Background: an optimization exercise with open tools, aiming at small area. Do not read the settings as production practice. Only simulation tests tie the RTL to the original design; equivalence was not proved. Some runs may be left out. An edit can pass the tests and still lose a function that they never use. No driver is modelled on the clock port, so clocking that relies on it looks cheaper here than on a real chip. Power figures rest on the tool's default switching activity, not on a simulated workload.

<file path="flow/run.sh">
#!/bin/bash
# synth_recipe.tcl (not shown) runs the flow's synth.tcl, then flattens the netlist and writes it again
# the make line also repeats each setting of config.mk as NAME=value (left out here)
make -C /OpenROAD-flow-scripts/flow DESIGN_CONFIG=/design/flow/config.mk WORK_HOME=/design/flow/orfs CLKGATE_MAP_FILE= SYNTH_SCRIPT=/design/flow/synth_recipe.tcl finish
</file>
<file path="flow/constraint.sdc">
create_clock -name core_clock -period 10.0 [get_ports {clk}]
set_input_delay 2.0000 -clock core_clock [delete_from_list [all_inputs] [get_ports {clk}]]
set_output_delay 2.0000 -clock core_clock [all_outputs]
set_load 0.01 [all_outputs]
</file>
<file path="flow/config.mk">
export PLATFORM = sky130hd
export DESIGN_NAME = top_level
export DESIGN_NICKNAME = top_level
export VERILOG_FILES = /design/flow/design.v
export SDC_FILE = /design/flow/constraint.sdc
export NUM_CORES = 4
export LEC_CHECK = 0
export CAP_MARGIN = 20
export CORE_MARGIN = 2
export CORE_UTILIZATION = 40
export SLEW_MARGIN = 20
</file>
<file path="flow/design.v">
`timescale 1ns / 10ps
module flex_counter #(
    parameter SIZE = 4
) (
    input logic clk,
    input logic n_rst,
    input logic clear,
    input logic count_enable,
    input logic [SIZE-1:0]rollover_val,
    output logic [SIZE-1:0]count_out,
    output logic rollover_flag
);
    logic [SIZE-1:0]curr_count;
    logic [SIZE-1:0]next_count;
    logic next_rollover_flag;
    always_ff @( posedge clk or negedge n_rst ) begin
        if(!n_rst) begin
            curr_count <= 0;
            rollover_flag <= 0;
        end else begin
            curr_count <= next_count;
            rollover_flag <= next_rollover_flag;
        end
    end
    always_comb begin
        next_count = curr_count;
        if(clear) begin
            next_count = 0;
        end else if(count_enable) begin
            if(curr_count >= rollover_val) begin
                next_count = 1;
            end else begin
                next_count = curr_count+1;
            end
        end
        next_rollover_flag = (next_count == rollover_val);
    end
    assign count_out = curr_count;
endmodule
`timescale 1ns / 10ps
module flex_sr #(
    parameter SIZE = 8,
    parameter MSB_FIRST = 0
) (
    input logic clk,
    input logic n_rst,
    input logic shift_enable,
    input logic load_enable,
    input logic serial_in,
    input logic [SIZE-1:0]parallel_in,
    output logic serial_out,
    output logic [SIZE-1:0]parallel_out
);
    logic [SIZE-1:0]sr_temp;
    logic [SIZE-1:0]sr_next;
    always_ff @(posedge clk, negedge n_rst) begin
        if(!n_rst) begin
            sr_temp <= {SIZE{1'b1}};
        end else begin
            sr_temp <= sr_next;
        end
    end
    always_comb begin
        if(load_enable) begin
            sr_next = parallel_in;
        end else if(shift_enable) begin
            if(MSB_FIRST) begin
                sr_next = {sr_temp[SIZE-2:0], serial_in};
            end else if(!MSB_FIRST) begin
                sr_next = {serial_in, sr_temp[SIZE-1:1]};
            end
        end else begin
            sr_next = sr_temp;
        end
    end
    assign serial_out = MSB_FIRST ? sr_temp[SIZE-1] : sr_temp[0];
    assign parallel_out = sr_temp;
endmodule
`timescale 1ns / 10ps
module bit_pd_counter (
    input clk, n_rst,
    input logic enable,
    input logic clear,
    output logic flag,
    output logic [3:0] count_out
);
  logic [1:0] cycle_ctr, next_cycle_ctr;
  logic [3:0] period_cnt, next_period_cnt;
  logic curr_flag, next_flag;
  logic [3:0] max_cnt;
  always @(posedge clk, negedge n_rst) begin
    if (!n_rst) begin
      cycle_ctr  <= 2'd0;
      period_cnt <= 4'd0;
      curr_flag     <= 1'b0;
    end
    else begin
      cycle_ctr  <= next_cycle_ctr;
      period_cnt <= next_period_cnt;
      curr_flag <= next_flag;
    end
  end
  always_comb begin
    next_cycle_ctr = cycle_ctr;
    next_period_cnt = period_cnt;
    max_cnt = (cycle_ctr == 2) ? 4'd8 : 4'd7;
    if(clear) begin
        next_cycle_ctr = 0;
        next_period_cnt = 0;
    end else if(enable) begin
        if(period_cnt == max_cnt) begin
            next_period_cnt = 4'h0;
            if(cycle_ctr == 2) begin
                next_cycle_ctr = 2'h0;
            end else begin
                next_cycle_ctr = cycle_ctr + 1;
            end
        end else begin
            next_period_cnt = period_cnt + 1;
        end
    end
    next_flag = (next_period_cnt == max_cnt);
  end
  assign count_out = period_cnt;
  assign flag = curr_flag;
endmodule
`timescale 1ns / 10ps
module encoder #(
) (
    input clk, n_rst,
    input logic serial_in,
    input logic shift_strobe,
    input logic send_eop,
    input logic [4:0]curr_state,
    output logic dp_out,
    output logic dm_out
);
    logic d_out, next_d, d_inv, next_d_inv;
    always_ff @(posedge clk, negedge n_rst) begin
        if(!n_rst) begin
            d_out <= 1'b1;
            d_inv <= 1'b0;
        end else begin
            d_out <= next_d;
            d_inv <= next_d_inv;
        end
    end
    always_comb begin
        next_d = d_out;
        next_d_inv = d_inv;
        if (shift_strobe && (curr_state==5'h9 || curr_state==5'd10 || curr_state==5'd11)) begin
            next_d = 1'b0;
            next_d_inv = 1'b0;
        end else if(shift_strobe) begin
            next_d = serial_in ? d_out : ~d_out;
            next_d_inv = ~next_d;
        end
    end
    assign dp_out = d_out;
    assign dm_out = d_inv;
endmodule
`timescale 1ns / 10ps
module tx_timer (
    input clk, n_rst,
    input logic timer_en, timer_clr,
    output logic byte_done,
    output logic bit_done,
    output logic shift_strobe,
    output logic [3:0] pd_count, bit_count
);
    logic flag1, flag2;
    logic [3:0]count1, count2;
    bit_pd_counter bit_pd(
        .clk(clk), 
        .n_rst(n_rst),
        .enable(timer_en),
        .clear(timer_clr),
        .flag(flag1),
        .count_out(count1)
    );
    flex_counter #(
        .SIZE(4)
    ) bit_counter(
        .clk(clk),
        .n_rst(n_rst),
        .clear(timer_clr),
        .count_enable(flag1),
        .rollover_val(4'h8),
        .rollover_flag(flag2),
        .count_out(count2)
    );
    assign byte_done = (count1==4'h6) ? flag2 : 1'b0;
    assign shift_strobe = flag1;
    assign bit_done = flag1;
    assign pd_count = count1;
    assign bit_count = count2;
endmodule
`timescale 1ns / 10ps
module txcu #(
) (
    input clk, n_rst,
    input logic [7:0] tx_packet_data,
    input logic [6:0] buffer_occupancy,
    input logic [2:0] tx_packet,
    input logic byte_done,  bit_done,
    input logic [3:0]pd_count, bit_count,
    output logic [7:0] data_to_send,
    output logic timer_en, timer_clr,
    output logic load_en,
    output logic send_eop,
    output logic tx_transfer_active,
    output logic get_tx_packet_data,
    output logic tx_error,
    output logic [4:0]curr_state
);
typedef enum logic [4:0] {IDLE, EIDLE, LOAD_SYNC, SEND_SYNC, LOAD_PID, SEND_PID, FETCH_TX_DATA, LOAD_TX_DATA, SEND_TX_DATA, WAIT_EOP, SEND_EOP1, SEND_EOP2, END_TX, LOAD_CRC1, SEND_CRC1, LOAD_CRC2, SEND_CRC2} state_t;
typedef enum logic [2:0] {OUT, IN, DATA0, DATA1, ACK, NAK, STALL} tx_packet_type;
state_t state, next_state;
localparam [7:0]SYNC_DATA = 8'b00000001;
localparam [7:0]DATA0_PID = 8'b11000011;
localparam [7:0]DATA1_PID = 8'b01001011;
localparam [7:0]ACK_PID = 8'b11010010;
localparam [7:0]NAK_PID = 8'b01011010;
localparam [7:0]STALL_PID = 8'b00011110;
always_ff @(posedge clk, negedge n_rst) begin : state_logic
    if(!n_rst) begin
        state <= IDLE;
        tx_transfer_active <= 0;
    end else begin
        state <= next_state;
        tx_transfer_active <= (next_state!=IDLE && next_state!=EIDLE && next_state!=END_TX);
    end
end
always_comb begin : next_state_logic
    next_state = state;
    case (state)
        IDLE: begin
            if((tx_packet == DATA0 || tx_packet == DATA1) && buffer_occupancy == 7'h0) begin
                next_state = EIDLE;
            end else if(((tx_packet == DATA0 || tx_packet == DATA1) && buffer_occupancy != 7'h0) || tx_packet == ACK || tx_packet == NAK || tx_packet == STALL)begin
                next_state = LOAD_SYNC;
            end else begin
                next_state = IDLE;
            end
        end
        LOAD_SYNC: next_state = SEND_SYNC;
        SEND_SYNC: next_state = byte_done ? LOAD_PID : SEND_SYNC;
        LOAD_PID: next_state = SEND_PID;
        SEND_PID: begin
            if(pd_count==4'h4 && bit_count==4'h8) begin
                next_state = (tx_packet==DATA0 || tx_packet==DATA1) ? FETCH_TX_DATA : SEND_PID;
            end else if (byte_done) begin
                next_state = WAIT_EOP;
            end else begin
                next_state = SEND_PID;
            end
        end
        FETCH_TX_DATA: next_state = LOAD_TX_DATA;
        LOAD_TX_DATA: next_state = SEND_TX_DATA;
        SEND_TX_DATA: begin
            if(buffer_occupancy != 0) begin
                next_state = (pd_count==4'h4 && bit_count==4'h8) ? FETCH_TX_DATA : SEND_TX_DATA;
            end else begin
                next_state = (pd_count==4'h5 && bit_count==4'h8) ? LOAD_CRC1 : SEND_TX_DATA;
            end
        end
        LOAD_CRC1: next_state = SEND_CRC1;
        SEND_CRC1: next_state = (pd_count==4'h5 && bit_count==4'h8) ? LOAD_CRC2 : SEND_CRC1;
        LOAD_CRC2: next_state = SEND_CRC2;
        SEND_CRC2: next_state = byte_done ? WAIT_EOP : SEND_CRC2;
        WAIT_EOP: next_state = bit_done ? SEND_EOP1 : WAIT_EOP;
        SEND_EOP1: next_state = bit_done ? SEND_EOP2 : SEND_EOP1;
        SEND_EOP2: next_state = bit_done ? END_TX : SEND_EOP2;
        END_TX: next_state = tx_packet==3'h7 ? IDLE : END_TX;
        EIDLE: begin
            if((tx_packet == DATA0 || tx_packet == DATA1) && buffer_occupancy == 7'h0) begin
                next_state = EIDLE;
            end else if (((tx_packet == DATA0 || tx_packet == DATA1) && buffer_occupancy != 7'h0) || tx_packet == ACK || tx_packet == NAK || tx_packet == STALL) begin
                next_state = LOAD_SYNC;
            end else begin
                next_state = EIDLE;
            end
        end
        default: next_state = state;
    endcase
end
always_comb begin : output_block
    data_to_send = 8'h1;
    timer_en = 0;
    timer_clr = 0;
    load_en = 0;
    send_eop = 0;
    case(state)
        IDLE: begin
            data_to_send = 8'h1;
            timer_en = 0;
            load_en = 0;
            send_eop = 0;
            timer_clr = 1'b1;
        end
        LOAD_SYNC: begin
            data_to_send = SYNC_DATA;
            timer_en = 1'b1;
            timer_clr = 1'b0;
            load_en = 1'b1;
        end
        SEND_SYNC: begin
            load_en = 1'b0;
            timer_en = 1'b1;
        end
        LOAD_PID: begin
            load_en = 1'b1;
            timer_en = 1'b1;
            case(tx_packet)
                DATA0: data_to_send = DATA0_PID;
                DATA1: data_to_send = DATA1_PID;
                ACK: data_to_send = ACK_PID;
                NAK: data_to_send = NAK_PID;
                STALL: data_to_send = STALL_PID;
                default: data_to_send = 8'b11111111;
            endcase
        end
        SEND_PID:  begin
            load_en = 1'b0;
            timer_en = 1'b1;
            case(tx_packet)
                DATA0: data_to_send = DATA0_PID;
                ACK: data_to_send = ACK_PID;
                NAK: data_to_send = NAK_PID;
                STALL: data_to_send = STALL_PID;
                default: data_to_send = 8'b11111111;
            endcase
        end
        FETCH_TX_DATA:  begin
            timer_en = 1'b1;
        end
        LOAD_TX_DATA:  begin
            load_en = 1'b1;
            data_to_send = tx_packet_data;
            timer_en = 1'b1;
        end
        SEND_TX_DATA:  begin
            load_en = 1'b0;
            data_to_send = tx_packet_data;
            timer_en = 1'b1;
        end
        LOAD_CRC1:  begin
            load_en = 1'b1;
            data_to_send = 8'h55;
            timer_en = 1'b1;
        end
        SEND_CRC1:  begin
            load_en = 1'b0;
            data_to_send = 8'h55;
            timer_en = 1'b1;
        end
        LOAD_CRC2:  begin
            load_en = 1'b1;
            data_to_send = 8'h55;
            timer_en = 1'b1;
        end
        SEND_CRC2:  begin
            load_en = 1'b0;
            data_to_send = 8'h55;
            timer_en = 1'b1;
        end
        WAIT_EOP:  begin
            load_en = 1'b0;
            send_eop = 1'b0;
            timer_en = 1'b1;
        end
        SEND_EOP1:  begin
            load_en = 1'b0;
            send_eop = 1'b1;
            timer_en = 1'b1;
        end
        SEND_EOP2:  begin
            load_en = 1'b0;
            send_eop = 1'b1;
            timer_en = 1'b1;
        end
        END_TX: begin
            data_to_send = 8'h1;
            timer_en = 0;
            load_en = 0;
            send_eop = 0;
            timer_clr = 1'b1;
        end
        EIDLE:  begin
            data_to_send = 8'h1;
            timer_en = 0;
            load_en = 0;
            send_eop = 0;
        end
        default: begin
            data_to_send = 8'hFF;
            timer_en = 0;
            load_en = 0;
            send_eop = 0;
            timer_clr = 0;
        end
    endcase
end
assign curr_state = state;
assign get_tx_packet_data = state==FETCH_TX_DATA;
assign tx_error = state==EIDLE;
endmodule
`timescale 1ns / 10ps
module usb_tx (
    input clk, n_rst,
    input logic [7:0] tx_packet_data,
    input logic [6:0] buffer_occupancy,
    input logic [2:0] tx_packet,
    output logic dp_out, dm_out,
    output logic tx_transfer_active, tx_error, get_tx_packet_data
);
    logic byte_done, timer_en, timer_clr, load_en, send_eop, shift_strobe, sr_to_stuffer, bit_done; 
    logic [7:0]data_to_send;
    logic [4:0]curr_state;
    logic [3:0]pd_count, bit_count;
    txcu fsm_ctrl(
        .clk(clk),
        .n_rst(n_rst),
        .tx_packet_data(tx_packet_data),
        .buffer_occupancy(buffer_occupancy),
        .tx_packet(tx_packet),
        .byte_done(byte_done),
        .bit_done(bit_done),
        .pd_count(pd_count),
        .bit_count(bit_count),
        .data_to_send(data_to_send),
        .timer_en(timer_en), 
        .timer_clr(timer_clr),
        .load_en(load_en),
        .send_eop(send_eop),
        .tx_transfer_active(tx_transfer_active),
        .get_tx_packet_data(get_tx_packet_data),
        .tx_error(tx_error),
        .curr_state(curr_state)
    );
    tx_timer timer(
        .clk(clk), 
        .n_rst(n_rst),
        .timer_en(timer_en), 
        .timer_clr(timer_clr),
        .byte_done(byte_done),
        .bit_done(bit_done),
        .shift_strobe(shift_strobe),
        .pd_count(pd_count),
        .bit_count(bit_count)
    );
    flex_sr #(
        .SIZE(8),
        .MSB_FIRST(0)
    ) pts_register (
        .clk(clk),
        .n_rst(n_rst),
        .shift_enable(shift_strobe),
        .load_enable(load_en),
        .serial_in(1'b1),
        .parallel_in(data_to_send),
        .serial_out(sr_to_stuffer),
        .parallel_out()
    );
    encoder encoder_module(
        .clk(clk), 
        .n_rst(n_rst),
        .serial_in(sr_to_stuffer),
        .shift_strobe(shift_strobe),
        .curr_state(curr_state),
        .send_eop(send_eop),
        .dp_out(dp_out),
        .dm_out(dm_out)
    );
endmodule
`timescale 1ns / 10ps
module bit_pd_counter_rx (
    input clk, n_rst,
    input logic enable,
    input logic clear, restart,
    output logic flag,
    output logic [3:0] count_out
);
  logic [1:0] cycle_ctr, next_cycle_ctr;
  logic [3:0] period_cnt, next_period_cnt;
  logic curr_flag, next_flag;
  logic [3:0] max_cnt;
  always @(posedge clk, negedge n_rst) begin
    if (!n_rst) begin
      cycle_ctr  <= 2'd0;
      period_cnt <= 4'd0;
      curr_flag     <= 1'b0;
    end else if (restart) begin
      cycle_ctr  <= 2'd0;
      period_cnt <= 4'd0;
      curr_flag     <= 1'b0;
    end
    else begin
      cycle_ctr  <= next_cycle_ctr;
      period_cnt <= next_period_cnt;
      curr_flag <= next_flag;
    end
  end
  always_comb begin
    next_cycle_ctr = cycle_ctr;
    next_period_cnt = period_cnt;
    max_cnt = (cycle_ctr == 2) ? 4'd8 : 4'd7;
    if(clear) begin
        next_cycle_ctr = 0;
        next_period_cnt = 0;
    end else if(enable) begin
        if(period_cnt == max_cnt) begin
            next_period_cnt = 4'h0;
            if(cycle_ctr == 2) begin
                next_cycle_ctr = 2'h0;
            end else begin
                next_cycle_ctr = cycle_ctr + 1;
            end
        end else begin
            next_period_cnt = period_cnt + 1;
        end
    end
    next_flag = (next_period_cnt == max_cnt);
  end
  assign count_out = period_cnt;
  assign flag = curr_flag;
endmodule
`timescale 1ns / 10ps
module decoder #(
) (
    input clk, n_rst,
    input logic dp_in, dm_in,
    input logic sample_en, restart,
    output logic d_orig, error, end_packet
);
    logic prev_dp, prev_dm, next_d_orig;
    always_ff @(posedge clk, negedge n_rst) begin
        if (!n_rst) begin
            prev_dp <= 1;
            prev_dm <= 0;
            d_orig <= 0;
        end else if (restart) begin
            prev_dp <= 1;
            prev_dm <= 0;
            d_orig <= 0;
        end else if (sample_en) begin
            prev_dp <= dp_in;
            prev_dm <= dm_in;
            d_orig <= next_d_orig;
        end
    end
    always_comb begin
        next_d_orig = d_orig;
        end_packet = 0;
        error = 0;
        if (sample_en) begin
        if (dp_in == !dm_in) begin
            next_d_orig = (dp_in == prev_dp) ? 1 : 0;
        end else if ((dp_in == dm_in) && (dp_in == 0)) begin
            if ((dp_in == prev_dp) && (dp_in == prev_dm)) 
                end_packet = 1;
            else if (prev_dp == prev_dm)
                error = 1;
        end
        end
    end
endmodule
`timescale 1ns / 10ps
module flex_counter_rx #(
    parameter SIZE = 4
) (
    input logic clk,
    input logic n_rst,
    input logic clear,
    input logic count_enable, restart,
    input logic [SIZE-1:0]rollover_val,
    output logic [SIZE-1:0]count_out,
    output logic rollover_flag
);
    logic [SIZE-1:0]curr_count;
    logic [SIZE-1:0]next_count;
    logic next_rollover_flag;
    always_ff @( posedge clk or negedge n_rst ) begin
        if(!n_rst) begin
            curr_count <= 0;
            rollover_flag <= 0;
        end else if (restart) begin
            curr_count <= 0;
            rollover_flag <= 0;
        end else begin
            curr_count <= next_count;
            rollover_flag <= next_rollover_flag;
        end
    end
    always_comb begin
        next_count = curr_count;
        if(clear) begin
            next_count = 0;
        end else if(count_enable) begin
            if(curr_count >= rollover_val) begin
                next_count = 1;
            end else begin
                next_count = curr_count+1;
            end
        end
        next_rollover_flag = (next_count == rollover_val);
    end
    assign count_out = curr_count;
endmodule
`timescale 1ns / 10ps
module flex_sr_rx #(
    parameter SIZE = 8,
    parameter MSB_FIRST = 0
) (
    input logic clk,
    input logic n_rst,
    input logic shift_enable,
    input logic load_enable,
    input logic serial_in, restart,
    input logic [SIZE-1:0]parallel_in,
    output logic serial_out,
    output logic [SIZE-1:0]parallel_out
);
    logic [SIZE-1:0]sr_temp;
    logic [SIZE-1:0]sr_next;
    always_ff @(posedge clk, negedge n_rst) begin
        if(!n_rst) begin
            sr_temp <= {SIZE{1'b0}};
        end else if (restart) begin
            sr_temp <= {SIZE{1'b0}};
        end else begin
            sr_temp <= sr_next;
        end
    end
    always_comb begin
        if(load_enable) begin
            sr_next = parallel_in;
        end else if(shift_enable) begin
            if(MSB_FIRST) begin
                sr_next = {sr_temp[SIZE-2:0], serial_in};
            end else if(!MSB_FIRST) begin
                sr_next = {serial_in, sr_temp[SIZE-1:1]};
            end
        end else begin
            sr_next = sr_temp;
        end
    end
    assign serial_out = MSB_FIRST ? sr_temp[SIZE-1] : sr_temp[0];
    assign parallel_out = sr_temp;
endmodule
`timescale 1ns / 10ps
module rx_cu #(
) (
    input clk, n_rst,
    input logic [7:0] byte_reg,
    input logic end_packet, error,
    input logic valid_byte,
    input logic shift_strobe,
    input logic [6:0] buffer_occupancy,
    output logic start_count, restart,
    output logic [7:0] rx_packet_data,
    output logic rx_transfer_active, rx_error, rx_store_packet_data,
    output logic rx_data_ready, flush,
    output logic [2:0] rx_packet
);
    typedef enum logic [4:0] { IDLE, PID, DATA, WAIT, TOKEN, ACK, ERROR, EOP, WAIT1, WAIT2, WAIT3, WAIT4, WAIT5,WAITB,EIDLE, WAITA, WAITC, WAITD, WAITE, WAITF } states;
    states state, next_state;
    logic prev_valid, nxt_valid, prev_prev_valid, nxt_prev_valid, prev_prev_prev_valid;
    logic [1:0] token_byte_cnt;
    logic err, n_err, prev_end_packet, next_rx_data_ready;
    logic [2:0] next_rx_packet;
    always_ff @(posedge clk, negedge n_rst) begin
        if (!n_rst) begin
            state <= IDLE;
            prev_valid <= '0;
            prev_prev_valid <= 0;
            prev_prev_prev_valid <= 0;
            prev_end_packet <= 0;
            rx_packet <= 3'd7;
            rx_data_ready <= 0;
            err <= 0;
        end else if (restart) begin
            state <=  IDLE;
            prev_valid <= '0;
            prev_prev_valid <= 0;
            prev_prev_prev_valid <= 0;
            prev_end_packet <= 0;
            rx_packet <= 3'd7;
            rx_data_ready <= 0;
            err <= n_err;
        end else begin
            state <= next_state;
            prev_valid <= nxt_valid;
            prev_prev_valid <= nxt_prev_valid;
            prev_prev_prev_valid <= prev_prev_valid;
            prev_end_packet <= end_packet;
            rx_packet <= next_rx_packet;
            rx_data_ready <= next_rx_data_ready;
            err <= n_err;
        end
    end
    always_comb begin: valid
        nxt_valid = prev_valid;
        nxt_prev_valid = prev_prev_valid;
        if (shift_strobe) begin
            nxt_valid = valid_byte;
            nxt_prev_valid = prev_valid;
        end 
        if (prev_prev_valid == 1)
            nxt_prev_valid = 0;
    end
    always_comb begin : next_state_logic
        next_state = state;
        case(state) 
            EIDLE: begin
                if (prev_prev_prev_valid) begin
                    if (byte_reg == 8'h01) 
                        next_state = PID;
                end else 
                    next_state = EIDLE;
            end
            IDLE: begin
                if (byte_reg == 8'hc0) begin
                    next_state = ERROR;
                end
                if (prev_prev_prev_valid) begin
                    if (byte_reg == 8'h01) begin
                        next_state = PID;
                    end
                end else 
                    next_state = IDLE;
            end
            PID: begin
                if (end_packet)
                    next_state = ERROR;
                else begin
                    if (prev_prev_valid) begin
                        if (byte_reg[3:0] == 4'd3 || byte_reg[3:0] == 4'd11) begin
                            next_state = DATA;
                        end else if (byte_reg[3:0] == 4'd1 || byte_reg[3:0] == 4'd2 || byte_reg[3:0] == 4'd4) begin
                            next_state = TOKEN;
                        end else begin
                            next_state = ERROR;
                        end
                    end else begin
                        next_state = PID;
                end
                end
            end
            TOKEN: begin
                if (end_packet)
                    next_state = EOP;
                else
                    next_state = TOKEN;
            end
            ACK: begin
                if (end_packet)
                    next_state = EOP;
                else
                    next_state = TOKEN;
            end
            DATA: begin
                if (!prev_end_packet) begin
                    if (prev_prev_valid) begin
                        if (buffer_occupancy == 7'd64) begin
                            next_state = ERROR;
                        end else begin
                            next_state = WAIT;
                        end
                    end else begin
                        next_state = DATA;
                    end
                end else begin
                    next_state = EOP;
                end
            end
            WAIT: begin
                if (prev_end_packet || end_packet) begin
                    next_state = EOP;
                end else if (buffer_occupancy == 7'd64) begin
                    next_state = WAITA;
                end else
                    next_state = DATA;
            end
            WAITA: begin
                    next_state = WAITB;
            end
            WAITB: begin
                next_state = WAITC;
            end
            WAITC: begin
                next_state = WAITD;
            end
            WAITD: begin
                next_state =WAITE;
            end
            WAITE: begin
                next_state = WAITF;
            end
            WAITF: begin
                if (!end_packet && buffer_occupancy == 7'd64) 
                    next_state = ERROR;
                else
                    next_state = WAIT;
            end
            EOP: begin
                next_state = WAIT1;
            end
            ERROR: begin
                next_state = WAIT1;
            end
            WAIT1: next_state = WAIT2;
            WAIT2: next_state = WAIT3;
            WAIT3: next_state = WAIT4;
            WAIT4: next_state = WAIT5;
            WAIT5: next_state = IDLE;
            default: begin
                next_state = IDLE;
            end
        endcase
    end
    always_comb begin : output_logic
        next_rx_packet = rx_packet;
        rx_packet_data = 0;
        rx_store_packet_data = 0;
        flush = 0;
        next_rx_data_ready = rx_data_ready;
        start_count = 0;
        rx_transfer_active = 0;
        rx_error = 0;
        restart = 0;
        n_err = err;
        case(state)
            EIDLE: begin
                if (prev_prev_prev_valid) begin
                    if (byte_reg == 8'h01) begin
                        start_count = 1;
                        n_err = 0;
                    end
                end
                else begin
                    start_count = 0;
                end
            end
            IDLE: begin
                n_err = 0;
                if (prev_prev_prev_valid) begin
                    if (byte_reg == 8'h01) begin
                        start_count = 1;
                    end
                end
                else begin
                    start_count = 0;
                end
            end
            PID: begin
                if (prev_prev_valid) begin
                    rx_transfer_active = 1;
                    case (byte_reg ) 
                        8'b11100001: next_rx_packet = 3'd0;
                        8'b11010011: next_rx_packet = 3'd1;
                        8'b11000011: next_rx_packet = 3'd2;
                        8'b01001011: next_rx_packet = 3'd3;
                        8'b11010010: next_rx_packet = 3'd4;
                        default: begin 
                            next_rx_packet = 3'd7;
                        end
                    endcase
                    if (byte_reg[3:0] == 4'd3 || byte_reg[3:0] == 4'd11) begin
                        flush = 1;
                    end else begin
                        flush = 0;
                    end
                end else begin
                    rx_transfer_active = 0;
                end
            end
            TOKEN: begin
                rx_transfer_active = 1;
            end
            DATA: begin
                flush = 0;
                rx_transfer_active = 1;
                if (!prev_end_packet) begin
                    if (prev_prev_valid) begin
                        if (buffer_occupancy < 7'd64) begin
                            rx_store_packet_data = 1;
                            rx_packet_data = byte_reg;
                        end
                    end
                end
            end
            WAIT: begin
                rx_transfer_active = 1;
                rx_store_packet_data = 0;
            end
            WAITA: begin
                rx_transfer_active = 1;
            end
            WAITB: begin
                rx_transfer_active = 1;
            end
            WAITC: begin
                rx_transfer_active = 1;
            end
            WAITD: begin
                rx_transfer_active = 1;
            end
            WAITE: begin
                rx_transfer_active = 1;
            end
            WAITF: begin
                rx_transfer_active = 1;
            end
            ERROR:  begin rx_error = 1;
                    n_err = 1;
                    rx_transfer_active = 0;
            end
            EOP: begin
                next_rx_data_ready = 1;
                rx_transfer_active = 0;
            end
            WAIT5: restart = 1;
            default: begin
            end
        endcase
    end
endmodule
`timescale 1ns / 10ps
module rx_timer #(
) (
    input clk, n_rst,
    input logic timer_en, timer_clr, restart,
    output logic byte_done, shift_strobe, bit_done,
    output logic [3:0] pd_count, bit_count
);
    logic flag1, flag2;
    logic [3:0] count1, count2;
    bit_pd_counter_rx pd (
        .clk(clk),
        .n_rst(n_rst),
        .restart(restart),
        .enable(timer_en),
        .clear(timer_clr),
        .flag(flag1),
        .count_out(count1)
    );
    flex_counter_rx count (
        .clk(clk),
        .n_rst(n_rst),
        .restart(restart),
        .clear(timer_clr),
        .count_enable(flag1),
        .rollover_val(4'h8),
        .rollover_flag(flag2),
        .count_out(count2)
    );
    assign shift_strobe = flag1;
    assign bit_done = flag1;
    assign byte_done = flag2;
    assign pd_count = count1;
    assign bit_count = count2;
endmodule
`timescale 1ns / 10ps
module usb_rx #(
) (
    input clk, n_rst,
    input logic dp_in, dm_in,
    input logic [6:0] buffer_occupancy,
    output logic flush,
    output logic rx_data_ready, rx_transfer_active, rx_error, rx_store_packet_data,
    output logic [7:0] rx_packet_data, 
    output logic [2:0] rx_packet
);
    logic d_orig, error, end_packet;
    logic [7:0] input_data, byte_reg;
    logic unused, serial_out;
    logic shift_enable;
    logic valid_byte, start_count;
    logic bit_done, unused3;
    logic [3:0] pd_count, bit_count, unused1, unused2;
    logic restart;
    decoder nrzi (
        .clk(clk),
        .n_rst(n_rst),
        .restart(restart),
        .dp_in(dp_in),
        .dm_in(dm_in),
        .sample_en(shift_enable),
        .d_orig(d_orig),
        .error(error),
        .end_packet(end_packet)
    );
    flex_sr_rx #(.MSB_FIRST(0)) bit_shift (
        .clk(clk),
        .n_rst(n_rst),
        .restart(restart),
        .shift_enable(shift_enable),
        .load_enable(1'b0),
        .serial_in(d_orig),
        .parallel_in(8'b0),
        .serial_out(serial_out),
        .parallel_out(input_data)
    );
    assign unused = serial_out;
    always_ff @(posedge clk, negedge n_rst) begin
        if (!n_rst)
            byte_reg <= 8'b0;
        else if (restart)
            byte_reg <= 8'b0;
        else    
            byte_reg <= input_data;
    end
    rx_cu rcu (
        .clk(clk),
        .n_rst(n_rst),
        .restart(restart),
        .byte_reg(byte_reg),
        .end_packet(end_packet),
        .error(error),
        .valid_byte(valid_byte),
        .shift_strobe(shift_enable),
        .buffer_occupancy(buffer_occupancy),
        .start_count(start_count),
        .rx_packet_data(rx_packet_data),
        .rx_transfer_active(rx_transfer_active),
        .rx_error(rx_error),
        .rx_store_packet_data(rx_store_packet_data),
        .rx_data_ready(rx_data_ready),
        .flush(flush),
        .rx_packet(rx_packet)
    );
    logic temp;
    assign temp = error || start_count;
    rx_timer timer (
        .clk(clk),
        .n_rst(n_rst),
        .restart(restart),
        .timer_en(1'b1),
        .timer_clr(temp),
        .bit_done(bit_done),
        .shift_strobe(shift_enable),
        .byte_done(valid_byte),
        .pd_count(pd_count),
        .bit_count(bit_count)
    );
    assign unused1 = pd_count;
    assign unused2 = bit_count;
    assign unused3 = bit_done;
endmodule
`timescale 1ns / 10ps
module data_buffer #(
) (
    input clk, n_rst,
    input logic flush, clear,
    input logic get_rx_data, get_tx_packet_data,
    input logic store_tx_data, store_rx_packet_data,
    input logic [7:0] tx_data, rx_packet_data,
    output logic [6:0] buffer_occupancy,
    output logic [7:0] tx_packet_data, rx_data
);
    logic [63:0][7:0] curr_reg;
    logic [63:0][7:0] next_reg;
    logic [5:0] curr_read_ptr, curr_write_ptr, next_read_ptr, next_write_ptr;
    logic [6:0]curr_occupancy, next_occupancy;
    logic [7:0] curr_tx_packet_data, next_tx_packet_data, curr_rx_data, next_rx_data;
    always_ff @(posedge clk, negedge n_rst) begin
        if(!n_rst) begin
            curr_reg <= '0;
            curr_write_ptr <= 6'h0;
            curr_read_ptr <= 6'h0;
            curr_occupancy <= 7'h0;
            curr_tx_packet_data <= 8'd0;
            curr_rx_data <= 8'd0;
        end else begin
            curr_reg <= next_reg;
            curr_write_ptr <= next_write_ptr;
            curr_read_ptr <= next_read_ptr;
            curr_occupancy <= next_occupancy;
            curr_tx_packet_data <= next_tx_packet_data;
            curr_rx_data <= next_rx_data;
        end
    end
    always_comb begin : _WRITE
        next_reg = curr_reg;
        next_write_ptr = curr_write_ptr;
        if(clear || flush) begin
            next_write_ptr = 6'h0;
        end else if(curr_occupancy < 7'd64) begin
            if(store_tx_data) begin
                next_reg[curr_write_ptr] = tx_data;
                next_write_ptr = curr_write_ptr == 6'd63 ? 6'd0 : curr_write_ptr + 1;
            end else if(store_rx_packet_data) begin
                next_reg[curr_write_ptr] = rx_packet_data;
                next_write_ptr = curr_write_ptr == 6'd63 ? 6'd0 : curr_write_ptr + 1;
            end
        end
    end
    always_comb begin : _OCCUPANCY
        next_occupancy = curr_occupancy;
        if (clear || flush) begin
            next_occupancy = 7'd0;
        end else begin
            if ((store_tx_data||store_rx_packet_data) && !(get_tx_packet_data||get_rx_data)) begin
                next_occupancy = (curr_occupancy<7'd64) ? curr_occupancy+7'd1 : 7'd64;
            end else if ((get_tx_packet_data||get_rx_data) && !(store_tx_data||store_rx_packet_data)) begin
                next_occupancy = (curr_occupancy>0) ? curr_occupancy-7'd1 : 7'd0;
            end
        end
    end
    always_comb begin : _READ
        next_tx_packet_data = curr_tx_packet_data;
        next_rx_data = curr_rx_data;
        next_read_ptr = curr_read_ptr;
        if(clear || flush) begin
            next_read_ptr = 6'd0;
        end else if(get_tx_packet_data) begin
            next_tx_packet_data = curr_reg[curr_read_ptr];
            next_read_ptr = curr_read_ptr == 6'd63 ? 6'd0 : curr_read_ptr + 1;
        end else if(get_rx_data) begin
            next_rx_data = curr_reg[curr_read_ptr];
            next_read_ptr = curr_read_ptr == 6'd63 ? 6'd0 : curr_read_ptr + 1;
        end
    end
    assign tx_packet_data = curr_tx_packet_data;
    assign rx_data = curr_rx_data;
    assign buffer_occupancy = curr_occupancy;
endmodule
`timescale 1ns / 10ps
module hready_controller (
    input logic clk, 
    input logic n_rst,
    output logic hready,
    output logic hresp,
    output logic [3:0] regadd,
    output logic write_tx,
    output logic store_tx_data,
    output logic get_rx_data,
    input logic hwrite,
    input logic [3:0] haddr,
    input logic [1:0] hsize,
    input logic hsel,
    input logic [3:0] curr_addr,
    input logic [1:0] htrans
);
    typedef enum logic [5:0] {
        IDLE, EIDLE1, EIDLE2, WRITE0_DATA, WRITE1_DATA, WRITE1_MEM, WRITE1_NEXTTX, WRITE1_TX,
        WRITE2_DATA, WRITE2_MEM, WRITE2_NEXTTX1, WRITE2_NEXTTX2, WRITE2_TX,
        WRITE4_DATA, WRITE4_MEM, WRITE4_NEXTTX1, WRITE4_NEXTTX2, WRITE4_NEXTTX3, WRITE4_NEXTTX4, WRITE4_TX,
        READ0_DATA, READ1_DATA, READ1_NEXTMEM, READ1_MEM, READ1_HRDATA, 
        READ2_DATA, READ2_NEXTMEM1, READ2_NEXTMEM2, READ2_MEM, READ2_HRDATA,
        READ4_DATA, READ4_NEXTMEM1, READ4_NEXTMEM2, READ4_NEXTMEM3, READ4_NEXTMEM4, READ4_MEM, READ4_HRDATA
    } state_t;
    logic next_hready, next_hresp, next_get_rx_data, next_store_tx_data;
    state_t state, next_state;
    always_ff @( posedge clk, negedge n_rst ) begin : hready_state
        if(!n_rst) begin
            state <= IDLE;
            hready <= 1'b1;
            hresp <= 1'b0;
            get_rx_data <= 1'b0;
            store_tx_data <= 1'b0;
        end else begin
            state <= hsel ? next_state : IDLE;
            get_rx_data <= hsel ? next_get_rx_data : 1'b0;
            store_tx_data <= hsel ? next_store_tx_data : 1'b0;
            hready <= hsel ? next_hready : 1'b1;
            hresp <= hsel ? next_hresp : 1'b0;
        end        
    end
    always_comb begin : state_logic
        next_state = state;
        regadd = 4'h9;
        next_hready = 1'b0;
        next_hresp = 1'b0;
        next_store_tx_data = 1'b0;
        next_get_rx_data = 1'b0;
        write_tx = 1'b0;
        case (state)
            IDLE: begin
                next_hready = 1'b1;
                if((haddr == 4'd9 | haddr == 4'd10 | haddr == 4'd11 | haddr == 4'd14 | haddr == 4'd15) | 
                    (hwrite & ~(haddr == 4'b0 | haddr == 4'b1 | haddr == 4'd2 | haddr == 4'd3 | haddr == 4'd12 | haddr == 4'd13)) | 
                    (hwrite & haddr == 4'hC & hsize == 2'b10)) begin
                        next_state = EIDLE1;
                        next_hresp = 1'b1;
                        next_hready = 1'b0;
                end
                else if(!hwrite && haddr > 4'h3) begin 
                    next_state = IDLE;
                    next_hready = 1'b1;
                end
                else if(!hwrite && hsize == 2'b0 && haddr < 4'h4) begin
                    next_state = READ1_DATA;
                    next_get_rx_data = 1'b1;
                    next_hready = 1'b0;
                end
                else if(!hwrite && hsize == 2'b1 && (haddr == 4'b0 || haddr == 4'h2)) begin
                    next_state = READ2_DATA;
                    next_get_rx_data = 1'b1;
                    next_hready = 1'b0;
                end
                else if(!hwrite && hsize == 2'b10 && haddr == 4'b0) begin
                    next_state = READ4_DATA;
                    next_get_rx_data = 1'b1;
                    next_hready = 1'b0;
                end
                else if(hwrite && haddr > 4'h3) begin
                    next_state = WRITE0_DATA;
                    next_hready = 1'b0;
                end
                else if(hwrite && hsize == 2'b0 && haddr < 4'h4) begin
                    next_state = WRITE1_DATA;
                    next_hready = 1'b0;
                end
                else if(hwrite && hsize == 2'b1 && (haddr == 4'b0 || haddr == 4'h2)) begin
                    next_state = WRITE2_DATA;
                    next_hready = 1'b0;
                end
                else if(hwrite && hsize == 2'b10 && haddr == 4'b0) begin
                    next_state = WRITE4_DATA;
                    next_hready = 1'b0;
                end
                if(!hsel || htrans == 2'b0) begin
                    next_hready = 1'b1;
                    next_state = IDLE;
                    next_get_rx_data = 1'b0;
                    next_store_tx_data = 1'b0;
                    next_hresp = 1'b0;
                end
            end
            EIDLE1: begin
                next_hresp = 1'b1;
                next_hready = 1'b1;
                next_state = EIDLE2;
            end
            EIDLE2: begin
                next_hready = 1'b1;
                next_hresp = 1'b0;
                next_state = IDLE;
            end
            READ0_DATA: begin
                next_hready = 1'b1;
                next_state = IDLE;
            end
            READ1_DATA: begin
                next_get_rx_data = 1'b0;
                next_state = READ1_NEXTMEM;
            end
            READ1_NEXTMEM: begin
                regadd = curr_addr;
                next_state = READ1_MEM;
            end
            READ1_MEM: begin
                next_state = READ1_HRDATA;
            end
            READ1_HRDATA: begin 
                next_hready = 1'b1;
                next_state = IDLE;
            end
            READ2_DATA: begin
                next_get_rx_data = 1'b1;
                next_state = READ2_NEXTMEM1;
            end
            READ2_NEXTMEM1: begin
                next_get_rx_data = 1'b0;
                regadd = curr_addr;
                next_state = READ2_NEXTMEM2;
            end
            READ2_NEXTMEM2: begin
                regadd = curr_addr+4'b1;
                next_state = READ2_MEM;
            end
            READ2_MEM: next_state = READ2_HRDATA;
            READ2_HRDATA: begin 
                next_hready = 1'b1;
                next_state = IDLE;
            end
            READ4_DATA: begin
                next_get_rx_data = 1'b1;
                next_state = READ4_NEXTMEM1;
            end
            READ4_NEXTMEM1: begin
                next_get_rx_data = 1'b1;
                next_state = READ4_NEXTMEM2;
                regadd = curr_addr;
            end
            READ4_NEXTMEM2: begin
                next_get_rx_data = 1'b1;
                next_state = READ4_NEXTMEM3;
                regadd = curr_addr + 4'b1;
            end
            READ4_NEXTMEM3: begin
                next_get_rx_data = 1'b0;
                next_state = READ4_NEXTMEM4;
                regadd = curr_addr + 4'b10;
            end
            READ4_NEXTMEM4: begin
                regadd = curr_addr + 4'b11;
                next_state = READ4_MEM;
            end
            READ4_MEM: next_state = READ4_HRDATA;
            READ4_HRDATA: begin 
                next_hready = 1'b1;
                next_state = IDLE;
            end
            WRITE0_DATA: begin 
                next_hready = 1'b1;
                next_state = IDLE;
            end
            WRITE1_DATA: begin
                next_state = WRITE1_MEM;
            end
            WRITE1_MEM: next_state = WRITE1_NEXTTX;
            WRITE1_NEXTTX: begin
                regadd = curr_addr;
                write_tx = 1'b1;
                next_state = WRITE1_TX;
                next_store_tx_data = 1'b1;
            end
            WRITE1_TX: begin
                next_store_tx_data = 1'b0;
                next_hready = 1'b1;
                next_state = IDLE;
            end
            WRITE2_DATA: next_state = WRITE2_MEM;
            WRITE2_MEM: next_state = WRITE2_NEXTTX1;
            WRITE2_NEXTTX1: begin
                regadd = curr_addr;
                write_tx = 1'b1;
                next_state = WRITE2_NEXTTX2;
                next_store_tx_data = 1'b1;
            end
            WRITE2_NEXTTX2: begin
                regadd = curr_addr + 4'b1;
                next_state = WRITE2_TX;
                write_tx = 1'b1;
                next_store_tx_data = 1'b1;
            end
            WRITE2_TX: begin
                next_store_tx_data = 1'b0;
                next_state = IDLE;
                next_hready = 1'b1;
            end
            WRITE4_DATA: next_state = WRITE4_MEM;
            WRITE4_MEM: next_state = WRITE4_NEXTTX1;
            WRITE4_NEXTTX1: begin
                regadd = curr_addr;
                write_tx = 1'b1;
                next_state = WRITE4_NEXTTX2;
                next_store_tx_data = 1'b1;
            end
            WRITE4_NEXTTX2: begin
                regadd = curr_addr + 4'b1;
                write_tx = 1'b1;
                next_store_tx_data = 1'b1;
                next_state = WRITE4_NEXTTX3;
            end
            WRITE4_NEXTTX3: begin
                regadd = curr_addr + 4'h2;
                write_tx = 1'b1;
                next_store_tx_data = 1'b1;
                next_state = WRITE4_NEXTTX4;
            end
            WRITE4_NEXTTX4: begin
                regadd = curr_addr + 4'h3;
                write_tx = 1'b1;
                next_store_tx_data = 1'b1;
                next_state = WRITE4_TX;
            end
            WRITE4_TX: begin
                next_store_tx_data = 1'b0;
                next_hready = 1'b1;
                next_state = IDLE;
            end
            default: next_state = IDLE;
        endcase
    end
endmodule
`timescale 1ns / 10ps
module ahb_subordinate_lite (
    input logic clk,
    input logic n_rst,
    input logic hsel,
    input logic [3:0] haddr,
    input logic [1:0] hsize,
    input logic [1:0] htrans,
    input logic hwrite,
    input logic [31:0] hwdata,
    output logic [31:0] hrdata,
    output logic hresp,
    output logic hready,
    input logic [2:0] rx_packet,
    input logic rx_data_ready,
    input logic rx_transfer_active,
    input logic rx_error,
    output logic d_mode,
    input logic [6:0] buffer_occupancy,
    input logic [7:0] rx_data,
    output logic get_rx_data,
    output logic store_tx_data,
    output logic [7:0] tx_data,
    output logic clear,
    output logic [2:0] tx_packet,
    input logic tx_transfer_active,
    input logic tx_error,
    input logic [2:0] hburst
    );
    logic [3:0] txreg;
    /*verilator lint_off UNUSEDSIGNAL*/
    logic [15:0][7:0] mem,next_mem;
    logic write_tx;
    /*verilator lint_on UNUSEDSIGNAL*/
    logic [3:0] prev_addr, curr_addr;
    logic [1:0] prev_size, curr_size;
    hready_controller hrcu(.clk(clk), .n_rst(n_rst), .hready(hready), .hresp(hresp), 
                            .regadd(txreg), .write_tx(write_tx), .store_tx_data(store_tx_data), .hsel(hsel), .htrans(htrans),
                            .get_rx_data(get_rx_data), .hwrite(hwrite), .haddr(haddr), .curr_addr(prev_addr), .hsize(hsize));
    logic [31:0] next_hrdata;
    logic [7:0] next_tx_data;
    logic prev_hwrite, prev_write, curr_write;
    logic [3:0] prev_write_addr, write_addr;
    logic [1:0] prev_write_size, write_size;
    logic prev_tx_active, prev_get_rx_data;
    assign d_mode = tx_transfer_active;
    assign clear = mem[13][0];
    always_comb begin
        case (mem[12])
            8'd1: tx_packet = 3'd2;
            8'd2: tx_packet = 3'd3;
            8'd3: tx_packet = 3'd4;
            8'd4: tx_packet = 3'd5;
            8'd5: tx_packet = 3'd6; 
            default: tx_packet = 3'd7;
        endcase
        next_tx_data = 8'b0;
        curr_addr = prev_addr;
        curr_size = prev_size;
        curr_write = prev_write;
        if(txreg < 4'h4) next_tx_data = mem[txreg][7:0];
        if(hsel && hready) begin
            curr_addr = haddr;
            curr_size = hsize;
            curr_write = hwrite;
        end
    end
    always_ff @( posedge clk, negedge n_rst ) begin : ready_stuff
        if(!n_rst) begin
            prev_addr <= 4'h9;
            prev_size <= 2'b0;
            prev_write <= 1'b0;
        end else begin
            prev_write <= curr_write;
            prev_addr <= curr_addr;
            prev_size <= curr_size;
        end
    end
    always_comb begin : read_logic
        next_hrdata = hrdata;
        if(hsel) begin
            next_hrdata = 32'b0;
            if(hready) begin
                if(!hwrite && !(hresp)) begin  
                    next_hrdata[31:0] = 32'b0;
                    if(hsize == 2'b0) begin
                        next_hrdata[haddr[1:0]*8 +: 8] = mem[haddr];
                    end
                    if(hsize == 2'b1) begin
                        next_hrdata[haddr[1:0]*8 +: 16] = {mem[haddr+4'b1], mem[haddr]};
                    end
                    if(hsize == 2'b10 && haddr <= 4'd12) begin
                        next_hrdata[31:0] = {mem[haddr+4'b11], mem[haddr+4'b10], mem[haddr+4'b1], mem[haddr]};
                    end
                end
            end
            if(~hready) begin
                if(!prev_write && !hresp) begin
                    if(prev_size == 2'b0) begin
                        next_hrdata[prev_addr[1:0]*8 +: 8] = mem[prev_addr];
                    end
                    if(prev_size == 2'b1) begin
                        next_hrdata[prev_addr[1:0]*8 +: 16] = {mem[prev_addr+4'b1], mem[prev_addr]};
                    end
                    if(prev_size == 2'b10 && prev_addr <= 4'd12) begin
                        next_hrdata[31:0] = {mem[prev_addr+4'b11], mem[prev_addr+4'b10], mem[prev_addr+4'b1], mem[prev_addr]};
                    end
                end
            end
        end
    end
    always_comb begin : write_logic
        next_mem = mem;
        if((tx_transfer_active == 1'b0 && prev_tx_active == 1'b1) || tx_error == 1'b1) next_mem[12] = 8'b0;
        if(hsel) begin
            if(prev_hwrite && (prev_write_addr < 4'd4 || prev_write_addr == 4'd12 || prev_write_addr == 4'd13)) begin
                if(prev_write_size == 2'b0) begin
                    next_mem[prev_write_addr] = hwdata[prev_write_addr[1:0]*8 +: 8];
                end
                if(prev_write_size == 2'b1) begin
                    next_mem[prev_write_addr] = hwdata[prev_write_addr[1:0]*8 +: 8];
                    next_mem[prev_write_addr+4'b1] = hwdata[prev_write_addr[1:0]*8+8 +: 8];
                end
                if(prev_write_size == 2'b10) begin
                    next_mem[prev_write_addr] = hwdata[7:0];
                    next_mem[prev_write_addr+4'b1] = hwdata[15:8];
                    next_mem[prev_write_addr+4'b10] = hwdata[23:16];
                    next_mem[prev_write_addr+4'b11] = hwdata[31:24];
                end
                if(prev_write_addr == 4'd13 || (prev_write_addr == 4'd12 && prev_write_size!=0)) begin
                end
            end
        end
        write_addr = 4'h9;
        write_size = 2'b0;
        if(hsel && htrans != 0 && hwrite) begin
            write_addr = haddr;
            write_size = hsize;
        end
        else if(hsel && htrans != 0 && hwrite == 1'b0) begin
            write_addr = 4'hF;
        end
        if(prev_get_rx_data) begin
            next_mem[txreg] = rx_data;
        end
        if(mem[13][0] == 1'b1) begin
            next_mem[13] = 8'b0;
        end
    end
    always_ff @(posedge clk, negedge n_rst) begin : write_ff
        if(!n_rst) begin
            prev_write_addr <= 4'b0;
            prev_hwrite <= 1'b0;
            prev_write_size <= 2'b0;
            prev_tx_active <= 1'b0;
            prev_get_rx_data <= 1'b0;
        end
        else begin
            prev_tx_active <= tx_transfer_active;
            prev_get_rx_data <= get_rx_data;
            prev_write_addr <= (hready == 1'b0) ? prev_write_addr : write_addr;
            prev_write_size <= (hready == 1'b0) ? prev_write_size : write_size;
            prev_hwrite <= (hready == 1'b0) ? prev_hwrite : hwrite;
        end
    end
    always_ff @( posedge clk, negedge n_rst ) begin : registers_ff
        if(!n_rst) begin
            mem <= '0;
            hrdata <= 32'b0;
            tx_data <= 8'b0;
        end
        else begin
            hrdata <= next_hrdata;
            tx_data <= next_tx_data;
            mem[0] <= next_mem[0];
            mem[1] <= next_mem[1];
            mem[2] <= next_mem[2];
            mem[3] <= next_mem[3];
            mem[4][0] <= rx_data_ready;
            mem[4][1] <= rx_packet == 3'b1;  
            mem[4][2] <= rx_packet == 3'b0;  
            mem[4][3] <= rx_packet == 3'd4;  
            mem[4][4] <= rx_packet == 3'd2;  
            mem[4][5] <= rx_packet == 3'd3;  
            mem[4][7:6] <= 2'b0;
            mem[5] <= {6'b0, tx_transfer_active, rx_transfer_active};
            mem[6] <= {7'b0, rx_error};
            mem[7] <= {7'b0, tx_error};
            mem[8] <= {1'b0, buffer_occupancy};
            mem[9] <= 8'b0;  
            mem[10] <= 8'b0;  
            mem[11] <= 8'b0;  
            mem[12] <= next_mem[12];  
            mem[13] <= next_mem[13];  
            mem[14] <= 8'b0;  
            mem[15] <= 8'b0;  
        end
    end
endmodule
`timescale 1ns / 10ps
module top_level #(
) (
    input logic clk,
    input logic n_rst,
    input logic hsel,
    input logic [3:0] haddr,
    input logic [1:0] hsize,
    input logic [1:0] htrans,
    input logic hwrite,
    input logic [31:0] hwdata,
    output logic [31:0] hrdata,
    output logic hresp,
    output logic hready,
    input logic dp_in,
    input logic dm_in,
    output logic d_mode,
    output logic dp_out,
    output logic dm_out
);
    logic [6:0] occupancy;
    logic rx_transfer_active, rx_data_ready, rx_error;
    logic [2:0] rx_packet, tx_packet;
    logic flush;
    logic [7:0] rx_data, tx_data;
    logic get_rx_data, store_tx_data;
    logic clear;
    logic [7:0] tx_packet_data, rx_packet_data;
    logic store_rx_packet_data, get_tx_packet_data;
    logic tx_transfer_active, tx_error;
    ahb_subordinate_lite ahb(
        .clk(clk),
        .n_rst(n_rst),
        .hsel(hsel),
        .haddr(haddr),
        .hsize(hsize),
        .htrans(htrans),
        .hwrite(hwrite),
        .hwdata(hwdata),
        .hrdata(hrdata),
        .hready(hready),
        .hresp(hresp),
        .rx_packet(rx_packet),
        .rx_data_ready(rx_data_ready),
        .rx_transfer_active(rx_transfer_active),
        .rx_error(rx_error),
        .d_mode(d_mode),
        .buffer_occupancy(occupancy),
        .rx_data(rx_data),
        .get_rx_data(get_rx_data),
        .store_tx_data(store_tx_data),
        .tx_data(tx_data),
        .clear(clear),
        .tx_packet(tx_packet),
        .tx_transfer_active(tx_transfer_active),
        .tx_error(tx_error),
        .hburst(3'b000)
    );
    data_buffer buffer(
        .clk(clk),
        .n_rst(n_rst),
        .flush(flush),
        .clear(clear),
        .get_rx_data(get_rx_data),
        .get_tx_packet_data(get_tx_packet_data),
        .store_tx_data(store_tx_data),
        .store_rx_packet_data(store_rx_packet_data),
        .tx_data(tx_data),
        .rx_packet_data(rx_packet_data),
        .buffer_occupancy(occupancy),
        .tx_packet_data(tx_packet_data),
        .rx_data(rx_data)
    );
    usb_tx transmitter(
        .clk(clk),
        .n_rst(n_rst),
        .tx_packet_data(tx_packet_data),
        .buffer_occupancy(occupancy),
        .tx_packet(tx_packet),
        .dp_out(dp_out),
        .dm_out(dm_out),
        .tx_transfer_active(tx_transfer_active),
        .tx_error(tx_error),
        .get_tx_packet_data(get_tx_packet_data)
    );
    usb_rx rx (
        .clk(clk),
        .n_rst(n_rst),
        .dp_in(dp_in),
        .dm_in(dm_in),
        .buffer_occupancy(occupancy),
        .flush(flush),
        .rx_data_ready(rx_data_ready),
        .rx_error(rx_error),
        .rx_store_packet_data(store_rx_packet_data),
        .rx_packet(rx_packet),
        .rx_packet_data(rx_packet_data),
        .rx_transfer_active(rx_transfer_active)
    );
endmodule
</file>
==> run_1/layer_met2.png <==
(1.5 px per um)
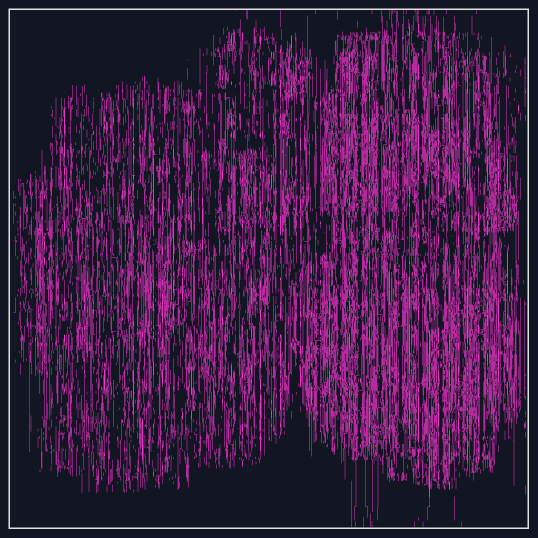
4073 nets have wire on it. The layer carries 77.3 mm of wire. The longest straight run is 85.0 um.
final routed wirelength across all metal layers: 169200 um
fraction of met2 tracks used by global routing: 43.86%
DR vias: 41068

==> run_1/io_fan.png <==
(1.5 px per um)
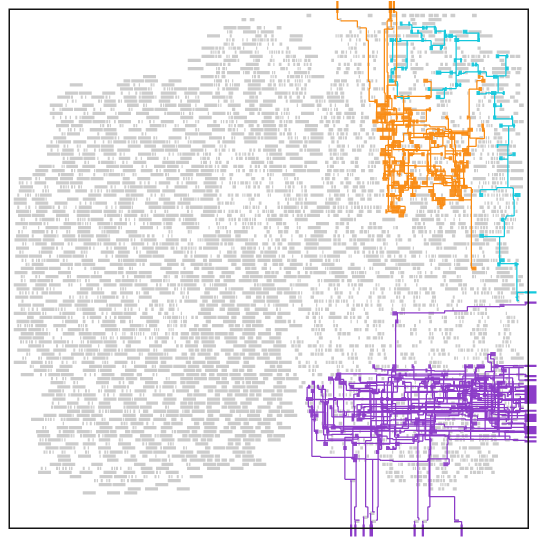
Key: `hwdata` = purple [bits 32, direction input, edge 24 right, 8 bottom, end cells 170, buffers 33, wire 6190 um]; `hsel` = cyan [bits 1, direction input, edge right, end cells 76, buffers 2, wire 684 um]; `haddr` = orange [bits 4, direction input, edge top, end cells 178, buffers 8, wire 2040 um]
num ports: 83
number of buffer cells added on primary ports: 82

==> run_1/sizes.png <==
(1.5 px per um)
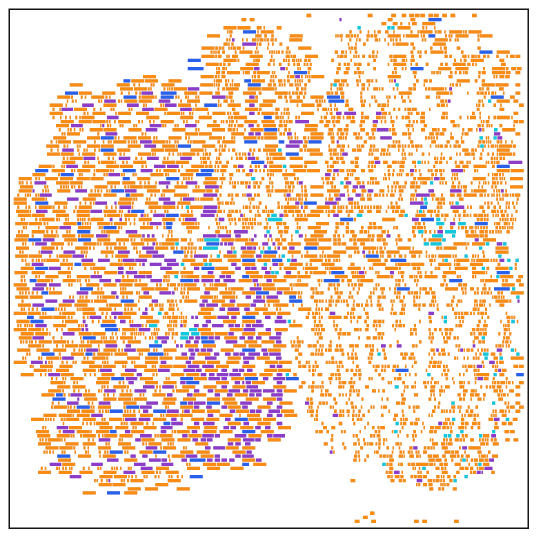
Key: _6 and larger = blue [cells 120, share 2.4%, most used clkbuf_16]; _3 and _4 cells = cyan [cells 106, share 2.1%, most used buf_4]; _2 cells = purple [cells 490, share 9.8%, most used mux2_2]; _0 and _1 cells = orange [cells 4265, share 86%, most used nand2_1]
number of non-clock buffers in the layout: 169
signed area change from the synthesized netlist to the final layout: 9.884%
minimum setup slack in the final design: 4.875 ns

==> run_1/clocks.png <==
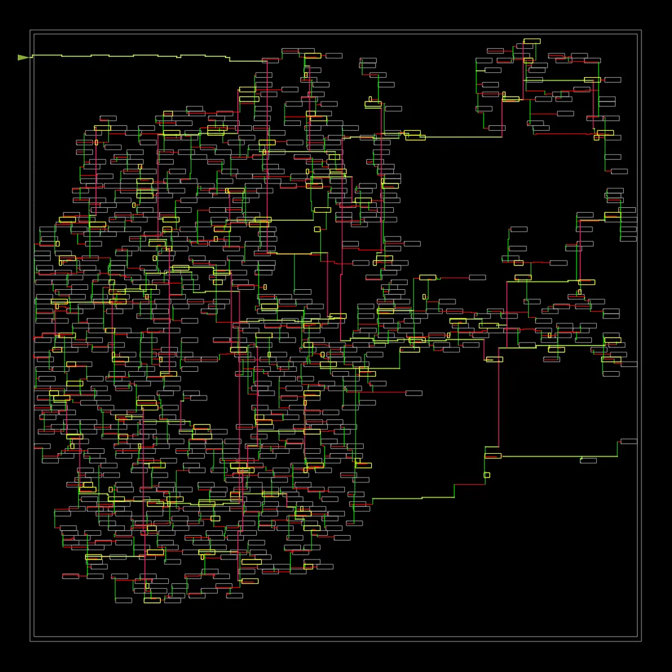
Clock Sinks: 749
TritonCTS Buffers: 83
total number of sequential cells: 749
power in the clock group: 3.20 mW

==> flow_results.org, run 1 <==
** Clock network
- Buffer type at the clock tree root :: sky130_fd_sc_hd__clkbuf_16
- The clock reaches the later pin of the worst-skew pair after 0.68 ns.
- Number of buffers between clock root and the deepest sink :: 3
- TritonCTS built the clock tree.
- The H-tree was split into 3 levels.
- Clock Pin Slew Worst Setup and Hold Paths :: 0.06 ns
- Hold buffers post-CTS :: 0
- # resized after CTS :: 0
- The number of setup buffers added after CTS is 0.

** Critical path
- Logic depth of the worst path, buffers included :: 14
- The most critical setup path has its startpoint at ahb.hrcu.state[1].
- In this design, the stage delay of the slowest critical-path cell is 0.83 ns.
- In this design, the critical path's most frequently occurring cell is sky130_fd_sc_hd__inv_1.
- Measured in cells, the most critical reg-to-reg path has a length of 14.
- The startpoint identified for the worst register-to-register timing path is ahb.hrcu.state[1].
- In this run the register-to-register setup slack is 4.87 ns.
- Destination of the worst register-to-register timing path :: ahb.mem[30]
- Largest delay contributor family on the critical path :: simple AND/OR/NAND/NOR gates
- CP Buf/Inv Count :: 4
- STA puts the critical path data arrival time at 5.71 ns.
- Critical path cell sequence :: inv_1 -> nor2_1 -> and3_1 -> inv_1 -> fa_1 -> o221ai_1 -> buf_4 -> clkinv_1 -> ha_1 -> or3_1 -> a211oi_1 -> and2_1 -> mux2_2 -> o21ai_0
- Critical path startpoint category :: register
- CP Capture Point :: ahb.mem[30]
- Maximum fanout encountered on the critical timing path :: 26
- Critical path start-end classification :: register to register
- Data on the critical path is required at its endpoint by 10.59 ns.
- Setup crit end kind :: register
- The slowest stage of the critical path is the sky130_fd_sc_hd__dfrtp_1 cell.

** Job
- MaxCap Viol Count :: 0

** Layout
- Final core area utilization :: 44.17%
- Clock network share of area :: 5.573%
- Most frequent cells in the layout :: sky130_fd_sc_hd__nand2_1 (766), sky130_fd_sc_hd__dfrtp_1 (729), sky130_fd_sc_hd__o21ai_0 (637)
- Number of flip-flops in the largest register :: 512
- By area, multi-input combinational cells come first.
- Final design area excluding fillers :: 0.05112 mm2
- The non-clock inverters instantiated in the layout total 78.
- The fraction of final cell area spent on non-clock buffers in this run is 2.918%.
- For this run, the post-layout net count is 5001.
- In the layout the tool counted multi-input logic cells amounting to 3831.
- Area of combinational cells with multiple inputs :: 0.02580 mm2
- Most common cell after layout, fill and taps aside :: sky130_fd_sc_hd__nand2_1
- The repair_antennas step left the layout with diodes totalling 0.
- Multi-input gate share of the layout cell area :: 50.48%
- Total area of sequential cells :: 0.01877 mm2
- Final Non-Filler Cells :: 6505
- The filler cells instantiated in the layout total 11275.
- Seq/total area :: 36.72%
- In the finished layout, the clock tree contains a buffer count of 127.
- In the final layout, the share of cells above drive strength 1 is 14.37%.

** Power
- For this design the total switching power over the nets is 3.967 mW.
- Total power per unit cell area :: 201.0 mW/mm2
- Share of total power consumed by net switching :: 38.61%
- Part of the power in registers :: 37.6%
- The clock network accounts for 31.2% of the total power.
- The group that draws the most power in this run is sequential cells.
- The internal power of the cells totals 6.307 mW.
- Power after layout :: 10.27 mW
- Combinational logic is responsible for 31.2% of the overall power.
- Total leakage power :: 20.75 nW
- Worst IR drop on VDD :: 146.4 uV
- In this run, power in combinational logic comes to 3.21 mW.
- Summed over all sequential cells, the power is 3.86 mW.

** GRT
- The via count of the first global-routing pass came to 39594.
- Global-route wire length before repair :: 257600 um
- M3 GR Usage :: 4.384%
- Global routing consumed, on the met1 layer, 37.85% of the routing resources.
- The number of antenna violations at the first check in global routing was 3.
- For this run the aggregate overflow at the end of global routing stands at 0.
- Layer carrying the most global-route usage :: met2
- In the global route stage, overall resource usage came out at 27.95%.
- Entering global routing, the biggest net connects 172 pins.

** Logic synthesis
- Summing the sequential cell areas from Yosys gives 40.33% of the chip area.
- By area the synthesized netlist is led by sky130_fd_sc_hd__dfrtp_1 (39%), sky130_fd_sc_hd__mux4_2 (8.4%), sky130_fd_sc_hd__o21ai_0 (6.9%).
- The number of nets handed over by synthesis was 5171.
- The most used flip-flop cell after synthesis is sky130_fd_sc_hd__dfrtp_1.
- Number of warnings reported in the yosys synthesis log :: 14
- After synthesis, the largest family of logic cells by area is compound AO/OA/AOI/OAI gates.
- After Yosys synthesis, full adders, half adders and majority gates account for 1.173% of the synthesized area.
- Top cells by instance count after synthesis :: sky130_fd_sc_hd__nand2_1 (766), sky130_fd_sc_hd__dfrtp_1 (733), sky130_fd_sc_hd__o21ai_0 (639)
- Counting flops and latches in the post-synthesis netlist gives 749.
- The share of synthesized area in the top cell type comes to 39.43%.
- Compound-cell area share of the yosys netlist :: 20.84%
- After synthesis the cells add up to 0.04652 mm2.
- The largest total area in the synthesized netlist belongs to sky130_fd_sc_hd__dfrtp_1.
- In the synthesized netlist the async set-or-reset flop fraction comes to 100.0%.
- Xor and xnor area share after synthesis :: 0.6832%
- Library cell with the highest instance count after synthesis :: sky130_fd_sc_hd__nand2_1
- Post-synth EDFFs :: 0
- Synthesis instantiated 103 different standard cells from the library.
- Of the post-synthesis cell area, the part taken by muxes is 15.69%.
- Average instance area after synthesis :: 9.154 um2
- Summing the areas of all and, or, nand and nor instances in the mapped netlist gives 16.97% of the synthesized area.
- Counting every instance in the synthesized netlist gives 5082.

** Drt
- Count of nets left with antenna violations after detail routing :: 0
- DRC errors left :: 0
- The routed design uses 12540 um of met3 wire.
- DR top layer :: met4
- Detailed routing placed a total of 77270 um of wire on met2.
- Number of vias per cell after detailed routing :: 6.313
- In the final routing, the length of wire on met1 measures 70350 um.
- DRT Pass-1 Iters :: 8
- In the final routed layout, each cell accounts on average for 26.02 um.
- In this run, the number of DRC markers left after iteration 0 of detailed routing was 4810.

** STA
- TNS Setup :: 0 ns
- The hold violation count in the final report is 0.
- Worst-Margin Slew :: 1.116 ns
- Final-report max-slew violation count :: 0
- The clock arrives with 0.03242 ns of skew.
- Hold_ws :: 0.4157 ns
- Measured against its own limit, the worst slew margin works out to 23.70%.
- Timing-limited maximum frequency :: 0.1951 GHz
- Final number of setup-violating endpoints :: 0
- The clock period could shrink to 5.125 ns.
- RSZ-0062 raised after global routing :: no
- Final period util :: 51.25%

** Floorplan
- Die ar. :: 0.1190 mm2
- Count of inserted tapcells :: 1524
- In this run the vertical extent of the chip is 345.0 um.
- Area inside the core boundary :: 0.1157 mm2
- Standard-cell rows :: 125
- Horiz. Die Dim :: 345.0 um
- Starting utilization of the core area :: 40.19%

** Placement
- In this run, placement finished with an instance count of 6349.
- Total half-perimeter wirelength after legalization and detailed placement :: 118300 um
- Prior to clock tree synthesis, the placed netlist has a worst setup slack of 4.371 ns.
- Placed inst area :: 0.04824 mm2
- The congestion estimate from routability-driven global placement came to 1.005.

** Min path
- Endpoint with the worst hold slack :: ahb.mem[32]
- Worst min-delay path startpoint :: rx.rcu.rx_data_ready
- Worst hold path cell count :: 0
- Worst hold path class :: register to register

** Run status
- Status :: no timing/DRC/antenna violations
==> run_1/power_grid.png <==
(1.5 px per um) Pins as bars on the die edge.
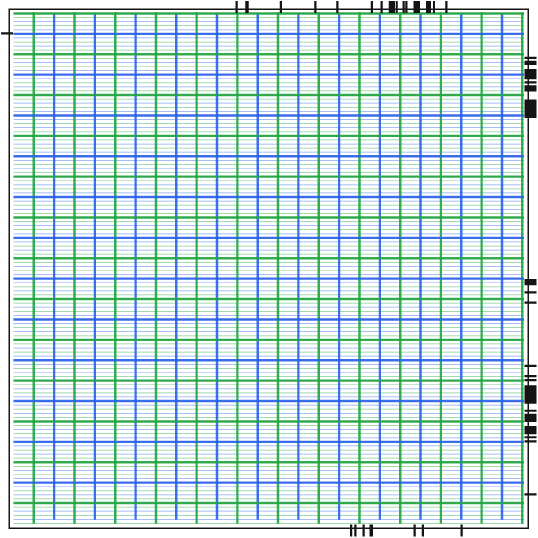

==> run 2: a larger rewrite; changed files in full <==
==> flow/design.v <==
`timescale 1ns / 10ps
`timescale 1ns / 10ps
`timescale 1ns / 10ps
`timescale 1ns / 10ps
`timescale 1ns / 10ps
`timescale 1ns / 10ps
`timescale 1ns / 10ps
module usb_tx (
    input clk, n_rst,
    input logic [7:0] tx_packet_data,
    input logic [6:0] buffer_occupancy,
    input logic [7:0] tx_req,
    output logic dp_out, dm_out,
    output logic tx_transfer_active, tx_error, get_tx_packet_data,
    output logic tx_req_clr
);
    typedef enum logic [4:0] {
        IDLE = 5'd0, EIDLE = 5'd1, END1 = 5'd2, END_TX = 5'd3,
        WAIT_EOP = 5'd8, SEND_EOP1 = 5'd9, SEND_EOP2 = 5'd10,
        LOAD_SYNC = 5'd16, SEND_SYNC = 5'd17, LOAD_PID = 5'd18, SEND_PID = 5'd19,
        FETCH_TX_DATA = 5'd20, LOAD_TX_DATA = 5'd21, SEND_TX_DATA = 5'd22,
        LOAD_CRC1 = 5'd24, SEND_CRC1 = 5'd25, LOAD_CRC2 = 5'd26, SEND_CRC2 = 5'd27
    } state_t;
    state_t state, next_state;
    logic [3:0] pd, bc;
    logic [1:0] cyc;
    logic [7:0] sr;
    logic d_out, d_inv;
    logic is_data, is_hand, is_none, occ0;
    assign is_data = tx_req == 8'd1 || tx_req == 8'd2;
    assign is_hand = tx_req == 8'd3 || tx_req == 8'd4 || tx_req == 8'd5;
    assign is_none = !is_data && !is_hand;
    assign occ0 = buffer_occupancy == 7'd0;
    logic active, eop, strobe, bc8, byte_done;
    assign active = state[4] | state[3];
    assign eop = state[4:3] == 2'b01;
    assign strobe = pd == ((cyc == 2'd2) ? 4'd8 : 4'd7);
    assign bc8 = bc == 4'd8;
    assign byte_done = bc8 && pd == 4'd6;
    always_comb begin
        next_state = state;
        case (state)
            IDLE, EIDLE: begin
                if (is_data && occ0) next_state = EIDLE;
                else if (!is_none) next_state = LOAD_SYNC;
            end
            LOAD_SYNC: next_state = SEND_SYNC;
            SEND_SYNC: if (byte_done) next_state = LOAD_PID;
            LOAD_PID: next_state = SEND_PID;
            SEND_PID: begin
                if (bc8 && pd == 4'd4) begin
                    if (is_data) next_state = FETCH_TX_DATA;
                end else if (byte_done) next_state = WAIT_EOP;
            end
            FETCH_TX_DATA: next_state = LOAD_TX_DATA;
            LOAD_TX_DATA: next_state = SEND_TX_DATA;
            SEND_TX_DATA: begin
                if (!occ0) begin
                    if (bc8 && pd == 4'd4) next_state = FETCH_TX_DATA;
                end else if (bc8 && pd == 4'd5) next_state = LOAD_CRC1;
            end
            LOAD_CRC1: next_state = SEND_CRC1;
            SEND_CRC1: if (bc8 && pd == 4'd5) next_state = LOAD_CRC2;
            LOAD_CRC2: next_state = SEND_CRC2;
            SEND_CRC2: if (byte_done) next_state = WAIT_EOP;
            WAIT_EOP: if (strobe) next_state = SEND_EOP1;
            SEND_EOP1: if (strobe) next_state = SEND_EOP2;
            SEND_EOP2: if (strobe) next_state = END1;
            END1, END_TX: next_state = is_none ? IDLE : END_TX;
            default: next_state = state;
        endcase
    end
    logic load;
    logic [7:0] ld;
    assign load = state == LOAD_SYNC || state == LOAD_PID || state == LOAD_TX_DATA ||
                  state == LOAD_CRC1 || state == LOAD_CRC2;
    always_comb begin
        case (state)
            LOAD_SYNC: ld = 8'h01;
            LOAD_PID: begin
                case (tx_req)
                    8'd1: ld = 8'b11000011;
                    8'd2: ld = 8'b01001011;
                    8'd3: ld = 8'b11010010;
                    8'd4: ld = 8'b01011010;
                    8'd5: ld = 8'b00011110;
                    default: ld = 8'hff;
                endcase
            end
            LOAD_TX_DATA: ld = tx_packet_data;
            default: ld = 8'h55;
        endcase
    end
    always_ff @(posedge clk, negedge n_rst) begin
        if (!n_rst) begin
            state <= IDLE;
            pd <= '0;
            cyc <= '0;
            bc <= '0;
            sr <= 8'hff;
            d_out <= 1'b1;
            d_inv <= 1'b0;
        end else begin
            state <= next_state;
            if (!active) begin
                pd <= '0;
                cyc <= '0;
                bc <= '0;
            end else begin
                if (strobe) begin
                    pd <= '0;
                    cyc <= (cyc == 2'd2) ? 2'd0 : cyc + 2'd1;
                    bc <= bc8 ? 4'd1 : bc + 4'd1;
                end else pd <= pd + 4'd1;
            end
            if (load) sr <= ld;
            else if (strobe) sr <= {1'b1, sr[7:1]};
            if (strobe) begin
                if (eop) begin
                    d_out <= 1'b0;
                    d_inv <= 1'b0;
                end else begin
                    d_out <= sr[0] ? d_out : ~d_out;
                    d_inv <= sr[0] ? ~d_out : d_out;
                end
            end
        end
    end
    assign dp_out = d_out;
    assign dm_out = d_inv;
    assign tx_transfer_active = active;
    assign tx_error = state == EIDLE;
    assign get_tx_packet_data = state == FETCH_TX_DATA;
    assign tx_req_clr = state == END1 || state == EIDLE;
endmodule
`timescale 1ns / 10ps
`timescale 1ns / 10ps
`timescale 1ns / 10ps
`timescale 1ns / 10ps
`timescale 1ns / 10ps
`timescale 1ns / 10ps
`timescale 1ns / 10ps
module usb_rx #(
) (
    input clk, n_rst,
    input logic dp_in, dm_in,
    input logic [6:0] buffer_occupancy,
    output logic flush,
    output logic rx_data_ready, rx_transfer_active, rx_error, rx_store_packet_data,
    output logic [7:0] rx_packet_data,
    output logic [2:0] rx_packet
);
    typedef enum logic [4:0] {
        IDLE = 5'd0, PID = 5'd1, ERROR = 5'd2, EOP = 5'd3,
        WAIT1 = 5'd4, WAIT2 = 5'd5, WAIT3 = 5'd6, WAIT4 = 5'd7, WAIT5 = 5'd8,
        TOKEN = 5'd16, DATA = 5'd17, WAIT = 5'd18,
        WAITA = 5'd19, WAITB = 5'd20, WAITC = 5'd21, WAITD = 5'd22, WAITE = 5'd23, WAITF = 5'd24
    } state_t;
    state_t state, next_state;
    logic prev_dp, prev_dm, d_orig;
    logic [3:0] pd, bc;
    logic [1:0] cyc;
    logic [7:0] sr, byte_reg;
    logic pv, ppv, pppv, pep;
    logic [2:0] next_rx_packet;
    logic restart, strobe, se0, end_packet, error, start_count, tclr, full;
    assign restart = state == WAIT5;
    assign strobe = pd == ((cyc == 2'd2) ? 4'd8 : 4'd7);
    assign se0 = !dp_in && !dm_in;
    assign end_packet = strobe && se0 && !prev_dp && !prev_dm;
    assign error = strobe && se0 && prev_dp && prev_dm;
    assign start_count = state == IDLE && pppv && byte_reg == 8'h01;
    assign tclr = error || start_count;
    assign full = buffer_occupancy == 7'd64;
    always_comb begin
        next_state = state;
        case (state)
            IDLE: if (pppv) begin
                if (byte_reg == 8'h01) next_state = PID;
                else if (byte_reg == 8'hc0) next_state = ERROR;
            end
            PID: begin
                if (end_packet) next_state = ERROR;
                else if (ppv) begin
                    if (byte_reg[2:0] == 3'd3) next_state = DATA;
                    else if (byte_reg[3:0] == 4'd1 || byte_reg[3:0] == 4'd2 || byte_reg[3:0] == 4'd4)
                        next_state = TOKEN;
                    else next_state = ERROR;
                end
            end
            TOKEN: if (end_packet) next_state = EOP;
            DATA: begin
                if (pep) next_state = EOP;
                else if (ppv) next_state = full ? ERROR : WAIT;
            end
            WAIT: begin
                if (pep || end_packet) next_state = EOP;
                else if (full) next_state = WAITA;
                else next_state = DATA;
            end
            WAITA: next_state = WAITB;
            WAITB: next_state = WAITC;
            WAITC: next_state = WAITD;
            WAITD: next_state = WAITE;
            WAITE: next_state = WAITF;
            WAITF: next_state = (!end_packet && full) ? ERROR : WAIT;
            EOP, ERROR: next_state = WAIT1;
            WAIT1: next_state = WAIT2;
            WAIT2: next_state = WAIT3;
            WAIT3: next_state = WAIT4;
            WAIT4: next_state = WAIT5;
            default: next_state = IDLE;
        endcase
    end
    always_comb begin
        case (byte_reg)
            8'b11100001: next_rx_packet = 3'd0;
            8'b11010011: next_rx_packet = 3'd1;
            8'b11000011: next_rx_packet = 3'd2;
            8'b01001011: next_rx_packet = 3'd3;
            8'b11010010: next_rx_packet = 3'd4;
            default: next_rx_packet = 3'd7;
        endcase
    end
    always_ff @(posedge clk, negedge n_rst) begin
        if (!n_rst) begin
            state <= IDLE;
            prev_dp <= 1'b1;
            prev_dm <= 1'b0;
            d_orig <= 1'b0;
            pd <= '0;
            cyc <= '0;
            bc <= '0;
            sr <= '0;
            byte_reg <= '0;
            pv <= 1'b0;
            ppv <= 1'b0;
            pppv <= 1'b0;
            pep <= 1'b0;
            rx_packet <= 3'd7;
            rx_data_ready <= 1'b0;
        end else if (restart) begin
            state <= IDLE;
            prev_dp <= 1'b1;
            prev_dm <= 1'b0;
            d_orig <= 1'b0;
            pd <= '0;
            cyc <= '0;
            bc <= '0;
            sr <= '0;
            byte_reg <= '0;
            pv <= 1'b0;
            ppv <= 1'b0;
            pppv <= 1'b0;
            pep <= 1'b0;
            rx_packet <= 3'd7;
            rx_data_ready <= 1'b0;
        end else begin
            state <= next_state;
            if (strobe) begin
                prev_dp <= dp_in;
                prev_dm <= dm_in;
                if (dp_in != dm_in) d_orig <= dp_in == prev_dp;
                sr <= {d_orig, sr[7:1]};
            end
            if (tclr) begin
                pd <= '0;
                cyc <= '0;
                bc <= '0;
            end else if (strobe) begin
                pd <= '0;
                cyc <= (cyc == 2'd2) ? 2'd0 : cyc + 2'd1;
                bc <= (bc == 4'd8) ? 4'd1 : bc + 4'd1;
            end else pd <= pd + 4'd1;
            byte_reg <= sr;
            if (strobe) pv <= bc == 4'd8;
            ppv <= !ppv && strobe && pv;
            pppv <= ppv;
            pep <= end_packet;
            if (state == PID && ppv) rx_packet <= next_rx_packet;
            if (state == EOP) rx_data_ready <= 1'b1;
        end
    end
    assign flush = state == PID && ppv && byte_reg[2:0] == 3'd3;
    assign rx_transfer_active = state[4] || (state == PID && ppv);
    assign rx_error = state == ERROR;
    assign rx_store_packet_data = state == DATA && !pep && ppv && !full;
    assign rx_packet_data = byte_reg;
endmodule
`timescale 1ns / 10ps
module data_buffer #(
) (
    input clk, n_rst,
    input logic flush, clear,
    input logic get_rx_data, get_tx_packet_data,
    input logic store_tx_data, store_rx_packet_data,
    input logic [7:0] tx_data, rx_packet_data,
    output logic [6:0] buffer_occupancy,
    output logic [7:0] tx_packet_data, rx_data
);
    logic [7:0] mem [0:63];
    logic [5:0] wptr, rptr;
    logic [6:0] occ, hwm;
    logic [7:0] txd, rxd;
    logic clr, st, gt, wen;
    logic [7:0] wdata, rdata;
    assign clr = clear | flush;
    assign st = store_tx_data | store_rx_packet_data;
    assign gt = get_tx_packet_data | get_rx_data;
    assign wen = !clr && !occ[6] && st;
    assign wdata = store_tx_data ? tx_data : rx_packet_data;
    assign rdata = (hwm > {1'b0, rptr}) ? mem[rptr] : 8'h00;
    always_ff @(posedge clk) begin
        if (wen) mem[wptr] <= wdata;
    end
    always_ff @(posedge clk, negedge n_rst) begin
        if (!n_rst) begin
            wptr <= '0;
            rptr <= '0;
            occ <= '0;
            hwm <= '0;
            txd <= '0;
            rxd <= '0;
        end else begin
            if (wen && {1'b0, wptr} == hwm) hwm <= hwm + 7'd1;
            if (clr) wptr <= '0;
            else if (wen) wptr <= wptr + 6'd1;
            if (clr) rptr <= '0;
            else if (gt) rptr <= rptr + 6'd1;
            if (clr) occ <= '0;
            else if (st && !gt && !occ[6]) occ <= occ + 7'd1;
            else if (gt && !st && occ != 7'd0) occ <= occ - 7'd1;
            if (!clr && get_tx_packet_data) txd <= rdata;
            if (!clr && !get_tx_packet_data && get_rx_data) rxd <= rdata;
        end
    end
    assign tx_packet_data = txd;
    assign rx_data = rxd;
    assign buffer_occupancy = occ;
endmodule
`timescale 1ns / 10ps
`timescale 1ns / 10ps
module ahb_subordinate_lite (
    input logic clk,
    input logic n_rst,
    input logic hsel,
    input logic [3:0] haddr,
    input logic [1:0] hsize,
    input logic [1:0] htrans,
    input logic hwrite,
    input logic [31:0] hwdata,
    output logic [31:0] hrdata,
    output logic hresp,
    output logic hready,
    input logic [2:0] rx_packet,
    input logic rx_data_ready,
    input logic rx_transfer_active,
    input logic rx_error,
    input logic [6:0] buffer_occupancy,
    input logic [7:0] rx_data,
    output logic get_rx_data,
    output logic store_tx_data,
    output logic [7:0] tx_data,
    output logic clear,
    output logic [7:0] tx_req,
    input logic tx_transfer_active,
    input logic tx_error,
    input logic tx_req_clr
);
    localparam logic [2:0] M_IDLE = 3'b000, M_ERR2 = 3'b001, M_ERR1 = 3'b011,
                           M_W0 = 3'b100, M_SEQ = 3'b110;
    logic [2:0] mode, next_mode;
    logic [2:0] step;
    logic rd;
    logic [3:0] paddr;
    logic [1:0] psize;
    logic wv;
    logic [7:0] win [0:3];
    logic [7:0] r12, r13;
    logic [2:0] rxp_d;
    logic rdy_d, rxa_d, txa_d, rxe_d, txe_d;
    logic [6:0] occ_d;
    assign hready = !mode[2] && !mode[1];
    assign hresp = mode[0];
    logic seq, err, last;
    assign seq = (mode == M_SEQ);
    always_comb begin
        case (psize)
            2'd0: last = (step == 3'd3);
            2'd1: last = (step == 3'd4);
            default: last = (step == 3'd6);
        endcase
    end
    assign err = haddr == 4'd9 || haddr == 4'd10 || haddr == 4'd11 || haddr == 4'd14 || haddr == 4'd15 ||
                 (hwrite && haddr[3:2] != 2'b00 && haddr != 4'd12 && haddr != 4'd13) ||
                 (hwrite && haddr == 4'd12 && hsize == 2'd2);
    always_comb begin
        next_mode = mode;
        if (!hsel) next_mode = M_IDLE;
        else begin
            case (mode)
                M_IDLE: if (htrans != 2'b00) begin
                    if (err) next_mode = M_ERR1;
                    else if (haddr[3:2] != 2'b00) next_mode = hwrite ? M_W0 : M_IDLE;
                    else next_mode = M_SEQ;
                end
                M_ERR1: next_mode = M_ERR2;
                M_SEQ: if (last) next_mode = M_IDLE;
                default: next_mode = M_IDLE;
            endcase
        end
    end
    always_ff @(posedge clk, negedge n_rst) begin
        if (!n_rst) mode <= M_IDLE;
        else mode <= next_mode;
    end
    always_ff @(posedge clk) begin
        step <= seq ? step + 3'd1 : 3'd0;
        if (hready) rd <= !hwrite;
    end
    logic [2:0] s1, s3;
    assign s1 = step - 3'd1;
    assign s3 = step - 3'd3;
    logic pop;
    logic [1:0] pop_idx, tx_idx;
    always_comb begin
        case (psize)
            2'd0: begin get_rx_data = step == 3'd0; pop = step == 3'd1; end
            2'd1: begin get_rx_data = step[2:1] == 2'b00; pop = s1[2:1] == 2'b00; end
            default: begin get_rx_data = !step[2]; pop = !s1[2]; end
        endcase
        get_rx_data = get_rx_data && seq && rd;
        pop = pop && seq && rd && step != 3'd0;
        store_tx_data = seq && !rd && (step >= 3'd3);
    end
    assign pop_idx = paddr[1:0] + s1[1:0];
    assign tx_idx = paddr[1:0] + s3[1:0];
    assign tx_data = win[tx_idx];
    function automatic logic lanesel(input logic [1:0] a, input logic [1:0] sz, input logic [1:0] k);
        lanesel = sz[1] || (sz[0] ? a[1] == k[1] : a == k);
    endfunction
    always_ff @(posedge clk, negedge n_rst) begin
        if (!n_rst) begin
            paddr <= 4'h9;
            psize <= 2'b0;
            wv <= 1'b0;
        end else begin
            if (hsel && hready) begin
                paddr <= haddr;
                psize <= hsize;
            end
            if (hready) wv <= hsel && htrans != 2'b00 && hwrite &&
                              (haddr[3:2] == 2'b00 || haddr == 4'd12 || haddr == 4'd13);
        end
    end
    logic bw_win, bw_reg;
    assign bw_win = hsel && wv && !paddr[3];
    assign bw_reg = hsel && wv && paddr[3];
    always_ff @(posedge clk, negedge n_rst) begin
        if (!n_rst) begin
            win[0] <= '0; win[1] <= '0; win[2] <= '0; win[3] <= '0;
            r12 <= '0;
            r13 <= '0;
            rxp_d <= 3'd7;
            rdy_d <= 1'b0; rxa_d <= 1'b0; txa_d <= 1'b0; rxe_d <= 1'b0; txe_d <= 1'b0;
            occ_d <= '0;
        end else begin
            for (int k = 0; k < 4; k++) begin
                if (pop && pop_idx == k[1:0]) win[k] <= rx_data;
                else if (bw_win && lanesel(paddr[1:0], psize, k[1:0])) win[k] <= hwdata[8*k +: 8];
            end
            if (bw_reg && lanesel(paddr[1:0], psize, 2'd0)) r12 <= hwdata[7:0];
            else if (tx_req_clr) r12 <= 8'd0;
            if (r13[0]) r13 <= 8'd0;
            else if (bw_reg && lanesel(paddr[1:0], psize, 2'd1)) r13 <= hwdata[15:8];
            rxp_d <= rx_packet;
            rdy_d <= rx_data_ready;
            rxa_d <= rx_transfer_active;
            txa_d <= tx_transfer_active;
            rxe_d <= rx_error;
            txe_d <= tx_error;
            occ_d <= buffer_occupancy;
        end
    end
    assign clear = r13[0];
    assign tx_req = r12;
    logic [3:0] ra;
    logic [1:0] rs;
    logic [31:0] rv;
    logic [7:0] st4;
    assign ra = hready ? haddr : paddr;
    assign rs = hready ? hsize : psize;
    assign st4 = {2'b00, rxp_d == 3'd3, rxp_d == 3'd2, rxp_d == 3'd4, rxp_d == 3'd0, rxp_d == 3'd1, rdy_d};
    always_comb begin
        for (int k = 0; k < 4; k++) begin
            logic [7:0] b;
            case (ra[3:2])
                2'd0: b = win[k];
                2'd1: b = (k == 0) ? st4 : (k == 1) ? {6'b0, txa_d, rxa_d} :
                          (k == 2) ? {7'b0, rxe_d} : {7'b0, txe_d};
                2'd2: b = (k == 0) ? {1'b0, occ_d} : 8'h00;
                default: b = (k == 0) ? r12 : (k == 1) ? r13 : 8'h00;
            endcase
            rv[8*k +: 8] = (lanesel(ra[1:0], rs, k[1:0]) && !hresp) ? b : 8'h00;
        end
    end
    always_ff @(posedge clk) begin
        if (hsel) hrdata <= rv;
    end
endmodule
`timescale 1ns / 10ps
module top_level #(
) (
    input logic clk,
    input logic n_rst,
    input logic hsel,
    input logic [3:0] haddr,
    input logic [1:0] hsize,
    input logic [1:0] htrans,
    input logic hwrite,
    input logic [31:0] hwdata,
    output logic [31:0] hrdata,
    output logic hresp,
    output logic hready,
    input logic dp_in,
    input logic dm_in,
    output logic d_mode,
    output logic dp_out,
    output logic dm_out
);
    logic [6:0] occupancy;
    logic rx_transfer_active, rx_data_ready, rx_error;
    logic [2:0] rx_packet;
    logic [7:0] tx_req;
    logic tx_req_clr;
    logic flush;
    logic [7:0] rx_data, tx_data;
    logic get_rx_data, store_tx_data;
    logic clear;
    logic [7:0] tx_packet_data, rx_packet_data;
    logic store_rx_packet_data, get_tx_packet_data;
    logic tx_transfer_active, tx_error;
    assign d_mode = tx_transfer_active;
    ahb_subordinate_lite ahb(
        .clk(clk),
        .n_rst(n_rst),
        .hsel(hsel),
        .haddr(haddr),
        .hsize(hsize),
        .htrans(htrans),
        .hwrite(hwrite),
        .hwdata(hwdata),
        .hrdata(hrdata),
        .hready(hready),
        .hresp(hresp),
        .rx_packet(rx_packet),
        .rx_data_ready(rx_data_ready),
        .rx_transfer_active(rx_transfer_active),
        .rx_error(rx_error),
        .buffer_occupancy(occupancy),
        .rx_data(rx_data),
        .get_rx_data(get_rx_data),
        .store_tx_data(store_tx_data),
        .tx_data(tx_data),
        .clear(clear),
        .tx_req(tx_req),
        .tx_transfer_active(tx_transfer_active),
        .tx_error(tx_error),
        .tx_req_clr(tx_req_clr)
    );
    data_buffer buffer(
        .clk(clk),
        .n_rst(n_rst),
        .flush(flush),
        .clear(clear),
        .get_rx_data(get_rx_data),
        .get_tx_packet_data(get_tx_packet_data),
        .store_tx_data(store_tx_data),
        .store_rx_packet_data(store_rx_packet_data),
        .tx_data(tx_data),
        .rx_packet_data(rx_packet_data),
        .buffer_occupancy(occupancy),
        .tx_packet_data(tx_packet_data),
        .rx_data(rx_data)
    );
    usb_tx transmitter(
        .clk(clk),
        .n_rst(n_rst),
        .tx_packet_data(tx_packet_data),
        .buffer_occupancy(occupancy),
        .tx_req(tx_req),
        .dp_out(dp_out),
        .dm_out(dm_out),
        .tx_transfer_active(tx_transfer_active),
        .tx_error(tx_error),
        .get_tx_packet_data(get_tx_packet_data),
        .tx_req_clr(tx_req_clr)
    );
    usb_rx rx (
        .clk(clk),
        .n_rst(n_rst),
        .dp_in(dp_in),
        .dm_in(dm_in),
        .buffer_occupancy(occupancy),
        .flush(flush),
        .rx_data_ready(rx_data_ready),
        .rx_error(rx_error),
        .rx_store_packet_data(store_rx_packet_data),
        .rx_packet(rx_packet),
        .rx_packet_data(rx_packet_data),
        .rx_transfer_active(rx_transfer_active)
    );
endmodule
==> flow/config.mk <==
export PLATFORM = sky130hd
export DESIGN_NAME = top_level
export DESIGN_NICKNAME = top_level
export VERILOG_FILES = /design/flow/design.v
export SDC_FILE = /design/flow/constraint.sdc
export NUM_CORES = 4
export LEC_CHECK = 0
export CAP_MARGIN = 20
export CORE_MARGIN = 2
export CORE_UTILIZATION = 60
export CTS_BUF_LIST = sky130_fd_sc_hd__clkbuf_4
export CTS_CLUSTER_SIZE = 30
export SLEW_MARGIN = 20
==> run_2/power_grid.png <==
(2 px per um) Pins as bars on the die edge.
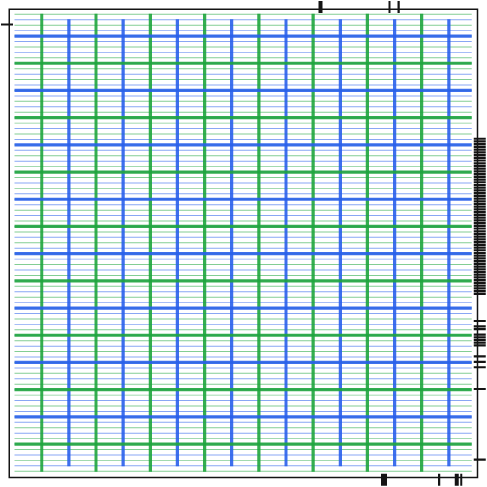
Key: VSS = green; VDD = blue
16 straps on met4. 16 straps on met5. 85 met1 rails follow the rows. The core has 84 rows. 83 signal pins sit on the boundary.
worst IR drop on VDD: 142.4 uV
Die Ht: 233.4 um
area inside the core boundary: 0.05224 mm2
Horiz. Die Dim: 233.4 um

==> run_2/clocks.png <==
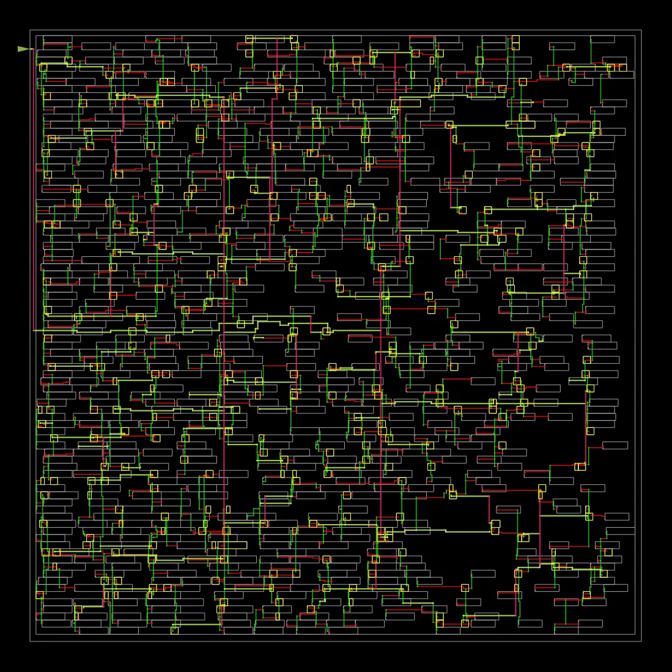
TritonCTS Buffers: 186
Clock Skews: 0.05754 ns
Clock Sinks: 730
total number of sequential cells: 730

==> run_2/io_fan.png <==
(2 px per um)
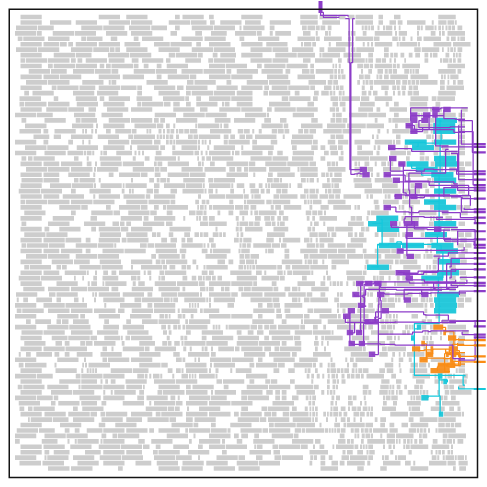
Key: `haddr` = orange [bits 4, direction input, edge right, end cells 20, buffers 4, wire 210 um]; `hwdata` = purple [bits 32, direction input, edge 30 right, 2 top, end cells 48, buffers 32, wire 2160 um]; `hsel` = cyan [bits 1, direction input, edge right, end cells 38, buffers 2, wire 358 um]

==> run_2/sizes.png <==
(2 px per um)
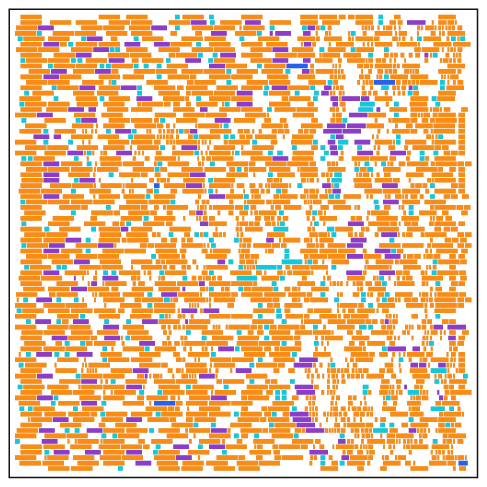
Key: _3 and _4 cells = cyan [cells 321, share 13%, most used clkbuf_4]; _6 and larger = blue [cells 5, share 0.20%, most used bufinv_16]; _2 cells = purple [cells 169, share 6.8%, most used mux4_2]; _0 and _1 cells = orange [cells 1977, share 80%, most used edfxtp_1]
signed area change from the synthesized netlist to the final layout: 11.96%
minimum setup slack in the final design: 5.155 ns
final design area excluding fillers: 0.03534 mm2
number of non-clock buffers in the layout: 105

==> flow_results.org, run 2 <==
** STA
- Timing-limited maximum frequency :: 0.2064 GHz (was 0.1951 GHz)
- Final number of setup-violating endpoints :: 0 (unchanged)
- Final period demand of the worst path :: 4.845 ns (was 5.125 ns)
- The hold violation count in the final report came to 0 (unchanged).
- The worst relative slew slack is 23.48% (was 23.70%).
- The final-layout worst hold slack is 0.3663 ns (was 0.4157 ns).
- Final period util :: 48.45% (was 51.25%)
- The final sum of negative setup slack is 0 ns (unchanged).
- The slew at the pin with the worst max-slew slack is 1.148 ns (was 1.116 ns).
- RSZ-0062 raised after global routing :: no (unchanged)

** Logic synthesis
- Xor and xnor area share after synthesis :: 1.027% (was 0.6832%)
- The synthesized area per cell came to 14.76 um2 (was 9.154 um2).
- The number of standard cells after synthesis is 2139 (was 5082).
- Synthesized net count :: 2219 (was 5171)
- Adder-cell area share of the yosys netlist :: 1.372% (was 1.173%)
- The total of warnings raised by yosys is 5 (was 14).
- Compound-cell area share of the yosys netlist :: 7.211% (was 20.84%)
- The post-synthesis async set-or-reset flop share is 24.93% (was 100.0%).
- The dominant combinational cell family by area after synthesis was multiplexers (was compound AO/OA/AOI/OAI gates).
- The mux contribution to synthesized area came to 12.96% (was 15.69%).
- Unique cell type count in the Yosys netlist :: 84 (was 103)
- Cells taking the most area after synthesis: sky130_fd_sc_hd__edfxtp_1 (52%), sky130_fd_sc_hd__dfrtp_1 (13%), sky130_fd_sc_hd__mux4_2 (7.3%) (was sky130_fd_sc_hd__dfrtp_1 (39%), sky130_fd_sc_hd__mux4_2 (8.4%), sky130_fd_sc_hd__o21ai_0 (6.9%)).
- Fraction of the mapped netlist area in simple logic gates :: 8.816% (was 16.97%)
- The register bit total from synthesis was 730 (was 749).
- Cell taking the most area after synthesis :: sky130_fd_sc_hd__edfxtp_1 (was sky130_fd_sc_hd__dfrtp_1)
- Library cell with the highest instance count after synthesis :: sky130_fd_sc_hd__edfxtp_1 (was sky130_fd_sc_hd__nand2_1)
- Post-synth EDFFs :: 545 (was 0)
- Area share of the largest cell type after synthesis :: 51.85% (was 39.43%)
- Sequential-to-total area share from yosys stat :: 66.54% (was 40.33%)
- Prevailing post-synth register cell :: sky130_fd_sc_hd__edfxtp_1 (was sky130_fd_sc_hd__dfrtp_1)
- Top cells by instance count after synthesis: sky130_fd_sc_hd__edfxtp_1 (545), sky130_fd_sc_hd__nor2_1 (223), sky130_fd_sc_hd__dfrtp_1 (164) (was sky130_fd_sc_hd__nand2_1 (766), sky130_fd_sc_hd__dfrtp_1 (733), sky130_fd_sc_hd__o21ai_0 (639)).
- Area of the mapped netlist :: 0.03156 mm2 (was 0.04652 mm2)

** Layout
- The fraction of area in registers came to 59.46% (was 36.72%).
- The clock network area share was 6.801% (was 5.573%).
- Number of clock buffers in the layout :: 274 (was 127)
- Non-clock buffering overhead :: 2.815% (was 2.918%)
- The utilization after layout came to 67.65% (was 44.17%).
- The non-filler instance count after layout was 3162 (was 6505).
- Most frequent cells in the layout :: sky130_fd_sc_hd__edfxtp_1 (545), sky130_fd_sc_hd__clkbuf_4 (274), sky130_fd_sc_hd__nor2_1 (223) (was sky130_fd_sc_hd__nand2_1 (766), sky130_fd_sc_hd__dfrtp_1 (729), sky130_fd_sc_hd__o21ai_0 (637))
- The most common cell after layout, fill and taps aside is sky130_fd_sc_hd__edfxtp_1 (was sky130_fd_sc_hd__nand2_1).
- The footprint of the multi-input gates came to 0.009922 mm2 (was 0.02580 mm2).
- Number of multi-input logic gates :: 1267 (was 3831)
- The number of flip-flops in the largest register is 512 (unchanged).
- The storage element area was 0.02101 mm2 (was 0.01877 mm2).
- The count of non-CTS inverters in the layout was 37 (was 78).
- The biggest area consumer among cell classes is flip-flops and latches (was multi-input combinational cells).
- Final #Nets :: 2407 (was 5001)
- Multi-input gate share of the layout cell area :: 28.08% (was 50.48%)
- Share of layout cells above drive strength 1 :: 20.02% (was 14.37%)
- Fill cells :: 3762 (was 11275)

** Drt
- The detail-routed net length per standard cell is 24.10 um (was 26.02 um).
- DR vias :: 19311 (was 41068)
- The detailed-routing iteration count for the pre-antenna-repair pass was 5 (was 8).
- The wire length reported by the detailed router was 76210 um (was 169200 um).
- DRC errors left :: 0 (unchanged)
- The number of nets with antenna violations after routing is 0 (unchanged).
- The DRC marker count from the first detailed-route iteration is 2040 (was 4810).
- The number of vias per cell after detailed routing came to 6.107 (was 6.313).
- The met2 wire length is 36720 um (was 77270 um).
- M1 wire length :: 30730 um (was 70350 um)

** Floorplan
- Standard-cell rows :: 84 (was 125)
- Count of inserted tapcells :: 688 (was 1524)
- The floorplan die area is 0.05445 mm2 (was 0.1190 mm2).
- The number of ports placed on the die boundary was 83 (unchanged).
- Starting utilization of the core area :: 60.42% (was 40.19%)

** Clock network
- Buffer type at the clock tree root :: sky130_fd_sc_hd__clkbuf_4 (was sky130_fd_sc_hd__clkbuf_16)
- Buffers inserted during post-CTS setup optimization :: 0 (unchanged)
- The total of cells resized after clock tree synthesis came to 0 (unchanged).
- The clock tree from TritonCTS is yes (unchanged).
- The clock latency reported for the late side of the worst-skew pair is 1.02 ns (was 0.68 ns).
- Number of levels the H-tree was split into :: 4 (was 3)
- Number of buffers between clock root and the deepest sink :: 3 (unchanged)
- Clock Pin Slew Worst Setup and Hold Paths :: 0.06 ns (about the same)
- The hold buffer count at CTS came to 0 (unchanged).

** Min path
- The path category of the worst min-delay check was register to register (unchanged).
- Worst min-delay path startpoint :: rx.rx_packet[0] (was rx.rcu.rx_data_ready)
- The destination of the worst hold path was ahb.rxp_d[0] (was ahb.mem[32]).

** Placement
- Post-Place Setup Slack :: 5.198 ns (was 4.371 ns)
- The number of placed instances with taps included was 2826 (was 6349).
- The final HPWL from detailed placement was 48060 um (was 118300 um).
- The total of buffers placed on input and output ports came to 82 (unchanged).
- The cell area reported after detailed placement is 0.03291 mm2 (was 0.04824 mm2).
- Final weighted congestion in routability-driven placement :: 0.8762 (was 1.005)

** GRT
- The busiest layer in global routing was met2 (unchanged).
- The global router's overall resource usage was 29.03% (was 27.95%).
- Global-route wire length before repair :: 115900 um (was 257600 um)
- Via count of the first global-routing pass :: 19469 (was 39594)
- Grt ovf :: 0 (unchanged)
- The met2 routing resource usage after global routing came to 45.92% (was 43.86%).
- Met1 routing resource usage after global routing :: 39.05% (was 37.85%)
- M3 GR Usage :: 6.799% (was 4.384%)
- Largest net degree at the start of global routing :: 69 (was 172)

** Power
- The highest-power group is sequential cells (unchanged).
- The share of power burned in combinational logic is 19.1% (was 31.2%).
- The switching fraction of total power came to 29.74% (was 38.61%).
- Total leakage power :: 12.88 nW (was 20.75 nW)
- The sequential share of power came to 49.2% (was 37.6%).
- The switching power total is 2.389 mW (was 3.967 mW).
- Power of the sequential group :: 3.95 mW (was 3.86 mW)
- The combinational group power came to 1.53 mW (was 3.21 mW).
- P_int :: 5.644 mW (was 6.307 mW)

** Critical path
- Register-to-register path setup slack :: 5.89 ns (was 4.87 ns)
- The total buffers and inverters traversed by the critical path is 2 (was 4).
- The worst-path cell with the longest stage delay was sky130_fd_sc_hd__dfrtp_1 (unchanged).
- CP Capture Point :: d_mode (was ahb.mem[30])
- Setup crit end kind :: primary output (was register)
- The startpoint-to-endpoint class of the critical path is register to primary output (was register to register).
- The required time reported for the critical path endpoint came to 8.00 ns (was 10.59 ns).
- Maximum fanout encountered on the critical timing path :: 18 (was 26)
- The kind of start point of the critical path was a register (unchanged).
- Reg-to-reg critical path startpoint :: buffer.rptr[1] (was ahb.hrcu.state[1])
- Critical path cell sequence: nor2_1 -> inv_1 -> clkdlybuf4s50_1 (was inv_1 -> nor2_1 -> and3_1 -> inv_1 -> fa_1 -> o221ai_1 -> buf_4 -> clkinv_1 -> ha_1 -> or3_1 -> a211oi_1 -> and2_1 -> mux2_2 -> o21ai_0).
- The kind of cell with the highest combined delay on the critical path was buffers and inverters (was simple AND/OR/NAND/NOR gates).
- Worst setup path startpoint :: transmitter.state[3] (was ahb.hrcu.state[1])
- The capture instance of the worst register-to-register path is buffer.rxd[1] (was ahb.mem[30]).
- The data arrival time of the critical path came to 2.84 ns (was 5.71 ns).
- Depth of the worst register-to-register path :: 8 (was 14)

** Run status
- Status :: no timing/DRC/antenna violations (unchanged)

** Job
- The max-capacitance violation count came to 0 (unchanged).
==> run_2/layer_met2.png <==
(2 px per um)
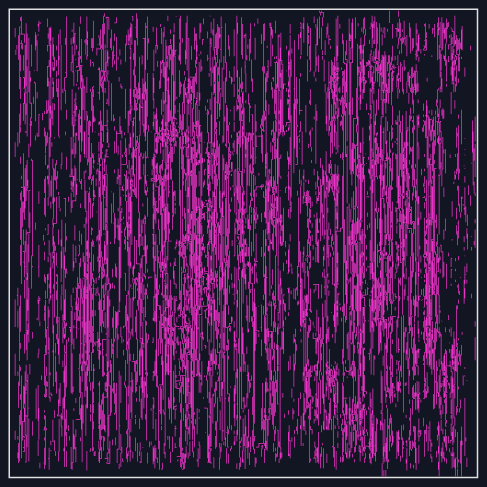

==> run 3, diff against run 2 <==
--- a/flow/config.mk
+++ b/flow/config.mk
@@ -9,5 +9,3 @@
 export CORE_MARGIN = 2
-export CORE_UTILIZATION = 60
-export CTS_BUF_LIST = sky130_fd_sc_hd__clkbuf_4
-export CTS_CLUSTER_SIZE = 30
+export CORE_UTILIZATION = 40
 export SLEW_MARGIN = 20
==> run_3/layer_met2.png <==
(2 px per um)
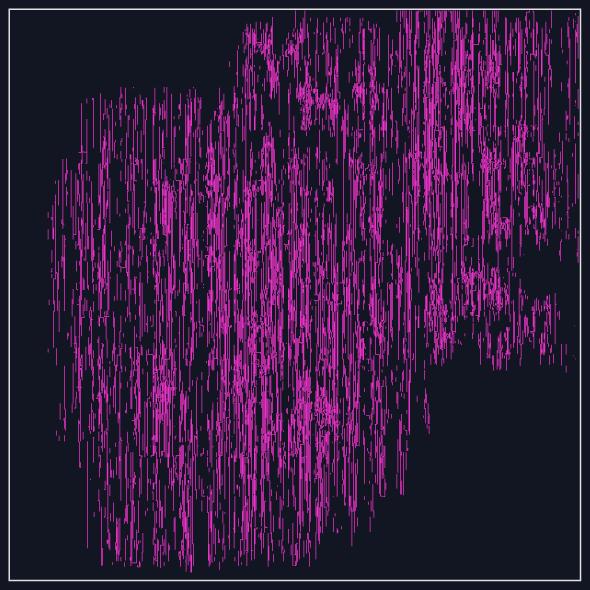
The longest straight run is 97.4 um. The layer holds 48% of the routed length.
final routed wirelength across all metal layers: 78730 um
fraction of met2 tracks used by global routing: 31.33%
DR vias: 18853

==> run_3/clocks.png <==
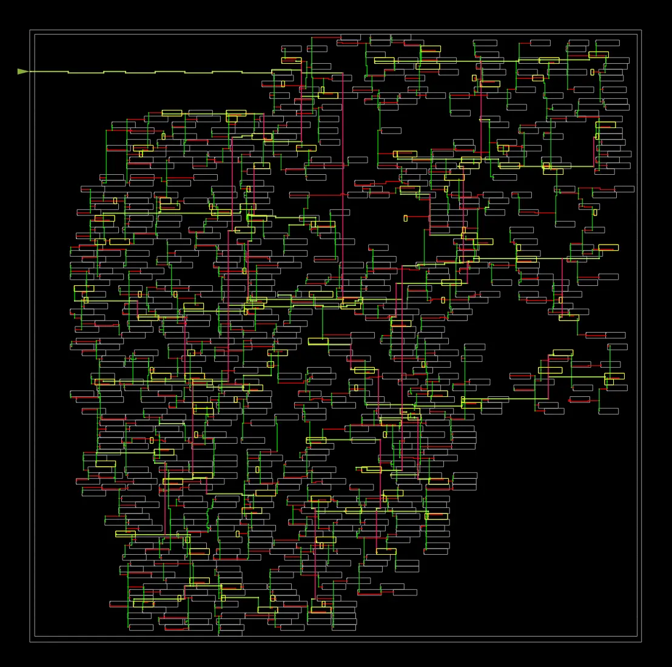
clock network latency to the later pin of the worst-skew pair: 0.64 ns
TritonCTS Buffers: 76
power in the clock group: 2.76 mW

==> run_3/io_fan.png <==
(2 px per um)
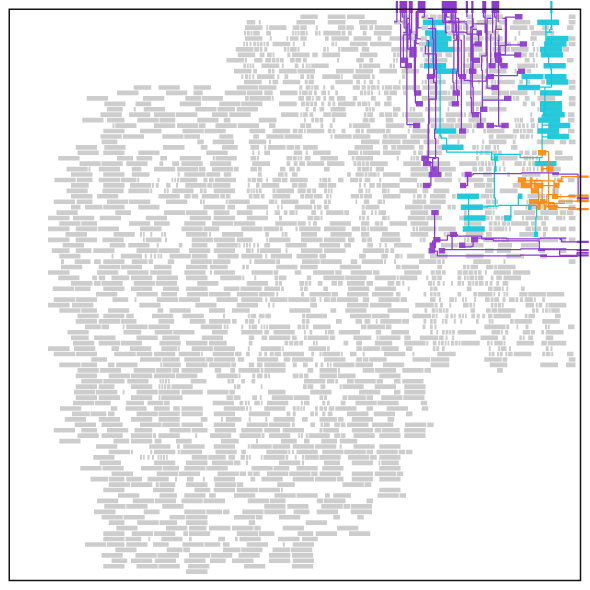
Key: `haddr` = orange [bits 4, direction input, edge right, end cells 20, buffers 4, wire 203 um]; `hwdata` = purple [bits 32, direction input, edge 27 top, 5 right, end cells 48, buffers 32, wire 1820 um]; `hsel` = cyan [bits 1, direction input, edge top, end cells 38, buffers 2, wire 386 um]

==> run_3/power_grid.png <==
(1.5 px per um) Pins as bars on the die edge.
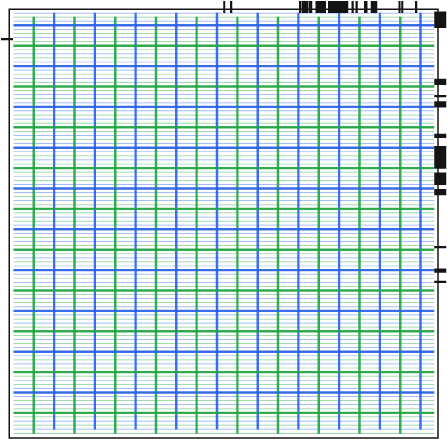
Key: VSS = green; VDD = blue
83 signal pins sit on the boundary. 20 straps on met4. 20 straps on met5. 104 met1 rails follow the rows. The core has 103 rows.
area inside the core boundary: 0.07861 mm2
Die Ht: 284.9 um

==> flow_results.org, run 3 <==
** Clock network
- The number of setup buffers added after CTS was 0 (unchanged).
- The clock transition at the registers of the reported paths was 0.06 ns (about the same).
- The hold buffer count at CTS came to 0 (unchanged).
- # resized after CTS :: 0 (unchanged)
- The clock tree from TritonCTS is yes (unchanged).
- Number of buffers between clock root and the deepest sink :: 3 (unchanged)
- Buffer type at the clock tree root :: sky130_fd_sc_hd__clkbuf_16 (was sky130_fd_sc_hd__clkbuf_4)
- The level count of the clock H-tree is 3 (was 4).
- Clock Sinks :: 730 (unchanged)

** Drt
- Wire length on met3 :: 4880 um (was 6176 um)
- The uppermost layer routed is met5 (was met4).
- The routed metal-1 wirelength came to 33890 um (was 30730 um).
- DRC errors left :: 0 (unchanged)
- The met2 wire length is 37920 um (was 36720 um).
- The DRC marker count from the first detailed-route iteration was 1797 (was 2040).
- The detailed-routing iteration count for the pre-antenna-repair pass is 6 (was 5).
- The number of vias per cell after detailed routing was 5.667 (was 6.107).
- The detail-routed net length per standard cell came to 23.66 um (was 24.10 um).
- Count of nets left with antenna violations after detail routing :: 0 (unchanged)

** Layout
- The total of clock buffers placed in the layout came to 106 (was 274).
- Area of combinational cells with multiple inputs :: 0.009917 mm2 (was 0.009922 mm2)
- Number of multi-input logic gates :: 1267 (unchanged)
- Number of flip-flops in the largest register :: 512 (unchanged)
- Total number of sequential cells :: 730 (unchanged)
- Number of non-clock buffers in the layout :: 106 (was 105)
- Most frequent cells in the layout :: sky130_fd_sc_hd__edfxtp_1 (545), sky130_fd_sc_hd__nor2_1 (223), sky130_fd_sc_hd__dfrtp_1 (161) (was sky130_fd_sc_hd__edfxtp_1 (545), sky130_fd_sc_hd__clkbuf_4 (274), sky130_fd_sc_hd__nor2_1 (223))
- The most common cell after layout, fill and taps aside is sky130_fd_sc_hd__edfxtp_1 (unchanged).
- The buffering overhead was 2.803% (was 2.815%).
- The count of non-CTS inverters in the layout came to 37 (unchanged).
- The utilization after layout is 45.54% (was 67.65%).
- The clock network area share is 6.732% (was 6.801%).
- Multi-input gate share of the layout cell area :: 27.70% (was 28.08%)
- Top class by area :: flip-flops and latches (unchanged)
- Seq/total area :: 58.70% (was 59.46%)
- Fill cells :: 6865 (was 3762)
- Final #Nets :: 2298 (was 2407)
- The storage element area came to 0.02101 mm2 (unchanged).
- The layout cell share with drive strength beyond 1 came to 13.61% (was 20.02%).
- Signed area change from the synthesized netlist to the final layout :: 13.41% (was 11.96%)
- The finished layout cell area is 0.03580 mm2 (was 0.03534 mm2).
- # diodes :: 0 (was 2)
- The non-filler instance count after layout was 3327 (was 3162).

** Min path
- Worst hold path class :: register to register (unchanged)
- The cell depth of the worst min-delay path is 0 (unchanged).
- Endpoint with the worst hold slack :: ahb.rxp_d[0] (unchanged)
- Worst min-delay path startpoint :: rx.rx_packet[0] (unchanged)

** Run status
- Status :: no timing/DRC/antenna violations (unchanged)

** STA
- Final period util :: 44.20% (was 48.45%)
- Clock Skews :: 0.02065 ns (was 0.05754 ns)
- The worst relative slew slack was 23.84% (was 23.48%).
- Timing-limited maximum frequency :: 0.2262 GHz (was 0.2064 GHz)
- The final sum of negative setup slack is 0 ns (unchanged).
- Final period demand of the worst path :: 4.420 ns (was 4.845 ns)
- The final-layout worst hold slack came to 0.3696 ns (was 0.3663 ns).
- RSZ-0062 raised after global routing :: no (unchanged)
- The final worst slack was 5.580 ns (was 5.155 ns).
- Final number of setup-violating endpoints :: 0 (unchanged)
- Final-report max-slew violation count :: 0 (unchanged)
- Worst-Margin Slew :: 1.142 ns (was 1.148 ns)
- The hold violation count in the final report is 0 (unchanged).

** GRT
- Largest net degree at the start of global routing :: 108 (was 69)
- The number of antenna violations at the first check in global routing is 1 (unchanged).
- The global router's overall resource usage is 19.19% (was 29.03%).
- The global-route met3 utilization came to 3.312% (was 6.799%).
- Layer carrying the most global-route usage :: met2 (unchanged)
- Via count of the first global-routing pass :: 18533 (was 19469)
- The total overflow reported by the global router came to 0 (unchanged).
- The wire length of the first global-routing pass is 118100 um (was 115900 um).
- The met1 layer usage reported by global route was 26.32% (was 39.05%).

** Logic synthesis
- The total of warnings raised by yosys was 5 (unchanged).
- Unique cell type count in the Yosys netlist :: 84 (unchanged)
- Multiplexer fraction of the synthesized cell area :: 12.96% (unchanged)
- Top cells by instance count after synthesis: sky130_fd_sc_hd__edfxtp_1 (545), sky130_fd_sc_hd__nor2_1 (223), sky130_fd_sc_hd__dfrtp_1 (164) (unchanged).
- The netlist area before placement is 0.03156 mm2 (unchanged).
- The xor and xnor fraction of the mapped netlist area was 1.027% (unchanged).
- Cell taking the most area after synthesis :: sky130_fd_sc_hd__edfxtp_1 (unchanged)
- The synthesized-area fraction occupied by ao, oa, aoi and oai cells came to 7.211% (unchanged).
- The post-synthesis async set-or-reset flop share is 24.93% (unchanged).
- Adder-cell area share of the yosys netlist :: 1.372% (unchanged)
- The number of synthesized flops with an enable pin is 545 (unchanged).
- The register bit total from synthesis is 730 (unchanged).
- Cells taking the most area after synthesis :: sky130_fd_sc_hd__edfxtp_1 (52%), sky130_fd_sc_hd__dfrtp_1 (13%), sky130_fd_sc_hd__mux4_2 (7.3%) (unchanged)
- Largest family of logic cells by synthesized area :: multiplexers (unchanged)
- The simple logic cell fraction of the synthesized area came to 8.816% (unchanged).
- The synthesized area per cell came to 14.76 um2 (unchanged).
- Instance count of the mapped netlist :: 2139 (unchanged)
- The area share of the leading cell type in the synthesized netlist came to 51.85% (unchanged).
- Synthesized net count :: 2219 (unchanged)
- Prevailing post-synth register cell :: sky130_fd_sc_hd__edfxtp_1 (unchanged)
- The dominant cell by count in the synthesized netlist is sky130_fd_sc_hd__edfxtp_1 (unchanged).
- The share of the yosys chip area belonging to registers came to 66.54% (unchanged).

** Power
- The clock network power share was 33.4% (was 31.7%).
- The internal power component came to 5.879 mW (was 5.644 mW).
- Share of total power consumed by net switching :: 29.02% (was 29.74%)
- Power group with the largest share :: sequential cells (unchanged)
- Power after layout :: 8.284 mW (was 8.033 mW)
- Part of the power in registers :: 48.1% (was 49.2%)
- The leakage power is 12.65 nW (was 12.88 nW).
- Net Switching :: 2.404 mW (was 2.389 mW)
- The power in sequential cells was 3.99 mW (was 3.95 mW).
- The worst ir drop on vdd came to 161.3 uV (was 142.4 uV).
- Total power per unit cell area :: 231.4 mW/mm2 (was 227.3 mW/mm2)
- Combinational group share of total power :: 18.5% (was 19.1%)
- Power in combinational cells :: 1.53 mW (about the same)

** Floorplan
- The row count was 103 (was 84).
- The number of tap cells inserted was 1050 (was 688).
- Horiz. Die Dim :: 284.9 um (was 233.4 um)
- Num ports :: 83 (unchanged)
- Die ar. :: 0.08117 mm2 (was 0.05445 mm2)
- Starting utilization of the core area :: 40.15% (was 60.42%)

** Critical path
- The minimum setup slack among reg-to-reg paths was 5.65 ns (was 5.89 ns).
- Data required, critical path :: 8.00 ns (about the same)
- CP Buf/Inv Count :: 2 (unchanged)
- CP Capture Point :: d_mode (unchanged)
- The length in cells of the worst reg-to-reg path is 8 (unchanged).
- Critical path cell sequence :: nor2_1 -> inv_1 -> clkdlybuf4s50_1 (unchanged)
- The launching instance or port of the critical path was transmitter.state[3] (unchanged).
- Critical path startpoint category :: register (unchanged)
- The startpoint of the lowest-slack register-to-register path was buffer.rptr[1] (unchanged).
- The data arrival time of the critical path was 2.42 ns (was 2.84 ns).
- Maximum fanout encountered on the critical timing path :: 18 (unchanged)
- Crit-path slowest cell :: sky130_fd_sc_hd__dfrtp_1 (unchanged)
- The delay of the slowest cell on the worst path is 0.57 ns (was 0.58 ns).
- Setup crit end kind :: primary output (unchanged)
- Destination of the worst register-to-register timing path :: buffer.txd[5] (was buffer.rxd[1])
- Critical path start-end classification :: register to primary output (unchanged)
- The kind of cell with the highest combined delay on the critical path is buffers and inverters (unchanged).
- The logic depth of the worst path, buffers included was 3 (unchanged).

** Placement
- Post-placement cell count :: 3189 (was 2826)
- Placed inst area :: 0.03337 mm2 (was 0.03291 mm2)
- Post-Place Setup Slack :: 5.527 ns (was 5.198 ns)
- Number of buffer cells added on primary ports :: 82 (unchanged)
- The final HPWL from detailed placement came to 50350 um (was 48060 um).
- The global placer's final weighted congestion came to 0.8513 (was 0.8762).

** Job
- MaxCap Viol Count :: 0 (unchanged)
==> run_3/sizes.png <==
(1.5 px per um)
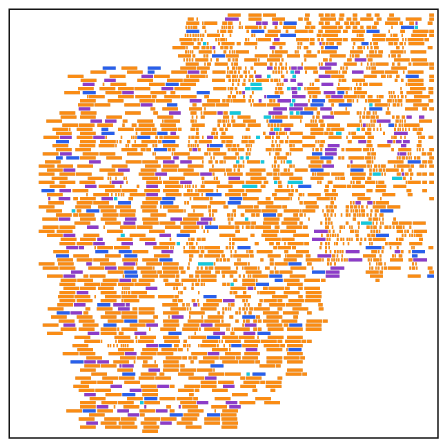

==> run 4, diff against run 3 <==
--- a/flow/design.v
+++ b/flow/design.v
@@ -36,3 +36,3 @@
     assign eop = state[4:3] == 2'b01;
-    assign strobe = pd == ((cyc == 2'd2) ? 4'd8 : 4'd7);
+    assign strobe = active && pd == ((cyc == 2'd2) ? 4'd8 : 4'd7);
     assign bc8 = bc == 4'd8;
@@ -96,6 +96,2 @@
             state <= IDLE;
-            pd <= '0;
-            cyc <= '0;
-            bc <= '0;
-            sr <= 8'hff;
             d_out <= 1'b1;
@@ -104,2 +100,14 @@
             state <= next_state;
+            if (strobe) begin
+                if (eop) begin
+                    d_out <= 1'b0;
+                    d_inv <= 1'b0;
+                end else begin
+                    d_out <= sr[0] ? d_out : ~d_out;
+                    d_inv <= sr[0] ? ~d_out : d_out;
+                end
+            end
+        end
+    end
+    always_ff @(posedge clk) begin
             if (!active) begin
@@ -117,12 +125,2 @@
             else if (strobe) sr <= {1'b1, sr[7:1]};
-            if (strobe) begin
-                if (eop) begin
-                    d_out <= 1'b0;
-                    d_inv <= 1'b0;
-                end else begin
-                    d_out <= sr[0] ? d_out : ~d_out;
-                    d_inv <= sr[0] ? ~d_out : d_out;
-                end
-            end
-        end
     end
@@ -162,3 +160,4 @@
     logic [1:0] cyc;
-    logic [7:0] sr, byte_reg;
+    logic [8:0] sr;
+    logic [7:0] cur_byte, prev_byte;
     logic pv, ppv, pppv, pep;
@@ -171,3 +170,5 @@
     assign error = strobe && se0 && prev_dp && prev_dm;
-    assign start_count = state == IDLE && pppv && byte_reg == 8'h01;
+    assign cur_byte = sr[8:1];
+    assign prev_byte = sr[7:0];
+    assign start_count = state == IDLE && pppv && cur_byte == 8'h01;
     assign tclr = error || start_count;
@@ -178,4 +179,4 @@
             IDLE: if (pppv) begin
-                if (byte_reg == 8'h01) next_state = PID;
-                else if (byte_reg == 8'hc0) next_state = ERROR;
+                if (cur_byte == 8'h01) next_state = PID;
+                else if (cur_byte == 8'hc0) next_state = ERROR;
             end
@@ -184,4 +185,4 @@
                 else if (ppv) begin
-                    if (byte_reg[2:0] == 3'd3) next_state = DATA;
-                    else if (byte_reg[3:0] == 4'd1 || byte_reg[3:0] == 4'd2 || byte_reg[3:0] == 4'd4)
+                    if (prev_byte[2:0] == 3'd3) next_state = DATA;
+                    else if (prev_byte[3:0] == 4'd1 || prev_byte[3:0] == 4'd2 || prev_byte[3:0] == 4'd4)
                         next_state = TOKEN;
@@ -215,3 +216,3 @@
     always_comb begin
-        case (byte_reg)
+        case (prev_byte)
             8'b11100001: next_rx_packet = 3'd0;
@@ -234,3 +235,2 @@
             sr <= '0;
-            byte_reg <= '0;
             pv <= 1'b0;
@@ -250,3 +250,2 @@
             sr <= '0;
-            byte_reg <= '0;
             pv <= 1'b0;
@@ -263,3 +262,3 @@
                 if (dp_in != dm_in) d_orig <= dp_in == prev_dp;
-                sr <= {d_orig, sr[7:1]};
+                sr <= {d_orig, sr[8:1]};
             end
@@ -274,3 +273,2 @@
             end else pd <= pd + 4'd1;
-            byte_reg <= sr;
             if (strobe) pv <= bc == 4'd8;
@@ -283,3 +281,3 @@
     end
-    assign flush = state == PID && ppv && byte_reg[2:0] == 3'd3;
+    assign flush = state == PID && ppv && prev_byte[2:0] == 3'd3;
     assign rx_transfer_active = state[4] || (state == PID && ppv);
@@ -287,3 +285,3 @@
     assign rx_store_packet_data = state == DATA && !pep && ppv && !full;
-    assign rx_packet_data = byte_reg;
+    assign rx_packet_data = prev_byte;
 endmodule
@@ -311,3 +309,21 @@
     assign wdata = store_tx_data ? tx_data : rx_packet_data;
-    assign rdata = (hwm > {1'b0, rptr}) ? mem[rptr] : 8'h00;
+    logic valid;
+    logic [63:0] rsel;
+    assign valid = hwm > {1'b0, rptr};
+    always_comb begin
+        rsel = '0;
+        rsel[rptr] = valid;
+    end
+    genvar b, g;
+    generate
+        for (b = 0; b < 8; b++) begin : rbit
+            logic [21:0] t;
+            for (g = 0; g < 21; g++) begin : grp
+                rd_aoi3 u (.d({mem[3*g+2][b], mem[3*g+1][b], mem[3*g][b]}),
+                           .s(rsel[3*g+2:3*g]), .y(t[g]));
+            end
+            assign t[21] = !(mem[63][b] && rsel[63]);
+            assign rdata[b] = !(&t);
+        end
+    endgenerate
     always_ff @(posedge clk) begin
@@ -340,2 +356,9 @@
 endmodule
+module rd_aoi3 (
+    input logic [2:0] d,
+    input logic [2:0] s,
+    output logic y
+);
+    assign y = !((d[0] && s[0]) || (d[1] && s[1]) || (d[2] && s[2]));
+endmodule
 `timescale 1ns / 10ps
@@ -417,2 +440,6 @@
     always_ff @(posedge clk) begin
+        if (hsel && hready) begin
+            paddr <= haddr;
+            psize <= hsize;
+        end
         step <= seq ? step + 3'd1 : 3'd0;
@@ -443,10 +470,4 @@
         if (!n_rst) begin
-            paddr <= 4'h9;
-            psize <= 2'b0;
             wv <= 1'b0;
         end else begin
-            if (hsel && hready) begin
-                paddr <= haddr;
-                psize <= hsize;
-            end
             if (hready) wv <= hsel && htrans != 2'b00 && hwrite &&
==> flow/flow/run.sh (new file) <==
#!/bin/bash
# Standard layout with two changes: port buffers use the smallest buffer cell,
# and clock tree synthesis uses small clock buffers without dummy loads.
set -euo pipefail
bash standard.sh \
  "BUFFER_PORTS_ARGS=-buffer_cell sky130_fd_sc_hd__buf_1" \
  "CTS_ARGS=-sink_clustering_enable -repair_clock_nets -dont_use_dummy_load -buf_list sky130_fd_sc_hd__clkbuf_8 -sink_clustering_size 20 -sink_clustering_max_diameter 50" \
  finish > orfs_make.log 2>&1
==> flow/standard.sh (new file) <==
#!/bin/bash
# synth_recipe.tcl (not shown) runs the flow's synth.tcl, then flattens the netlist and writes it again
# the make line also repeats each setting of config.mk as NAME=value (left out here)
make -C /OpenROAD-flow-scripts/flow DESIGN_CONFIG=/design/flow/config.mk WORK_HOME=/design/flow/orfs CLKGATE_MAP_FILE= SYNTH_SCRIPT=/design/flow/synth_recipe.tcl "${@:-finish}"
--- a/flow/config.mk
+++ b/flow/config.mk
@@ -9,3 +9,5 @@
 export CORE_MARGIN = 2
-export CORE_UTILIZATION = 40
+export CORE_UTILIZATION = 60
 export SLEW_MARGIN = 20
+export SYNTH_HIERARCHICAL = 1
+export SYNTH_MINIMUM_KEEP_SIZE = 0
removed: flow/run.sh
==> run_4/sizes.png <==
(2 px per um)
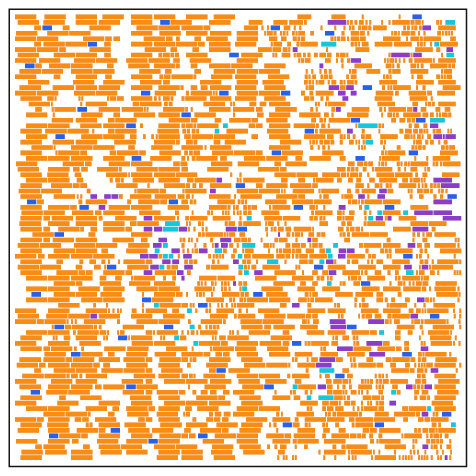
Key: _3 and _4 cells = cyan [cells 47, share 2.1%, most used buf_4]; _2 cells = purple [cells 95, share 4.3%]; _6 and larger = blue [cells 60, share 2.7%, most used clkbuf_8]; _0 and _1 cells = orange [cells 2020, share 91%, most used edfxtp_1]
signed area change from the synthesized netlist to the final layout: 6.433%
final design area excluding fillers: 0.03201 mm2
number of non-clock buffers in the layout: 115
minimum setup slack in the final design: 5.324 ns

==> run_4/clocks.png <==
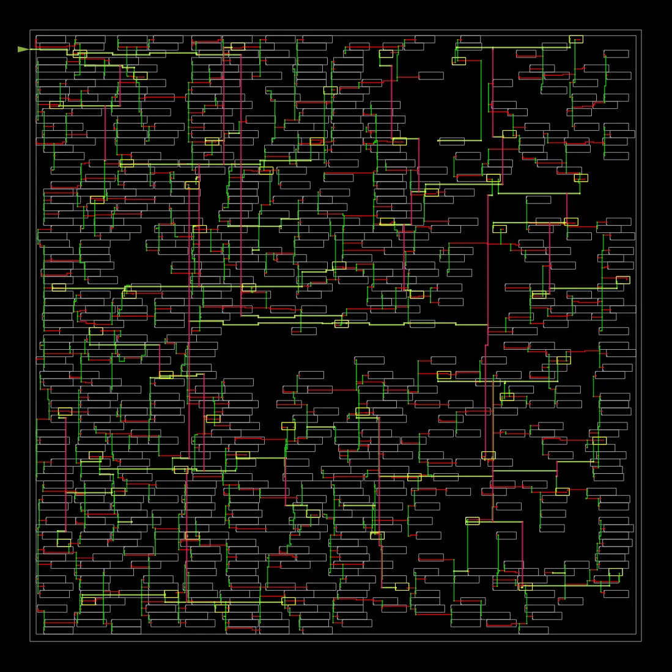
total number of sequential cells: 723
clock network latency to the later pin of the worst-skew pair: 0.75 ns
Clock Skews: 0.09704 ns
number of clock buffers in the layout: 60
power in the clock group: 1.43 mW

==> run_4/power_grid.png <==
(2 px per um) Pins as bars on the die edge.
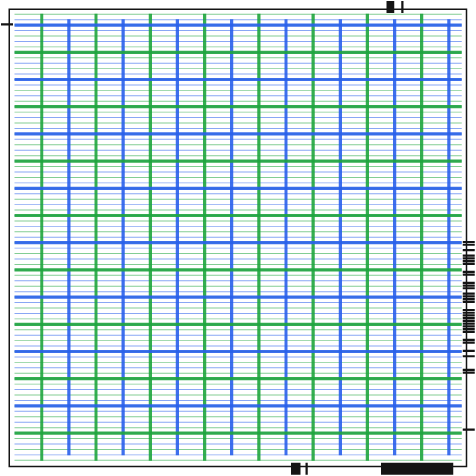
Key: VDD = blue; VSS = green
83 met1 rails follow the rows. 16 straps on met5.
area inside the core boundary: 0.04986 mm2
Horiz. Die Dim: 227.9 um
Die Ht: 227.9 um
worst IR drop on VDD: 158.3 uV

==> run_4/layer_met2.png <==
(2 px per um)
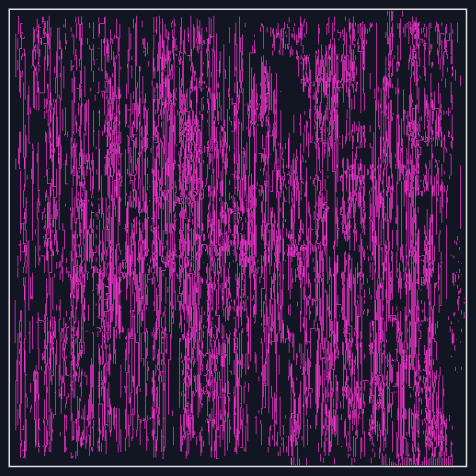
The wires run mostly vertical. The layer carries 37.2 mm of wire. The longest straight run is 91.0 um. The layer holds 47% of the routed length. 1964 nets have wire on it.
fraction of met2 tracks used by global routing: 48.39%
DR vias: 19603
final routed wirelength across all metal layers: 79950 um

==> flow_results.org, run 4 <==
** Run status
- Status: no timing/DRC/antenna violations (unchanged).

** Critical path
- Most common cell on crit path :: sky130_fd_sc_hd__a21oi_1
- The minimum setup slack among reg-to-reg paths came to 5.32 ns (was 5.65 ns).
- The startpoint of the lowest-slack register-to-register path was buffer.rptr[4] (was buffer.rptr[1]).
- Critical path startpoint category :: register (unchanged)
- Worst setup path startpoint :: buffer.rptr[4] (was transmitter.state[3])
- Largest delay contributor family on the critical path :: simple AND/OR/NAND/NOR gates (was buffers and inverters)
- The delay of the slowest cell on the worst path is 0.62 ns (was 0.57 ns).
- Critical path cell sequence: clkinv_1 -> ha_1 -> a21o_1 -> a211oi_1 -> a21oi_1 -> nand3_1 -> buf_4 -> nor3_1 -> a222oi_1 -> nand4_1 -> nor4_1 -> nand2_1 -> nor2_1 -> a21oi_1 (was nor2_1 -> inv_1 -> clkdlybuf4s50_1).
- Maximum fanout encountered on the critical timing path :: 31 (was 18)
- The required time reported for the critical path endpoint came to 10.62 ns (was 8.00 ns).
- Logic depth of the worst path, buffers included :: 14 (was 3)
- Crit-path slowest cell :: sky130_fd_sc_hd__nor4_1 (was sky130_fd_sc_hd__dfrtp_1)
- The capture instance of the worst register-to-register path was buffer.rxd[4] (was buffer.txd[5]).

** GRT
- The via count of the first global-routing pass came to 18754 (was 18533).
- The total overflow reported by the global router was 0 (unchanged).
- Global-route usage over all layers :: 30.82% (was 19.19%)
- The wire length of the first global-routing pass came to 120600 um (was 118100 um).
- The pin count of the biggest net entering global routing is 78 (was 108).
- Antenna violations before repair :: 0 (was 1)
- M3 GR Usage :: 4.475% (was 3.312%)

** Min path
- Worst min-delay path startpoint :: rx.rx_packet[2] (was rx.rx_packet[0])
- Endpoint with the worst hold slack :: ahb.rxp_d[2] (was ahb.rxp_d[0])
- Worst hold path class :: register to register (unchanged)
- The cell depth of the worst min-delay path is 0 (unchanged).

** Clock network
- The hold buffer count at CTS was 0 (unchanged).
- Buffers inserted during post-CTS setup optimization :: 0 (unchanged)
- The clock tree from TritonCTS is yes (unchanged).
- Clock Sinks :: 723 (was 730)
- The root buffer selected by CTS was sky130_fd_sc_hd__clkbuf_8 (was sky130_fd_sc_hd__clkbuf_16).
- # resized after CTS :: 0 (unchanged)
- Clock Pin Slew Worst Setup and Hold Paths :: 0.09 ns (was 0.06 ns)
- The buffer levels on the longest clock path is 3 (unchanged).
- TritonCTS Buffers :: 60 (was 76)

** Logic synthesis
- The top cell type by total area after synthesis is sky130_fd_sc_hd__edfxtp_1 (unchanged).
- Post-synth EDFFs :: 559 (was 545)
- The post-synthesis async set-or-reset flop share was 20.89% (was 24.93%).
- The synthesized netlist net count came to 2199 (was 2219).
- Top cells by instance count after synthesis :: sky130_fd_sc_hd__edfxtp_1 (559), sky130_fd_sc_hd__nor2_1 (212), sky130_fd_sc_hd__a222oi_1 (169) (was sky130_fd_sc_hd__edfxtp_1 (545), sky130_fd_sc_hd__nor2_1 (223), sky130_fd_sc_hd__dfrtp_1 (164))
- Adder-cell area share of the yosys netlist :: 1.431% (was 1.372%)
- The dominant combinational cell family by area after synthesis was simple AND/OR/NAND/NOR gates (was multiplexers).
- The simple logic cell fraction of the synthesized area came to 11.83% (was 8.816%).
- Cells taking the most area after synthesis: sky130_fd_sc_hd__edfxtp_1 (56%), sky130_fd_sc_hd__dfrtp_1 (12%), sky130_fd_sc_hd__a222oi_1 (5.6%) (was sky130_fd_sc_hd__edfxtp_1 (52%), sky130_fd_sc_hd__dfrtp_1 (13%), sky130_fd_sc_hd__mux4_2 (7.3%)).
- The register bit total from synthesis came to 723 (was 730).
- The mux contribution to synthesized area was 2.613% (was 12.96%).
- Library cell with the highest instance count after synthesis :: sky130_fd_sc_hd__edfxtp_1 (unchanged)
- Prevailing post-synth register cell :: sky130_fd_sc_hd__edfxtp_1 (unchanged)
- The number of standard cells after synthesis is 2120 (was 2139).
- The area share of the leading cell type in the synthesized netlist came to 55.82% (was 51.85%).

** Power
- Clock network power share :: 22.2% (was 33.4%)
- Total leakage power :: 11.27 nW (was 12.65 nW)
- The switching fraction of total power was 30.78% (was 29.02%).
- The internal power component came to 4.482 mW (was 5.879 mW).
- The power in sequential cells came to 3.80 mW (was 3.99 mW).
- Total power per unit cell area :: 202.3 mW/mm2 (was 231.4 mW/mm2)
- Part of the power in registers :: 58.7% (was 48.1%)
- Power after layout :: 6.476 mW (was 8.284 mW)
- The combinational group power came to 1.24 mW (was 1.53 mW).

** Floorplan
- The initial standard-cell utilization of the core is 60.31% (was 40.15%).
- The floorplan die area is 0.05192 mm2 (was 0.08117 mm2).
- The number of ports placed on the die boundary came to 83 (unchanged).
- The row count came to 82 (was 103).
- Count of inserted tapcells :: 672 (was 1050)

** STA
- Final period demand of the worst path :: 4.676 ns (was 4.420 ns)
- The maximum operating frequency is 0.2138 GHz (was 0.2262 GHz).
- Hold_ws :: 0.3680 ns (was 0.3696 ns)
- The post-route fraction of the period consumed by the critical path is 46.76% (was 44.20%).
- The hold violation count in the final report came to 0 (unchanged).
- RSZ-0062 raised after global routing :: no (unchanged)
- The final sum of negative setup slack is 0 ns (unchanged).
- The worst relative slew slack is 19.98% (was 23.84%).
- The number of max-slew violations in the final report was 0 (unchanged).
- Worst-Margin Slew :: 1.191 ns (was 1.142 ns)

** Placement
- The global placer's final weighted congestion came to 1.065 (was 0.8513).
- The worst slack at placement was 5.454 ns (was 5.527 ns).
- The total of buffers placed on input and output ports is 82 (unchanged).
- Placed inst area :: 0.03114 mm2 (was 0.03337 mm2)
- The number of placed instances with taps included was 2834 (was 3189).

** Drt
- DR top layer :: met4 (was met5)
- Detailed-route wire length per cell :: 27.63 um (was 23.66 um)
- The number of DRC violations after detailed routing came to 0 (unchanged).
- The DRC marker count from the first detailed-route iteration was 2892 (was 1797).
- DRT Pass-1 Iters :: 14 (was 6)
- Total length of routed met2 wires :: 37230 um (was 37920 um)
- M1 wire length :: 32220 um (was 33890 um)

** Layout
- The most common cell after layout, fill and taps aside is sky130_fd_sc_hd__edfxtp_1 (unchanged).
- The filler cell count in the final layout was 3801 (was 6865).
- The footprint of the multi-input gates is 0.008770 mm2 (was 0.009917 mm2).
- Top class by area :: flip-flops and latches (unchanged)
- Final core area utilization :: 64.19% (was 45.54%)
- Seq/total area :: 65.10% (was 58.70%)
- The number of flip-flops in the largest register was 512 (unchanged).
- The antenna cell count is 0 (unchanged).
- The count of multi-input gates came to 1277 (was 1267).
- Final Non-Filler Cells :: 2894 (was 3327)
- The storage element area came to 0.02084 mm2 (was 0.02101 mm2).
- The fraction of standard cell area in multi-input logic was 27.40% (was 27.70%).

** Job
- MaxCap Viol Count :: 0 (unchanged)
==> run_4/io_fan.png <==
(2 px per um)
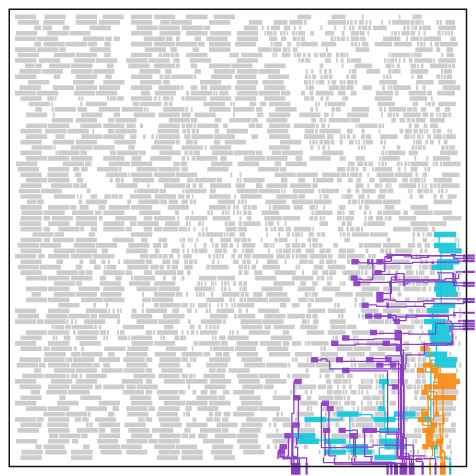

==> run 5, diff against run 4 <==
==> flow/flow/run.sh (replaced) <==
#!/bin/bash
# Standard layout with two changes: port buffers use the smallest buffer cell,
# and clock tree synthesis uses small clock buffers without dummy loads.
set -euo pipefail
bash standard.sh \
  "BUFFER_PORTS_ARGS=-buffer_cell sky130_fd_sc_hd__buf_1" \
  "CTS_ARGS=-sink_clustering_enable -repair_clock_nets -dont_use_dummy_load -buf_list sky130_fd_sc_hd__clkbuf_4 -sink_clustering_size 10 -sink_clustering_max_diameter 40" \
  finish > orfs_make.log 2>&1
==> run_5/io_fan.png <==
(2 px per um)
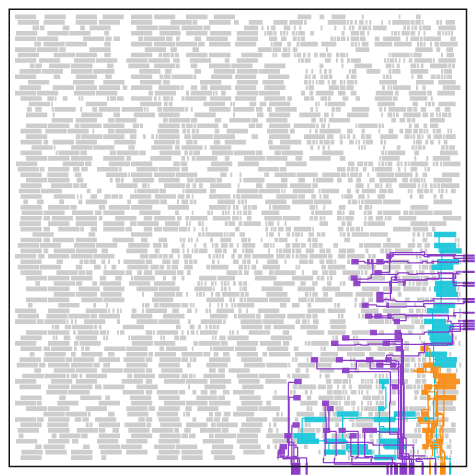
Key: `hwdata` = purple [bits 32, direction input, edge 19 bottom, 13 right, end cells 48, buffers 32, wire 1870 um]; `hsel` = cyan [bits 1, direction input, edge bottom, end cells 38, buffers 1, wire 340 um]; `haddr` = orange [bits 4, direction input, edge bottom, end cells 25, buffers 4, wire 316 um]

==> run_5/sizes.png <==
(2 px per um)
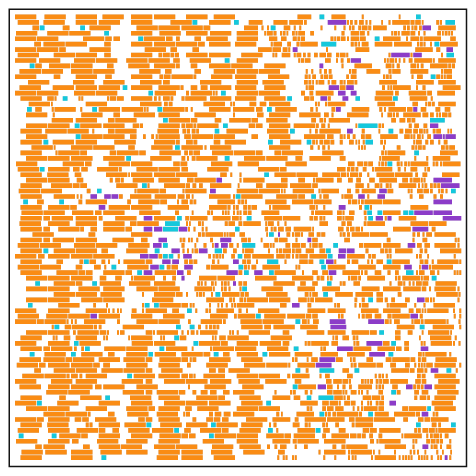
Key: _3 and _4 cells = cyan [cells 148, share 6.5%, most used clkbuf_4]; _2 cells = purple [cells 96, share 4.2%]; _0 and _1 cells = orange [cells 2019, share 89%, most used edfxtp_1]
final design area excluding fillers: 0.03195 mm2
minimum setup slack in the final design: 5.360 ns
signed area change from the synthesized netlist to the final layout: 6.258%

==> run_5/layer_met2.png <==
(2 px per um)
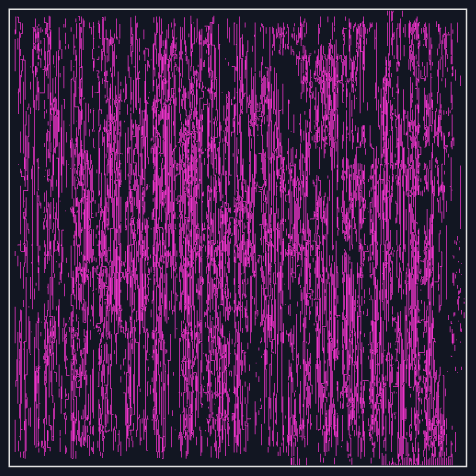
The wires run mostly vertical. 2009 nets have wire on it.
DR vias: 19758
fraction of met2 tracks used by global routing: 48.83%

==> run_5/clocks.png <==
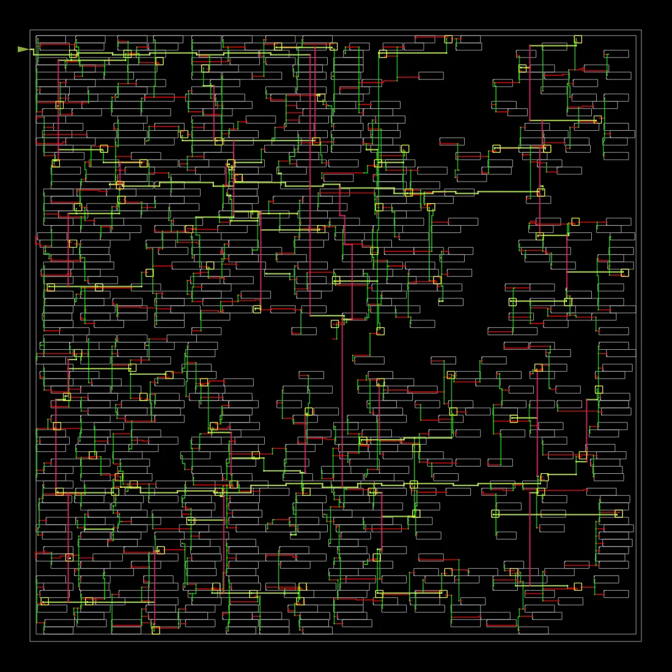
Clock Skews: 0.1370 ns
Clock Sinks: 723
number of clock buffers in the layout: 101
clock network latency to the later pin of the worst-skew pair: 0.93 ns
TritonCTS Buffers: 101

==> flow_results.org, run 5 <==
** Run status
- Status: no timing/DRC/antenna violations (unchanged).

** Critical path
- Critical path startpoint category :: register (unchanged)
- Reg-to-reg critical path startpoint :: buffer.rptr[4] (unchanged)
- Critical path cell sequence: clkinv_1 -> ha_1 -> nand4b_1 -> a21o_1 -> a21oi_1 -> nand2_1 -> buf_4 -> nor3_1 -> a222oi_1 -> nand3_1 -> nor2_1 -> nand2_1 -> nor2_1 -> a21oi_1 (was clkinv_1 -> ha_1 -> a21o_1 -> a211oi_1 -> a21oi_1 -> nand3_1 -> buf_4 -> nor3_1 -> a222oi_1 -> nand4_1 -> nor4_1 -> nand2_1 -> nor2_1 -> a21oi_1).
- The startpoint-to-endpoint class of the critical path was register to register (unchanged).
- Depth of the worst register-to-register path :: 14 (unchanged)
- The minimum setup slack among reg-to-reg paths came to 5.36 ns (was 5.32 ns).
- CP Buf/Inv Count :: 2 (unchanged)
- The capture instance of the worst register-to-register path is buffer.rxd[3] (was buffer.rxd[4]).
- Data required, critical path :: 10.81 ns (was 10.62 ns)
- The worst-path cell with the longest stage delay is sky130_fd_sc_hd__nor3_1 (was sky130_fd_sc_hd__nor4_1).
- Critical Path AT :: 5.45 ns (was 5.30 ns)
- Maximum fanout encountered on the critical timing path :: 31 (unchanged)
- The end point of the critical path is buffer.rxd[3] (was buffer.rxd[4]).
- Worst stage delay on the critical path :: 0.99 ns (was 0.62 ns)
- Logic depth of the worst path, buffers included :: 14 (unchanged)
- Largest delay contributor family on the critical path :: simple AND/OR/NAND/NOR gates (unchanged)
- The category of the worst setup path capture point is a register (unchanged).

** Drt
- Number of vias per cell after detailed routing :: 6.723 (was 6.774)
- Detailed-route wire length per cell :: 27.27 um (was 27.63 um)
- DRT Pass-1 Iters :: 14 (unchanged)
- DR top layer :: met4 (unchanged)
- Total length of routed met2 wires :: 37780 um (was 37230 um)
- The number of nets with antenna violations after routing came to 0 (unchanged).
- Wire length on met3 :: 7257 um (was 7582 um)
- The number of DRC violations after detailed routing is 0 (unchanged).
- Number of DRC violations after detailed-routing iteration 0 :: 3069 (was 2892)
- Final routed wirelength across all metal layers :: 80160 um (was 79950 um)

** Layout
- The utilization after layout was 64.08% (was 64.19%).
- # diodes :: 4 (was 0)
- Share of layout cells above drive strength 1 :: 10.78% (was 9.091%)
- Most frequent cells in the layout: sky130_fd_sc_hd__edfxtp_1 (559), sky130_fd_sc_hd__nor2_1 (212), sky130_fd_sc_hd__a222oi_1 (169) (unchanged).
- Clock network share of area :: 2.373% (was 2.580%)
- The storage element area came to 0.02084 mm2 (unchanged).
- Area of combinational cells with multiple inputs :: 0.008775 mm2 (was 0.008770 mm2)
- The count of nets after finishing is 2344 (was 2303).
- Logic inverters :: 47 (unchanged)
- The fraction of standard cell area in multi-input logic is 27.46% (was 27.40%).
- The most common cell after layout, fill and taps aside is sky130_fd_sc_hd__edfxtp_1 (unchanged).
- The count of multi-input gates was 1277 (unchanged).
- Seq/total area :: 65.20% (was 65.10%)
- Final Non-Filler Cells :: 2939 (was 2894)
- The number of flip-flops and latches was 723 (unchanged).
- The filler cell count in the final layout was 3841 (was 3801).
- Non-clock buffering overhead :: 1.739% (was 1.736%)
- The number of flip-flops in the largest register is 512 (unchanged).
- The biggest area consumer among cell classes was flip-flops and latches (unchanged).

** Logic synthesis
- The dominant cell by count in the synthesized netlist is sky130_fd_sc_hd__edfxtp_1 (unchanged).
- The top cell type by total area after synthesis is sky130_fd_sc_hd__edfxtp_1 (unchanged).
- Unique cell type count in the Yosys netlist :: 104 (unchanged)
- The adder and majority cell fraction of the synthesized area is 1.431% (unchanged).
- Largest family of logic cells by synthesized area :: simple AND/OR/NAND/NOR gates (unchanged)
- The netlist area before placement came to 0.03007 mm2 (unchanged).
- Average instance area after synthesis :: 14.18 um2 (unchanged)
- The area share of the leading cell type in the synthesized netlist is 55.82% (unchanged).
- The xor and xnor fraction of the mapped netlist area came to 1.223% (unchanged).
- The most instantiated flip-flop cell in the synthesis netlist is sky130_fd_sc_hd__edfxtp_1 (unchanged).
- Cells taking the most area after synthesis: sky130_fd_sc_hd__edfxtp_1 (56%), sky130_fd_sc_hd__dfrtp_1 (12%), sky130_fd_sc_hd__a222oi_1 (5.6%) (unchanged).
- The number of standard cells after synthesis was 2120 (unchanged).
- Number of warnings reported in the yosys synthesis log :: 11 (unchanged)
- Fraction of the mapped netlist area in simple logic gates :: 11.83% (unchanged)
- Compound-cell area share of the yosys netlist :: 11.58% (unchanged)
- Async SR Flop Fraction :: 20.89% (unchanged)
- Multiplexer fraction of the synthesized cell area :: 2.613% (unchanged)
- Post-synth EDFFs :: 559 (unchanged)
- Number of synthesized register bits :: 723 (unchanged)
- Top cells by instance count after synthesis: sky130_fd_sc_hd__edfxtp_1 (559), sky130_fd_sc_hd__nor2_1 (212), sky130_fd_sc_hd__a222oi_1 (169) (unchanged).
- Sequential-to-total area share from yosys stat :: 69.29% (unchanged)
- The synthesized netlist net count came to 2199 (unchanged).

** Floorplan
- The number of tap cells inserted was 672 (unchanged).
- The horizontal die dimension was 227.9 um (unchanged).
- Area inside the core boundary :: 0.04986 mm2 (unchanged)
- Die Ht :: 227.9 um (unchanged)
- Num ports :: 83 (unchanged)
- The row count came to 82 (unchanged).
- The initial standard-cell utilization of the core was 60.31% (unchanged).

** Power
- Worst IR drop on VDD :: 127.5 uV (was 158.3 uV)
- The leakage power came to 11.30 nW (was 11.27 nW).
- P_int :: 4.412 mW (was 4.482 mW)
- The clock network power share came to 21.3% (was 22.2%).
- The total chip power came to 6.406 mW (was 6.476 mW).
- The combinational group power came to 1.24 mW (about the same).
- The share of power burned in combinational logic came to 19.3% (was 19.1%).
- The highest-power group was sequential cells (unchanged).
- The switching fraction of total power was 31.13% (was 30.78%).
- The power density normalized to cell area came to 200.5 mW/mm2 (was 202.3 mW/mm2).
- Power in the clock group :: 1.36 mW (was 1.43 mW)
- Part of the power in registers :: 59.4% (was 58.7%)
- The switching power total is 1.994 mW (was 1.993 mW).
- The power in sequential cells came to 3.80 mW (about the same).

** STA
- Final hold vios :: 0 (unchanged)
- The minimum period implied by the final worst setup slack came to 4.640 ns (was 4.676 ns).
- The slew at the pin with the worst max-slew slack was 1.174 ns (was 1.191 ns).
- The worst relative slew slack is 21.16% (was 19.98%).
- The post-route fraction of the period consumed by the critical path was 46.40% (was 46.76%).
- TNS Setup :: 0 ns (unchanged)
- The count of final setup violators came to 0 (unchanged).
- The maximum operating frequency was 0.2155 GHz (was 0.2138 GHz).
- Hold_ws :: 0.3632 ns (was 0.3680 ns)
- The number of max-slew violations in the final report came to 0 (unchanged).
- RSZ-0062 raised after global routing: no (unchanged).

** Min path
- The worst min-delay path startpoint is rx.rx_packet[0] (was rx.rx_packet[2]).
- Worst hold path cell count :: 0 (unchanged)
- The path category of the worst min-delay check was register to register (unchanged).

** Placement
- Total half-perimeter wirelength after legalization and detailed placement :: 54210 um (unchanged)
- Post-Place Setup Slack :: 5.454 ns (unchanged)
- Post-placement cell count :: 2834 (unchanged)
- The cell area reported after detailed placement is 0.03114 mm2 (unchanged).
- The total of buffers placed on input and output ports came to 82 (unchanged).
- The global placer's final weighted congestion was 1.065 (unchanged).

** GRT
- The via count of the first global-routing pass was 19042 (was 18754).
- M3 GR Usage :: 5.663% (was 4.475%)
- Layer carrying the most global-route usage :: met2 (unchanged)
- Global-route wire length before repair :: 120800 um (was 120600 um)
- Global-route usage over all layers :: 30.96% (was 30.82%)
- The total overflow reported by the global router came to 0 (unchanged).
- The met1 layer usage reported by global route was 44.43% (was 44.58%).
- Largest net degree at the start of global routing :: 78 (unchanged)
- Antenna violations before repair :: 1 (was 0)

** Job
- The max-capacitance violation count came to 0 (unchanged).

** Clock network
- Buffer type at the clock tree root :: sky130_fd_sc_hd__clkbuf_4 (was sky130_fd_sc_hd__clkbuf_8)
- The number of setup buffers added after CTS was 0 (unchanged).
- Number of levels the H-tree was split into :: 3 (was 2)
- Number of buffers between clock root and the deepest sink :: 3 (unchanged)
- The hold buffer count at CTS came to 0 (unchanged).
- The total of cells resized after clock tree synthesis was 0 (unchanged).
- TritonCTS clock tree :: yes (unchanged)
- The clock transition at the registers of the reported paths came to 0.11 ns (was 0.09 ns).
## Run 6: files that changed since run 5, shown whole
==> flow/design.v <==
`timescale 1ns / 10ps
`timescale 1ns / 10ps
`timescale 1ns / 10ps
`timescale 1ns / 10ps
`timescale 1ns / 10ps
`timescale 1ns / 10ps
`timescale 1ns / 10ps
`timescale 1ns / 10ps
`timescale 1ns / 10ps
`timescale 1ns / 10ps
`timescale 1ns / 10ps
`timescale 1ns / 10ps
`timescale 1ns / 10ps
`timescale 1ns / 10ps
`timescale 1ns / 10ps
`timescale 1ns / 10ps
`timescale 1ns / 10ps
`timescale 1ns / 10ps
module top_level #(
) (
    input logic clk,
    input logic n_rst,
    input logic hsel,
    input logic [3:0] haddr,
    input logic [1:0] hsize,
    input logic [1:0] htrans,
    input logic hwrite,
    input logic [31:0] hwdata,
    output logic [31:0] hrdata,
    output logic hresp,
    output logic hready,
    input logic dp_in,
    input logic dm_in,
    output logic d_mode,
    output logic dp_out,
    output logic dm_out
);
    logic get_rx_data, store_tx_data, clear;
    logic [7:0] tx_data;
    logic [7:0] tx_req;
    logic tx_active, tx_error, tx_req_clr, get_tx_data;
    logic [6:0] occ;
    logic [7:0] txd, rxd;
    logic flush, rx_ready, rx_active, rx_error, store_rx_data;
    logic [7:0] rx_byte;
    logic [2:0] rx_packet;
    localparam logic [2:0] M_IDLE = 3'b000, M_ERR2 = 3'b001, M_ERR1 = 3'b011,
                           M_W0 = 3'b100, M_SEQ = 3'b110;
    logic [2:0] mode, next_mode;
    logic [2:0] step;
    logic rd;
    logic [3:0] paddr;
    logic [1:0] psize;
    logic wv;
    logic [7:0] win [0:3];
    logic [7:0] r12, r13;
    logic [2:0] rxp_d;
    logic rdy_d, rxa_d, txa_d, rxe_d, txe_d;
    logic [6:0] occ_d;
    function automatic logic lanesel(input logic [1:0] a, input logic [1:0] sz, input logic [1:0] k);
        lanesel = sz[1] || (sz[0] ? a[1] == k[1] : a == k);
    endfunction
    assign hready = !mode[2] && !mode[1];
    assign hresp = mode[0];
    logic seq, err, last;
    assign seq = (mode == M_SEQ);
    always_comb begin
        case (psize)
            2'd0: last = (step == 3'd3);
            2'd1: last = (step == 3'd4);
            default: last = (step == 3'd6);
        endcase
    end
    assign err = haddr == 4'd9 || haddr == 4'd10 || haddr == 4'd11 || haddr == 4'd14 || haddr == 4'd15 ||
                 (hwrite && haddr[3:2] != 2'b00 && haddr != 4'd12 && haddr != 4'd13) ||
                 (hwrite && haddr == 4'd12 && hsize == 2'd2);
    always_comb begin
        next_mode = mode;
        if (!hsel) next_mode = M_IDLE;
        else begin
            case (mode)
                M_IDLE: if (htrans != 2'b00) begin
                    if (err) next_mode = M_ERR1;
                    else if (haddr[3:2] != 2'b00) next_mode = hwrite ? M_W0 : M_IDLE;
                    else next_mode = M_SEQ;
                end
                M_ERR1: next_mode = M_ERR2;
                M_SEQ: if (last) next_mode = M_IDLE;
                default: next_mode = M_IDLE;
            endcase
        end
    end
    always_ff @(posedge clk, negedge n_rst) begin
        if (!n_rst) mode <= M_IDLE;
        else mode <= next_mode;
    end
    always_ff @(posedge clk) begin
        if (hsel && hready) begin
            paddr <= haddr;
            psize <= hsize;
        end
        step <= seq ? step + 3'd1 : 3'd0;
        if (hready) rd <= !hwrite;
    end
    logic [2:0] s1, s3;
    assign s1 = step - 3'd1;
    assign s3 = step - 3'd3;
    logic pop;
    logic [1:0] pop_idx, tx_idx;
    always_comb begin
        case (psize)
            2'd0: begin get_rx_data = step == 3'd0; pop = step == 3'd1; end
            2'd1: begin get_rx_data = step[2:1] == 2'b00; pop = s1[2:1] == 2'b00; end
            default: begin get_rx_data = !step[2]; pop = !s1[2]; end
        endcase
        get_rx_data = get_rx_data && seq && rd;
        pop = pop && seq && rd && step != 3'd0;
        store_tx_data = seq && !rd && (step >= 3'd3);
    end
    assign pop_idx = paddr[1:0] + s1[1:0];
    assign tx_idx = paddr[1:0] + s3[1:0];
    assign tx_data = win[tx_idx];
    always_ff @(posedge clk, negedge n_rst) begin
        if (!n_rst) begin
            wv <= 1'b0;
        end else begin
            if (hready) wv <= hsel && htrans != 2'b00 && hwrite &&
                              (haddr[3:2] == 2'b00 || haddr == 4'd12 || haddr == 4'd13);
        end
    end
    logic bw_win, bw_reg;
    assign bw_win = hsel && wv && !paddr[3];
    assign bw_reg = hsel && wv && paddr[3];
    always_ff @(posedge clk, negedge n_rst) begin
        if (!n_rst) begin
            win[0] <= '0; win[1] <= '0; win[2] <= '0; win[3] <= '0;
            r12 <= '0;
            r13 <= '0;
            rxp_d <= 3'd7;
            rdy_d <= 1'b0; rxa_d <= 1'b0; txa_d <= 1'b0; rxe_d <= 1'b0; txe_d <= 1'b0;
            occ_d <= '0;
        end else begin
            for (int k = 0; k < 4; k++) begin
                if (pop && pop_idx == k[1:0]) win[k] <= rxd;
                else if (bw_win && lanesel(paddr[1:0], psize, k[1:0])) win[k] <= hwdata[8*k +: 8];
            end
            if (bw_reg && lanesel(paddr[1:0], psize, 2'd0)) r12 <= hwdata[7:0];
            else if (tx_req_clr) r12 <= 8'd0;
            if (r13[0]) r13 <= 8'd0;
            else if (bw_reg && lanesel(paddr[1:0], psize, 2'd1)) r13 <= hwdata[15:8];
            rxp_d <= rx_packet;
            rdy_d <= rx_ready;
            rxa_d <= rx_active;
            txa_d <= tx_active;
            rxe_d <= rx_error;
            txe_d <= tx_error;
            occ_d <= occ;
        end
    end
    assign clear = r13[0];
    assign tx_req = r12;
    logic [3:0] ra;
    logic [1:0] rs;
    logic [31:0] rv;
    logic [7:0] st4;
    assign ra = hready ? haddr : paddr;
    assign rs = hready ? hsize : psize;
    assign st4 = {2'b00, rxp_d == 3'd3, rxp_d == 3'd2, rxp_d == 3'd4, rxp_d == 3'd0, rxp_d == 3'd1, rdy_d};
    always_comb begin
        for (int k = 0; k < 4; k++) begin
            logic [7:0] b;
            case (ra[3:2])
                2'd0: b = win[k];
                2'd1: b = (k == 0) ? st4 : (k == 1) ? {6'b0, txa_d, rxa_d} :
                          (k == 2) ? {7'b0, rxe_d} : {7'b0, txe_d};
                2'd2: b = (k == 0) ? {1'b0, occ_d} : 8'h00;
                default: b = (k == 0) ? r12 : (k == 1) ? r13 : 8'h00;
            endcase
            rv[8*k +: 8] = (lanesel(ra[1:0], rs, k[1:0]) && !hresp) ? b : 8'h00;
        end
    end
    always_ff @(posedge clk) begin
        if (hsel) hrdata <= rv;
    end
    logic [7:0] mem [0:63];
    logic [5:0] wptr, rptr;
    logic [6:0] hwm;
    logic clr, st, gt, wen;
    logic [7:0] wdata, rdata;
    assign clr = clear | flush;
    assign st = store_tx_data | store_rx_data;
    assign gt = get_tx_data | get_rx_data;
    assign wen = !clr && !occ[6] && st;
    assign wdata = store_tx_data ? tx_data : rx_byte;
    logic valid;
    logic [63:0] rsel;
    assign valid = hwm > {1'b0, rptr};
    always_comb begin
        rsel = '0;
        rsel[rptr] = valid;
    end
    genvar gb, gg;
    generate
        for (gb = 0; gb < 8; gb++) begin : rbit
            logic [21:0] t;
            for (gg = 0; gg < 21; gg++) begin : grp
                rd_aoi3 u (.d({mem[3*gg+2][gb], mem[3*gg+1][gb], mem[3*gg][gb]}),
                           .s(rsel[3*gg+2:3*gg]), .y(t[gg]));
            end
            assign t[21] = !(mem[63][gb] && rsel[63]);
            assign rdata[gb] = !(&t);
        end
    endgenerate
    always_ff @(posedge clk) begin
        if (wen) mem[wptr] <= wdata;
    end
    always_ff @(posedge clk, negedge n_rst) begin
        if (!n_rst) begin
            wptr <= '0;
            rptr <= '0;
            occ <= '0;
            hwm <= '0;
            txd <= '0;
            rxd <= '0;
        end else begin
            if (wen && {1'b0, wptr} == hwm) hwm <= hwm + 7'd1;
            if (clr) wptr <= '0;
            else if (wen) wptr <= wptr + 6'd1;
            if (clr) rptr <= '0;
            else if (gt) rptr <= rptr + 6'd1;
            if (clr) occ <= '0;
            else if (st && !gt && !occ[6]) occ <= occ + 7'd1;
            else if (gt && !st && occ != 7'd0) occ <= occ - 7'd1;
            if (!clr && get_tx_data) txd <= rdata;
            if (!clr && !get_tx_data && get_rx_data) rxd <= rdata;
        end
    end
    localparam logic [4:0]
        T_IDLE = 5'd0, T_EIDLE = 5'd1, T_END1 = 5'd2, T_END = 5'd3,
        T_WAIT_EOP = 5'd8, T_EOP1 = 5'd9, T_EOP2 = 5'd10,
        T_LOAD_SYNC = 5'd16, T_SEND_SYNC = 5'd17, T_LOAD_PID = 5'd18, T_SEND_PID = 5'd19,
        T_FETCH = 5'd20, T_LOAD_DATA = 5'd21, T_SEND_DATA = 5'd22,
        T_LOAD_CRC1 = 5'd24, T_SEND_CRC1 = 5'd25, T_LOAD_CRC2 = 5'd26, T_SEND_CRC2 = 5'd27;
    logic [4:0] t_state, t_next;
    logic [3:0] t_pd, t_bc;
    logic [1:0] t_cyc;
    logic [7:0] t_sr;
    logic t_dout, t_dinv;
    logic t_is_data, t_is_none, t_occ0;
    assign t_is_data = tx_req == 8'd1 || tx_req == 8'd2;
    assign t_is_none = !(tx_req == 8'd1 || tx_req == 8'd2 || tx_req == 8'd3 ||
                         tx_req == 8'd4 || tx_req == 8'd5);
    assign t_occ0 = occ == 7'd0;
    logic t_eop, t_strobe, t_bc8, t_byte_done;
    assign tx_active = t_state[4] | t_state[3];
    assign t_eop = t_state[4:3] == 2'b01;
    assign t_strobe = tx_active && t_pd == ((t_cyc == 2'd2) ? 4'd8 : 4'd7);
    assign t_bc8 = t_bc == 4'd8;
    assign t_byte_done = t_bc8 && t_pd == 4'd6;
    always_comb begin
        t_next = t_state;
        case (t_state)
            T_IDLE, T_EIDLE: begin
                if (t_is_data && t_occ0) t_next = T_EIDLE;
                else if (!t_is_none) t_next = T_LOAD_SYNC;
            end
            T_LOAD_SYNC: t_next = T_SEND_SYNC;
            T_SEND_SYNC: if (t_byte_done) t_next = T_LOAD_PID;
            T_LOAD_PID: t_next = T_SEND_PID;
            T_SEND_PID: begin
                if (t_bc8 && t_pd == 4'd4) begin
                    if (t_is_data) t_next = T_FETCH;
                end else if (t_byte_done) t_next = T_WAIT_EOP;
            end
            T_FETCH: t_next = T_LOAD_DATA;
            T_LOAD_DATA: t_next = T_SEND_DATA;
            T_SEND_DATA: begin
                if (!t_occ0) begin
                    if (t_bc8 && t_pd == 4'd4) t_next = T_FETCH;
                end else if (t_bc8 && t_pd == 4'd5) t_next = T_LOAD_CRC1;
            end
            T_LOAD_CRC1: t_next = T_SEND_CRC1;
            T_SEND_CRC1: if (t_bc8 && t_pd == 4'd5) t_next = T_LOAD_CRC2;
            T_LOAD_CRC2: t_next = T_SEND_CRC2;
            T_SEND_CRC2: if (t_byte_done) t_next = T_WAIT_EOP;
            T_WAIT_EOP: if (t_strobe) t_next = T_EOP1;
            T_EOP1: if (t_strobe) t_next = T_EOP2;
            T_EOP2: if (t_strobe) t_next = T_END1;
            T_END1, T_END: t_next = t_is_none ? T_IDLE : T_END;
            default: t_next = t_state;
        endcase
    end
    logic t_load;
    logic [7:0] t_ld;
    assign t_load = t_state == T_LOAD_SYNC || t_state == T_LOAD_PID || t_state == T_LOAD_DATA ||
                    t_state == T_LOAD_CRC1 || t_state == T_LOAD_CRC2;
    always_comb begin
        case (t_state)
            T_LOAD_SYNC: t_ld = 8'h01;
            T_LOAD_PID: begin
                case (tx_req)
                    8'd1: t_ld = 8'b11000011;
                    8'd2: t_ld = 8'b01001011;
                    8'd3: t_ld = 8'b11010010;
                    8'd4: t_ld = 8'b01011010;
                    8'd5: t_ld = 8'b00011110;
                    default: t_ld = 8'hff;
                endcase
            end
            T_LOAD_DATA: t_ld = txd;
            default: t_ld = 8'h55;
        endcase
    end
    always_ff @(posedge clk, negedge n_rst) begin
        if (!n_rst) begin
            t_state <= T_IDLE;
            t_dout <= 1'b1;
            t_dinv <= 1'b0;
        end else begin
            t_state <= t_next;
            if (t_strobe) begin
                if (t_eop) begin
                    t_dout <= 1'b0;
                    t_dinv <= 1'b0;
                end else begin
                    t_dout <= t_sr[0] ? t_dout : ~t_dout;
                    t_dinv <= t_sr[0] ? ~t_dout : t_dout;
                end
            end
        end
    end
    always_ff @(posedge clk) begin
        if (!tx_active) begin
            t_pd <= '0;
            t_cyc <= '0;
            t_bc <= '0;
        end else if (t_strobe) begin
            t_pd <= '0;
            t_cyc <= (t_cyc == 2'd2) ? 2'd0 : t_cyc + 2'd1;
            t_bc <= t_bc8 ? 4'd1 : t_bc + 4'd1;
        end else t_pd <= t_pd + 4'd1;
        if (t_load) t_sr <= t_ld;
        else if (t_strobe) t_sr <= {1'b1, t_sr[7:1]};
    end
    assign dp_out = t_dout;
    assign dm_out = t_dinv;
    assign d_mode = tx_active;
    assign tx_error = t_state == T_EIDLE;
    assign get_tx_data = t_state == T_FETCH;
    assign tx_req_clr = t_state == T_END1 || t_state == T_EIDLE;
    localparam logic [4:0]
        R_IDLE = 5'd0, R_PID = 5'd1, R_ERROR = 5'd2, R_EOP = 5'd3,
        R_WAIT1 = 5'd4, R_WAIT2 = 5'd5, R_WAIT3 = 5'd6, R_WAIT4 = 5'd7, R_WAIT5 = 5'd8,
        R_TOKEN = 5'd16, R_DATA = 5'd17, R_WAIT = 5'd18,
        R_WAITA = 5'd19, R_WAITB = 5'd20, R_WAITC = 5'd21, R_WAITD = 5'd22, R_WAITE = 5'd23,
        R_WAITF = 5'd24;
    logic [4:0] r_state, r_next;
    logic r_prev_dp, r_prev_dm, r_d_orig;
    logic [3:0] r_pd, r_bc;
    logic [1:0] r_cyc;
    logic [8:0] r_sr;
    logic [7:0] r_cur, r_prev;
    logic r_pv, r_ppv, r_pppv, r_pep;
    logic [2:0] r_next_packet;
    logic r_restart, r_strobe, r_se0, r_end_packet, r_error_bit, r_start, r_tclr, r_full;
    assign r_cur = r_sr[8:1];
    assign r_prev = r_sr[7:0];
    assign r_restart = r_state == R_WAIT5;
    assign r_strobe = r_pd == ((r_cyc == 2'd2) ? 4'd8 : 4'd7);
    assign r_se0 = !dp_in && !dm_in;
    assign r_end_packet = r_strobe && r_se0 && !r_prev_dp && !r_prev_dm;
    assign r_error_bit = r_strobe && r_se0 && r_prev_dp && r_prev_dm;
    assign r_start = r_state == R_IDLE && r_pppv && r_cur == 8'h01;
    assign r_tclr = r_error_bit || r_start;
    assign r_full = occ == 7'd64;
    always_comb begin
        r_next = r_state;
        case (r_state)
            R_IDLE: if (r_pppv) begin
                if (r_cur == 8'h01) r_next = R_PID;
                else if (r_cur == 8'hc0) r_next = R_ERROR;
            end
            R_PID: begin
                if (r_end_packet) r_next = R_ERROR;
                else if (r_ppv) begin
                    if (r_prev[2:0] == 3'd3) r_next = R_DATA;
                    else if (r_prev[3:0] == 4'd1 || r_prev[3:0] == 4'd2 || r_prev[3:0] == 4'd4)
                        r_next = R_TOKEN;
                    else r_next = R_ERROR;
                end
            end
            R_TOKEN: if (r_end_packet) r_next = R_EOP;
            R_DATA: begin
                if (r_pep) r_next = R_EOP;
                else if (r_ppv) r_next = r_full ? R_ERROR : R_WAIT;
            end
            R_WAIT: begin
                if (r_pep || r_end_packet) r_next = R_EOP;
                else if (r_full) r_next = R_WAITA;
                else r_next = R_DATA;
            end
            R_WAITA: r_next = R_WAITB;
            R_WAITB: r_next = R_WAITC;
            R_WAITC: r_next = R_WAITD;
            R_WAITD: r_next = R_WAITE;
            R_WAITE: r_next = R_WAITF;
            R_WAITF: r_next = (!r_end_packet && r_full) ? R_ERROR : R_WAIT;
            R_EOP, R_ERROR: r_next = R_WAIT1;
            R_WAIT1: r_next = R_WAIT2;
            R_WAIT2: r_next = R_WAIT3;
            R_WAIT3: r_next = R_WAIT4;
            R_WAIT4: r_next = R_WAIT5;
            default: r_next = R_IDLE;
        endcase
    end
    always_comb begin
        case (r_prev)
            8'b11100001: r_next_packet = 3'd0;
            8'b11010011: r_next_packet = 3'd1;
            8'b11000011: r_next_packet = 3'd2;
            8'b01001011: r_next_packet = 3'd3;
            8'b11010010: r_next_packet = 3'd4;
            default: r_next_packet = 3'd7;
        endcase
    end
    always_ff @(posedge clk, negedge n_rst) begin
        if (!n_rst) begin
            r_state <= R_IDLE;
            r_prev_dp <= 1'b1;
            r_prev_dm <= 1'b0;
            r_d_orig <= 1'b0;
            r_pd <= '0;
            r_cyc <= '0;
            r_bc <= '0;
            r_sr <= '0;
            r_pv <= 1'b0;
            r_ppv <= 1'b0;
            r_pppv <= 1'b0;
            r_pep <= 1'b0;
            rx_packet <= 3'd7;
            rx_ready <= 1'b0;
        end else if (r_restart) begin
            r_state <= R_IDLE;
            r_prev_dp <= 1'b1;
            r_prev_dm <= 1'b0;
            r_d_orig <= 1'b0;
            r_pd <= '0;
            r_cyc <= '0;
            r_bc <= '0;
            r_sr <= '0;
            r_pv <= 1'b0;
            r_ppv <= 1'b0;
            r_pppv <= 1'b0;
            r_pep <= 1'b0;
            rx_packet <= 3'd7;
            rx_ready <= 1'b0;
        end else begin
            r_state <= r_next;
            if (r_strobe) begin
                r_prev_dp <= dp_in;
                r_prev_dm <= dm_in;
                if (dp_in != dm_in) r_d_orig <= dp_in == r_prev_dp;
                r_sr <= {r_d_orig, r_sr[8:1]};
            end
            if (r_tclr) begin
                r_pd <= '0;
                r_cyc <= '0;
                r_bc <= '0;
            end else if (r_strobe) begin
                r_pd <= '0;
                r_cyc <= (r_cyc == 2'd2) ? 2'd0 : r_cyc + 2'd1;
                r_bc <= (r_bc == 4'd8) ? 4'd1 : r_bc + 4'd1;
            end else r_pd <= r_pd + 4'd1;
            if (r_strobe) r_pv <= r_bc == 4'd8;
            r_ppv <= !r_ppv && r_strobe && r_pv;
            r_pppv <= r_ppv;
            r_pep <= r_end_packet;
            if (r_state == R_PID && r_ppv) rx_packet <= r_next_packet;
            if (r_state == R_EOP) rx_ready <= 1'b1;
        end
    end
    assign flush = r_state == R_PID && r_ppv && r_prev[2:0] == 3'd3;
    assign rx_active = r_state[4] || (r_state == R_PID && r_ppv);
    assign rx_error = r_state == R_ERROR;
    assign store_rx_data = r_state == R_DATA && !r_pep && r_ppv && !r_full;
    assign rx_byte = r_prev;
endmodule
module rd_aoi3 (
    input logic [2:0] d,
    input logic [2:0] s,
    output logic y
);
    assign y = !((d[0] && s[0]) || (d[1] && s[1]) || (d[2] && s[2]));
endmodule
==> flow/flow/run.sh <==
#!/bin/bash
# The standard layout (standard.sh, unchanged synthesis) with three changes:
#  - port buffers use the smallest buffer cell (sky130_fd_sc_hd__buf_1);
#  - clock tree synthesis uses clkbuf_4 sink clusters and no dummy loads;
#  - after CTS, repair_timing -recover_power downsizes cells with spare slack.
# ORFS's full output goes to orfs_make.log in this folder.
set -euo pipefail
bash standard.sh \
  "BUFFER_PORTS_ARGS=-buffer_cell sky130_fd_sc_hd__buf_1" \
  "CTS_ARGS=-sink_clustering_enable -repair_clock_nets -dont_use_dummy_load -buf_list sky130_fd_sc_hd__clkbuf_4 -sink_clustering_size 10 -sink_clustering_max_diameter 40" \
  "POST_CTS_TCL=$PWD/flow/post_cts.tcl" \
  finish > orfs_make.log 2>&1
==> flow/flow/post_cts.tcl <==
# After clock tree synthesis: trade unused setup slack for smaller cells.
estimate_parasitics -placement
repair_timing -recover_power 100
==> run_6/io_fan.png <==
(2 px per um)
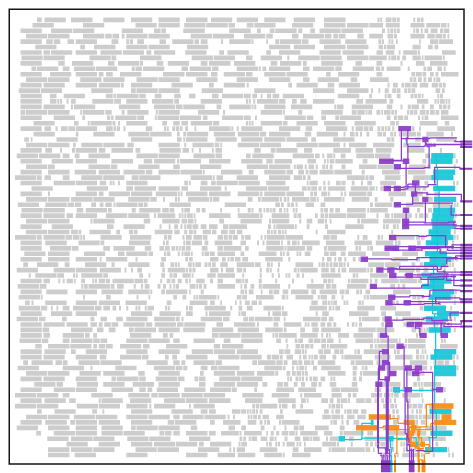
Key: `hwdata` = purple [bits 32, direction input, edge 24 right, 8 bottom, end cells 48, buffers 32, wire 1530 um]; `hsel` = cyan [bits 1, direction input, edge bottom, end cells 38, buffers 3, wire 290 um]; `haddr` = orange [bits 4, direction input, edge bottom, end cells 18, buffers 4, wire 211 um]

==> run_6/clocks.png <==
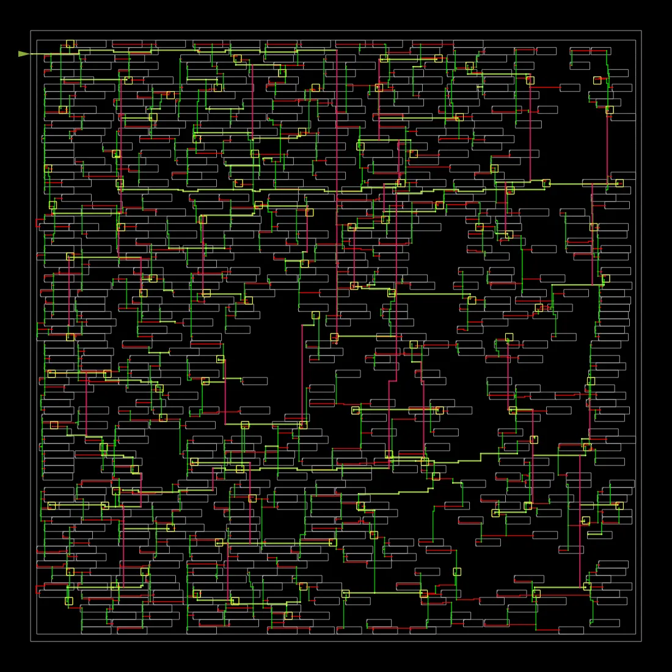
number of clock buffers in the layout: 106
Clock Skews: 0.1200 ns
clock network latency to the later pin of the worst-skew pair: 0.92 ns

==> flow_results.org, run 6 <==
** Run status
- Status: no timing/DRC/antenna violations (unchanged).

** Critical path
- The kind of start point of the critical path is a register (unchanged).
- The end point of the critical path is txd[3] (was buffer.rxd[3]).
- The launching instance or port of the critical path was rptr[0] (was buffer.rptr[4]).
- The category of the worst setup path capture point is a register (unchanged).
- Reg-to-reg critical path startpoint :: rptr[0] (was buffer.rptr[4])
- Destination of the worst register-to-register timing path :: txd[3] (was buffer.rxd[3])
- Critical path start-end classification :: register to register (unchanged)
- Crit-path slowest cell :: sky130_fd_sc_hd__or2_0 (was sky130_fd_sc_hd__nor3_1)
- Maximum fanout encountered on the critical timing path :: 13 (was 31)
- The minimum setup slack among reg-to-reg paths was 5.19 ns (was 5.36 ns).
- Worst stage delay on the critical path :: 0.69 ns (was 0.99 ns)
- Critical path cell sequence: inv_1 -> ha_1 -> nand2b_1 -> or2_0 -> nor3_1 -> a222oi_1 -> nand4_1 -> nor4_1 -> nand2_1 -> nor2_1 -> a21oi_1 (was clkinv_1 -> ha_1 -> nand4b_1 -> a21o_1 -> a21oi_1 -> nand2_1 -> buf_4 -> nor3_1 -> a222oi_1 -> nand3_1 -> nor2_1 -> nand2_1 -> nor2_1 -> a21oi_1).
- The length in cells of the worst reg-to-reg path came to 11 (was 14).
- Data required, critical path :: 10.74 ns (was 10.81 ns)
- The data arrival time of the critical path was 5.55 ns (was 5.45 ns).
- The logic depth of the worst path, buffers included was 11 (was 14).
- The total buffers and inverters traversed by the critical path was 1 (was 2).
- The kind of cell with the highest combined delay on the critical path is simple AND/OR/NAND/NOR gates (unchanged).

** Power
- The sequential share of power is 59.9% (was 59.4%).
- Power after layout :: 6.408 mW (was 6.406 mW)
- Power in combinational cells :: 1.16 mW (was 1.24 mW)
- The clock network power share was 22.0% (was 21.3%).
- The switching power total was 1.929 mW (was 1.994 mW).
- Combinational group share of total power :: 18.1% (was 19.3%)
- The power in sequential cells came to 3.84 mW (was 3.80 mW).
- The internal power component is 4.478 mW (was 4.412 mW).
- The switching fraction of total power is 30.11% (was 31.13%).
- Power in the clock group :: 1.41 mW (was 1.36 mW)
- The leakage power is 11.39 nW (was 11.30 nW).
- Total power per unit cell area :: 201.4 mW/mm2 (was 200.5 mW/mm2)
- The highest-power group is sequential cells (unchanged).

** Logic synthesis
- The simple logic cell fraction of the synthesized area is 11.37% (was 11.83%).
- The dominant combinational cell family by area after synthesis is simple AND/OR/NAND/NOR gates (unchanged).
- The synthesized area per cell is 14.16 um2 (was 14.18 um2).
- The total of warnings raised by yosys was 8 (was 11).
- Multiplexer fraction of the synthesized cell area :: 3.396% (was 2.613%)
- The post-synthesis async set-or-reset flop share is 20.89% (unchanged).
- The register bit total from synthesis came to 723 (unchanged).
- The number of synthesized flops with an enable pin was 559 (unchanged).
- Cells taking the most area after synthesis :: sky130_fd_sc_hd__edfxtp_1 (56%), sky130_fd_sc_hd__dfrtp_1 (12%), sky130_fd_sc_hd__a222oi_1 (5.7%) (was sky130_fd_sc_hd__edfxtp_1 (56%), sky130_fd_sc_hd__dfrtp_1 (12%), sky130_fd_sc_hd__a222oi_1 (5.6%))
- The most instantiated flip-flop cell in the synthesis netlist is sky130_fd_sc_hd__edfxtp_1 (unchanged).
- The top cell type by total area after synthesis is sky130_fd_sc_hd__edfxtp_1 (unchanged).
- Library cell with the highest instance count after synthesis :: sky130_fd_sc_hd__edfxtp_1 (unchanged)
- The number of different library cells in the post-synthesis netlist was 92 (was 104).
- The netlist area before placement came to 0.02973 mm2 (was 0.03007 mm2).
- The area share of the leading cell type in the synthesized netlist was 56.46% (was 55.82%).
- Compound-cell area share of the yosys netlist :: 11.01% (was 11.58%)
- Instance count of the mapped netlist :: 2099 (was 2120)
- The synthesized netlist net count was 2179 (was 2199).
- The share of the yosys chip area belonging to registers is 70.08% (was 69.29%).
- Top cells by instance count after synthesis: sky130_fd_sc_hd__edfxtp_1 (559), sky130_fd_sc_hd__nor2_1 (240), sky130_fd_sc_hd__a222oi_1 (168) (was sky130_fd_sc_hd__edfxtp_1 (559), sky130_fd_sc_hd__nor2_1 (212), sky130_fd_sc_hd__a222oi_1 (169)).
- Adder-cell area share of the yosys netlist :: 1.490% (was 1.431%)
- Xor and xnor area share after synthesis :: 1.208% (was 1.223%)

** STA
- The post-route fraction of the period consumed by the critical path was 48.10% (was 46.40%).
- Worst slew margin relative to its limit :: 14.82% (was 21.16%)
- The final worst slack was 5.190 ns (was 5.360 ns).
- Final number of setup-violating endpoints :: 0 (unchanged)
- The maximum operating frequency was 0.2079 GHz (was 0.2155 GHz).
- The hold violation count in the final report came to 0 (unchanged).
- Worst-Margin Slew :: 1.268 ns (was 1.174 ns)
- RSZ-0062 raised after global routing :: no (unchanged)
- TNS Setup :: 0 ns (unchanged)
- Final period demand of the worst path :: 4.810 ns (was 4.640 ns)
- The final-layout worst hold slack came to 0.3633 ns (was 0.3632 ns).
- The number of max-slew violations in the final report came to 0 (unchanged).

** Drt
- DRC errors left :: 0 (unchanged)
- Number of DRC violations after detailed-routing iteration 0 :: 3064 (was 3069)
- The routed metal-1 wirelength came to 31490 um (was 32400 um).
- Wire length on met3 :: 6331 um (was 7257 um)
- Total length of routed met2 wires :: 37160 um (was 37780 um)
- Detailed-route wire length per cell :: 26.82 um (was 27.27 um)
- Count of nets left with antenna violations after detail routing :: 0 (unchanged)
- The detailed-routing iteration count for the pre-antenna-repair pass is 12 (was 14).
- The number of vias per cell after detailed routing is 6.659 (was 6.723).
- DR top layer :: met5 (was met4)

** Layout
- Fill cells :: 3683 (was 3841)
- Total area of sequential cells :: 0.02084 mm2 (unchanged)
- The non-filler instance count after layout is 2921 (was 2939).
- The layout buffer count excluding clock buffers is 118 (was 115).
- Most frequent cells in the layout: sky130_fd_sc_hd__edfxtp_1 (559), sky130_fd_sc_hd__nor2_1 (247), sky130_fd_sc_hd__a222oi_1 (168) (was sky130_fd_sc_hd__edfxtp_1 (559), sky130_fd_sc_hd__nor2_1 (212), sky130_fd_sc_hd__a222oi_1 (169)).
- Total number of sequential cells :: 723 (unchanged)
- The number of flip-flops in the largest register is 512 (unchanged).
- Logic inverters :: 39 (was 47)
- Share of layout cells above drive strength 1 :: 8.962% (was 10.78%)
- Final #Nets :: 2336 (was 2344)
- Final design area excluding fillers :: 0.03182 mm2 (was 0.03195 mm2)
- Non-clock buffering overhead :: 2.343% (was 1.739%)
- Signed area change from the synthesized netlist to the final layout :: 7.032% (was 6.258%)
- The utilization after layout is 65.01% (was 64.08%).
- The fraction of area in registers came to 65.47% (was 65.20%).
- The biggest area consumer among cell classes is flip-flops and latches (unchanged).
- Clock network share of area :: 2.501% (was 2.373%)
- The fraction of standard cell area in multi-input logic came to 26.59% (was 27.46%).
- # diodes :: 3 (was 4)
- The most common cell after layout, fill and taps aside was sky130_fd_sc_hd__edfxtp_1 (unchanged).
- The count of multi-input gates was 1268 (was 1277).
- The footprint of the multi-input gates came to 0.008461 mm2 (was 0.008775 mm2).

** Clock network
- The clock transition at the registers of the reported paths is 0.09 ns (was 0.11 ns).
- The clock sink count is 723 (unchanged).
- The clock tree from TritonCTS was yes (unchanged).

** GRT
- Global-route wire length before repair :: 116300 um (was 120800 um)
- The pin count of the biggest net entering global routing came to 66 (was 78).
- Grt ovf :: 0 (unchanged)
- M3 GR Usage :: 6.129% (was 5.663%)
- The via count of the first global-routing pass came to 18680 (was 19042).
- Met1 routing resource usage after global routing :: 41.84% (was 44.43%)
- The global router's overall resource usage is 30.92% (was 30.96%).
- The busiest layer in global routing is met2 (unchanged).
- The number of antenna violations at the first check in global routing was 3 (was 1).

** Job
- The max-capacitance violation count was 0 (unchanged).

** Min path
- The cell depth of the worst min-delay path came to 0 (unchanged).
- Worst hold path class :: register to register (unchanged)
- The worst min-delay path startpoint was rx_packet[2] (was rx.rx_packet[0]).
- Endpoint with the worst hold slack :: rxp_d[2] (was ahb.rxp_d[0])

** Placement
- The number of placed instances with taps included was 2801 (was 2834).
- The total of buffers placed on input and output ports is 82 (unchanged).
- The global placer's final weighted congestion is 0.9757 (was 1.065).
- Placed inst area :: 0.03084 mm2 (was 0.03114 mm2)
- Total half-perimeter wirelength after legalization and detailed placement :: 52180 um (was 54210 um)
- Post-Place Setup Slack :: 5.506 ns (was 5.454 ns)

** Floorplan
- The row count is 81 (was 82).
- The floorplan die area was 0.05135 mm2 (was 0.05192 mm2).
- The number of ports placed on the die boundary came to 83 (unchanged).
- The initial standard-cell utilization of the core came to 60.74% (was 60.31%).
- The number of tap cells inserted was 664 (was 672).
==> run_6/power_grid.png <==
(2 px per um) Pins as bars on the die edge.
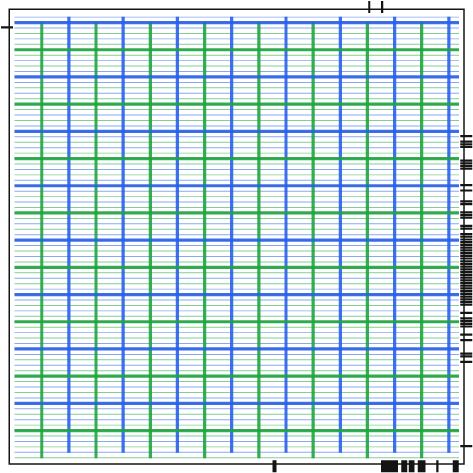
Key: VDD = blue; VSS = green
82 met1 rails follow the rows. 16 straps on met5. The core has 81 rows.
Die Ht: 226.6 um
worst IR drop on VDD: 123.4 uV
Horiz. Die Dim: 226.6 um
area inside the core boundary: 0.04895 mm2

==> run_6/layer_met2.png <==
(2 px per um)
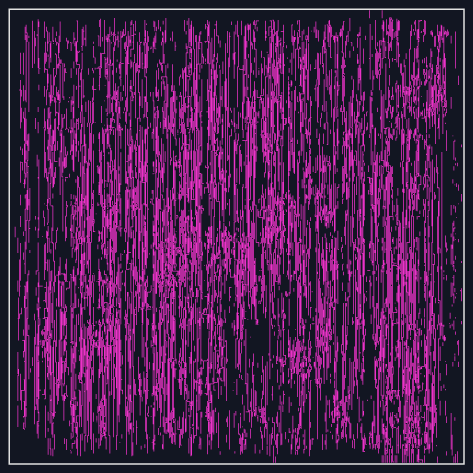
The wires run mostly vertical. The layer carries 37.2 mm of wire. 1986 nets have wire on it. The layer holds 47% of the routed length. The longest straight run is 98.6 um.
final routed wirelength across all metal layers: 78340 um
fraction of met2 tracks used by global routing: 49.81%
DR vias: 19452

==> run_6/sizes.png <==
(2 px per um)
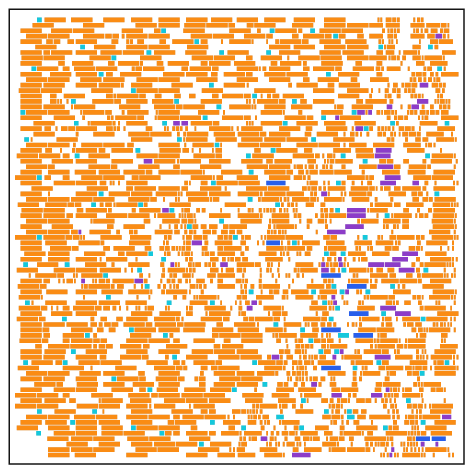

==> run 7, diff against run 6 <==
--- a/flow/flow/run.sh
+++ b/flow/flow/run.sh
@@ -9,3 +9,3 @@
   "BUFFER_PORTS_ARGS=-buffer_cell sky130_fd_sc_hd__buf_1" \
-  "CTS_ARGS=-sink_clustering_enable -repair_clock_nets -dont_use_dummy_load -buf_list sky130_fd_sc_hd__clkbuf_4 -sink_clustering_size 10 -sink_clustering_max_diameter 40" \
+  "CTS_ARGS=-sink_clustering_enable -repair_clock_nets -dont_use_dummy_load -buf_list sky130_fd_sc_hd__clkbuf_4 -sink_clustering_size 8 -sink_clustering_max_diameter 35" \
   "POST_CTS_TCL=$PWD/flow/post_cts.tcl" \
--- a/flow/config.mk
+++ b/flow/config.mk
@@ -7,6 +7,6 @@
 export LEC_CHECK = 0
-export CAP_MARGIN = 20
+export CAP_MARGIN = 10
 export CORE_MARGIN = 2
 export CORE_UTILIZATION = 60
-export SLEW_MARGIN = 20
+export SLEW_MARGIN = 10
 export SYNTH_HIERARCHICAL = 1
==> run_7/sizes.png <==
(2 px per um)
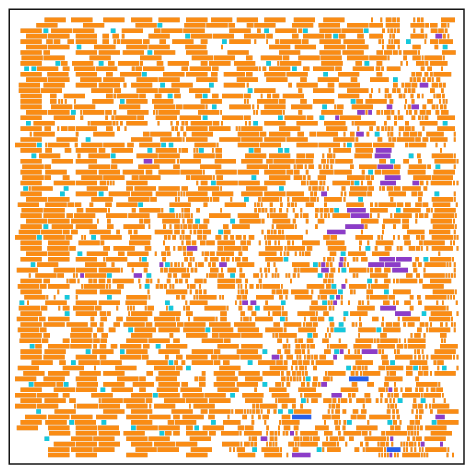
Key: _3 and _4 cells = cyan [cells 155, share 6.8%, most used clkbuf_4]; _2 cells = purple [cells 56, share 2.5%, most used mux4_2]; _0 and _1 cells = orange [cells 2058, share 91%, most used edfxtp_1]; _6 and larger = blue [cells 3, share 0.13%, most used buf_16]
minimum setup slack in the final design: 5.257 ns
final design area excluding fillers: 0.03181 mm2
number of non-clock buffers in the layout: 110
signed area change from the synthesized netlist to the final layout: 7.007%

==> run_7/clocks.png <==
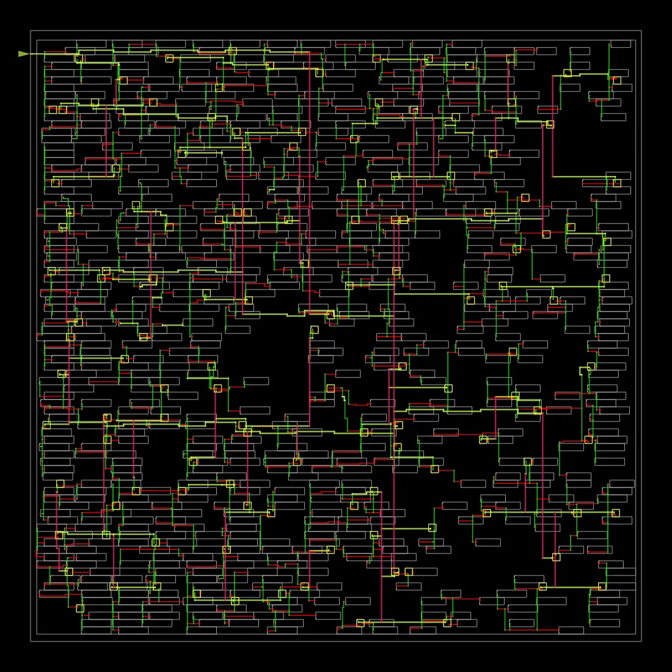
clock network latency to the later pin of the worst-skew pair: 1.03 ns
power in the clock group: 1.56 mW
Clock Skews: 0.09171 ns
number of clock buffers in the layout: 132

==> run_7/layer_met2.png <==
(2 px per um)
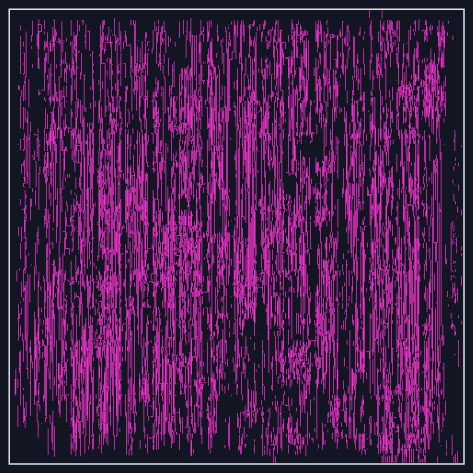
The wires run mostly vertical. The longest straight run is 94.2 um. 1996 nets have wire on it. The layer holds 47% of the routed length. The layer carries 36.8 mm of wire.
final routed wirelength across all metal layers: 78120 um
fraction of met2 tracks used by global routing: 49.62%
DR vias: 19638

==> run_7/io_fan.png <==
(2 px per um)
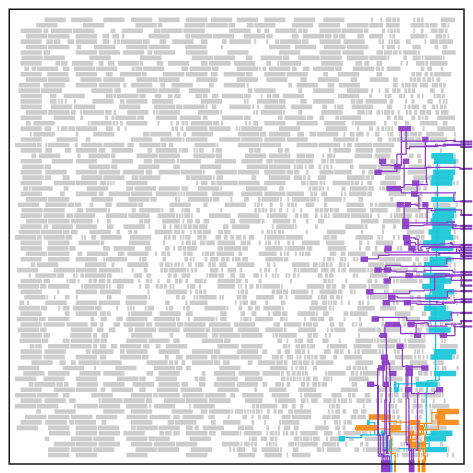
Key: `haddr` = orange [bits 4, direction input, edge bottom, end cells 18, buffers 4, wire 207 um]; `hwdata` = purple [bits 32, direction input, edge 24 right, 8 bottom, end cells 48, buffers 32, wire 1580 um]; `hsel` = cyan [bits 1, direction input, edge bottom, end cells 38, buffers 3, wire 308 um]

==> flow_results.org, run 7 <==
** Layout
- The buffering overhead is 1.770% (was 2.343%).
- Clock network share of area :: 3.115% (was 2.501%)
- Seq/total area :: 65.49% (was 65.47%)
- Top class by area :: flip-flops and latches (unchanged)
- Number of multi-input logic gates :: 1268 (unchanged)
- Most common cell after layout, fill and taps aside :: sky130_fd_sc_hd__edfxtp_1 (unchanged)
- Logic inverters :: 39 (unchanged)
- The layout cell share with drive strength beyond 1 came to 9.419% (was 8.962%).
- The footprint of the multi-input gates came to 0.008421 mm2 (was 0.008461 mm2).
- The number of flip-flops and latches was 723 (unchanged).
- The number of flip-flops in the largest register came to 512 (unchanged).
- Fill cells :: 3712 (was 3683)
- The fraction of standard cell area in multi-input logic came to 26.47% (was 26.59%).
- The count of nets after finishing was 2354 (was 2336).
- The antenna cell count is 11 (was 3).
- The storage element area was 0.02084 mm2 (unchanged).
- The utilization after layout was 64.99% (was 65.01%).
- The non-filler instance count after layout was 2947 (was 2921).

** Logic synthesis
- Top cells by instance count after synthesis: sky130_fd_sc_hd__edfxtp_1 (559), sky130_fd_sc_hd__nor2_1 (240), sky130_fd_sc_hd__a222oi_1 (168) (unchanged).
- Prevailing post-synth register cell :: sky130_fd_sc_hd__edfxtp_1 (unchanged)
- Async SR Flop Fraction :: 20.89% (unchanged)
- The synthesized area per cell came to 14.16 um2 (unchanged).
- Xor and xnor area share after synthesis :: 1.208% (unchanged)
- The adder and majority cell fraction of the synthesized area was 1.490% (unchanged).
- The dominant combinational cell family by area after synthesis was simple AND/OR/NAND/NOR gates (unchanged).
- Synthesized net count :: 2179 (unchanged)
- Instance count of the mapped netlist :: 2099 (unchanged)
- Number of synthesized register bits :: 723 (unchanged)
- The number of different library cells in the post-synthesis netlist came to 92 (unchanged).
- Cells taking the most area after synthesis: sky130_fd_sc_hd__edfxtp_1 (56%), sky130_fd_sc_hd__dfrtp_1 (12%), sky130_fd_sc_hd__a222oi_1 (5.7%) (unchanged).
- The total of warnings raised by yosys came to 8 (unchanged).
- The netlist area before placement is 0.02973 mm2 (unchanged).
- The share of the yosys chip area belonging to registers is 70.08% (unchanged).
- Area share of the largest cell type after synthesis :: 56.46% (unchanged)
- Fraction of the mapped netlist area in simple logic gates :: 11.37% (unchanged)
- The synthesized-area fraction occupied by ao, oa, aoi and oai cells was 11.01% (unchanged).
- Multiplexer fraction of the synthesized cell area :: 3.396% (unchanged)
- The number of synthesized flops with an enable pin is 559 (unchanged).
- The dominant cell by count in the synthesized netlist is sky130_fd_sc_hd__edfxtp_1 (unchanged).
- The top cell type by total area after synthesis was sky130_fd_sc_hd__edfxtp_1 (unchanged).

** Power
- The worst ir drop on vdd was 126.4 uV (was 123.4 uV).
- P_int :: 4.587 mW (was 4.478 mW)
- Total power per unit cell area :: 205.5 mW/mm2 (was 201.4 mW/mm2)
- Total leakage power :: 11.42 nW (was 11.39 nW)
- Clock network power share :: 23.9% (was 22.0%)
- The switching fraction of total power was 29.83% (was 30.11%).
- Power of the sequential group :: 3.85 mW (was 3.84 mW)
- Combinational group share of total power :: 17.2% (was 18.1%)
- Net Switching :: 1.950 mW (was 1.929 mW)
- The sequential share of power was 58.8% (was 59.9%).
- The highest-power group was sequential cells (unchanged).
- The combinational group power came to 1.13 mW (was 1.16 mW).
- Power after layout :: 6.537 mW (was 6.408 mW)

** Placement
- Number of buffer cells added on primary ports :: 82 (unchanged)
- The final HPWL from detailed placement is 52120 um (was 52180 um).
- The global placer's final weighted congestion came to 0.9757 (unchanged).
- The cell area reported after detailed placement was 0.03082 mm2 (was 0.03084 mm2).
- Post-Place Setup Slack :: 5.443 ns (was 5.506 ns)
- Post-placement cell count :: 2800 (was 2801)

** STA
- Final number of setup-violating endpoints :: 0 (unchanged)
- Final period demand of the worst path :: 4.743 ns (was 4.810 ns)
- The maximum operating frequency is 0.2108 GHz (was 0.2079 GHz).
- Hold_ws :: 0.3639 ns (was 0.3633 ns)
- The number of max-slew violations in the final report was 0 (unchanged).
- TNS Setup :: 0 ns (unchanged)
- The slew at the pin with the worst max-slew slack is 1.287 ns (was 1.268 ns).
- The hold violation count in the final report is 0 (unchanged).
- The post-route fraction of the period consumed by the critical path came to 47.43% (was 48.10%).
- RSZ-0062 raised after global routing :: no (unchanged)
- The worst relative slew slack is 13.39% (was 14.82%).

** Drt
- The number of nets with antenna violations after routing came to 0 (unchanged).
- Detailed-route wire length per cell :: 26.51 um (was 26.82 um)
- The DRC marker count from the first detailed-route iteration came to 2671 (was 3064).
- The routed metal-1 wirelength came to 31450 um (was 31490 um).
- Number of vias per cell after detailed routing :: 6.664 (was 6.659)
- The met2 wire length is 36810 um (was 37160 um).
- DRT Pass-1 Iters :: 14 (was 12)
- DRC errors left :: 0 (unchanged)
- Wire length on met3 :: 6367 um (was 6331 um)
- DR top layer :: met5 (unchanged)

** Critical path
- Critical Path AT :: 5.61 ns (was 5.55 ns)
- The length in cells of the worst reg-to-reg path is 11 (unchanged).
- The kind of cell with the highest combined delay on the critical path is simple AND/OR/NAND/NOR gates (unchanged).
- Critical path start-end classification :: register to register (unchanged)
- The largest fanout of any net on the critical path came to 13 (unchanged).
- CP Buf/Inv Count :: 1 (unchanged)
- The logic depth of the worst path, buffers included is 11 (unchanged).
- CP Capture Point :: txd[3] (unchanged)
- The category of the worst setup path capture point is a register (unchanged).
- Worst stage delay on the critical path :: 0.68 ns (was 0.69 ns)
- The required time reported for the critical path endpoint is 10.87 ns (was 10.74 ns).
- Critical path startpoint category :: register (unchanged)
- The capture instance of the worst register-to-register path is txd[3] (unchanged).
- Reg-to-reg critical path startpoint :: rptr[0] (unchanged)
- Critical path cell sequence: inv_1 -> ha_1 -> nand2b_1 -> or2_0 -> nor3_1 -> a222oi_1 -> nand4_1 -> nor4_1 -> nand2_1 -> nor2_1 -> a21oi_1 (unchanged).
- Worst setup path startpoint :: rptr[0] (unchanged)
- The minimum setup slack among reg-to-reg paths was 5.26 ns (was 5.19 ns).

** GRT
- The busiest layer in global routing was met2 (unchanged).
- Global-route usage over all layers :: 31.33% (was 30.92%)
- The via count of the first global-routing pass is 18939 (was 18680).
- Met1 routing resource usage after global routing :: 41.83% (was 41.84%)
- The wire length of the first global-routing pass is 116700 um (was 116300 um).
- The total overflow reported by the global router is 0 (unchanged).
- Antenna violations before repair :: 3 (unchanged)
- The global-route met3 utilization came to 6.985% (was 6.129%).
- The pin count of the biggest net entering global routing was 66 (unchanged).

** Run status
- Status :: no timing/DRC/antenna violations (unchanged)

** Floorplan
- Die ar. :: 0.05135 mm2 (unchanged)
- The row count is 81 (unchanged).
- The number of ports placed on the die boundary is 83 (unchanged).
- The horizontal die dimension came to 226.6 um (unchanged).
- Starting utilization of the core area :: 60.74% (unchanged)
- Area inside the core boundary :: 0.04895 mm2 (unchanged)
- The vertical die dimension was 226.6 um (unchanged).
- Count of inserted tapcells :: 664 (unchanged)

** Clock network
- Clock Sinks :: 723 (unchanged)
- The clock transition at the registers of the reported paths was 0.08 ns (was 0.09 ns).
- The clock tree from TritonCTS was yes (unchanged).

** Min path
- The destination of the worst hold path is rxp_d[2] (unchanged).
- Worst hold path class :: register to register (unchanged)
- Worst min-delay path startpoint :: rx_packet[2] (unchanged)
- The cell depth of the worst min-delay path came to 0 (unchanged).

** Job
- MaxCap Viol Count :: 0 (unchanged)
==> run 8, diff against run 7 <==
--- a/flow/flow/run.sh
+++ b/flow/flow/run.sh
@@ -9,3 +9,3 @@
   "BUFFER_PORTS_ARGS=-buffer_cell sky130_fd_sc_hd__buf_1" \
-  "CTS_ARGS=-sink_clustering_enable -repair_clock_nets -dont_use_dummy_load -buf_list sky130_fd_sc_hd__clkbuf_4 -sink_clustering_size 8 -sink_clustering_max_diameter 35" \
+  "CTS_ARGS=-sink_clustering_enable -repair_clock_nets -dont_use_dummy_load -buf_list sky130_fd_sc_hd__clkbuf_4 -sink_clustering_size 9 -sink_clustering_max_diameter 40" \
   "POST_CTS_TCL=$PWD/flow/post_cts.tcl" \
--- a/flow/config.mk
+++ b/flow/config.mk
@@ -7,6 +7,6 @@
 export LEC_CHECK = 0
-export CAP_MARGIN = 10
+export CAP_MARGIN = 0
 export CORE_MARGIN = 2
-export CORE_UTILIZATION = 60
-export SLEW_MARGIN = 10
+export CORE_UTILIZATION = 70
+export SLEW_MARGIN = 0
 export SYNTH_HIERARCHICAL = 1
==> run_8/power_grid.png <==
(2 px per um) Pins as bars on the die edge.
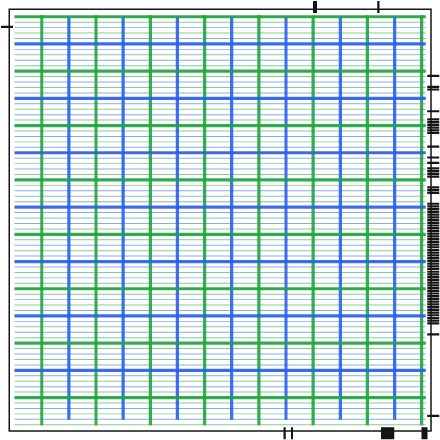
Key: VSS = green; VDD = blue
76 met1 rails follow the rows. 15 straps on met5. The core has 75 rows.
area inside the core boundary: 0.04195 mm2
Horiz. Die Dim: 210.1 um

==> run_8/io_fan.png <==
(3 px per um)
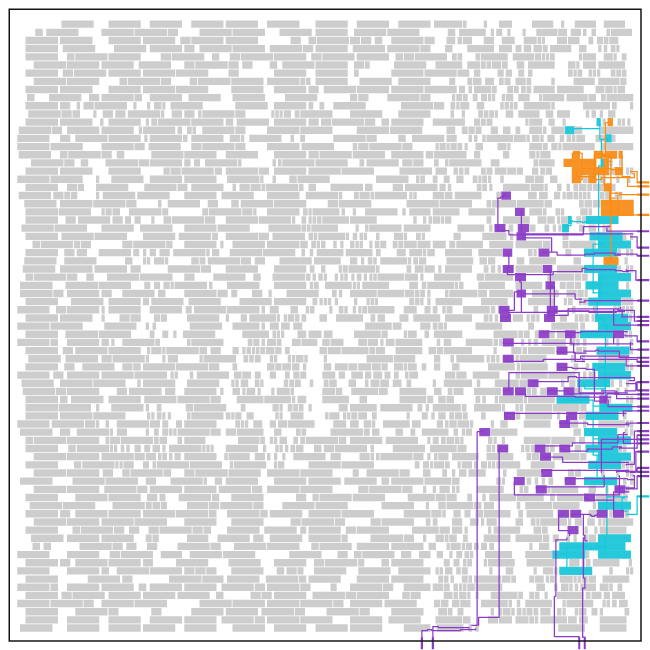
Key: `haddr` = orange [bits 4, direction input, edge right, end cells 18, buffers 4, wire 191 um]; `hwdata` = purple [bits 32, direction input, edge 28 right, 4 bottom, end cells 48, buffers 32, wire 1590 um]; `hsel` = cyan [bits 1, direction input, edge right, end cells 38, buffers 2, wire 293 um]

==> run_8/sizes.png <==
(2 px per um)
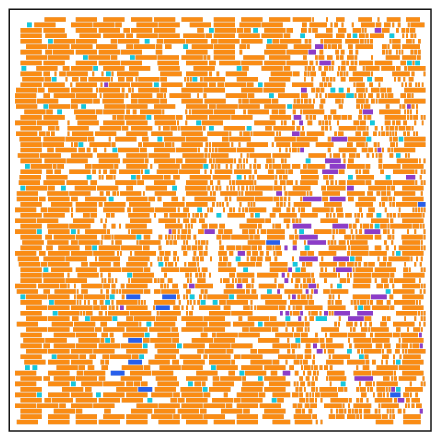
Key: _2 cells = purple [cells 64, share 2.8%, most used mux4_2]; _3 and _4 cells = cyan [cells 118, share 5.2%, most used clkbuf_4]; _6 and larger = blue [cells 10, share 0.44%, most used buf_12]; _0 and _1 cells = orange [cells 2056, share 91%, most used edfxtp_1]
minimum setup slack in the final design: 4.837 ns
final design area excluding fillers: 0.03151 mm2

==> run_8/clocks.png <==
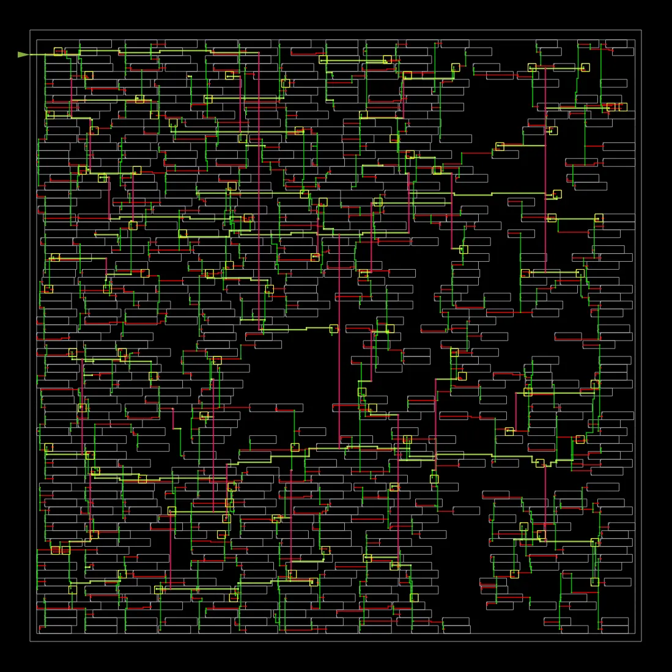
Clock Skews: 0.1311 ns
power in the clock group: 1.35 mW

==> flow_results.org, run 8 <==
** Run status
- Status: no timing/DRC/antenna violations (unchanged).

** Clock network
- The clock latency reported for the late side of the worst-skew pair was 0.92 ns (was 1.03 ns).
- The clock transition at the registers of the reported paths came to 0.10 ns (was 0.08 ns).

** Logic synthesis
- Post-synth EDFFs :: 559 (unchanged)
- The dominant combinational cell family by area after synthesis is simple AND/OR/NAND/NOR gates (unchanged).
- Multiplexer fraction of the synthesized cell area :: 3.396% (unchanged)
- Cells taking the most area after synthesis :: sky130_fd_sc_hd__edfxtp_1 (56%), sky130_fd_sc_hd__dfrtp_1 (12%), sky130_fd_sc_hd__a222oi_1 (5.7%) (unchanged)
- Cell taking the most area after synthesis :: sky130_fd_sc_hd__edfxtp_1 (unchanged)
- Fraction of the mapped netlist area in simple logic gates :: 11.37% (unchanged)
- The number of different library cells in the post-synthesis netlist was 92 (unchanged).
- The synthesized-area fraction occupied by ao, oa, aoi and oai cells is 11.01% (unchanged).
- The synthesized area per cell is 14.16 um2 (unchanged).
- The most instantiated flip-flop cell in the synthesis netlist was sky130_fd_sc_hd__edfxtp_1 (unchanged).
- Library cell with the highest instance count after synthesis :: sky130_fd_sc_hd__edfxtp_1 (unchanged)
- Area of the mapped netlist :: 0.02973 mm2 (unchanged)

** Critical path
- Maximum fanout encountered on the critical timing path :: 13 (unchanged)
- The required time reported for the critical path endpoint is 10.76 ns (was 10.87 ns).
- The kind of start point of the critical path was a register (unchanged).
- The logic depth of the worst path, buffers included is 11 (unchanged).
- Largest delay contributor family on the critical path :: simple AND/OR/NAND/NOR gates (unchanged)
- The total buffers and inverters traversed by the critical path came to 1 (unchanged).
- The delay of the slowest cell on the worst path came to 0.76 ns (was 0.68 ns).
- Depth of the worst register-to-register path :: 11 (unchanged)
- Register-to-register path setup slack :: 4.84 ns (was 5.26 ns)
- Critical path start-end classification :: register to register (unchanged)

** Floorplan
- The number of tap cells inserted was 539 (was 664).
- Standard-cell rows :: 75 (was 81)
- The number of ports placed on the die boundary is 83 (unchanged).
- Die ar. :: 0.04414 mm2 (was 0.05135 mm2)

** Placement
- Post-Place Setup Slack :: 5.147 ns (was 5.443 ns)
- The number of placed instances with taps included is 2675 (was 2800).
- The total of buffers placed on input and output ports came to 82 (unchanged).
- Final weighted congestion in routability-driven placement :: 0.9656 (was 0.9757)

** STA
- Final hold vios :: 0 (unchanged)
- Final number of setup-violating endpoints :: 0 (unchanged)
- RSZ-0062 raised after global routing: no (unchanged).
- The final-layout worst hold slack came to 0.3758 ns (was 0.3639 ns).
- The minimum period implied by the final worst setup slack was 5.163 ns (was 4.743 ns).
- Timing-limited maximum frequency :: 0.1937 GHz (was 0.2108 GHz)
- The number of max-slew violations in the final report is 0 (unchanged).
- The worst relative slew slack is 13.94% (was 13.39%).

** Power
- Worst IR drop on VDD :: 137.8 uV (was 126.4 uV)
- The share of power burned in combinational logic is 18.0% (was 17.2%).
- The power density normalized to cell area was 200.8 mW/mm2 (was 205.5 mW/mm2).
- The internal power component came to 4.448 mW (was 4.587 mW).
- The total chip power is 6.327 mW (was 6.537 mW).
- The clock network power share came to 21.3% (was 23.9%).
- The power in sequential cells is 3.84 mW (was 3.85 mW).
- The highest-power group was sequential cells (unchanged).
- Part of the power in registers :: 60.7% (was 58.8%)

** Layout
- Multi-input gate share of the layout cell area :: 26.73% (was 26.47%)
- The count of multi-input gates is 1268 (unchanged).
- The total of clock buffers placed in the layout is 100 (was 132).
- The number of flip-flops and latches was 723 (unchanged).
- The count of non-CTS inverters in the layout came to 39 (unchanged).
- Fill cells :: 2722 (was 3712)
- The layout cell share with drive strength beyond 1 is 8.541% (was 9.419%).
- Top class by area :: flip-flops and latches (unchanged)
- The antenna cell count was 5 (was 11).
- Signed area change from the synthesized netlist to the final layout :: 5.967% (was 7.007%)
- Final core area utilization :: 75.11% (was 64.99%)
- The number of flip-flops in the largest register was 512 (unchanged).
- The fraction of area in registers came to 66.13% (was 65.49%).
- Clock network share of area :: 2.383% (was 3.115%)
- Most frequent cells in the layout :: sky130_fd_sc_hd__edfxtp_1 (559), sky130_fd_sc_hd__nor2_1 (247), sky130_fd_sc_hd__a222oi_1 (168) (unchanged)
- The layout buffer count excluding clock buffers is 118 (was 110).
- Non-clock buffering overhead :: 2.113% (was 1.770%)

** GRT
- Antenna violations before repair :: 2 (was 3)
- The met2 routing resource usage after global routing was 55.80% (was 49.62%).
- Global-route wire length before repair :: 112300 um (was 116700 um)
- Largest net degree at the start of global routing :: 65 (was 66)
- The met1 layer usage reported by global route came to 45.31% (was 41.83%).

** Min path
- Endpoint with the worst hold slack :: rxp_d[1] (was rxp_d[2])
- The path category of the worst min-delay check is register to register (unchanged).

** Drt
- DR vias :: 19713 (was 19638)
- Final routed wirelength across all metal layers :: 74160 um (was 78120 um)
- Number of vias per cell after detailed routing :: 7.061 (was 6.664)
- DRT Pass-1 Iters :: 14 (unchanged)
- Detailed-route wire length per cell :: 26.56 um (was 26.51 um)

** Job
- The max-capacitance violation count came to 0 (unchanged).
==> run_8/layer_met2.png <==
(3 px per um)
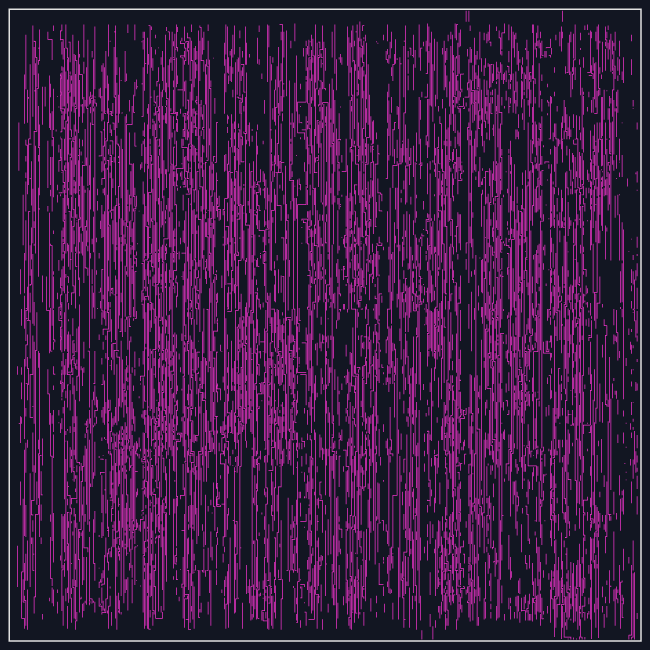

==> run 9, diff against run 8 <==
--- a/flow/config.mk
+++ b/flow/config.mk
@@ -9,3 +9,3 @@
 export CORE_MARGIN = 2
-export CORE_UTILIZATION = 70
+export CORE_UTILIZATION = 65
 export SLEW_MARGIN = 0
==> run_9/layer_met2.png <==
(2 px per um)
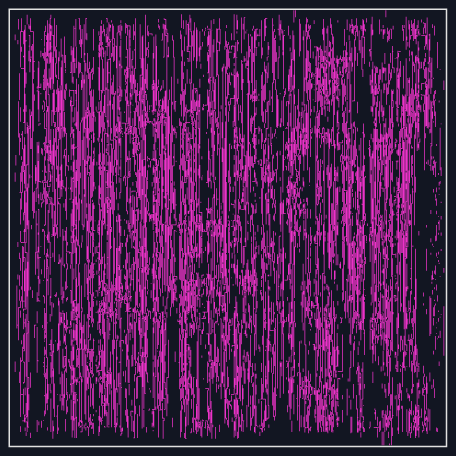
The layer carries 36.0 mm of wire. The wires run mostly vertical. 2001 nets have wire on it. The layer holds 48% of the routed length.
DR vias: 19446
fraction of met2 tracks used by global routing: 52.00%
final routed wirelength across all metal layers: 74990 um

==> run_9/sizes.png <==
(2 px per um)
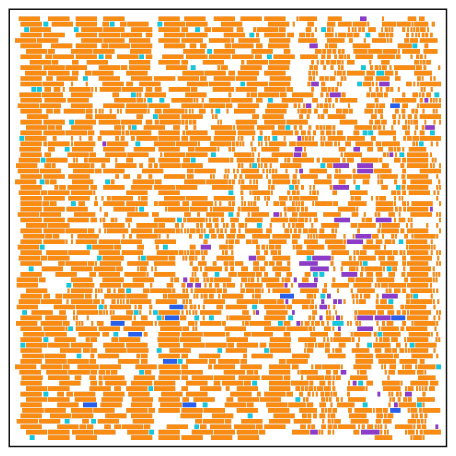
Key: _6 and larger = blue [cells 11, share 0.49%, most used buf_12]; _0 and _1 cells = orange [cells 2059, share 92%, most used edfxtp_1]; _2 cells = purple [cells 62, share 2.8%, most used mux4_2]; _3 and _4 cells = cyan [cells 116, share 5.2%, most used clkbuf_4]
final design area excluding fillers: 0.03159 mm2
number of non-clock buffers in the layout: 118

==> run_9/clocks.png <==
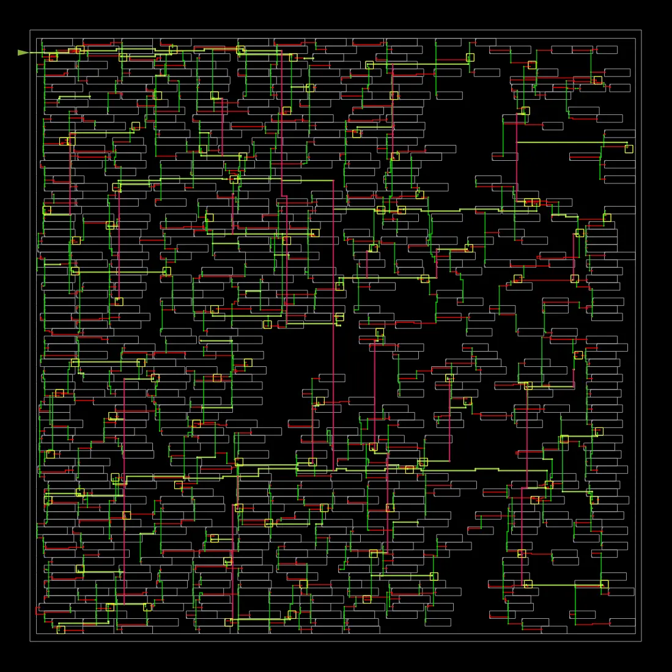
number of clock buffers in the layout: 100
Clock Skews: 0.1319 ns

==> run_9/io_fan.png <==
(2 px per um)
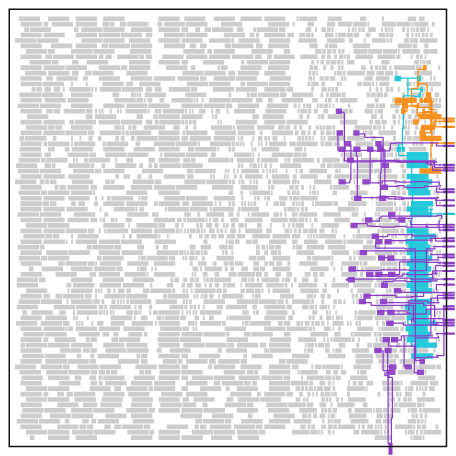
Key: `hwdata` = purple [bits 32, direction input, edge 30 right, 2 bottom, end cells 48, buffers 32, wire 1720 um]; `haddr` = orange [bits 4, direction input, edge right, end cells 18, buffers 4, wire 222 um]; `hsel` = cyan [bits 1, direction input, edge right, end cells 38, buffers 1, wire 253 um]

==> flow_results.org, run 9 <==
** Power
- P_int :: 4.449 mW (was 4.448 mW)
- The power in sequential cells came to 3.85 mW (was 3.84 mW).
- The total chip power came to 6.347 mW (was 6.327 mW).
- The clock network power share was 21.3% (about the same).
- Part of the power in registers :: 60.6% (was 60.7%)
- The switching power total was 1.897 mW (was 1.879 mW).
- The power drawn by the clock network is 1.35 mW (about the same).
- The share of power burned in combinational logic is 18.0% (about the same).

** GRT
- M3 GR Usage :: 6.053% (was 6.630%)
- The met1 layer usage reported by global route was 43.04% (was 45.31%).
- Layer carrying the most global-route usage :: met2 (unchanged)
- The total overflow reported by the global router is 0 (unchanged).
- The number of antenna violations at the first check in global routing was 1 (was 2).

** Run status
- Status :: no timing/DRC/antenna violations (unchanged)

** Job
- The max-capacitance violation count is 0 (unchanged).

** Layout
- The count of non-CTS inverters in the layout is 39 (unchanged).
- The fraction of standard cell area in multi-input logic is 26.65% (was 26.73%).
- The clock network area share came to 2.377% (was 2.383%).
- The biggest area consumer among cell classes is flip-flops and latches (unchanged).
- The antenna cell count is 3 (was 5).
- Share of layout cells above drive strength 1 :: 8.407% (was 8.541%)
- Signed area change from the synthesized netlist to the final layout :: 6.237% (was 5.967%)
- The number of flip-flops and latches is 723 (unchanged).
- Most frequent cells in the layout :: sky130_fd_sc_hd__edfxtp_1 (559), sky130_fd_sc_hd__nor2_1 (247), sky130_fd_sc_hd__a222oi_1 (168) (unchanged)
- Most common cell after layout, fill and taps aside :: sky130_fd_sc_hd__edfxtp_1 (unchanged)
- The count of multi-input gates came to 1268 (unchanged).
- The storage element area came to 0.02084 mm2 (unchanged).
- The count of nets after finishing came to 2330 (unchanged).

** Logic synthesis
- Cell taking the most area after synthesis :: sky130_fd_sc_hd__edfxtp_1 (unchanged)
- Cells taking the most area after synthesis :: sky130_fd_sc_hd__edfxtp_1 (56%), sky130_fd_sc_hd__dfrtp_1 (12%), sky130_fd_sc_hd__a222oi_1 (5.7%) (unchanged)
- Prevailing post-synth register cell :: sky130_fd_sc_hd__edfxtp_1 (unchanged)
- Number of synthesized register bits :: 723 (unchanged)
- Synthesized net count :: 2179 (unchanged)
- Compound-cell area share of the yosys netlist :: 11.01% (unchanged)
- The synthesized area per cell came to 14.16 um2 (unchanged).
- The total of warnings raised by yosys was 8 (unchanged).
- Area of the mapped netlist :: 0.02973 mm2 (unchanged)
- Adder-cell area share of the yosys netlist :: 1.490% (unchanged)
- Top cells by instance count after synthesis :: sky130_fd_sc_hd__edfxtp_1 (559), sky130_fd_sc_hd__nor2_1 (240), sky130_fd_sc_hd__a222oi_1 (168) (unchanged)

** Floorplan
- The floorplan die area came to 0.04747 mm2 (was 0.04414 mm2).
- The vertical die dimension is 217.9 um (was 210.1 um).
- The row count came to 78 (was 75).
- The horizontal die dimension came to 217.9 um (was 210.1 um).
- The number of ports placed on the die boundary is 83 (unchanged).

** Drt
- Count of nets left with antenna violations after detail routing :: 0 (unchanged)
- The met2 wire length was 36020 um (was 35840 um).
- The routed wire length on met3 was 6938 um (was 6848 um).
- The uppermost layer routed was met4 (unchanged).

** STA
- Hold_ws :: 0.3717 ns (was 0.3758 ns)
- Worst-Margin Slew :: 1.256 ns (was 1.281 ns)
- Final-report max-slew violation count :: 0 (unchanged)
- Worst slew margin relative to its limit :: 15.62% (was 13.94%)
- The minimum period implied by the final worst setup slack is 5.285 ns (was 5.163 ns).
- The maximum operating frequency was 0.1892 GHz (was 0.1937 GHz).
- The count of final setup violators was 0 (unchanged).
- Final hold vios :: 0 (unchanged)
- TNS Setup :: 0 ns (unchanged)

** Clock network
- The clock sink count was 723 (unchanged).

** Critical path
- Depth of the worst register-to-register path :: 12 (was 11)
- The kind of start point of the critical path is a register (unchanged).
- The end point of the critical path was txd[2] (was txd[7]).
- The worst-path cell with the longest stage delay was sky130_fd_sc_hd__dfrtp_1 (was sky130_fd_sc_hd__or2_0).
- CP Buf/Inv Count :: 1 (unchanged)
- Setup crit end kind :: register (unchanged)
- The minimum setup slack among reg-to-reg paths was 4.72 ns (was 4.84 ns).
- The launching instance or port of the critical path is rptr[0] (unchanged).
- Maximum fanout encountered on the critical timing path :: 13 (unchanged)
- Critical path cell sequence: inv_1 -> ha_1 -> nand2b_1 -> or2_0 -> or2_2 -> nor2_1 -> a222oi_1 -> nand4_1 -> nor4_1 -> nand2_1 -> nor2_1 -> a21oi_1 (was inv_1 -> ha_1 -> nand2b_1 -> or2_0 -> nor2_1 -> a222oi_1 -> nand4_1 -> nor4_1 -> nand2_1 -> nor2_1 -> a21oi_1).
- Most common cell on crit path :: sky130_fd_sc_hd__nor2_1 (unchanged)
- The required time reported for the critical path endpoint was 10.72 ns (was 10.76 ns).
- Destination of the worst register-to-register timing path :: txd[2] (was txd[7])
- Worst stage delay on the critical path :: 0.77 ns (was 0.76 ns)
==> run 10, diff against run 9 <==
--- a/flow/config.mk
+++ b/flow/config.mk
@@ -9,3 +9,3 @@
 export CORE_MARGIN = 2
-export CORE_UTILIZATION = 65
+export CORE_UTILIZATION = 60
 export SLEW_MARGIN = 0
==> run_10/sizes.png <==
(2 px per um)
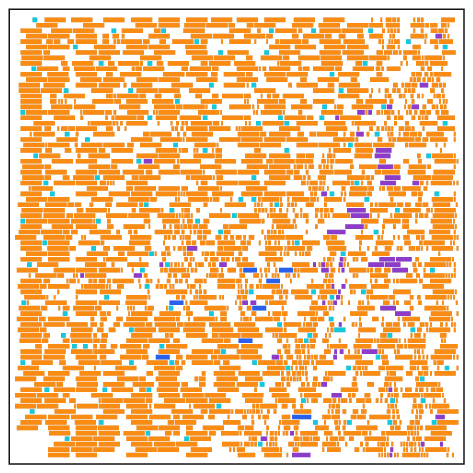
Key: _6 and larger = blue [cells 8, share 0.36%, most used buf_12]; _0 and _1 cells = orange [cells 2058, share 91%, most used edfxtp_1]; _3 and _4 cells = cyan [cells 123, share 5.5%, most used clkbuf_4]; _2 cells = purple [cells 63, share 2.8%, most used mux4_2]
minimum setup slack in the final design: 5.095 ns
signed area change from the synthesized netlist to the final layout: 6.544%

==> run_10/clocks.png <==
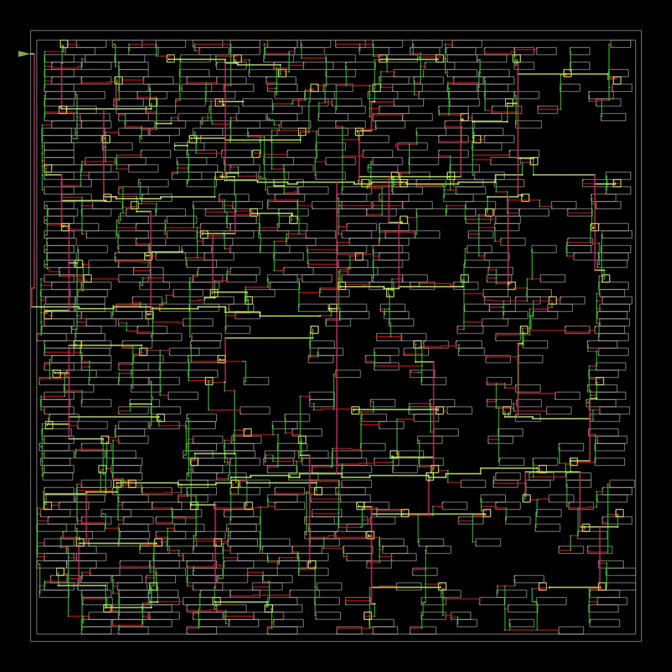
Clock Skews: 0.1044 ns
number of clock buffers in the layout: 107

==> flow_results.org, run 10 <==
** Critical path
- Crit-path slowest cell :: sky130_fd_sc_hd__or2_0 (was sky130_fd_sc_hd__dfrtp_1)
- The delay of the slowest cell on the worst path is 0.69 ns (was 0.77 ns).
- The launching instance or port of the critical path is rptr[0] (unchanged).
- Depth of the worst register-to-register path :: 11 (was 12)
- The startpoint of the lowest-slack register-to-register path was rptr[0] (unchanged).
- Critical path cell sequence :: inv_1 -> ha_1 -> nand2b_1 -> or2_0 -> nor3_1 -> a222oi_1 -> nand4_1 -> nor4_1 -> nand2_1 -> nor2_1 -> a21oi_1 (was inv_1 -> ha_1 -> nand2b_1 -> or2_0 -> or2_2 -> nor2_1 -> a222oi_1 -> nand4_1 -> nor4_1 -> nand2_1 -> nor2_1 -> a21oi_1)
- CP Capture Point :: txd[3] (was txd[2])
- Setup crit end kind :: register (unchanged)
- Critical Path AT :: 5.64 ns (was 6.00 ns)
- The largest fanout of any net on the critical path is 13 (unchanged).
- Register-to-register path setup slack :: 5.10 ns (was 4.72 ns)
- The logic depth of the worst path, buffers included was 11 (was 12).
- The total buffers and inverters traversed by the critical path is 1 (unchanged).
- Data required, critical path :: 10.74 ns (was 10.72 ns)
- Destination of the worst register-to-register timing path :: txd[3] (was txd[2])
- The kind of cell with the highest combined delay on the critical path is simple AND/OR/NAND/NOR gates (unchanged).
- The kind of start point of the critical path is a register (unchanged).
- The startpoint-to-endpoint class of the critical path was register to register (unchanged).

** Floorplan
- The core area came to 0.04895 mm2 (was 0.04528 mm2).
- The number of tap cells inserted came to 664 (was 600).
- The vertical die dimension was 226.6 um (was 217.9 um).
- The row count is 81 (was 78).
- Horiz. Die Dim :: 226.6 um (was 217.9 um)
- Die ar. :: 0.05135 mm2 (was 0.04747 mm2)
- The initial standard-cell utilization of the core is 60.74% (was 65.66%).
- The number of ports placed on the die boundary came to 83 (unchanged).

** Power
- The power density normalized to cell area came to 202.2 mW/mm2 (was 200.9 mW/mm2).
- The leakage power is 11.35 nW (was 11.34 nW).
- The worst ir drop on vdd is 115.0 uV (was 131.9 uV).
- Share of total power consumed by net switching :: 30.05% (was 29.90%)
- The highest-power group was sequential cells (unchanged).
- Clock network power share :: 22.1% (was 21.3%)
- Power in the clock group :: 1.42 mW (was 1.35 mW)
- Power after layout :: 6.405 mW (was 6.347 mW)
- Combinational group share of total power :: 17.9% (was 18.0%)
- Power of the sequential group :: 3.84 mW (was 3.85 mW)
- Net Switching :: 1.924 mW (was 1.897 mW)
- Part of the power in registers :: 59.9% (was 60.6%)
- P_int :: 4.480 mW (was 4.449 mW)
- Power in combinational cells :: 1.15 mW (was 1.14 mW)

** STA
- TNS Setup :: 0 ns (unchanged)
- The number of max-slew violations in the final report came to 0 (unchanged).
- The hold violation count in the final report came to 0 (unchanged).
- The maximum operating frequency was 0.2039 GHz (was 0.1892 GHz).
- Worst-Margin Slew :: 1.275 ns (was 1.256 ns)
- The worst relative slew slack was 14.32% (was 15.62%).
- Final period util :: 49.05% (was 52.85%)
- The final-layout worst hold slack is 0.3728 ns (was 0.3717 ns).
- The minimum period implied by the final worst setup slack is 4.905 ns (was 5.285 ns).
- The count of final setup violators was 0 (unchanged).
- RSZ-0062 raised after global routing: no (unchanged).

** Layout
- Non-clock buffering overhead :: 2.014% (was 2.143%)
- The layout buffer count excluding clock buffers was 115 (was 118).
- The antenna cell count was 1 (was 3).
- Seq/total area :: 65.77% (was 65.96%)
- Final Non-Filler Cells :: 2917 (was 2851)
- Logic inverters :: 39 (unchanged)
- Multi-input gate share of the layout cell area :: 26.58% (was 26.65%)
- Most common cell after layout, fill and taps aside :: sky130_fd_sc_hd__edfxtp_1 (unchanged)
- The utilization after layout is 64.71% (was 69.75%).
- The finished layout cell area came to 0.03168 mm2 (was 0.03159 mm2).
- The count of multi-input gates came to 1268 (unchanged).
- Total area of sequential cells :: 0.02084 mm2 (unchanged)
- The count of nets after finishing is 2334 (was 2330).
- The filler cell count in the final layout came to 3708 (was 3201).
- Top class by area :: flip-flops and latches (unchanged)
- Most frequent cells in the layout :: sky130_fd_sc_hd__edfxtp_1 (559), sky130_fd_sc_hd__nor2_1 (247), sky130_fd_sc_hd__a222oi_1 (168) (unchanged)
- Area of combinational cells with multiple inputs :: 0.008421 mm2 (was 0.008418 mm2)
- The layout cell share with drive strength beyond 1 came to 8.615% (was 8.407%).
- The number of flip-flops in the largest register was 512 (unchanged).
- The number of flip-flops and latches was 723 (unchanged).
- The clock network area share is 2.536% (was 2.377%).

** GRT
- The busiest layer in global routing is met2 (unchanged).
- Via count of the first global-routing pass :: 18749 (was 18868)
- Global-route usage over all layers :: 30.99% (was 32.07%)
- Largest net degree at the start of global routing :: 66 (was 71)
- M3 GR Usage :: 5.961% (was 6.053%)
- The met1 layer usage reported by global route came to 42.04% (was 43.04%).
- Grt ovf :: 0 (unchanged)
- The wire length of the first global-routing pass was 116700 um (was 113300 um).
- The number of antenna violations at the first check in global routing was 2 (was 1).

** Min path
- The destination of the worst hold path is rxp_d[1] (unchanged).
- Worst hold path cell count :: 0 (unchanged)
- The path category of the worst min-delay check is register to register (unchanged).
- The worst min-delay path startpoint is rx_packet[1] (unchanged).

** Drt
- DRC errors left :: 0 (unchanged)
- The number of nets with antenna violations after routing came to 0 (unchanged).
- Wire length on met3 :: 6352 um (was 6938 um)
- M1 wire length :: 31440 um (was 28790 um)
- Number of DRC violations after detailed-routing iteration 0 :: 3109 (was 2713)
- The number of vias per cell after detailed routing was 6.668 (was 6.821).
- DR top layer :: met5 (was met4)
- The detail-routed net length per standard cell is 26.70 um (was 26.30 um).
- Total length of routed met2 wires :: 36710 um (was 36020 um)
- DRT Pass-1 Iters :: 14 (was 11)

** Placement
- Final weighted congestion in routability-driven placement :: 0.9757 (was 0.8996)
- Post-Place Setup Slack :: 5.443 ns (was 5.139 ns)
- Placed inst area :: 0.03082 mm2 (was 0.03073 mm2)
- Post-placement cell count :: 2800 (was 2737)
- The total of buffers placed on input and output ports was 82 (unchanged).
- The final HPWL from detailed placement came to 52120 um (was 49710 um).

** Logic synthesis
- Adder-cell area share of the yosys netlist :: 1.490% (unchanged)
- The dominant cell by count in the synthesized netlist is sky130_fd_sc_hd__edfxtp_1 (unchanged).
- Instance count of the mapped netlist :: 2099 (unchanged)
- Top cells by instance count after synthesis :: sky130_fd_sc_hd__edfxtp_1 (559), sky130_fd_sc_hd__nor2_1 (240), sky130_fd_sc_hd__a222oi_1 (168) (unchanged)
- Compound-cell area share of the yosys netlist :: 11.01% (unchanged)
- Cells taking the most area after synthesis :: sky130_fd_sc_hd__edfxtp_1 (56%), sky130_fd_sc_hd__dfrtp_1 (12%), sky130_fd_sc_hd__a222oi_1 (5.7%) (unchanged)
- Average instance area after synthesis :: 14.16 um2 (unchanged)
- The post-synthesis async set-or-reset flop share was 20.89% (unchanged).
- Unique cell type count in the Yosys netlist :: 92 (unchanged)
- Number of synthesized register bits :: 723 (unchanged)
- The mux contribution to synthesized area is 3.396% (unchanged).
- The simple logic cell fraction of the synthesized area is 11.37% (unchanged).
- The top cell type by total area after synthesis is sky130_fd_sc_hd__edfxtp_1 (unchanged).
- Xor and xnor area share after synthesis :: 1.208% (unchanged)
- The synthesized netlist net count was 2179 (unchanged).
- The total of warnings raised by yosys was 8 (unchanged).
- Area share of the largest cell type after synthesis :: 56.46% (unchanged)
- The dominant combinational cell family by area after synthesis is simple AND/OR/NAND/NOR gates (unchanged).
- The number of synthesized flops with an enable pin came to 559 (unchanged).
- Area of the mapped netlist :: 0.02973 mm2 (unchanged)
- Sequential-to-total area share from yosys stat :: 70.08% (unchanged)
- The most instantiated flip-flop cell in the synthesis netlist is sky130_fd_sc_hd__edfxtp_1 (unchanged).

** Clock network
- The clock latency reported for the late side of the worst-skew pair is 0.91 ns (about the same).
- TritonCTS clock tree :: yes (unchanged)
- The clock sink count was 723 (unchanged).
- The clock transition at the registers of the reported paths is 0.10 ns (was 0.09 ns).

** Job
- The max-capacitance violation count came to 0 (unchanged).

** Run status
- Status :: no timing/DRC/antenna violations (unchanged)
==> run_10/layer_met2.png <==
(2 px per um)
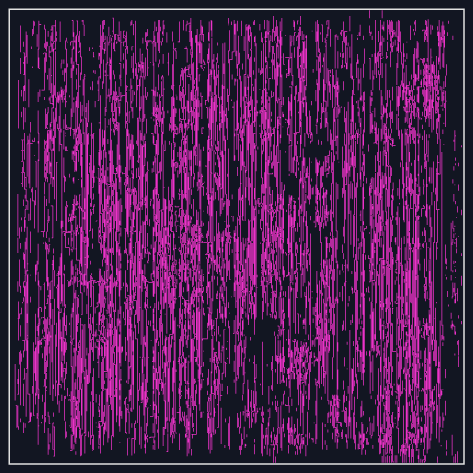
The layer holds 47% of the routed length. 1980 nets have wire on it. The longest straight run is 96.2 um. The wires run mostly vertical.
final routed wirelength across all metal layers: 77880 um
DR vias: 19451
fraction of met2 tracks used by global routing: 49.68%

==> run_10/io_fan.png <==
(2 px per um)
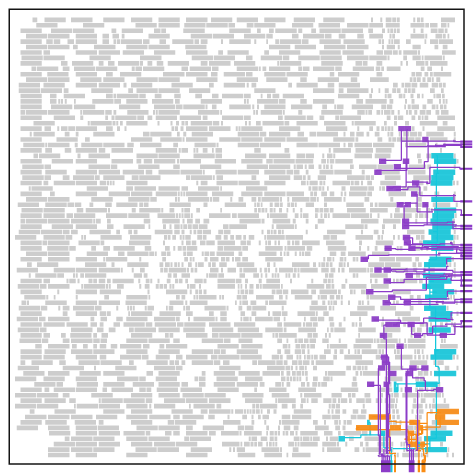
Key: `haddr` = orange [bits 4, direction input, edge bottom, end cells 18, buffers 4, wire 203 um]; `hwdata` = purple [bits 32, direction input, edge 24 right, 8 bottom, end cells 48, buffers 32, wire 1560 um]; `hsel` = cyan [bits 1, direction input, edge bottom, end cells 38, buffers 2, wire 287 um]

==> run 11, diff against run 10 <==
--- a/flow/flow/run.sh
+++ b/flow/flow/run.sh
@@ -4,3 +4,4 @@
 #  - clock tree synthesis uses clkbuf_4 sink clusters and no dummy loads;
-#  - after CTS, repair_timing -recover_power downsizes cells with spare slack.
+#  - after CTS and after global routing, repair_timing -recover_power
+#    downsizes cells with spare slack (RECOVER_POWER in the global route step).
 # ORFS's full output goes to orfs_make.log in this folder.
@@ -11,2 +12,3 @@
   "POST_CTS_TCL=$PWD/flow/post_cts.tcl" \
+  "RECOVER_POWER=100" \
   finish > orfs_make.log 2>&1
==> run_11/io_fan.png <==
(2 px per um)
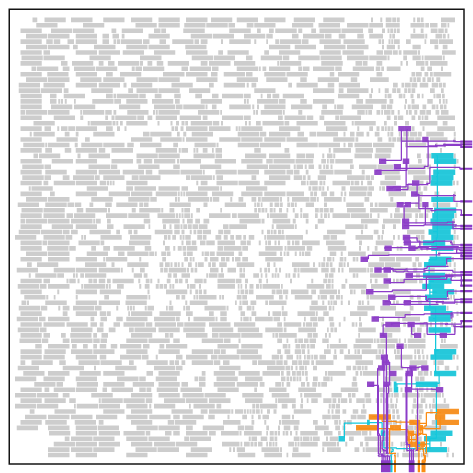
Key: `hwdata` = purple [bits 32, direction input, edge 24 right, 8 bottom, end cells 48, buffers 32, wire 1550 um]; `hsel` = cyan [bits 1, direction input, edge bottom, end cells 38, buffers 2, wire 296 um]; `haddr` = orange [bits 4, direction input, edge bottom, end cells 18, buffers 4, wire 198 um]

==> run_11/sizes.png <==
(2 px per um)
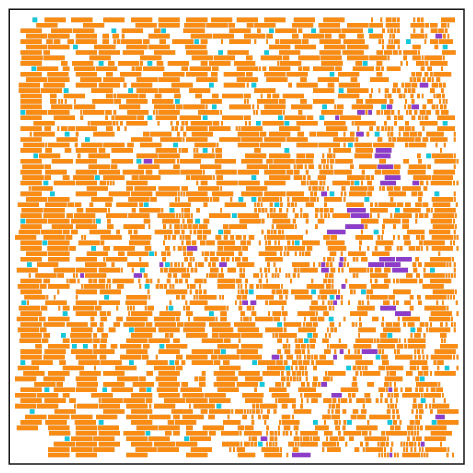
Key: _2 cells = purple [cells 53, share 2.4%, most used mux4_2]; _3 and _4 cells = cyan [cells 119, share 5.3%, most used clkbuf_4]; _0 and _1 cells = orange [cells 2080, share 92%, most used edfxtp_1]
final design area excluding fillers: 0.03150 mm2
minimum setup slack in the final design: 4.074 ns
number of non-clock buffers in the layout: 115
signed area change from the synthesized netlist to the final layout: 5.959%

==> flow_results.org, run 11 <==
** Run status
- Status: finished with violations (was no timing/DRC/antenna violations).
- Layout checks that failed :: capacitance limit, slew limit

** Clock network
- The clock transition at the registers of the reported paths is 0.09 ns (was 0.10 ns).
- Clock Sinks :: 723 (unchanged)
- The clock tree from TritonCTS is yes (unchanged).

** Drt
- Count of nets left with antenna violations after detail routing :: 0 (unchanged)
- The routed wire length on met3 came to 6239 um (was 6352 um).
- The detail-routed net length per standard cell came to 26.69 um (was 26.70 um).
- The met2 wire length is 36860 um (was 36710 um).
- Number of vias per cell after detailed routing :: 6.665 (was 6.668)
- The detailed-routing iteration count for the pre-antenna-repair pass came to 9 (was 14).
- Number of DRC violations after detailed-routing iteration 0 :: 2880 (was 3109)
- DR top layer :: met5 (unchanged)
- M1 wire length :: 31470 um (was 31440 um)
- The number of DRC violations after detailed routing came to 0 (unchanged).

** Logic synthesis
- Cells taking the most area after synthesis: sky130_fd_sc_hd__edfxtp_1 (56%), sky130_fd_sc_hd__dfrtp_1 (12%), sky130_fd_sc_hd__a222oi_1 (5.7%) (unchanged).
- Largest family of logic cells by synthesized area :: simple AND/OR/NAND/NOR gates (unchanged)
- Library cell with the highest instance count after synthesis :: sky130_fd_sc_hd__edfxtp_1 (unchanged)
- Fraction of the mapped netlist area in simple logic gates :: 11.37% (unchanged)
- Sequential-to-total area share from yosys stat :: 70.08% (unchanged)
- Top cells by instance count after synthesis :: sky130_fd_sc_hd__edfxtp_1 (559), sky130_fd_sc_hd__nor2_1 (240), sky130_fd_sc_hd__a222oi_1 (168) (unchanged)
- Area share of the largest cell type after synthesis :: 56.46% (unchanged)
- Instance count of the mapped netlist :: 2099 (unchanged)
- Number of synthesized register bits :: 723 (unchanged)
- Multiplexer fraction of the synthesized cell area :: 3.396% (unchanged)
- Async SR Flop Fraction :: 20.89% (unchanged)
- Area of the mapped netlist :: 0.02973 mm2 (unchanged)
- The synthesized area per cell came to 14.16 um2 (unchanged).
- The top cell type by total area after synthesis was sky130_fd_sc_hd__edfxtp_1 (unchanged).
- Synthesized net count :: 2179 (unchanged)
- The xor and xnor fraction of the mapped netlist area came to 1.208% (unchanged).
- The total of warnings raised by yosys is 8 (unchanged).
- Unique cell type count in the Yosys netlist :: 92 (unchanged)
- Compound-cell area share of the yosys netlist :: 11.01% (unchanged)

** STA
- The worst relative slew slack was -128.7% (was 14.32%).
- The hold violation count in the final report is 0 (unchanged).
- The slew at the pin with the worst max-slew slack was 3.431 ns (was 1.275 ns).
- Final-report max-slew violation count :: 546 (was 0)
- RSZ-0062 raised after global routing :: no (unchanged)
- The maximum operating frequency was 0.1688 GHz (was 0.2039 GHz).
- The count of final setup violators was 0 (unchanged).
- The minimum period implied by the final worst setup slack was 5.926 ns (was 4.905 ns).
- TNS Setup :: 0 ns (unchanged)

** Critical path
- Critical Path AT :: 6.76 ns (was 5.64 ns)
- The required time reported for the critical path endpoint came to 10.83 ns (was 10.74 ns).
- The end point of the critical path is t_state[2] (was txd[3]).
- Critical path cell sequence: clkbuf_1 -> clkbuf_1 -> buf_4 (was inv_1 -> ha_1 -> nand2b_1 -> or2_0 -> nor3_1 -> a222oi_1 -> nand4_1 -> nor4_1 -> nand2_1 -> nor2_1 -> a21oi_1).
- Critical path startpoint category :: input port (was register)
- Most common cell on crit path :: sky130_fd_sc_hd__clkbuf_1
- Reg-to-reg critical path startpoint :: step[0] (was rptr[0])
- The kind of cell with the highest combined delay on the critical path is buffers and inverters (was simple AND/OR/NAND/NOR gates).
- The category of the worst setup path capture point is an async pin (was register).
- Depth of the worst register-to-register path :: 8 (was 11)
- The largest fanout of any net on the critical path was 65 (was 13).
- Destination of the worst register-to-register timing path :: mem[44][5] (was txd[3])
- The launching instance or port of the critical path is n_rst (was rptr[0]).
- The minimum setup slack among reg-to-reg paths is 4.51 ns (was 5.10 ns).
- CP Buf/Inv Count :: 3 (was 1)
- The delay of the slowest cell on the worst path is 2.48 ns (was 0.69 ns).
- Logic depth of the worst path, buffers included :: 3 (was 11)

** Placement
- The final HPWL from detailed placement was 52120 um (unchanged).
- The worst slack at placement was 5.443 ns (unchanged).
- Final weighted congestion in routability-driven placement :: 0.9757 (unchanged)
- Number of buffer cells added on primary ports :: 82 (unchanged)
- Post-placement cell count :: 2800 (unchanged)
- The cell area reported after detailed placement came to 0.03082 mm2 (unchanged).

** Min path
- Endpoint with the worst hold slack :: rxp_d[1] (unchanged)
- The worst min-delay path startpoint is rx_packet[1] (unchanged).
- The cell depth of the worst min-delay path is 0 (unchanged).

** Layout
- Total area of sequential cells :: 0.02084 mm2 (unchanged)
- Non-clock buffering overhead :: 1.517% (was 2.014%)
- Share of layout cells above drive strength 1 :: 7.638% (was 8.615%)
- The biggest area consumer among cell classes is flip-flops and latches (unchanged).
- Most common cell after layout, fill and taps aside :: sky130_fd_sc_hd__edfxtp_1 (unchanged)
- Seq/total area :: 66.14% (was 65.77%)
- The clock network area share is 2.550% (was 2.536%).
- The count of non-CTS inverters in the layout is 39 (unchanged).
- The total of clock buffers placed in the layout is 107 (unchanged).
- Total number of sequential cells :: 723 (unchanged)
- # diodes :: 1 (unchanged)
- The number of flip-flops in the largest register is 512 (unchanged).
- The count of nets after finishing came to 2334 (unchanged).
- Final core area utilization :: 64.36% (was 64.71%)
- Most frequent cells in the layout :: sky130_fd_sc_hd__edfxtp_1 (559), sky130_fd_sc_hd__nor2_1 (248), sky130_fd_sc_hd__a222oi_1 (168) (was sky130_fd_sc_hd__edfxtp_1 (559), sky130_fd_sc_hd__nor2_1 (247), sky130_fd_sc_hd__a222oi_1 (168))
- Area of combinational cells with multiple inputs :: 0.008407 mm2 (was 0.008421 mm2)
- Fill cells :: 3742 (was 3708)

** GRT
- Fraction of met2 tracks used by global routing :: 49.68% (unchanged)
- Grt ovf :: 0 (unchanged)
- The met1 layer usage reported by global route is 42.04% (unchanged).
- The number of antenna violations at the first check in global routing was 2 (unchanged).
- The busiest layer in global routing is met2 (unchanged).
- Via count of the first global-routing pass :: 18749 (unchanged)
- The wire length of the first global-routing pass came to 116700 um (unchanged).
- The global-route met3 utilization is 5.961% (unchanged).
- Largest net degree at the start of global routing :: 66 (unchanged)

** Floorplan
- Horiz. Die Dim :: 226.6 um (unchanged)
- Die Ht :: 226.6 um (unchanged)
- Standard-cell rows :: 81 (unchanged)
- Area inside the core boundary :: 0.04895 mm2 (unchanged)
- Num ports :: 83 (unchanged)
- The number of tap cells inserted is 664 (unchanged).
- The floorplan die area was 0.05135 mm2 (unchanged).
- The initial standard-cell utilization of the core came to 60.74% (unchanged).

** Power
- The worst ir drop on vdd came to 115.1 uV (was 115.0 uV).
- The total chip power was 6.383 mW (was 6.405 mW).
- Power of the sequential group :: 3.85 mW (was 3.84 mW)
- Power group with the largest share :: sequential cells (unchanged)
- Total power per unit cell area :: 202.6 mW/mm2 (was 202.2 mW/mm2)
- Power in combinational cells :: 1.11 mW (was 1.15 mW)
- The leakage power is 11.22 nW (was 11.35 nW).
- P_int :: 4.464 mW (was 4.480 mW)
- Net Switching :: 1.919 mW (was 1.924 mW)
- Combinational group share of total power :: 17.5% (was 17.9%)

** Job
- MaxCap Viol Count :: 13 (was 0)
==> run_11/layer_met2.png <==
(2 px per um)
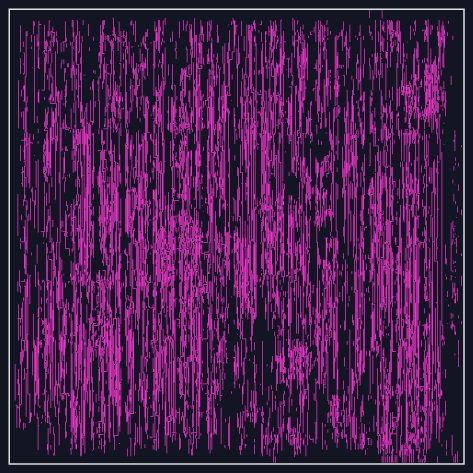
The layer carries 36.9 mm of wire. The wires run mostly vertical.
DR vias: 19441
final routed wirelength across all metal layers: 77860 um

==> run_11/clocks.png <==
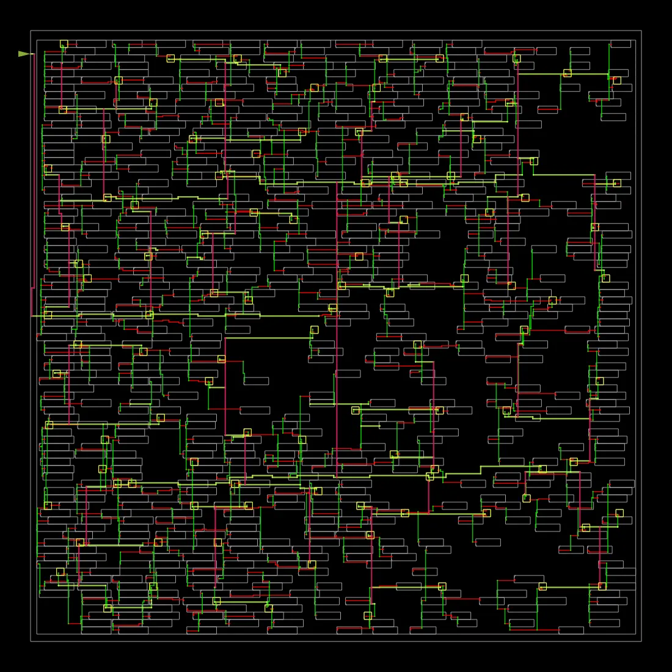
Clock Skews: 0.1027 ns
clock network latency to the later pin of the worst-skew pair: 0.92 ns
power in the clock group: 1.41 mW

## re-timing with driven ports
No port has a modelled driver above. Below, the same layouts with a new extraction and two added sets of constraints.
Step 1, drivers: a clkbuf_16 drives clk and a buf_2 each remaining input, both assumed.
Step 2 adds t to the input delays and takes it off the output delays; t is the mean of the earliest and latest rising clock arrival at the registers after step 1. Input paths then give back, and output paths get back, about the clock's delay inside the block.
Three values: no drivers, after step 1, after step 2; two values: the first two.
| run | t (ns) | slack for setup (ns) | hold slack, ns | slew at the worst register clock pin (ns) | cell pins on the clock port's net |
|---|---|---|---|---|---|
| run 1 | 0.730 | 4.875 / 4.875 / 4.322 | 0.416 / 0.416 / 0.416 | 0.07 / 0.07 | 1 |
| run 2 | 1.051 | 5.155 / 5.100 / 5.210 | 0.366 / 0.366 / 0.366 | 0.08 / 0.08 | 1 |
| run 3 | 0.689 | 5.580 / 5.516 / 5.583 | 0.370 / 0.370 / 0.370 | 0.07 / 0.07 | 1 |
| run 4 | 0.761 | 5.324 / 5.324 / 5.324 | 0.368 / 0.368 / 0.368 | 0.12 / 0.12 | 1 |
| run 5 | 0.923 | 5.360 / 5.360 / 5.360 | 0.363 / 0.363 / 0.363 | 0.11 / 0.11 | 1 |
| run 6 | 0.919 | 5.190 / 5.190 / 5.190 | 0.363 / 0.363 / 0.363 | 0.12 / 0.12 | 1 |
| run 7 | 1.037 | 5.257 / 5.257 / 5.257 | 0.364 / 0.364 / 0.364 | 0.09 / 0.09 | 1 |
| run 8 | 0.906 | 4.837 / 4.837 / 4.837 | 0.376 / 0.376 / 0.376 | 0.11 / 0.11 | 1 |
| run 9 | 0.903 | 4.715 / 4.715 / 4.715 | 0.372 / 0.372 / 0.372 | 0.10 / 0.10 | 1 |
| run 10 | 0.910 | 5.095 / 5.095 / 5.095 | 0.373 / 0.373 / 0.373 | 0.11 / 0.11 | 1 |
| run 11 | 0.916 | 4.074 / 4.086 / 3.170 | 0.373 / 0.373 / 0.373 | 0.10 / 0.10 | 1 |
For run 11, which loses most, drivers alone change the setup slack by +0.012 ns; drivers and shift together by -0.904 ns. The worst setup slack also covers recovery checks on asynchronous resets.
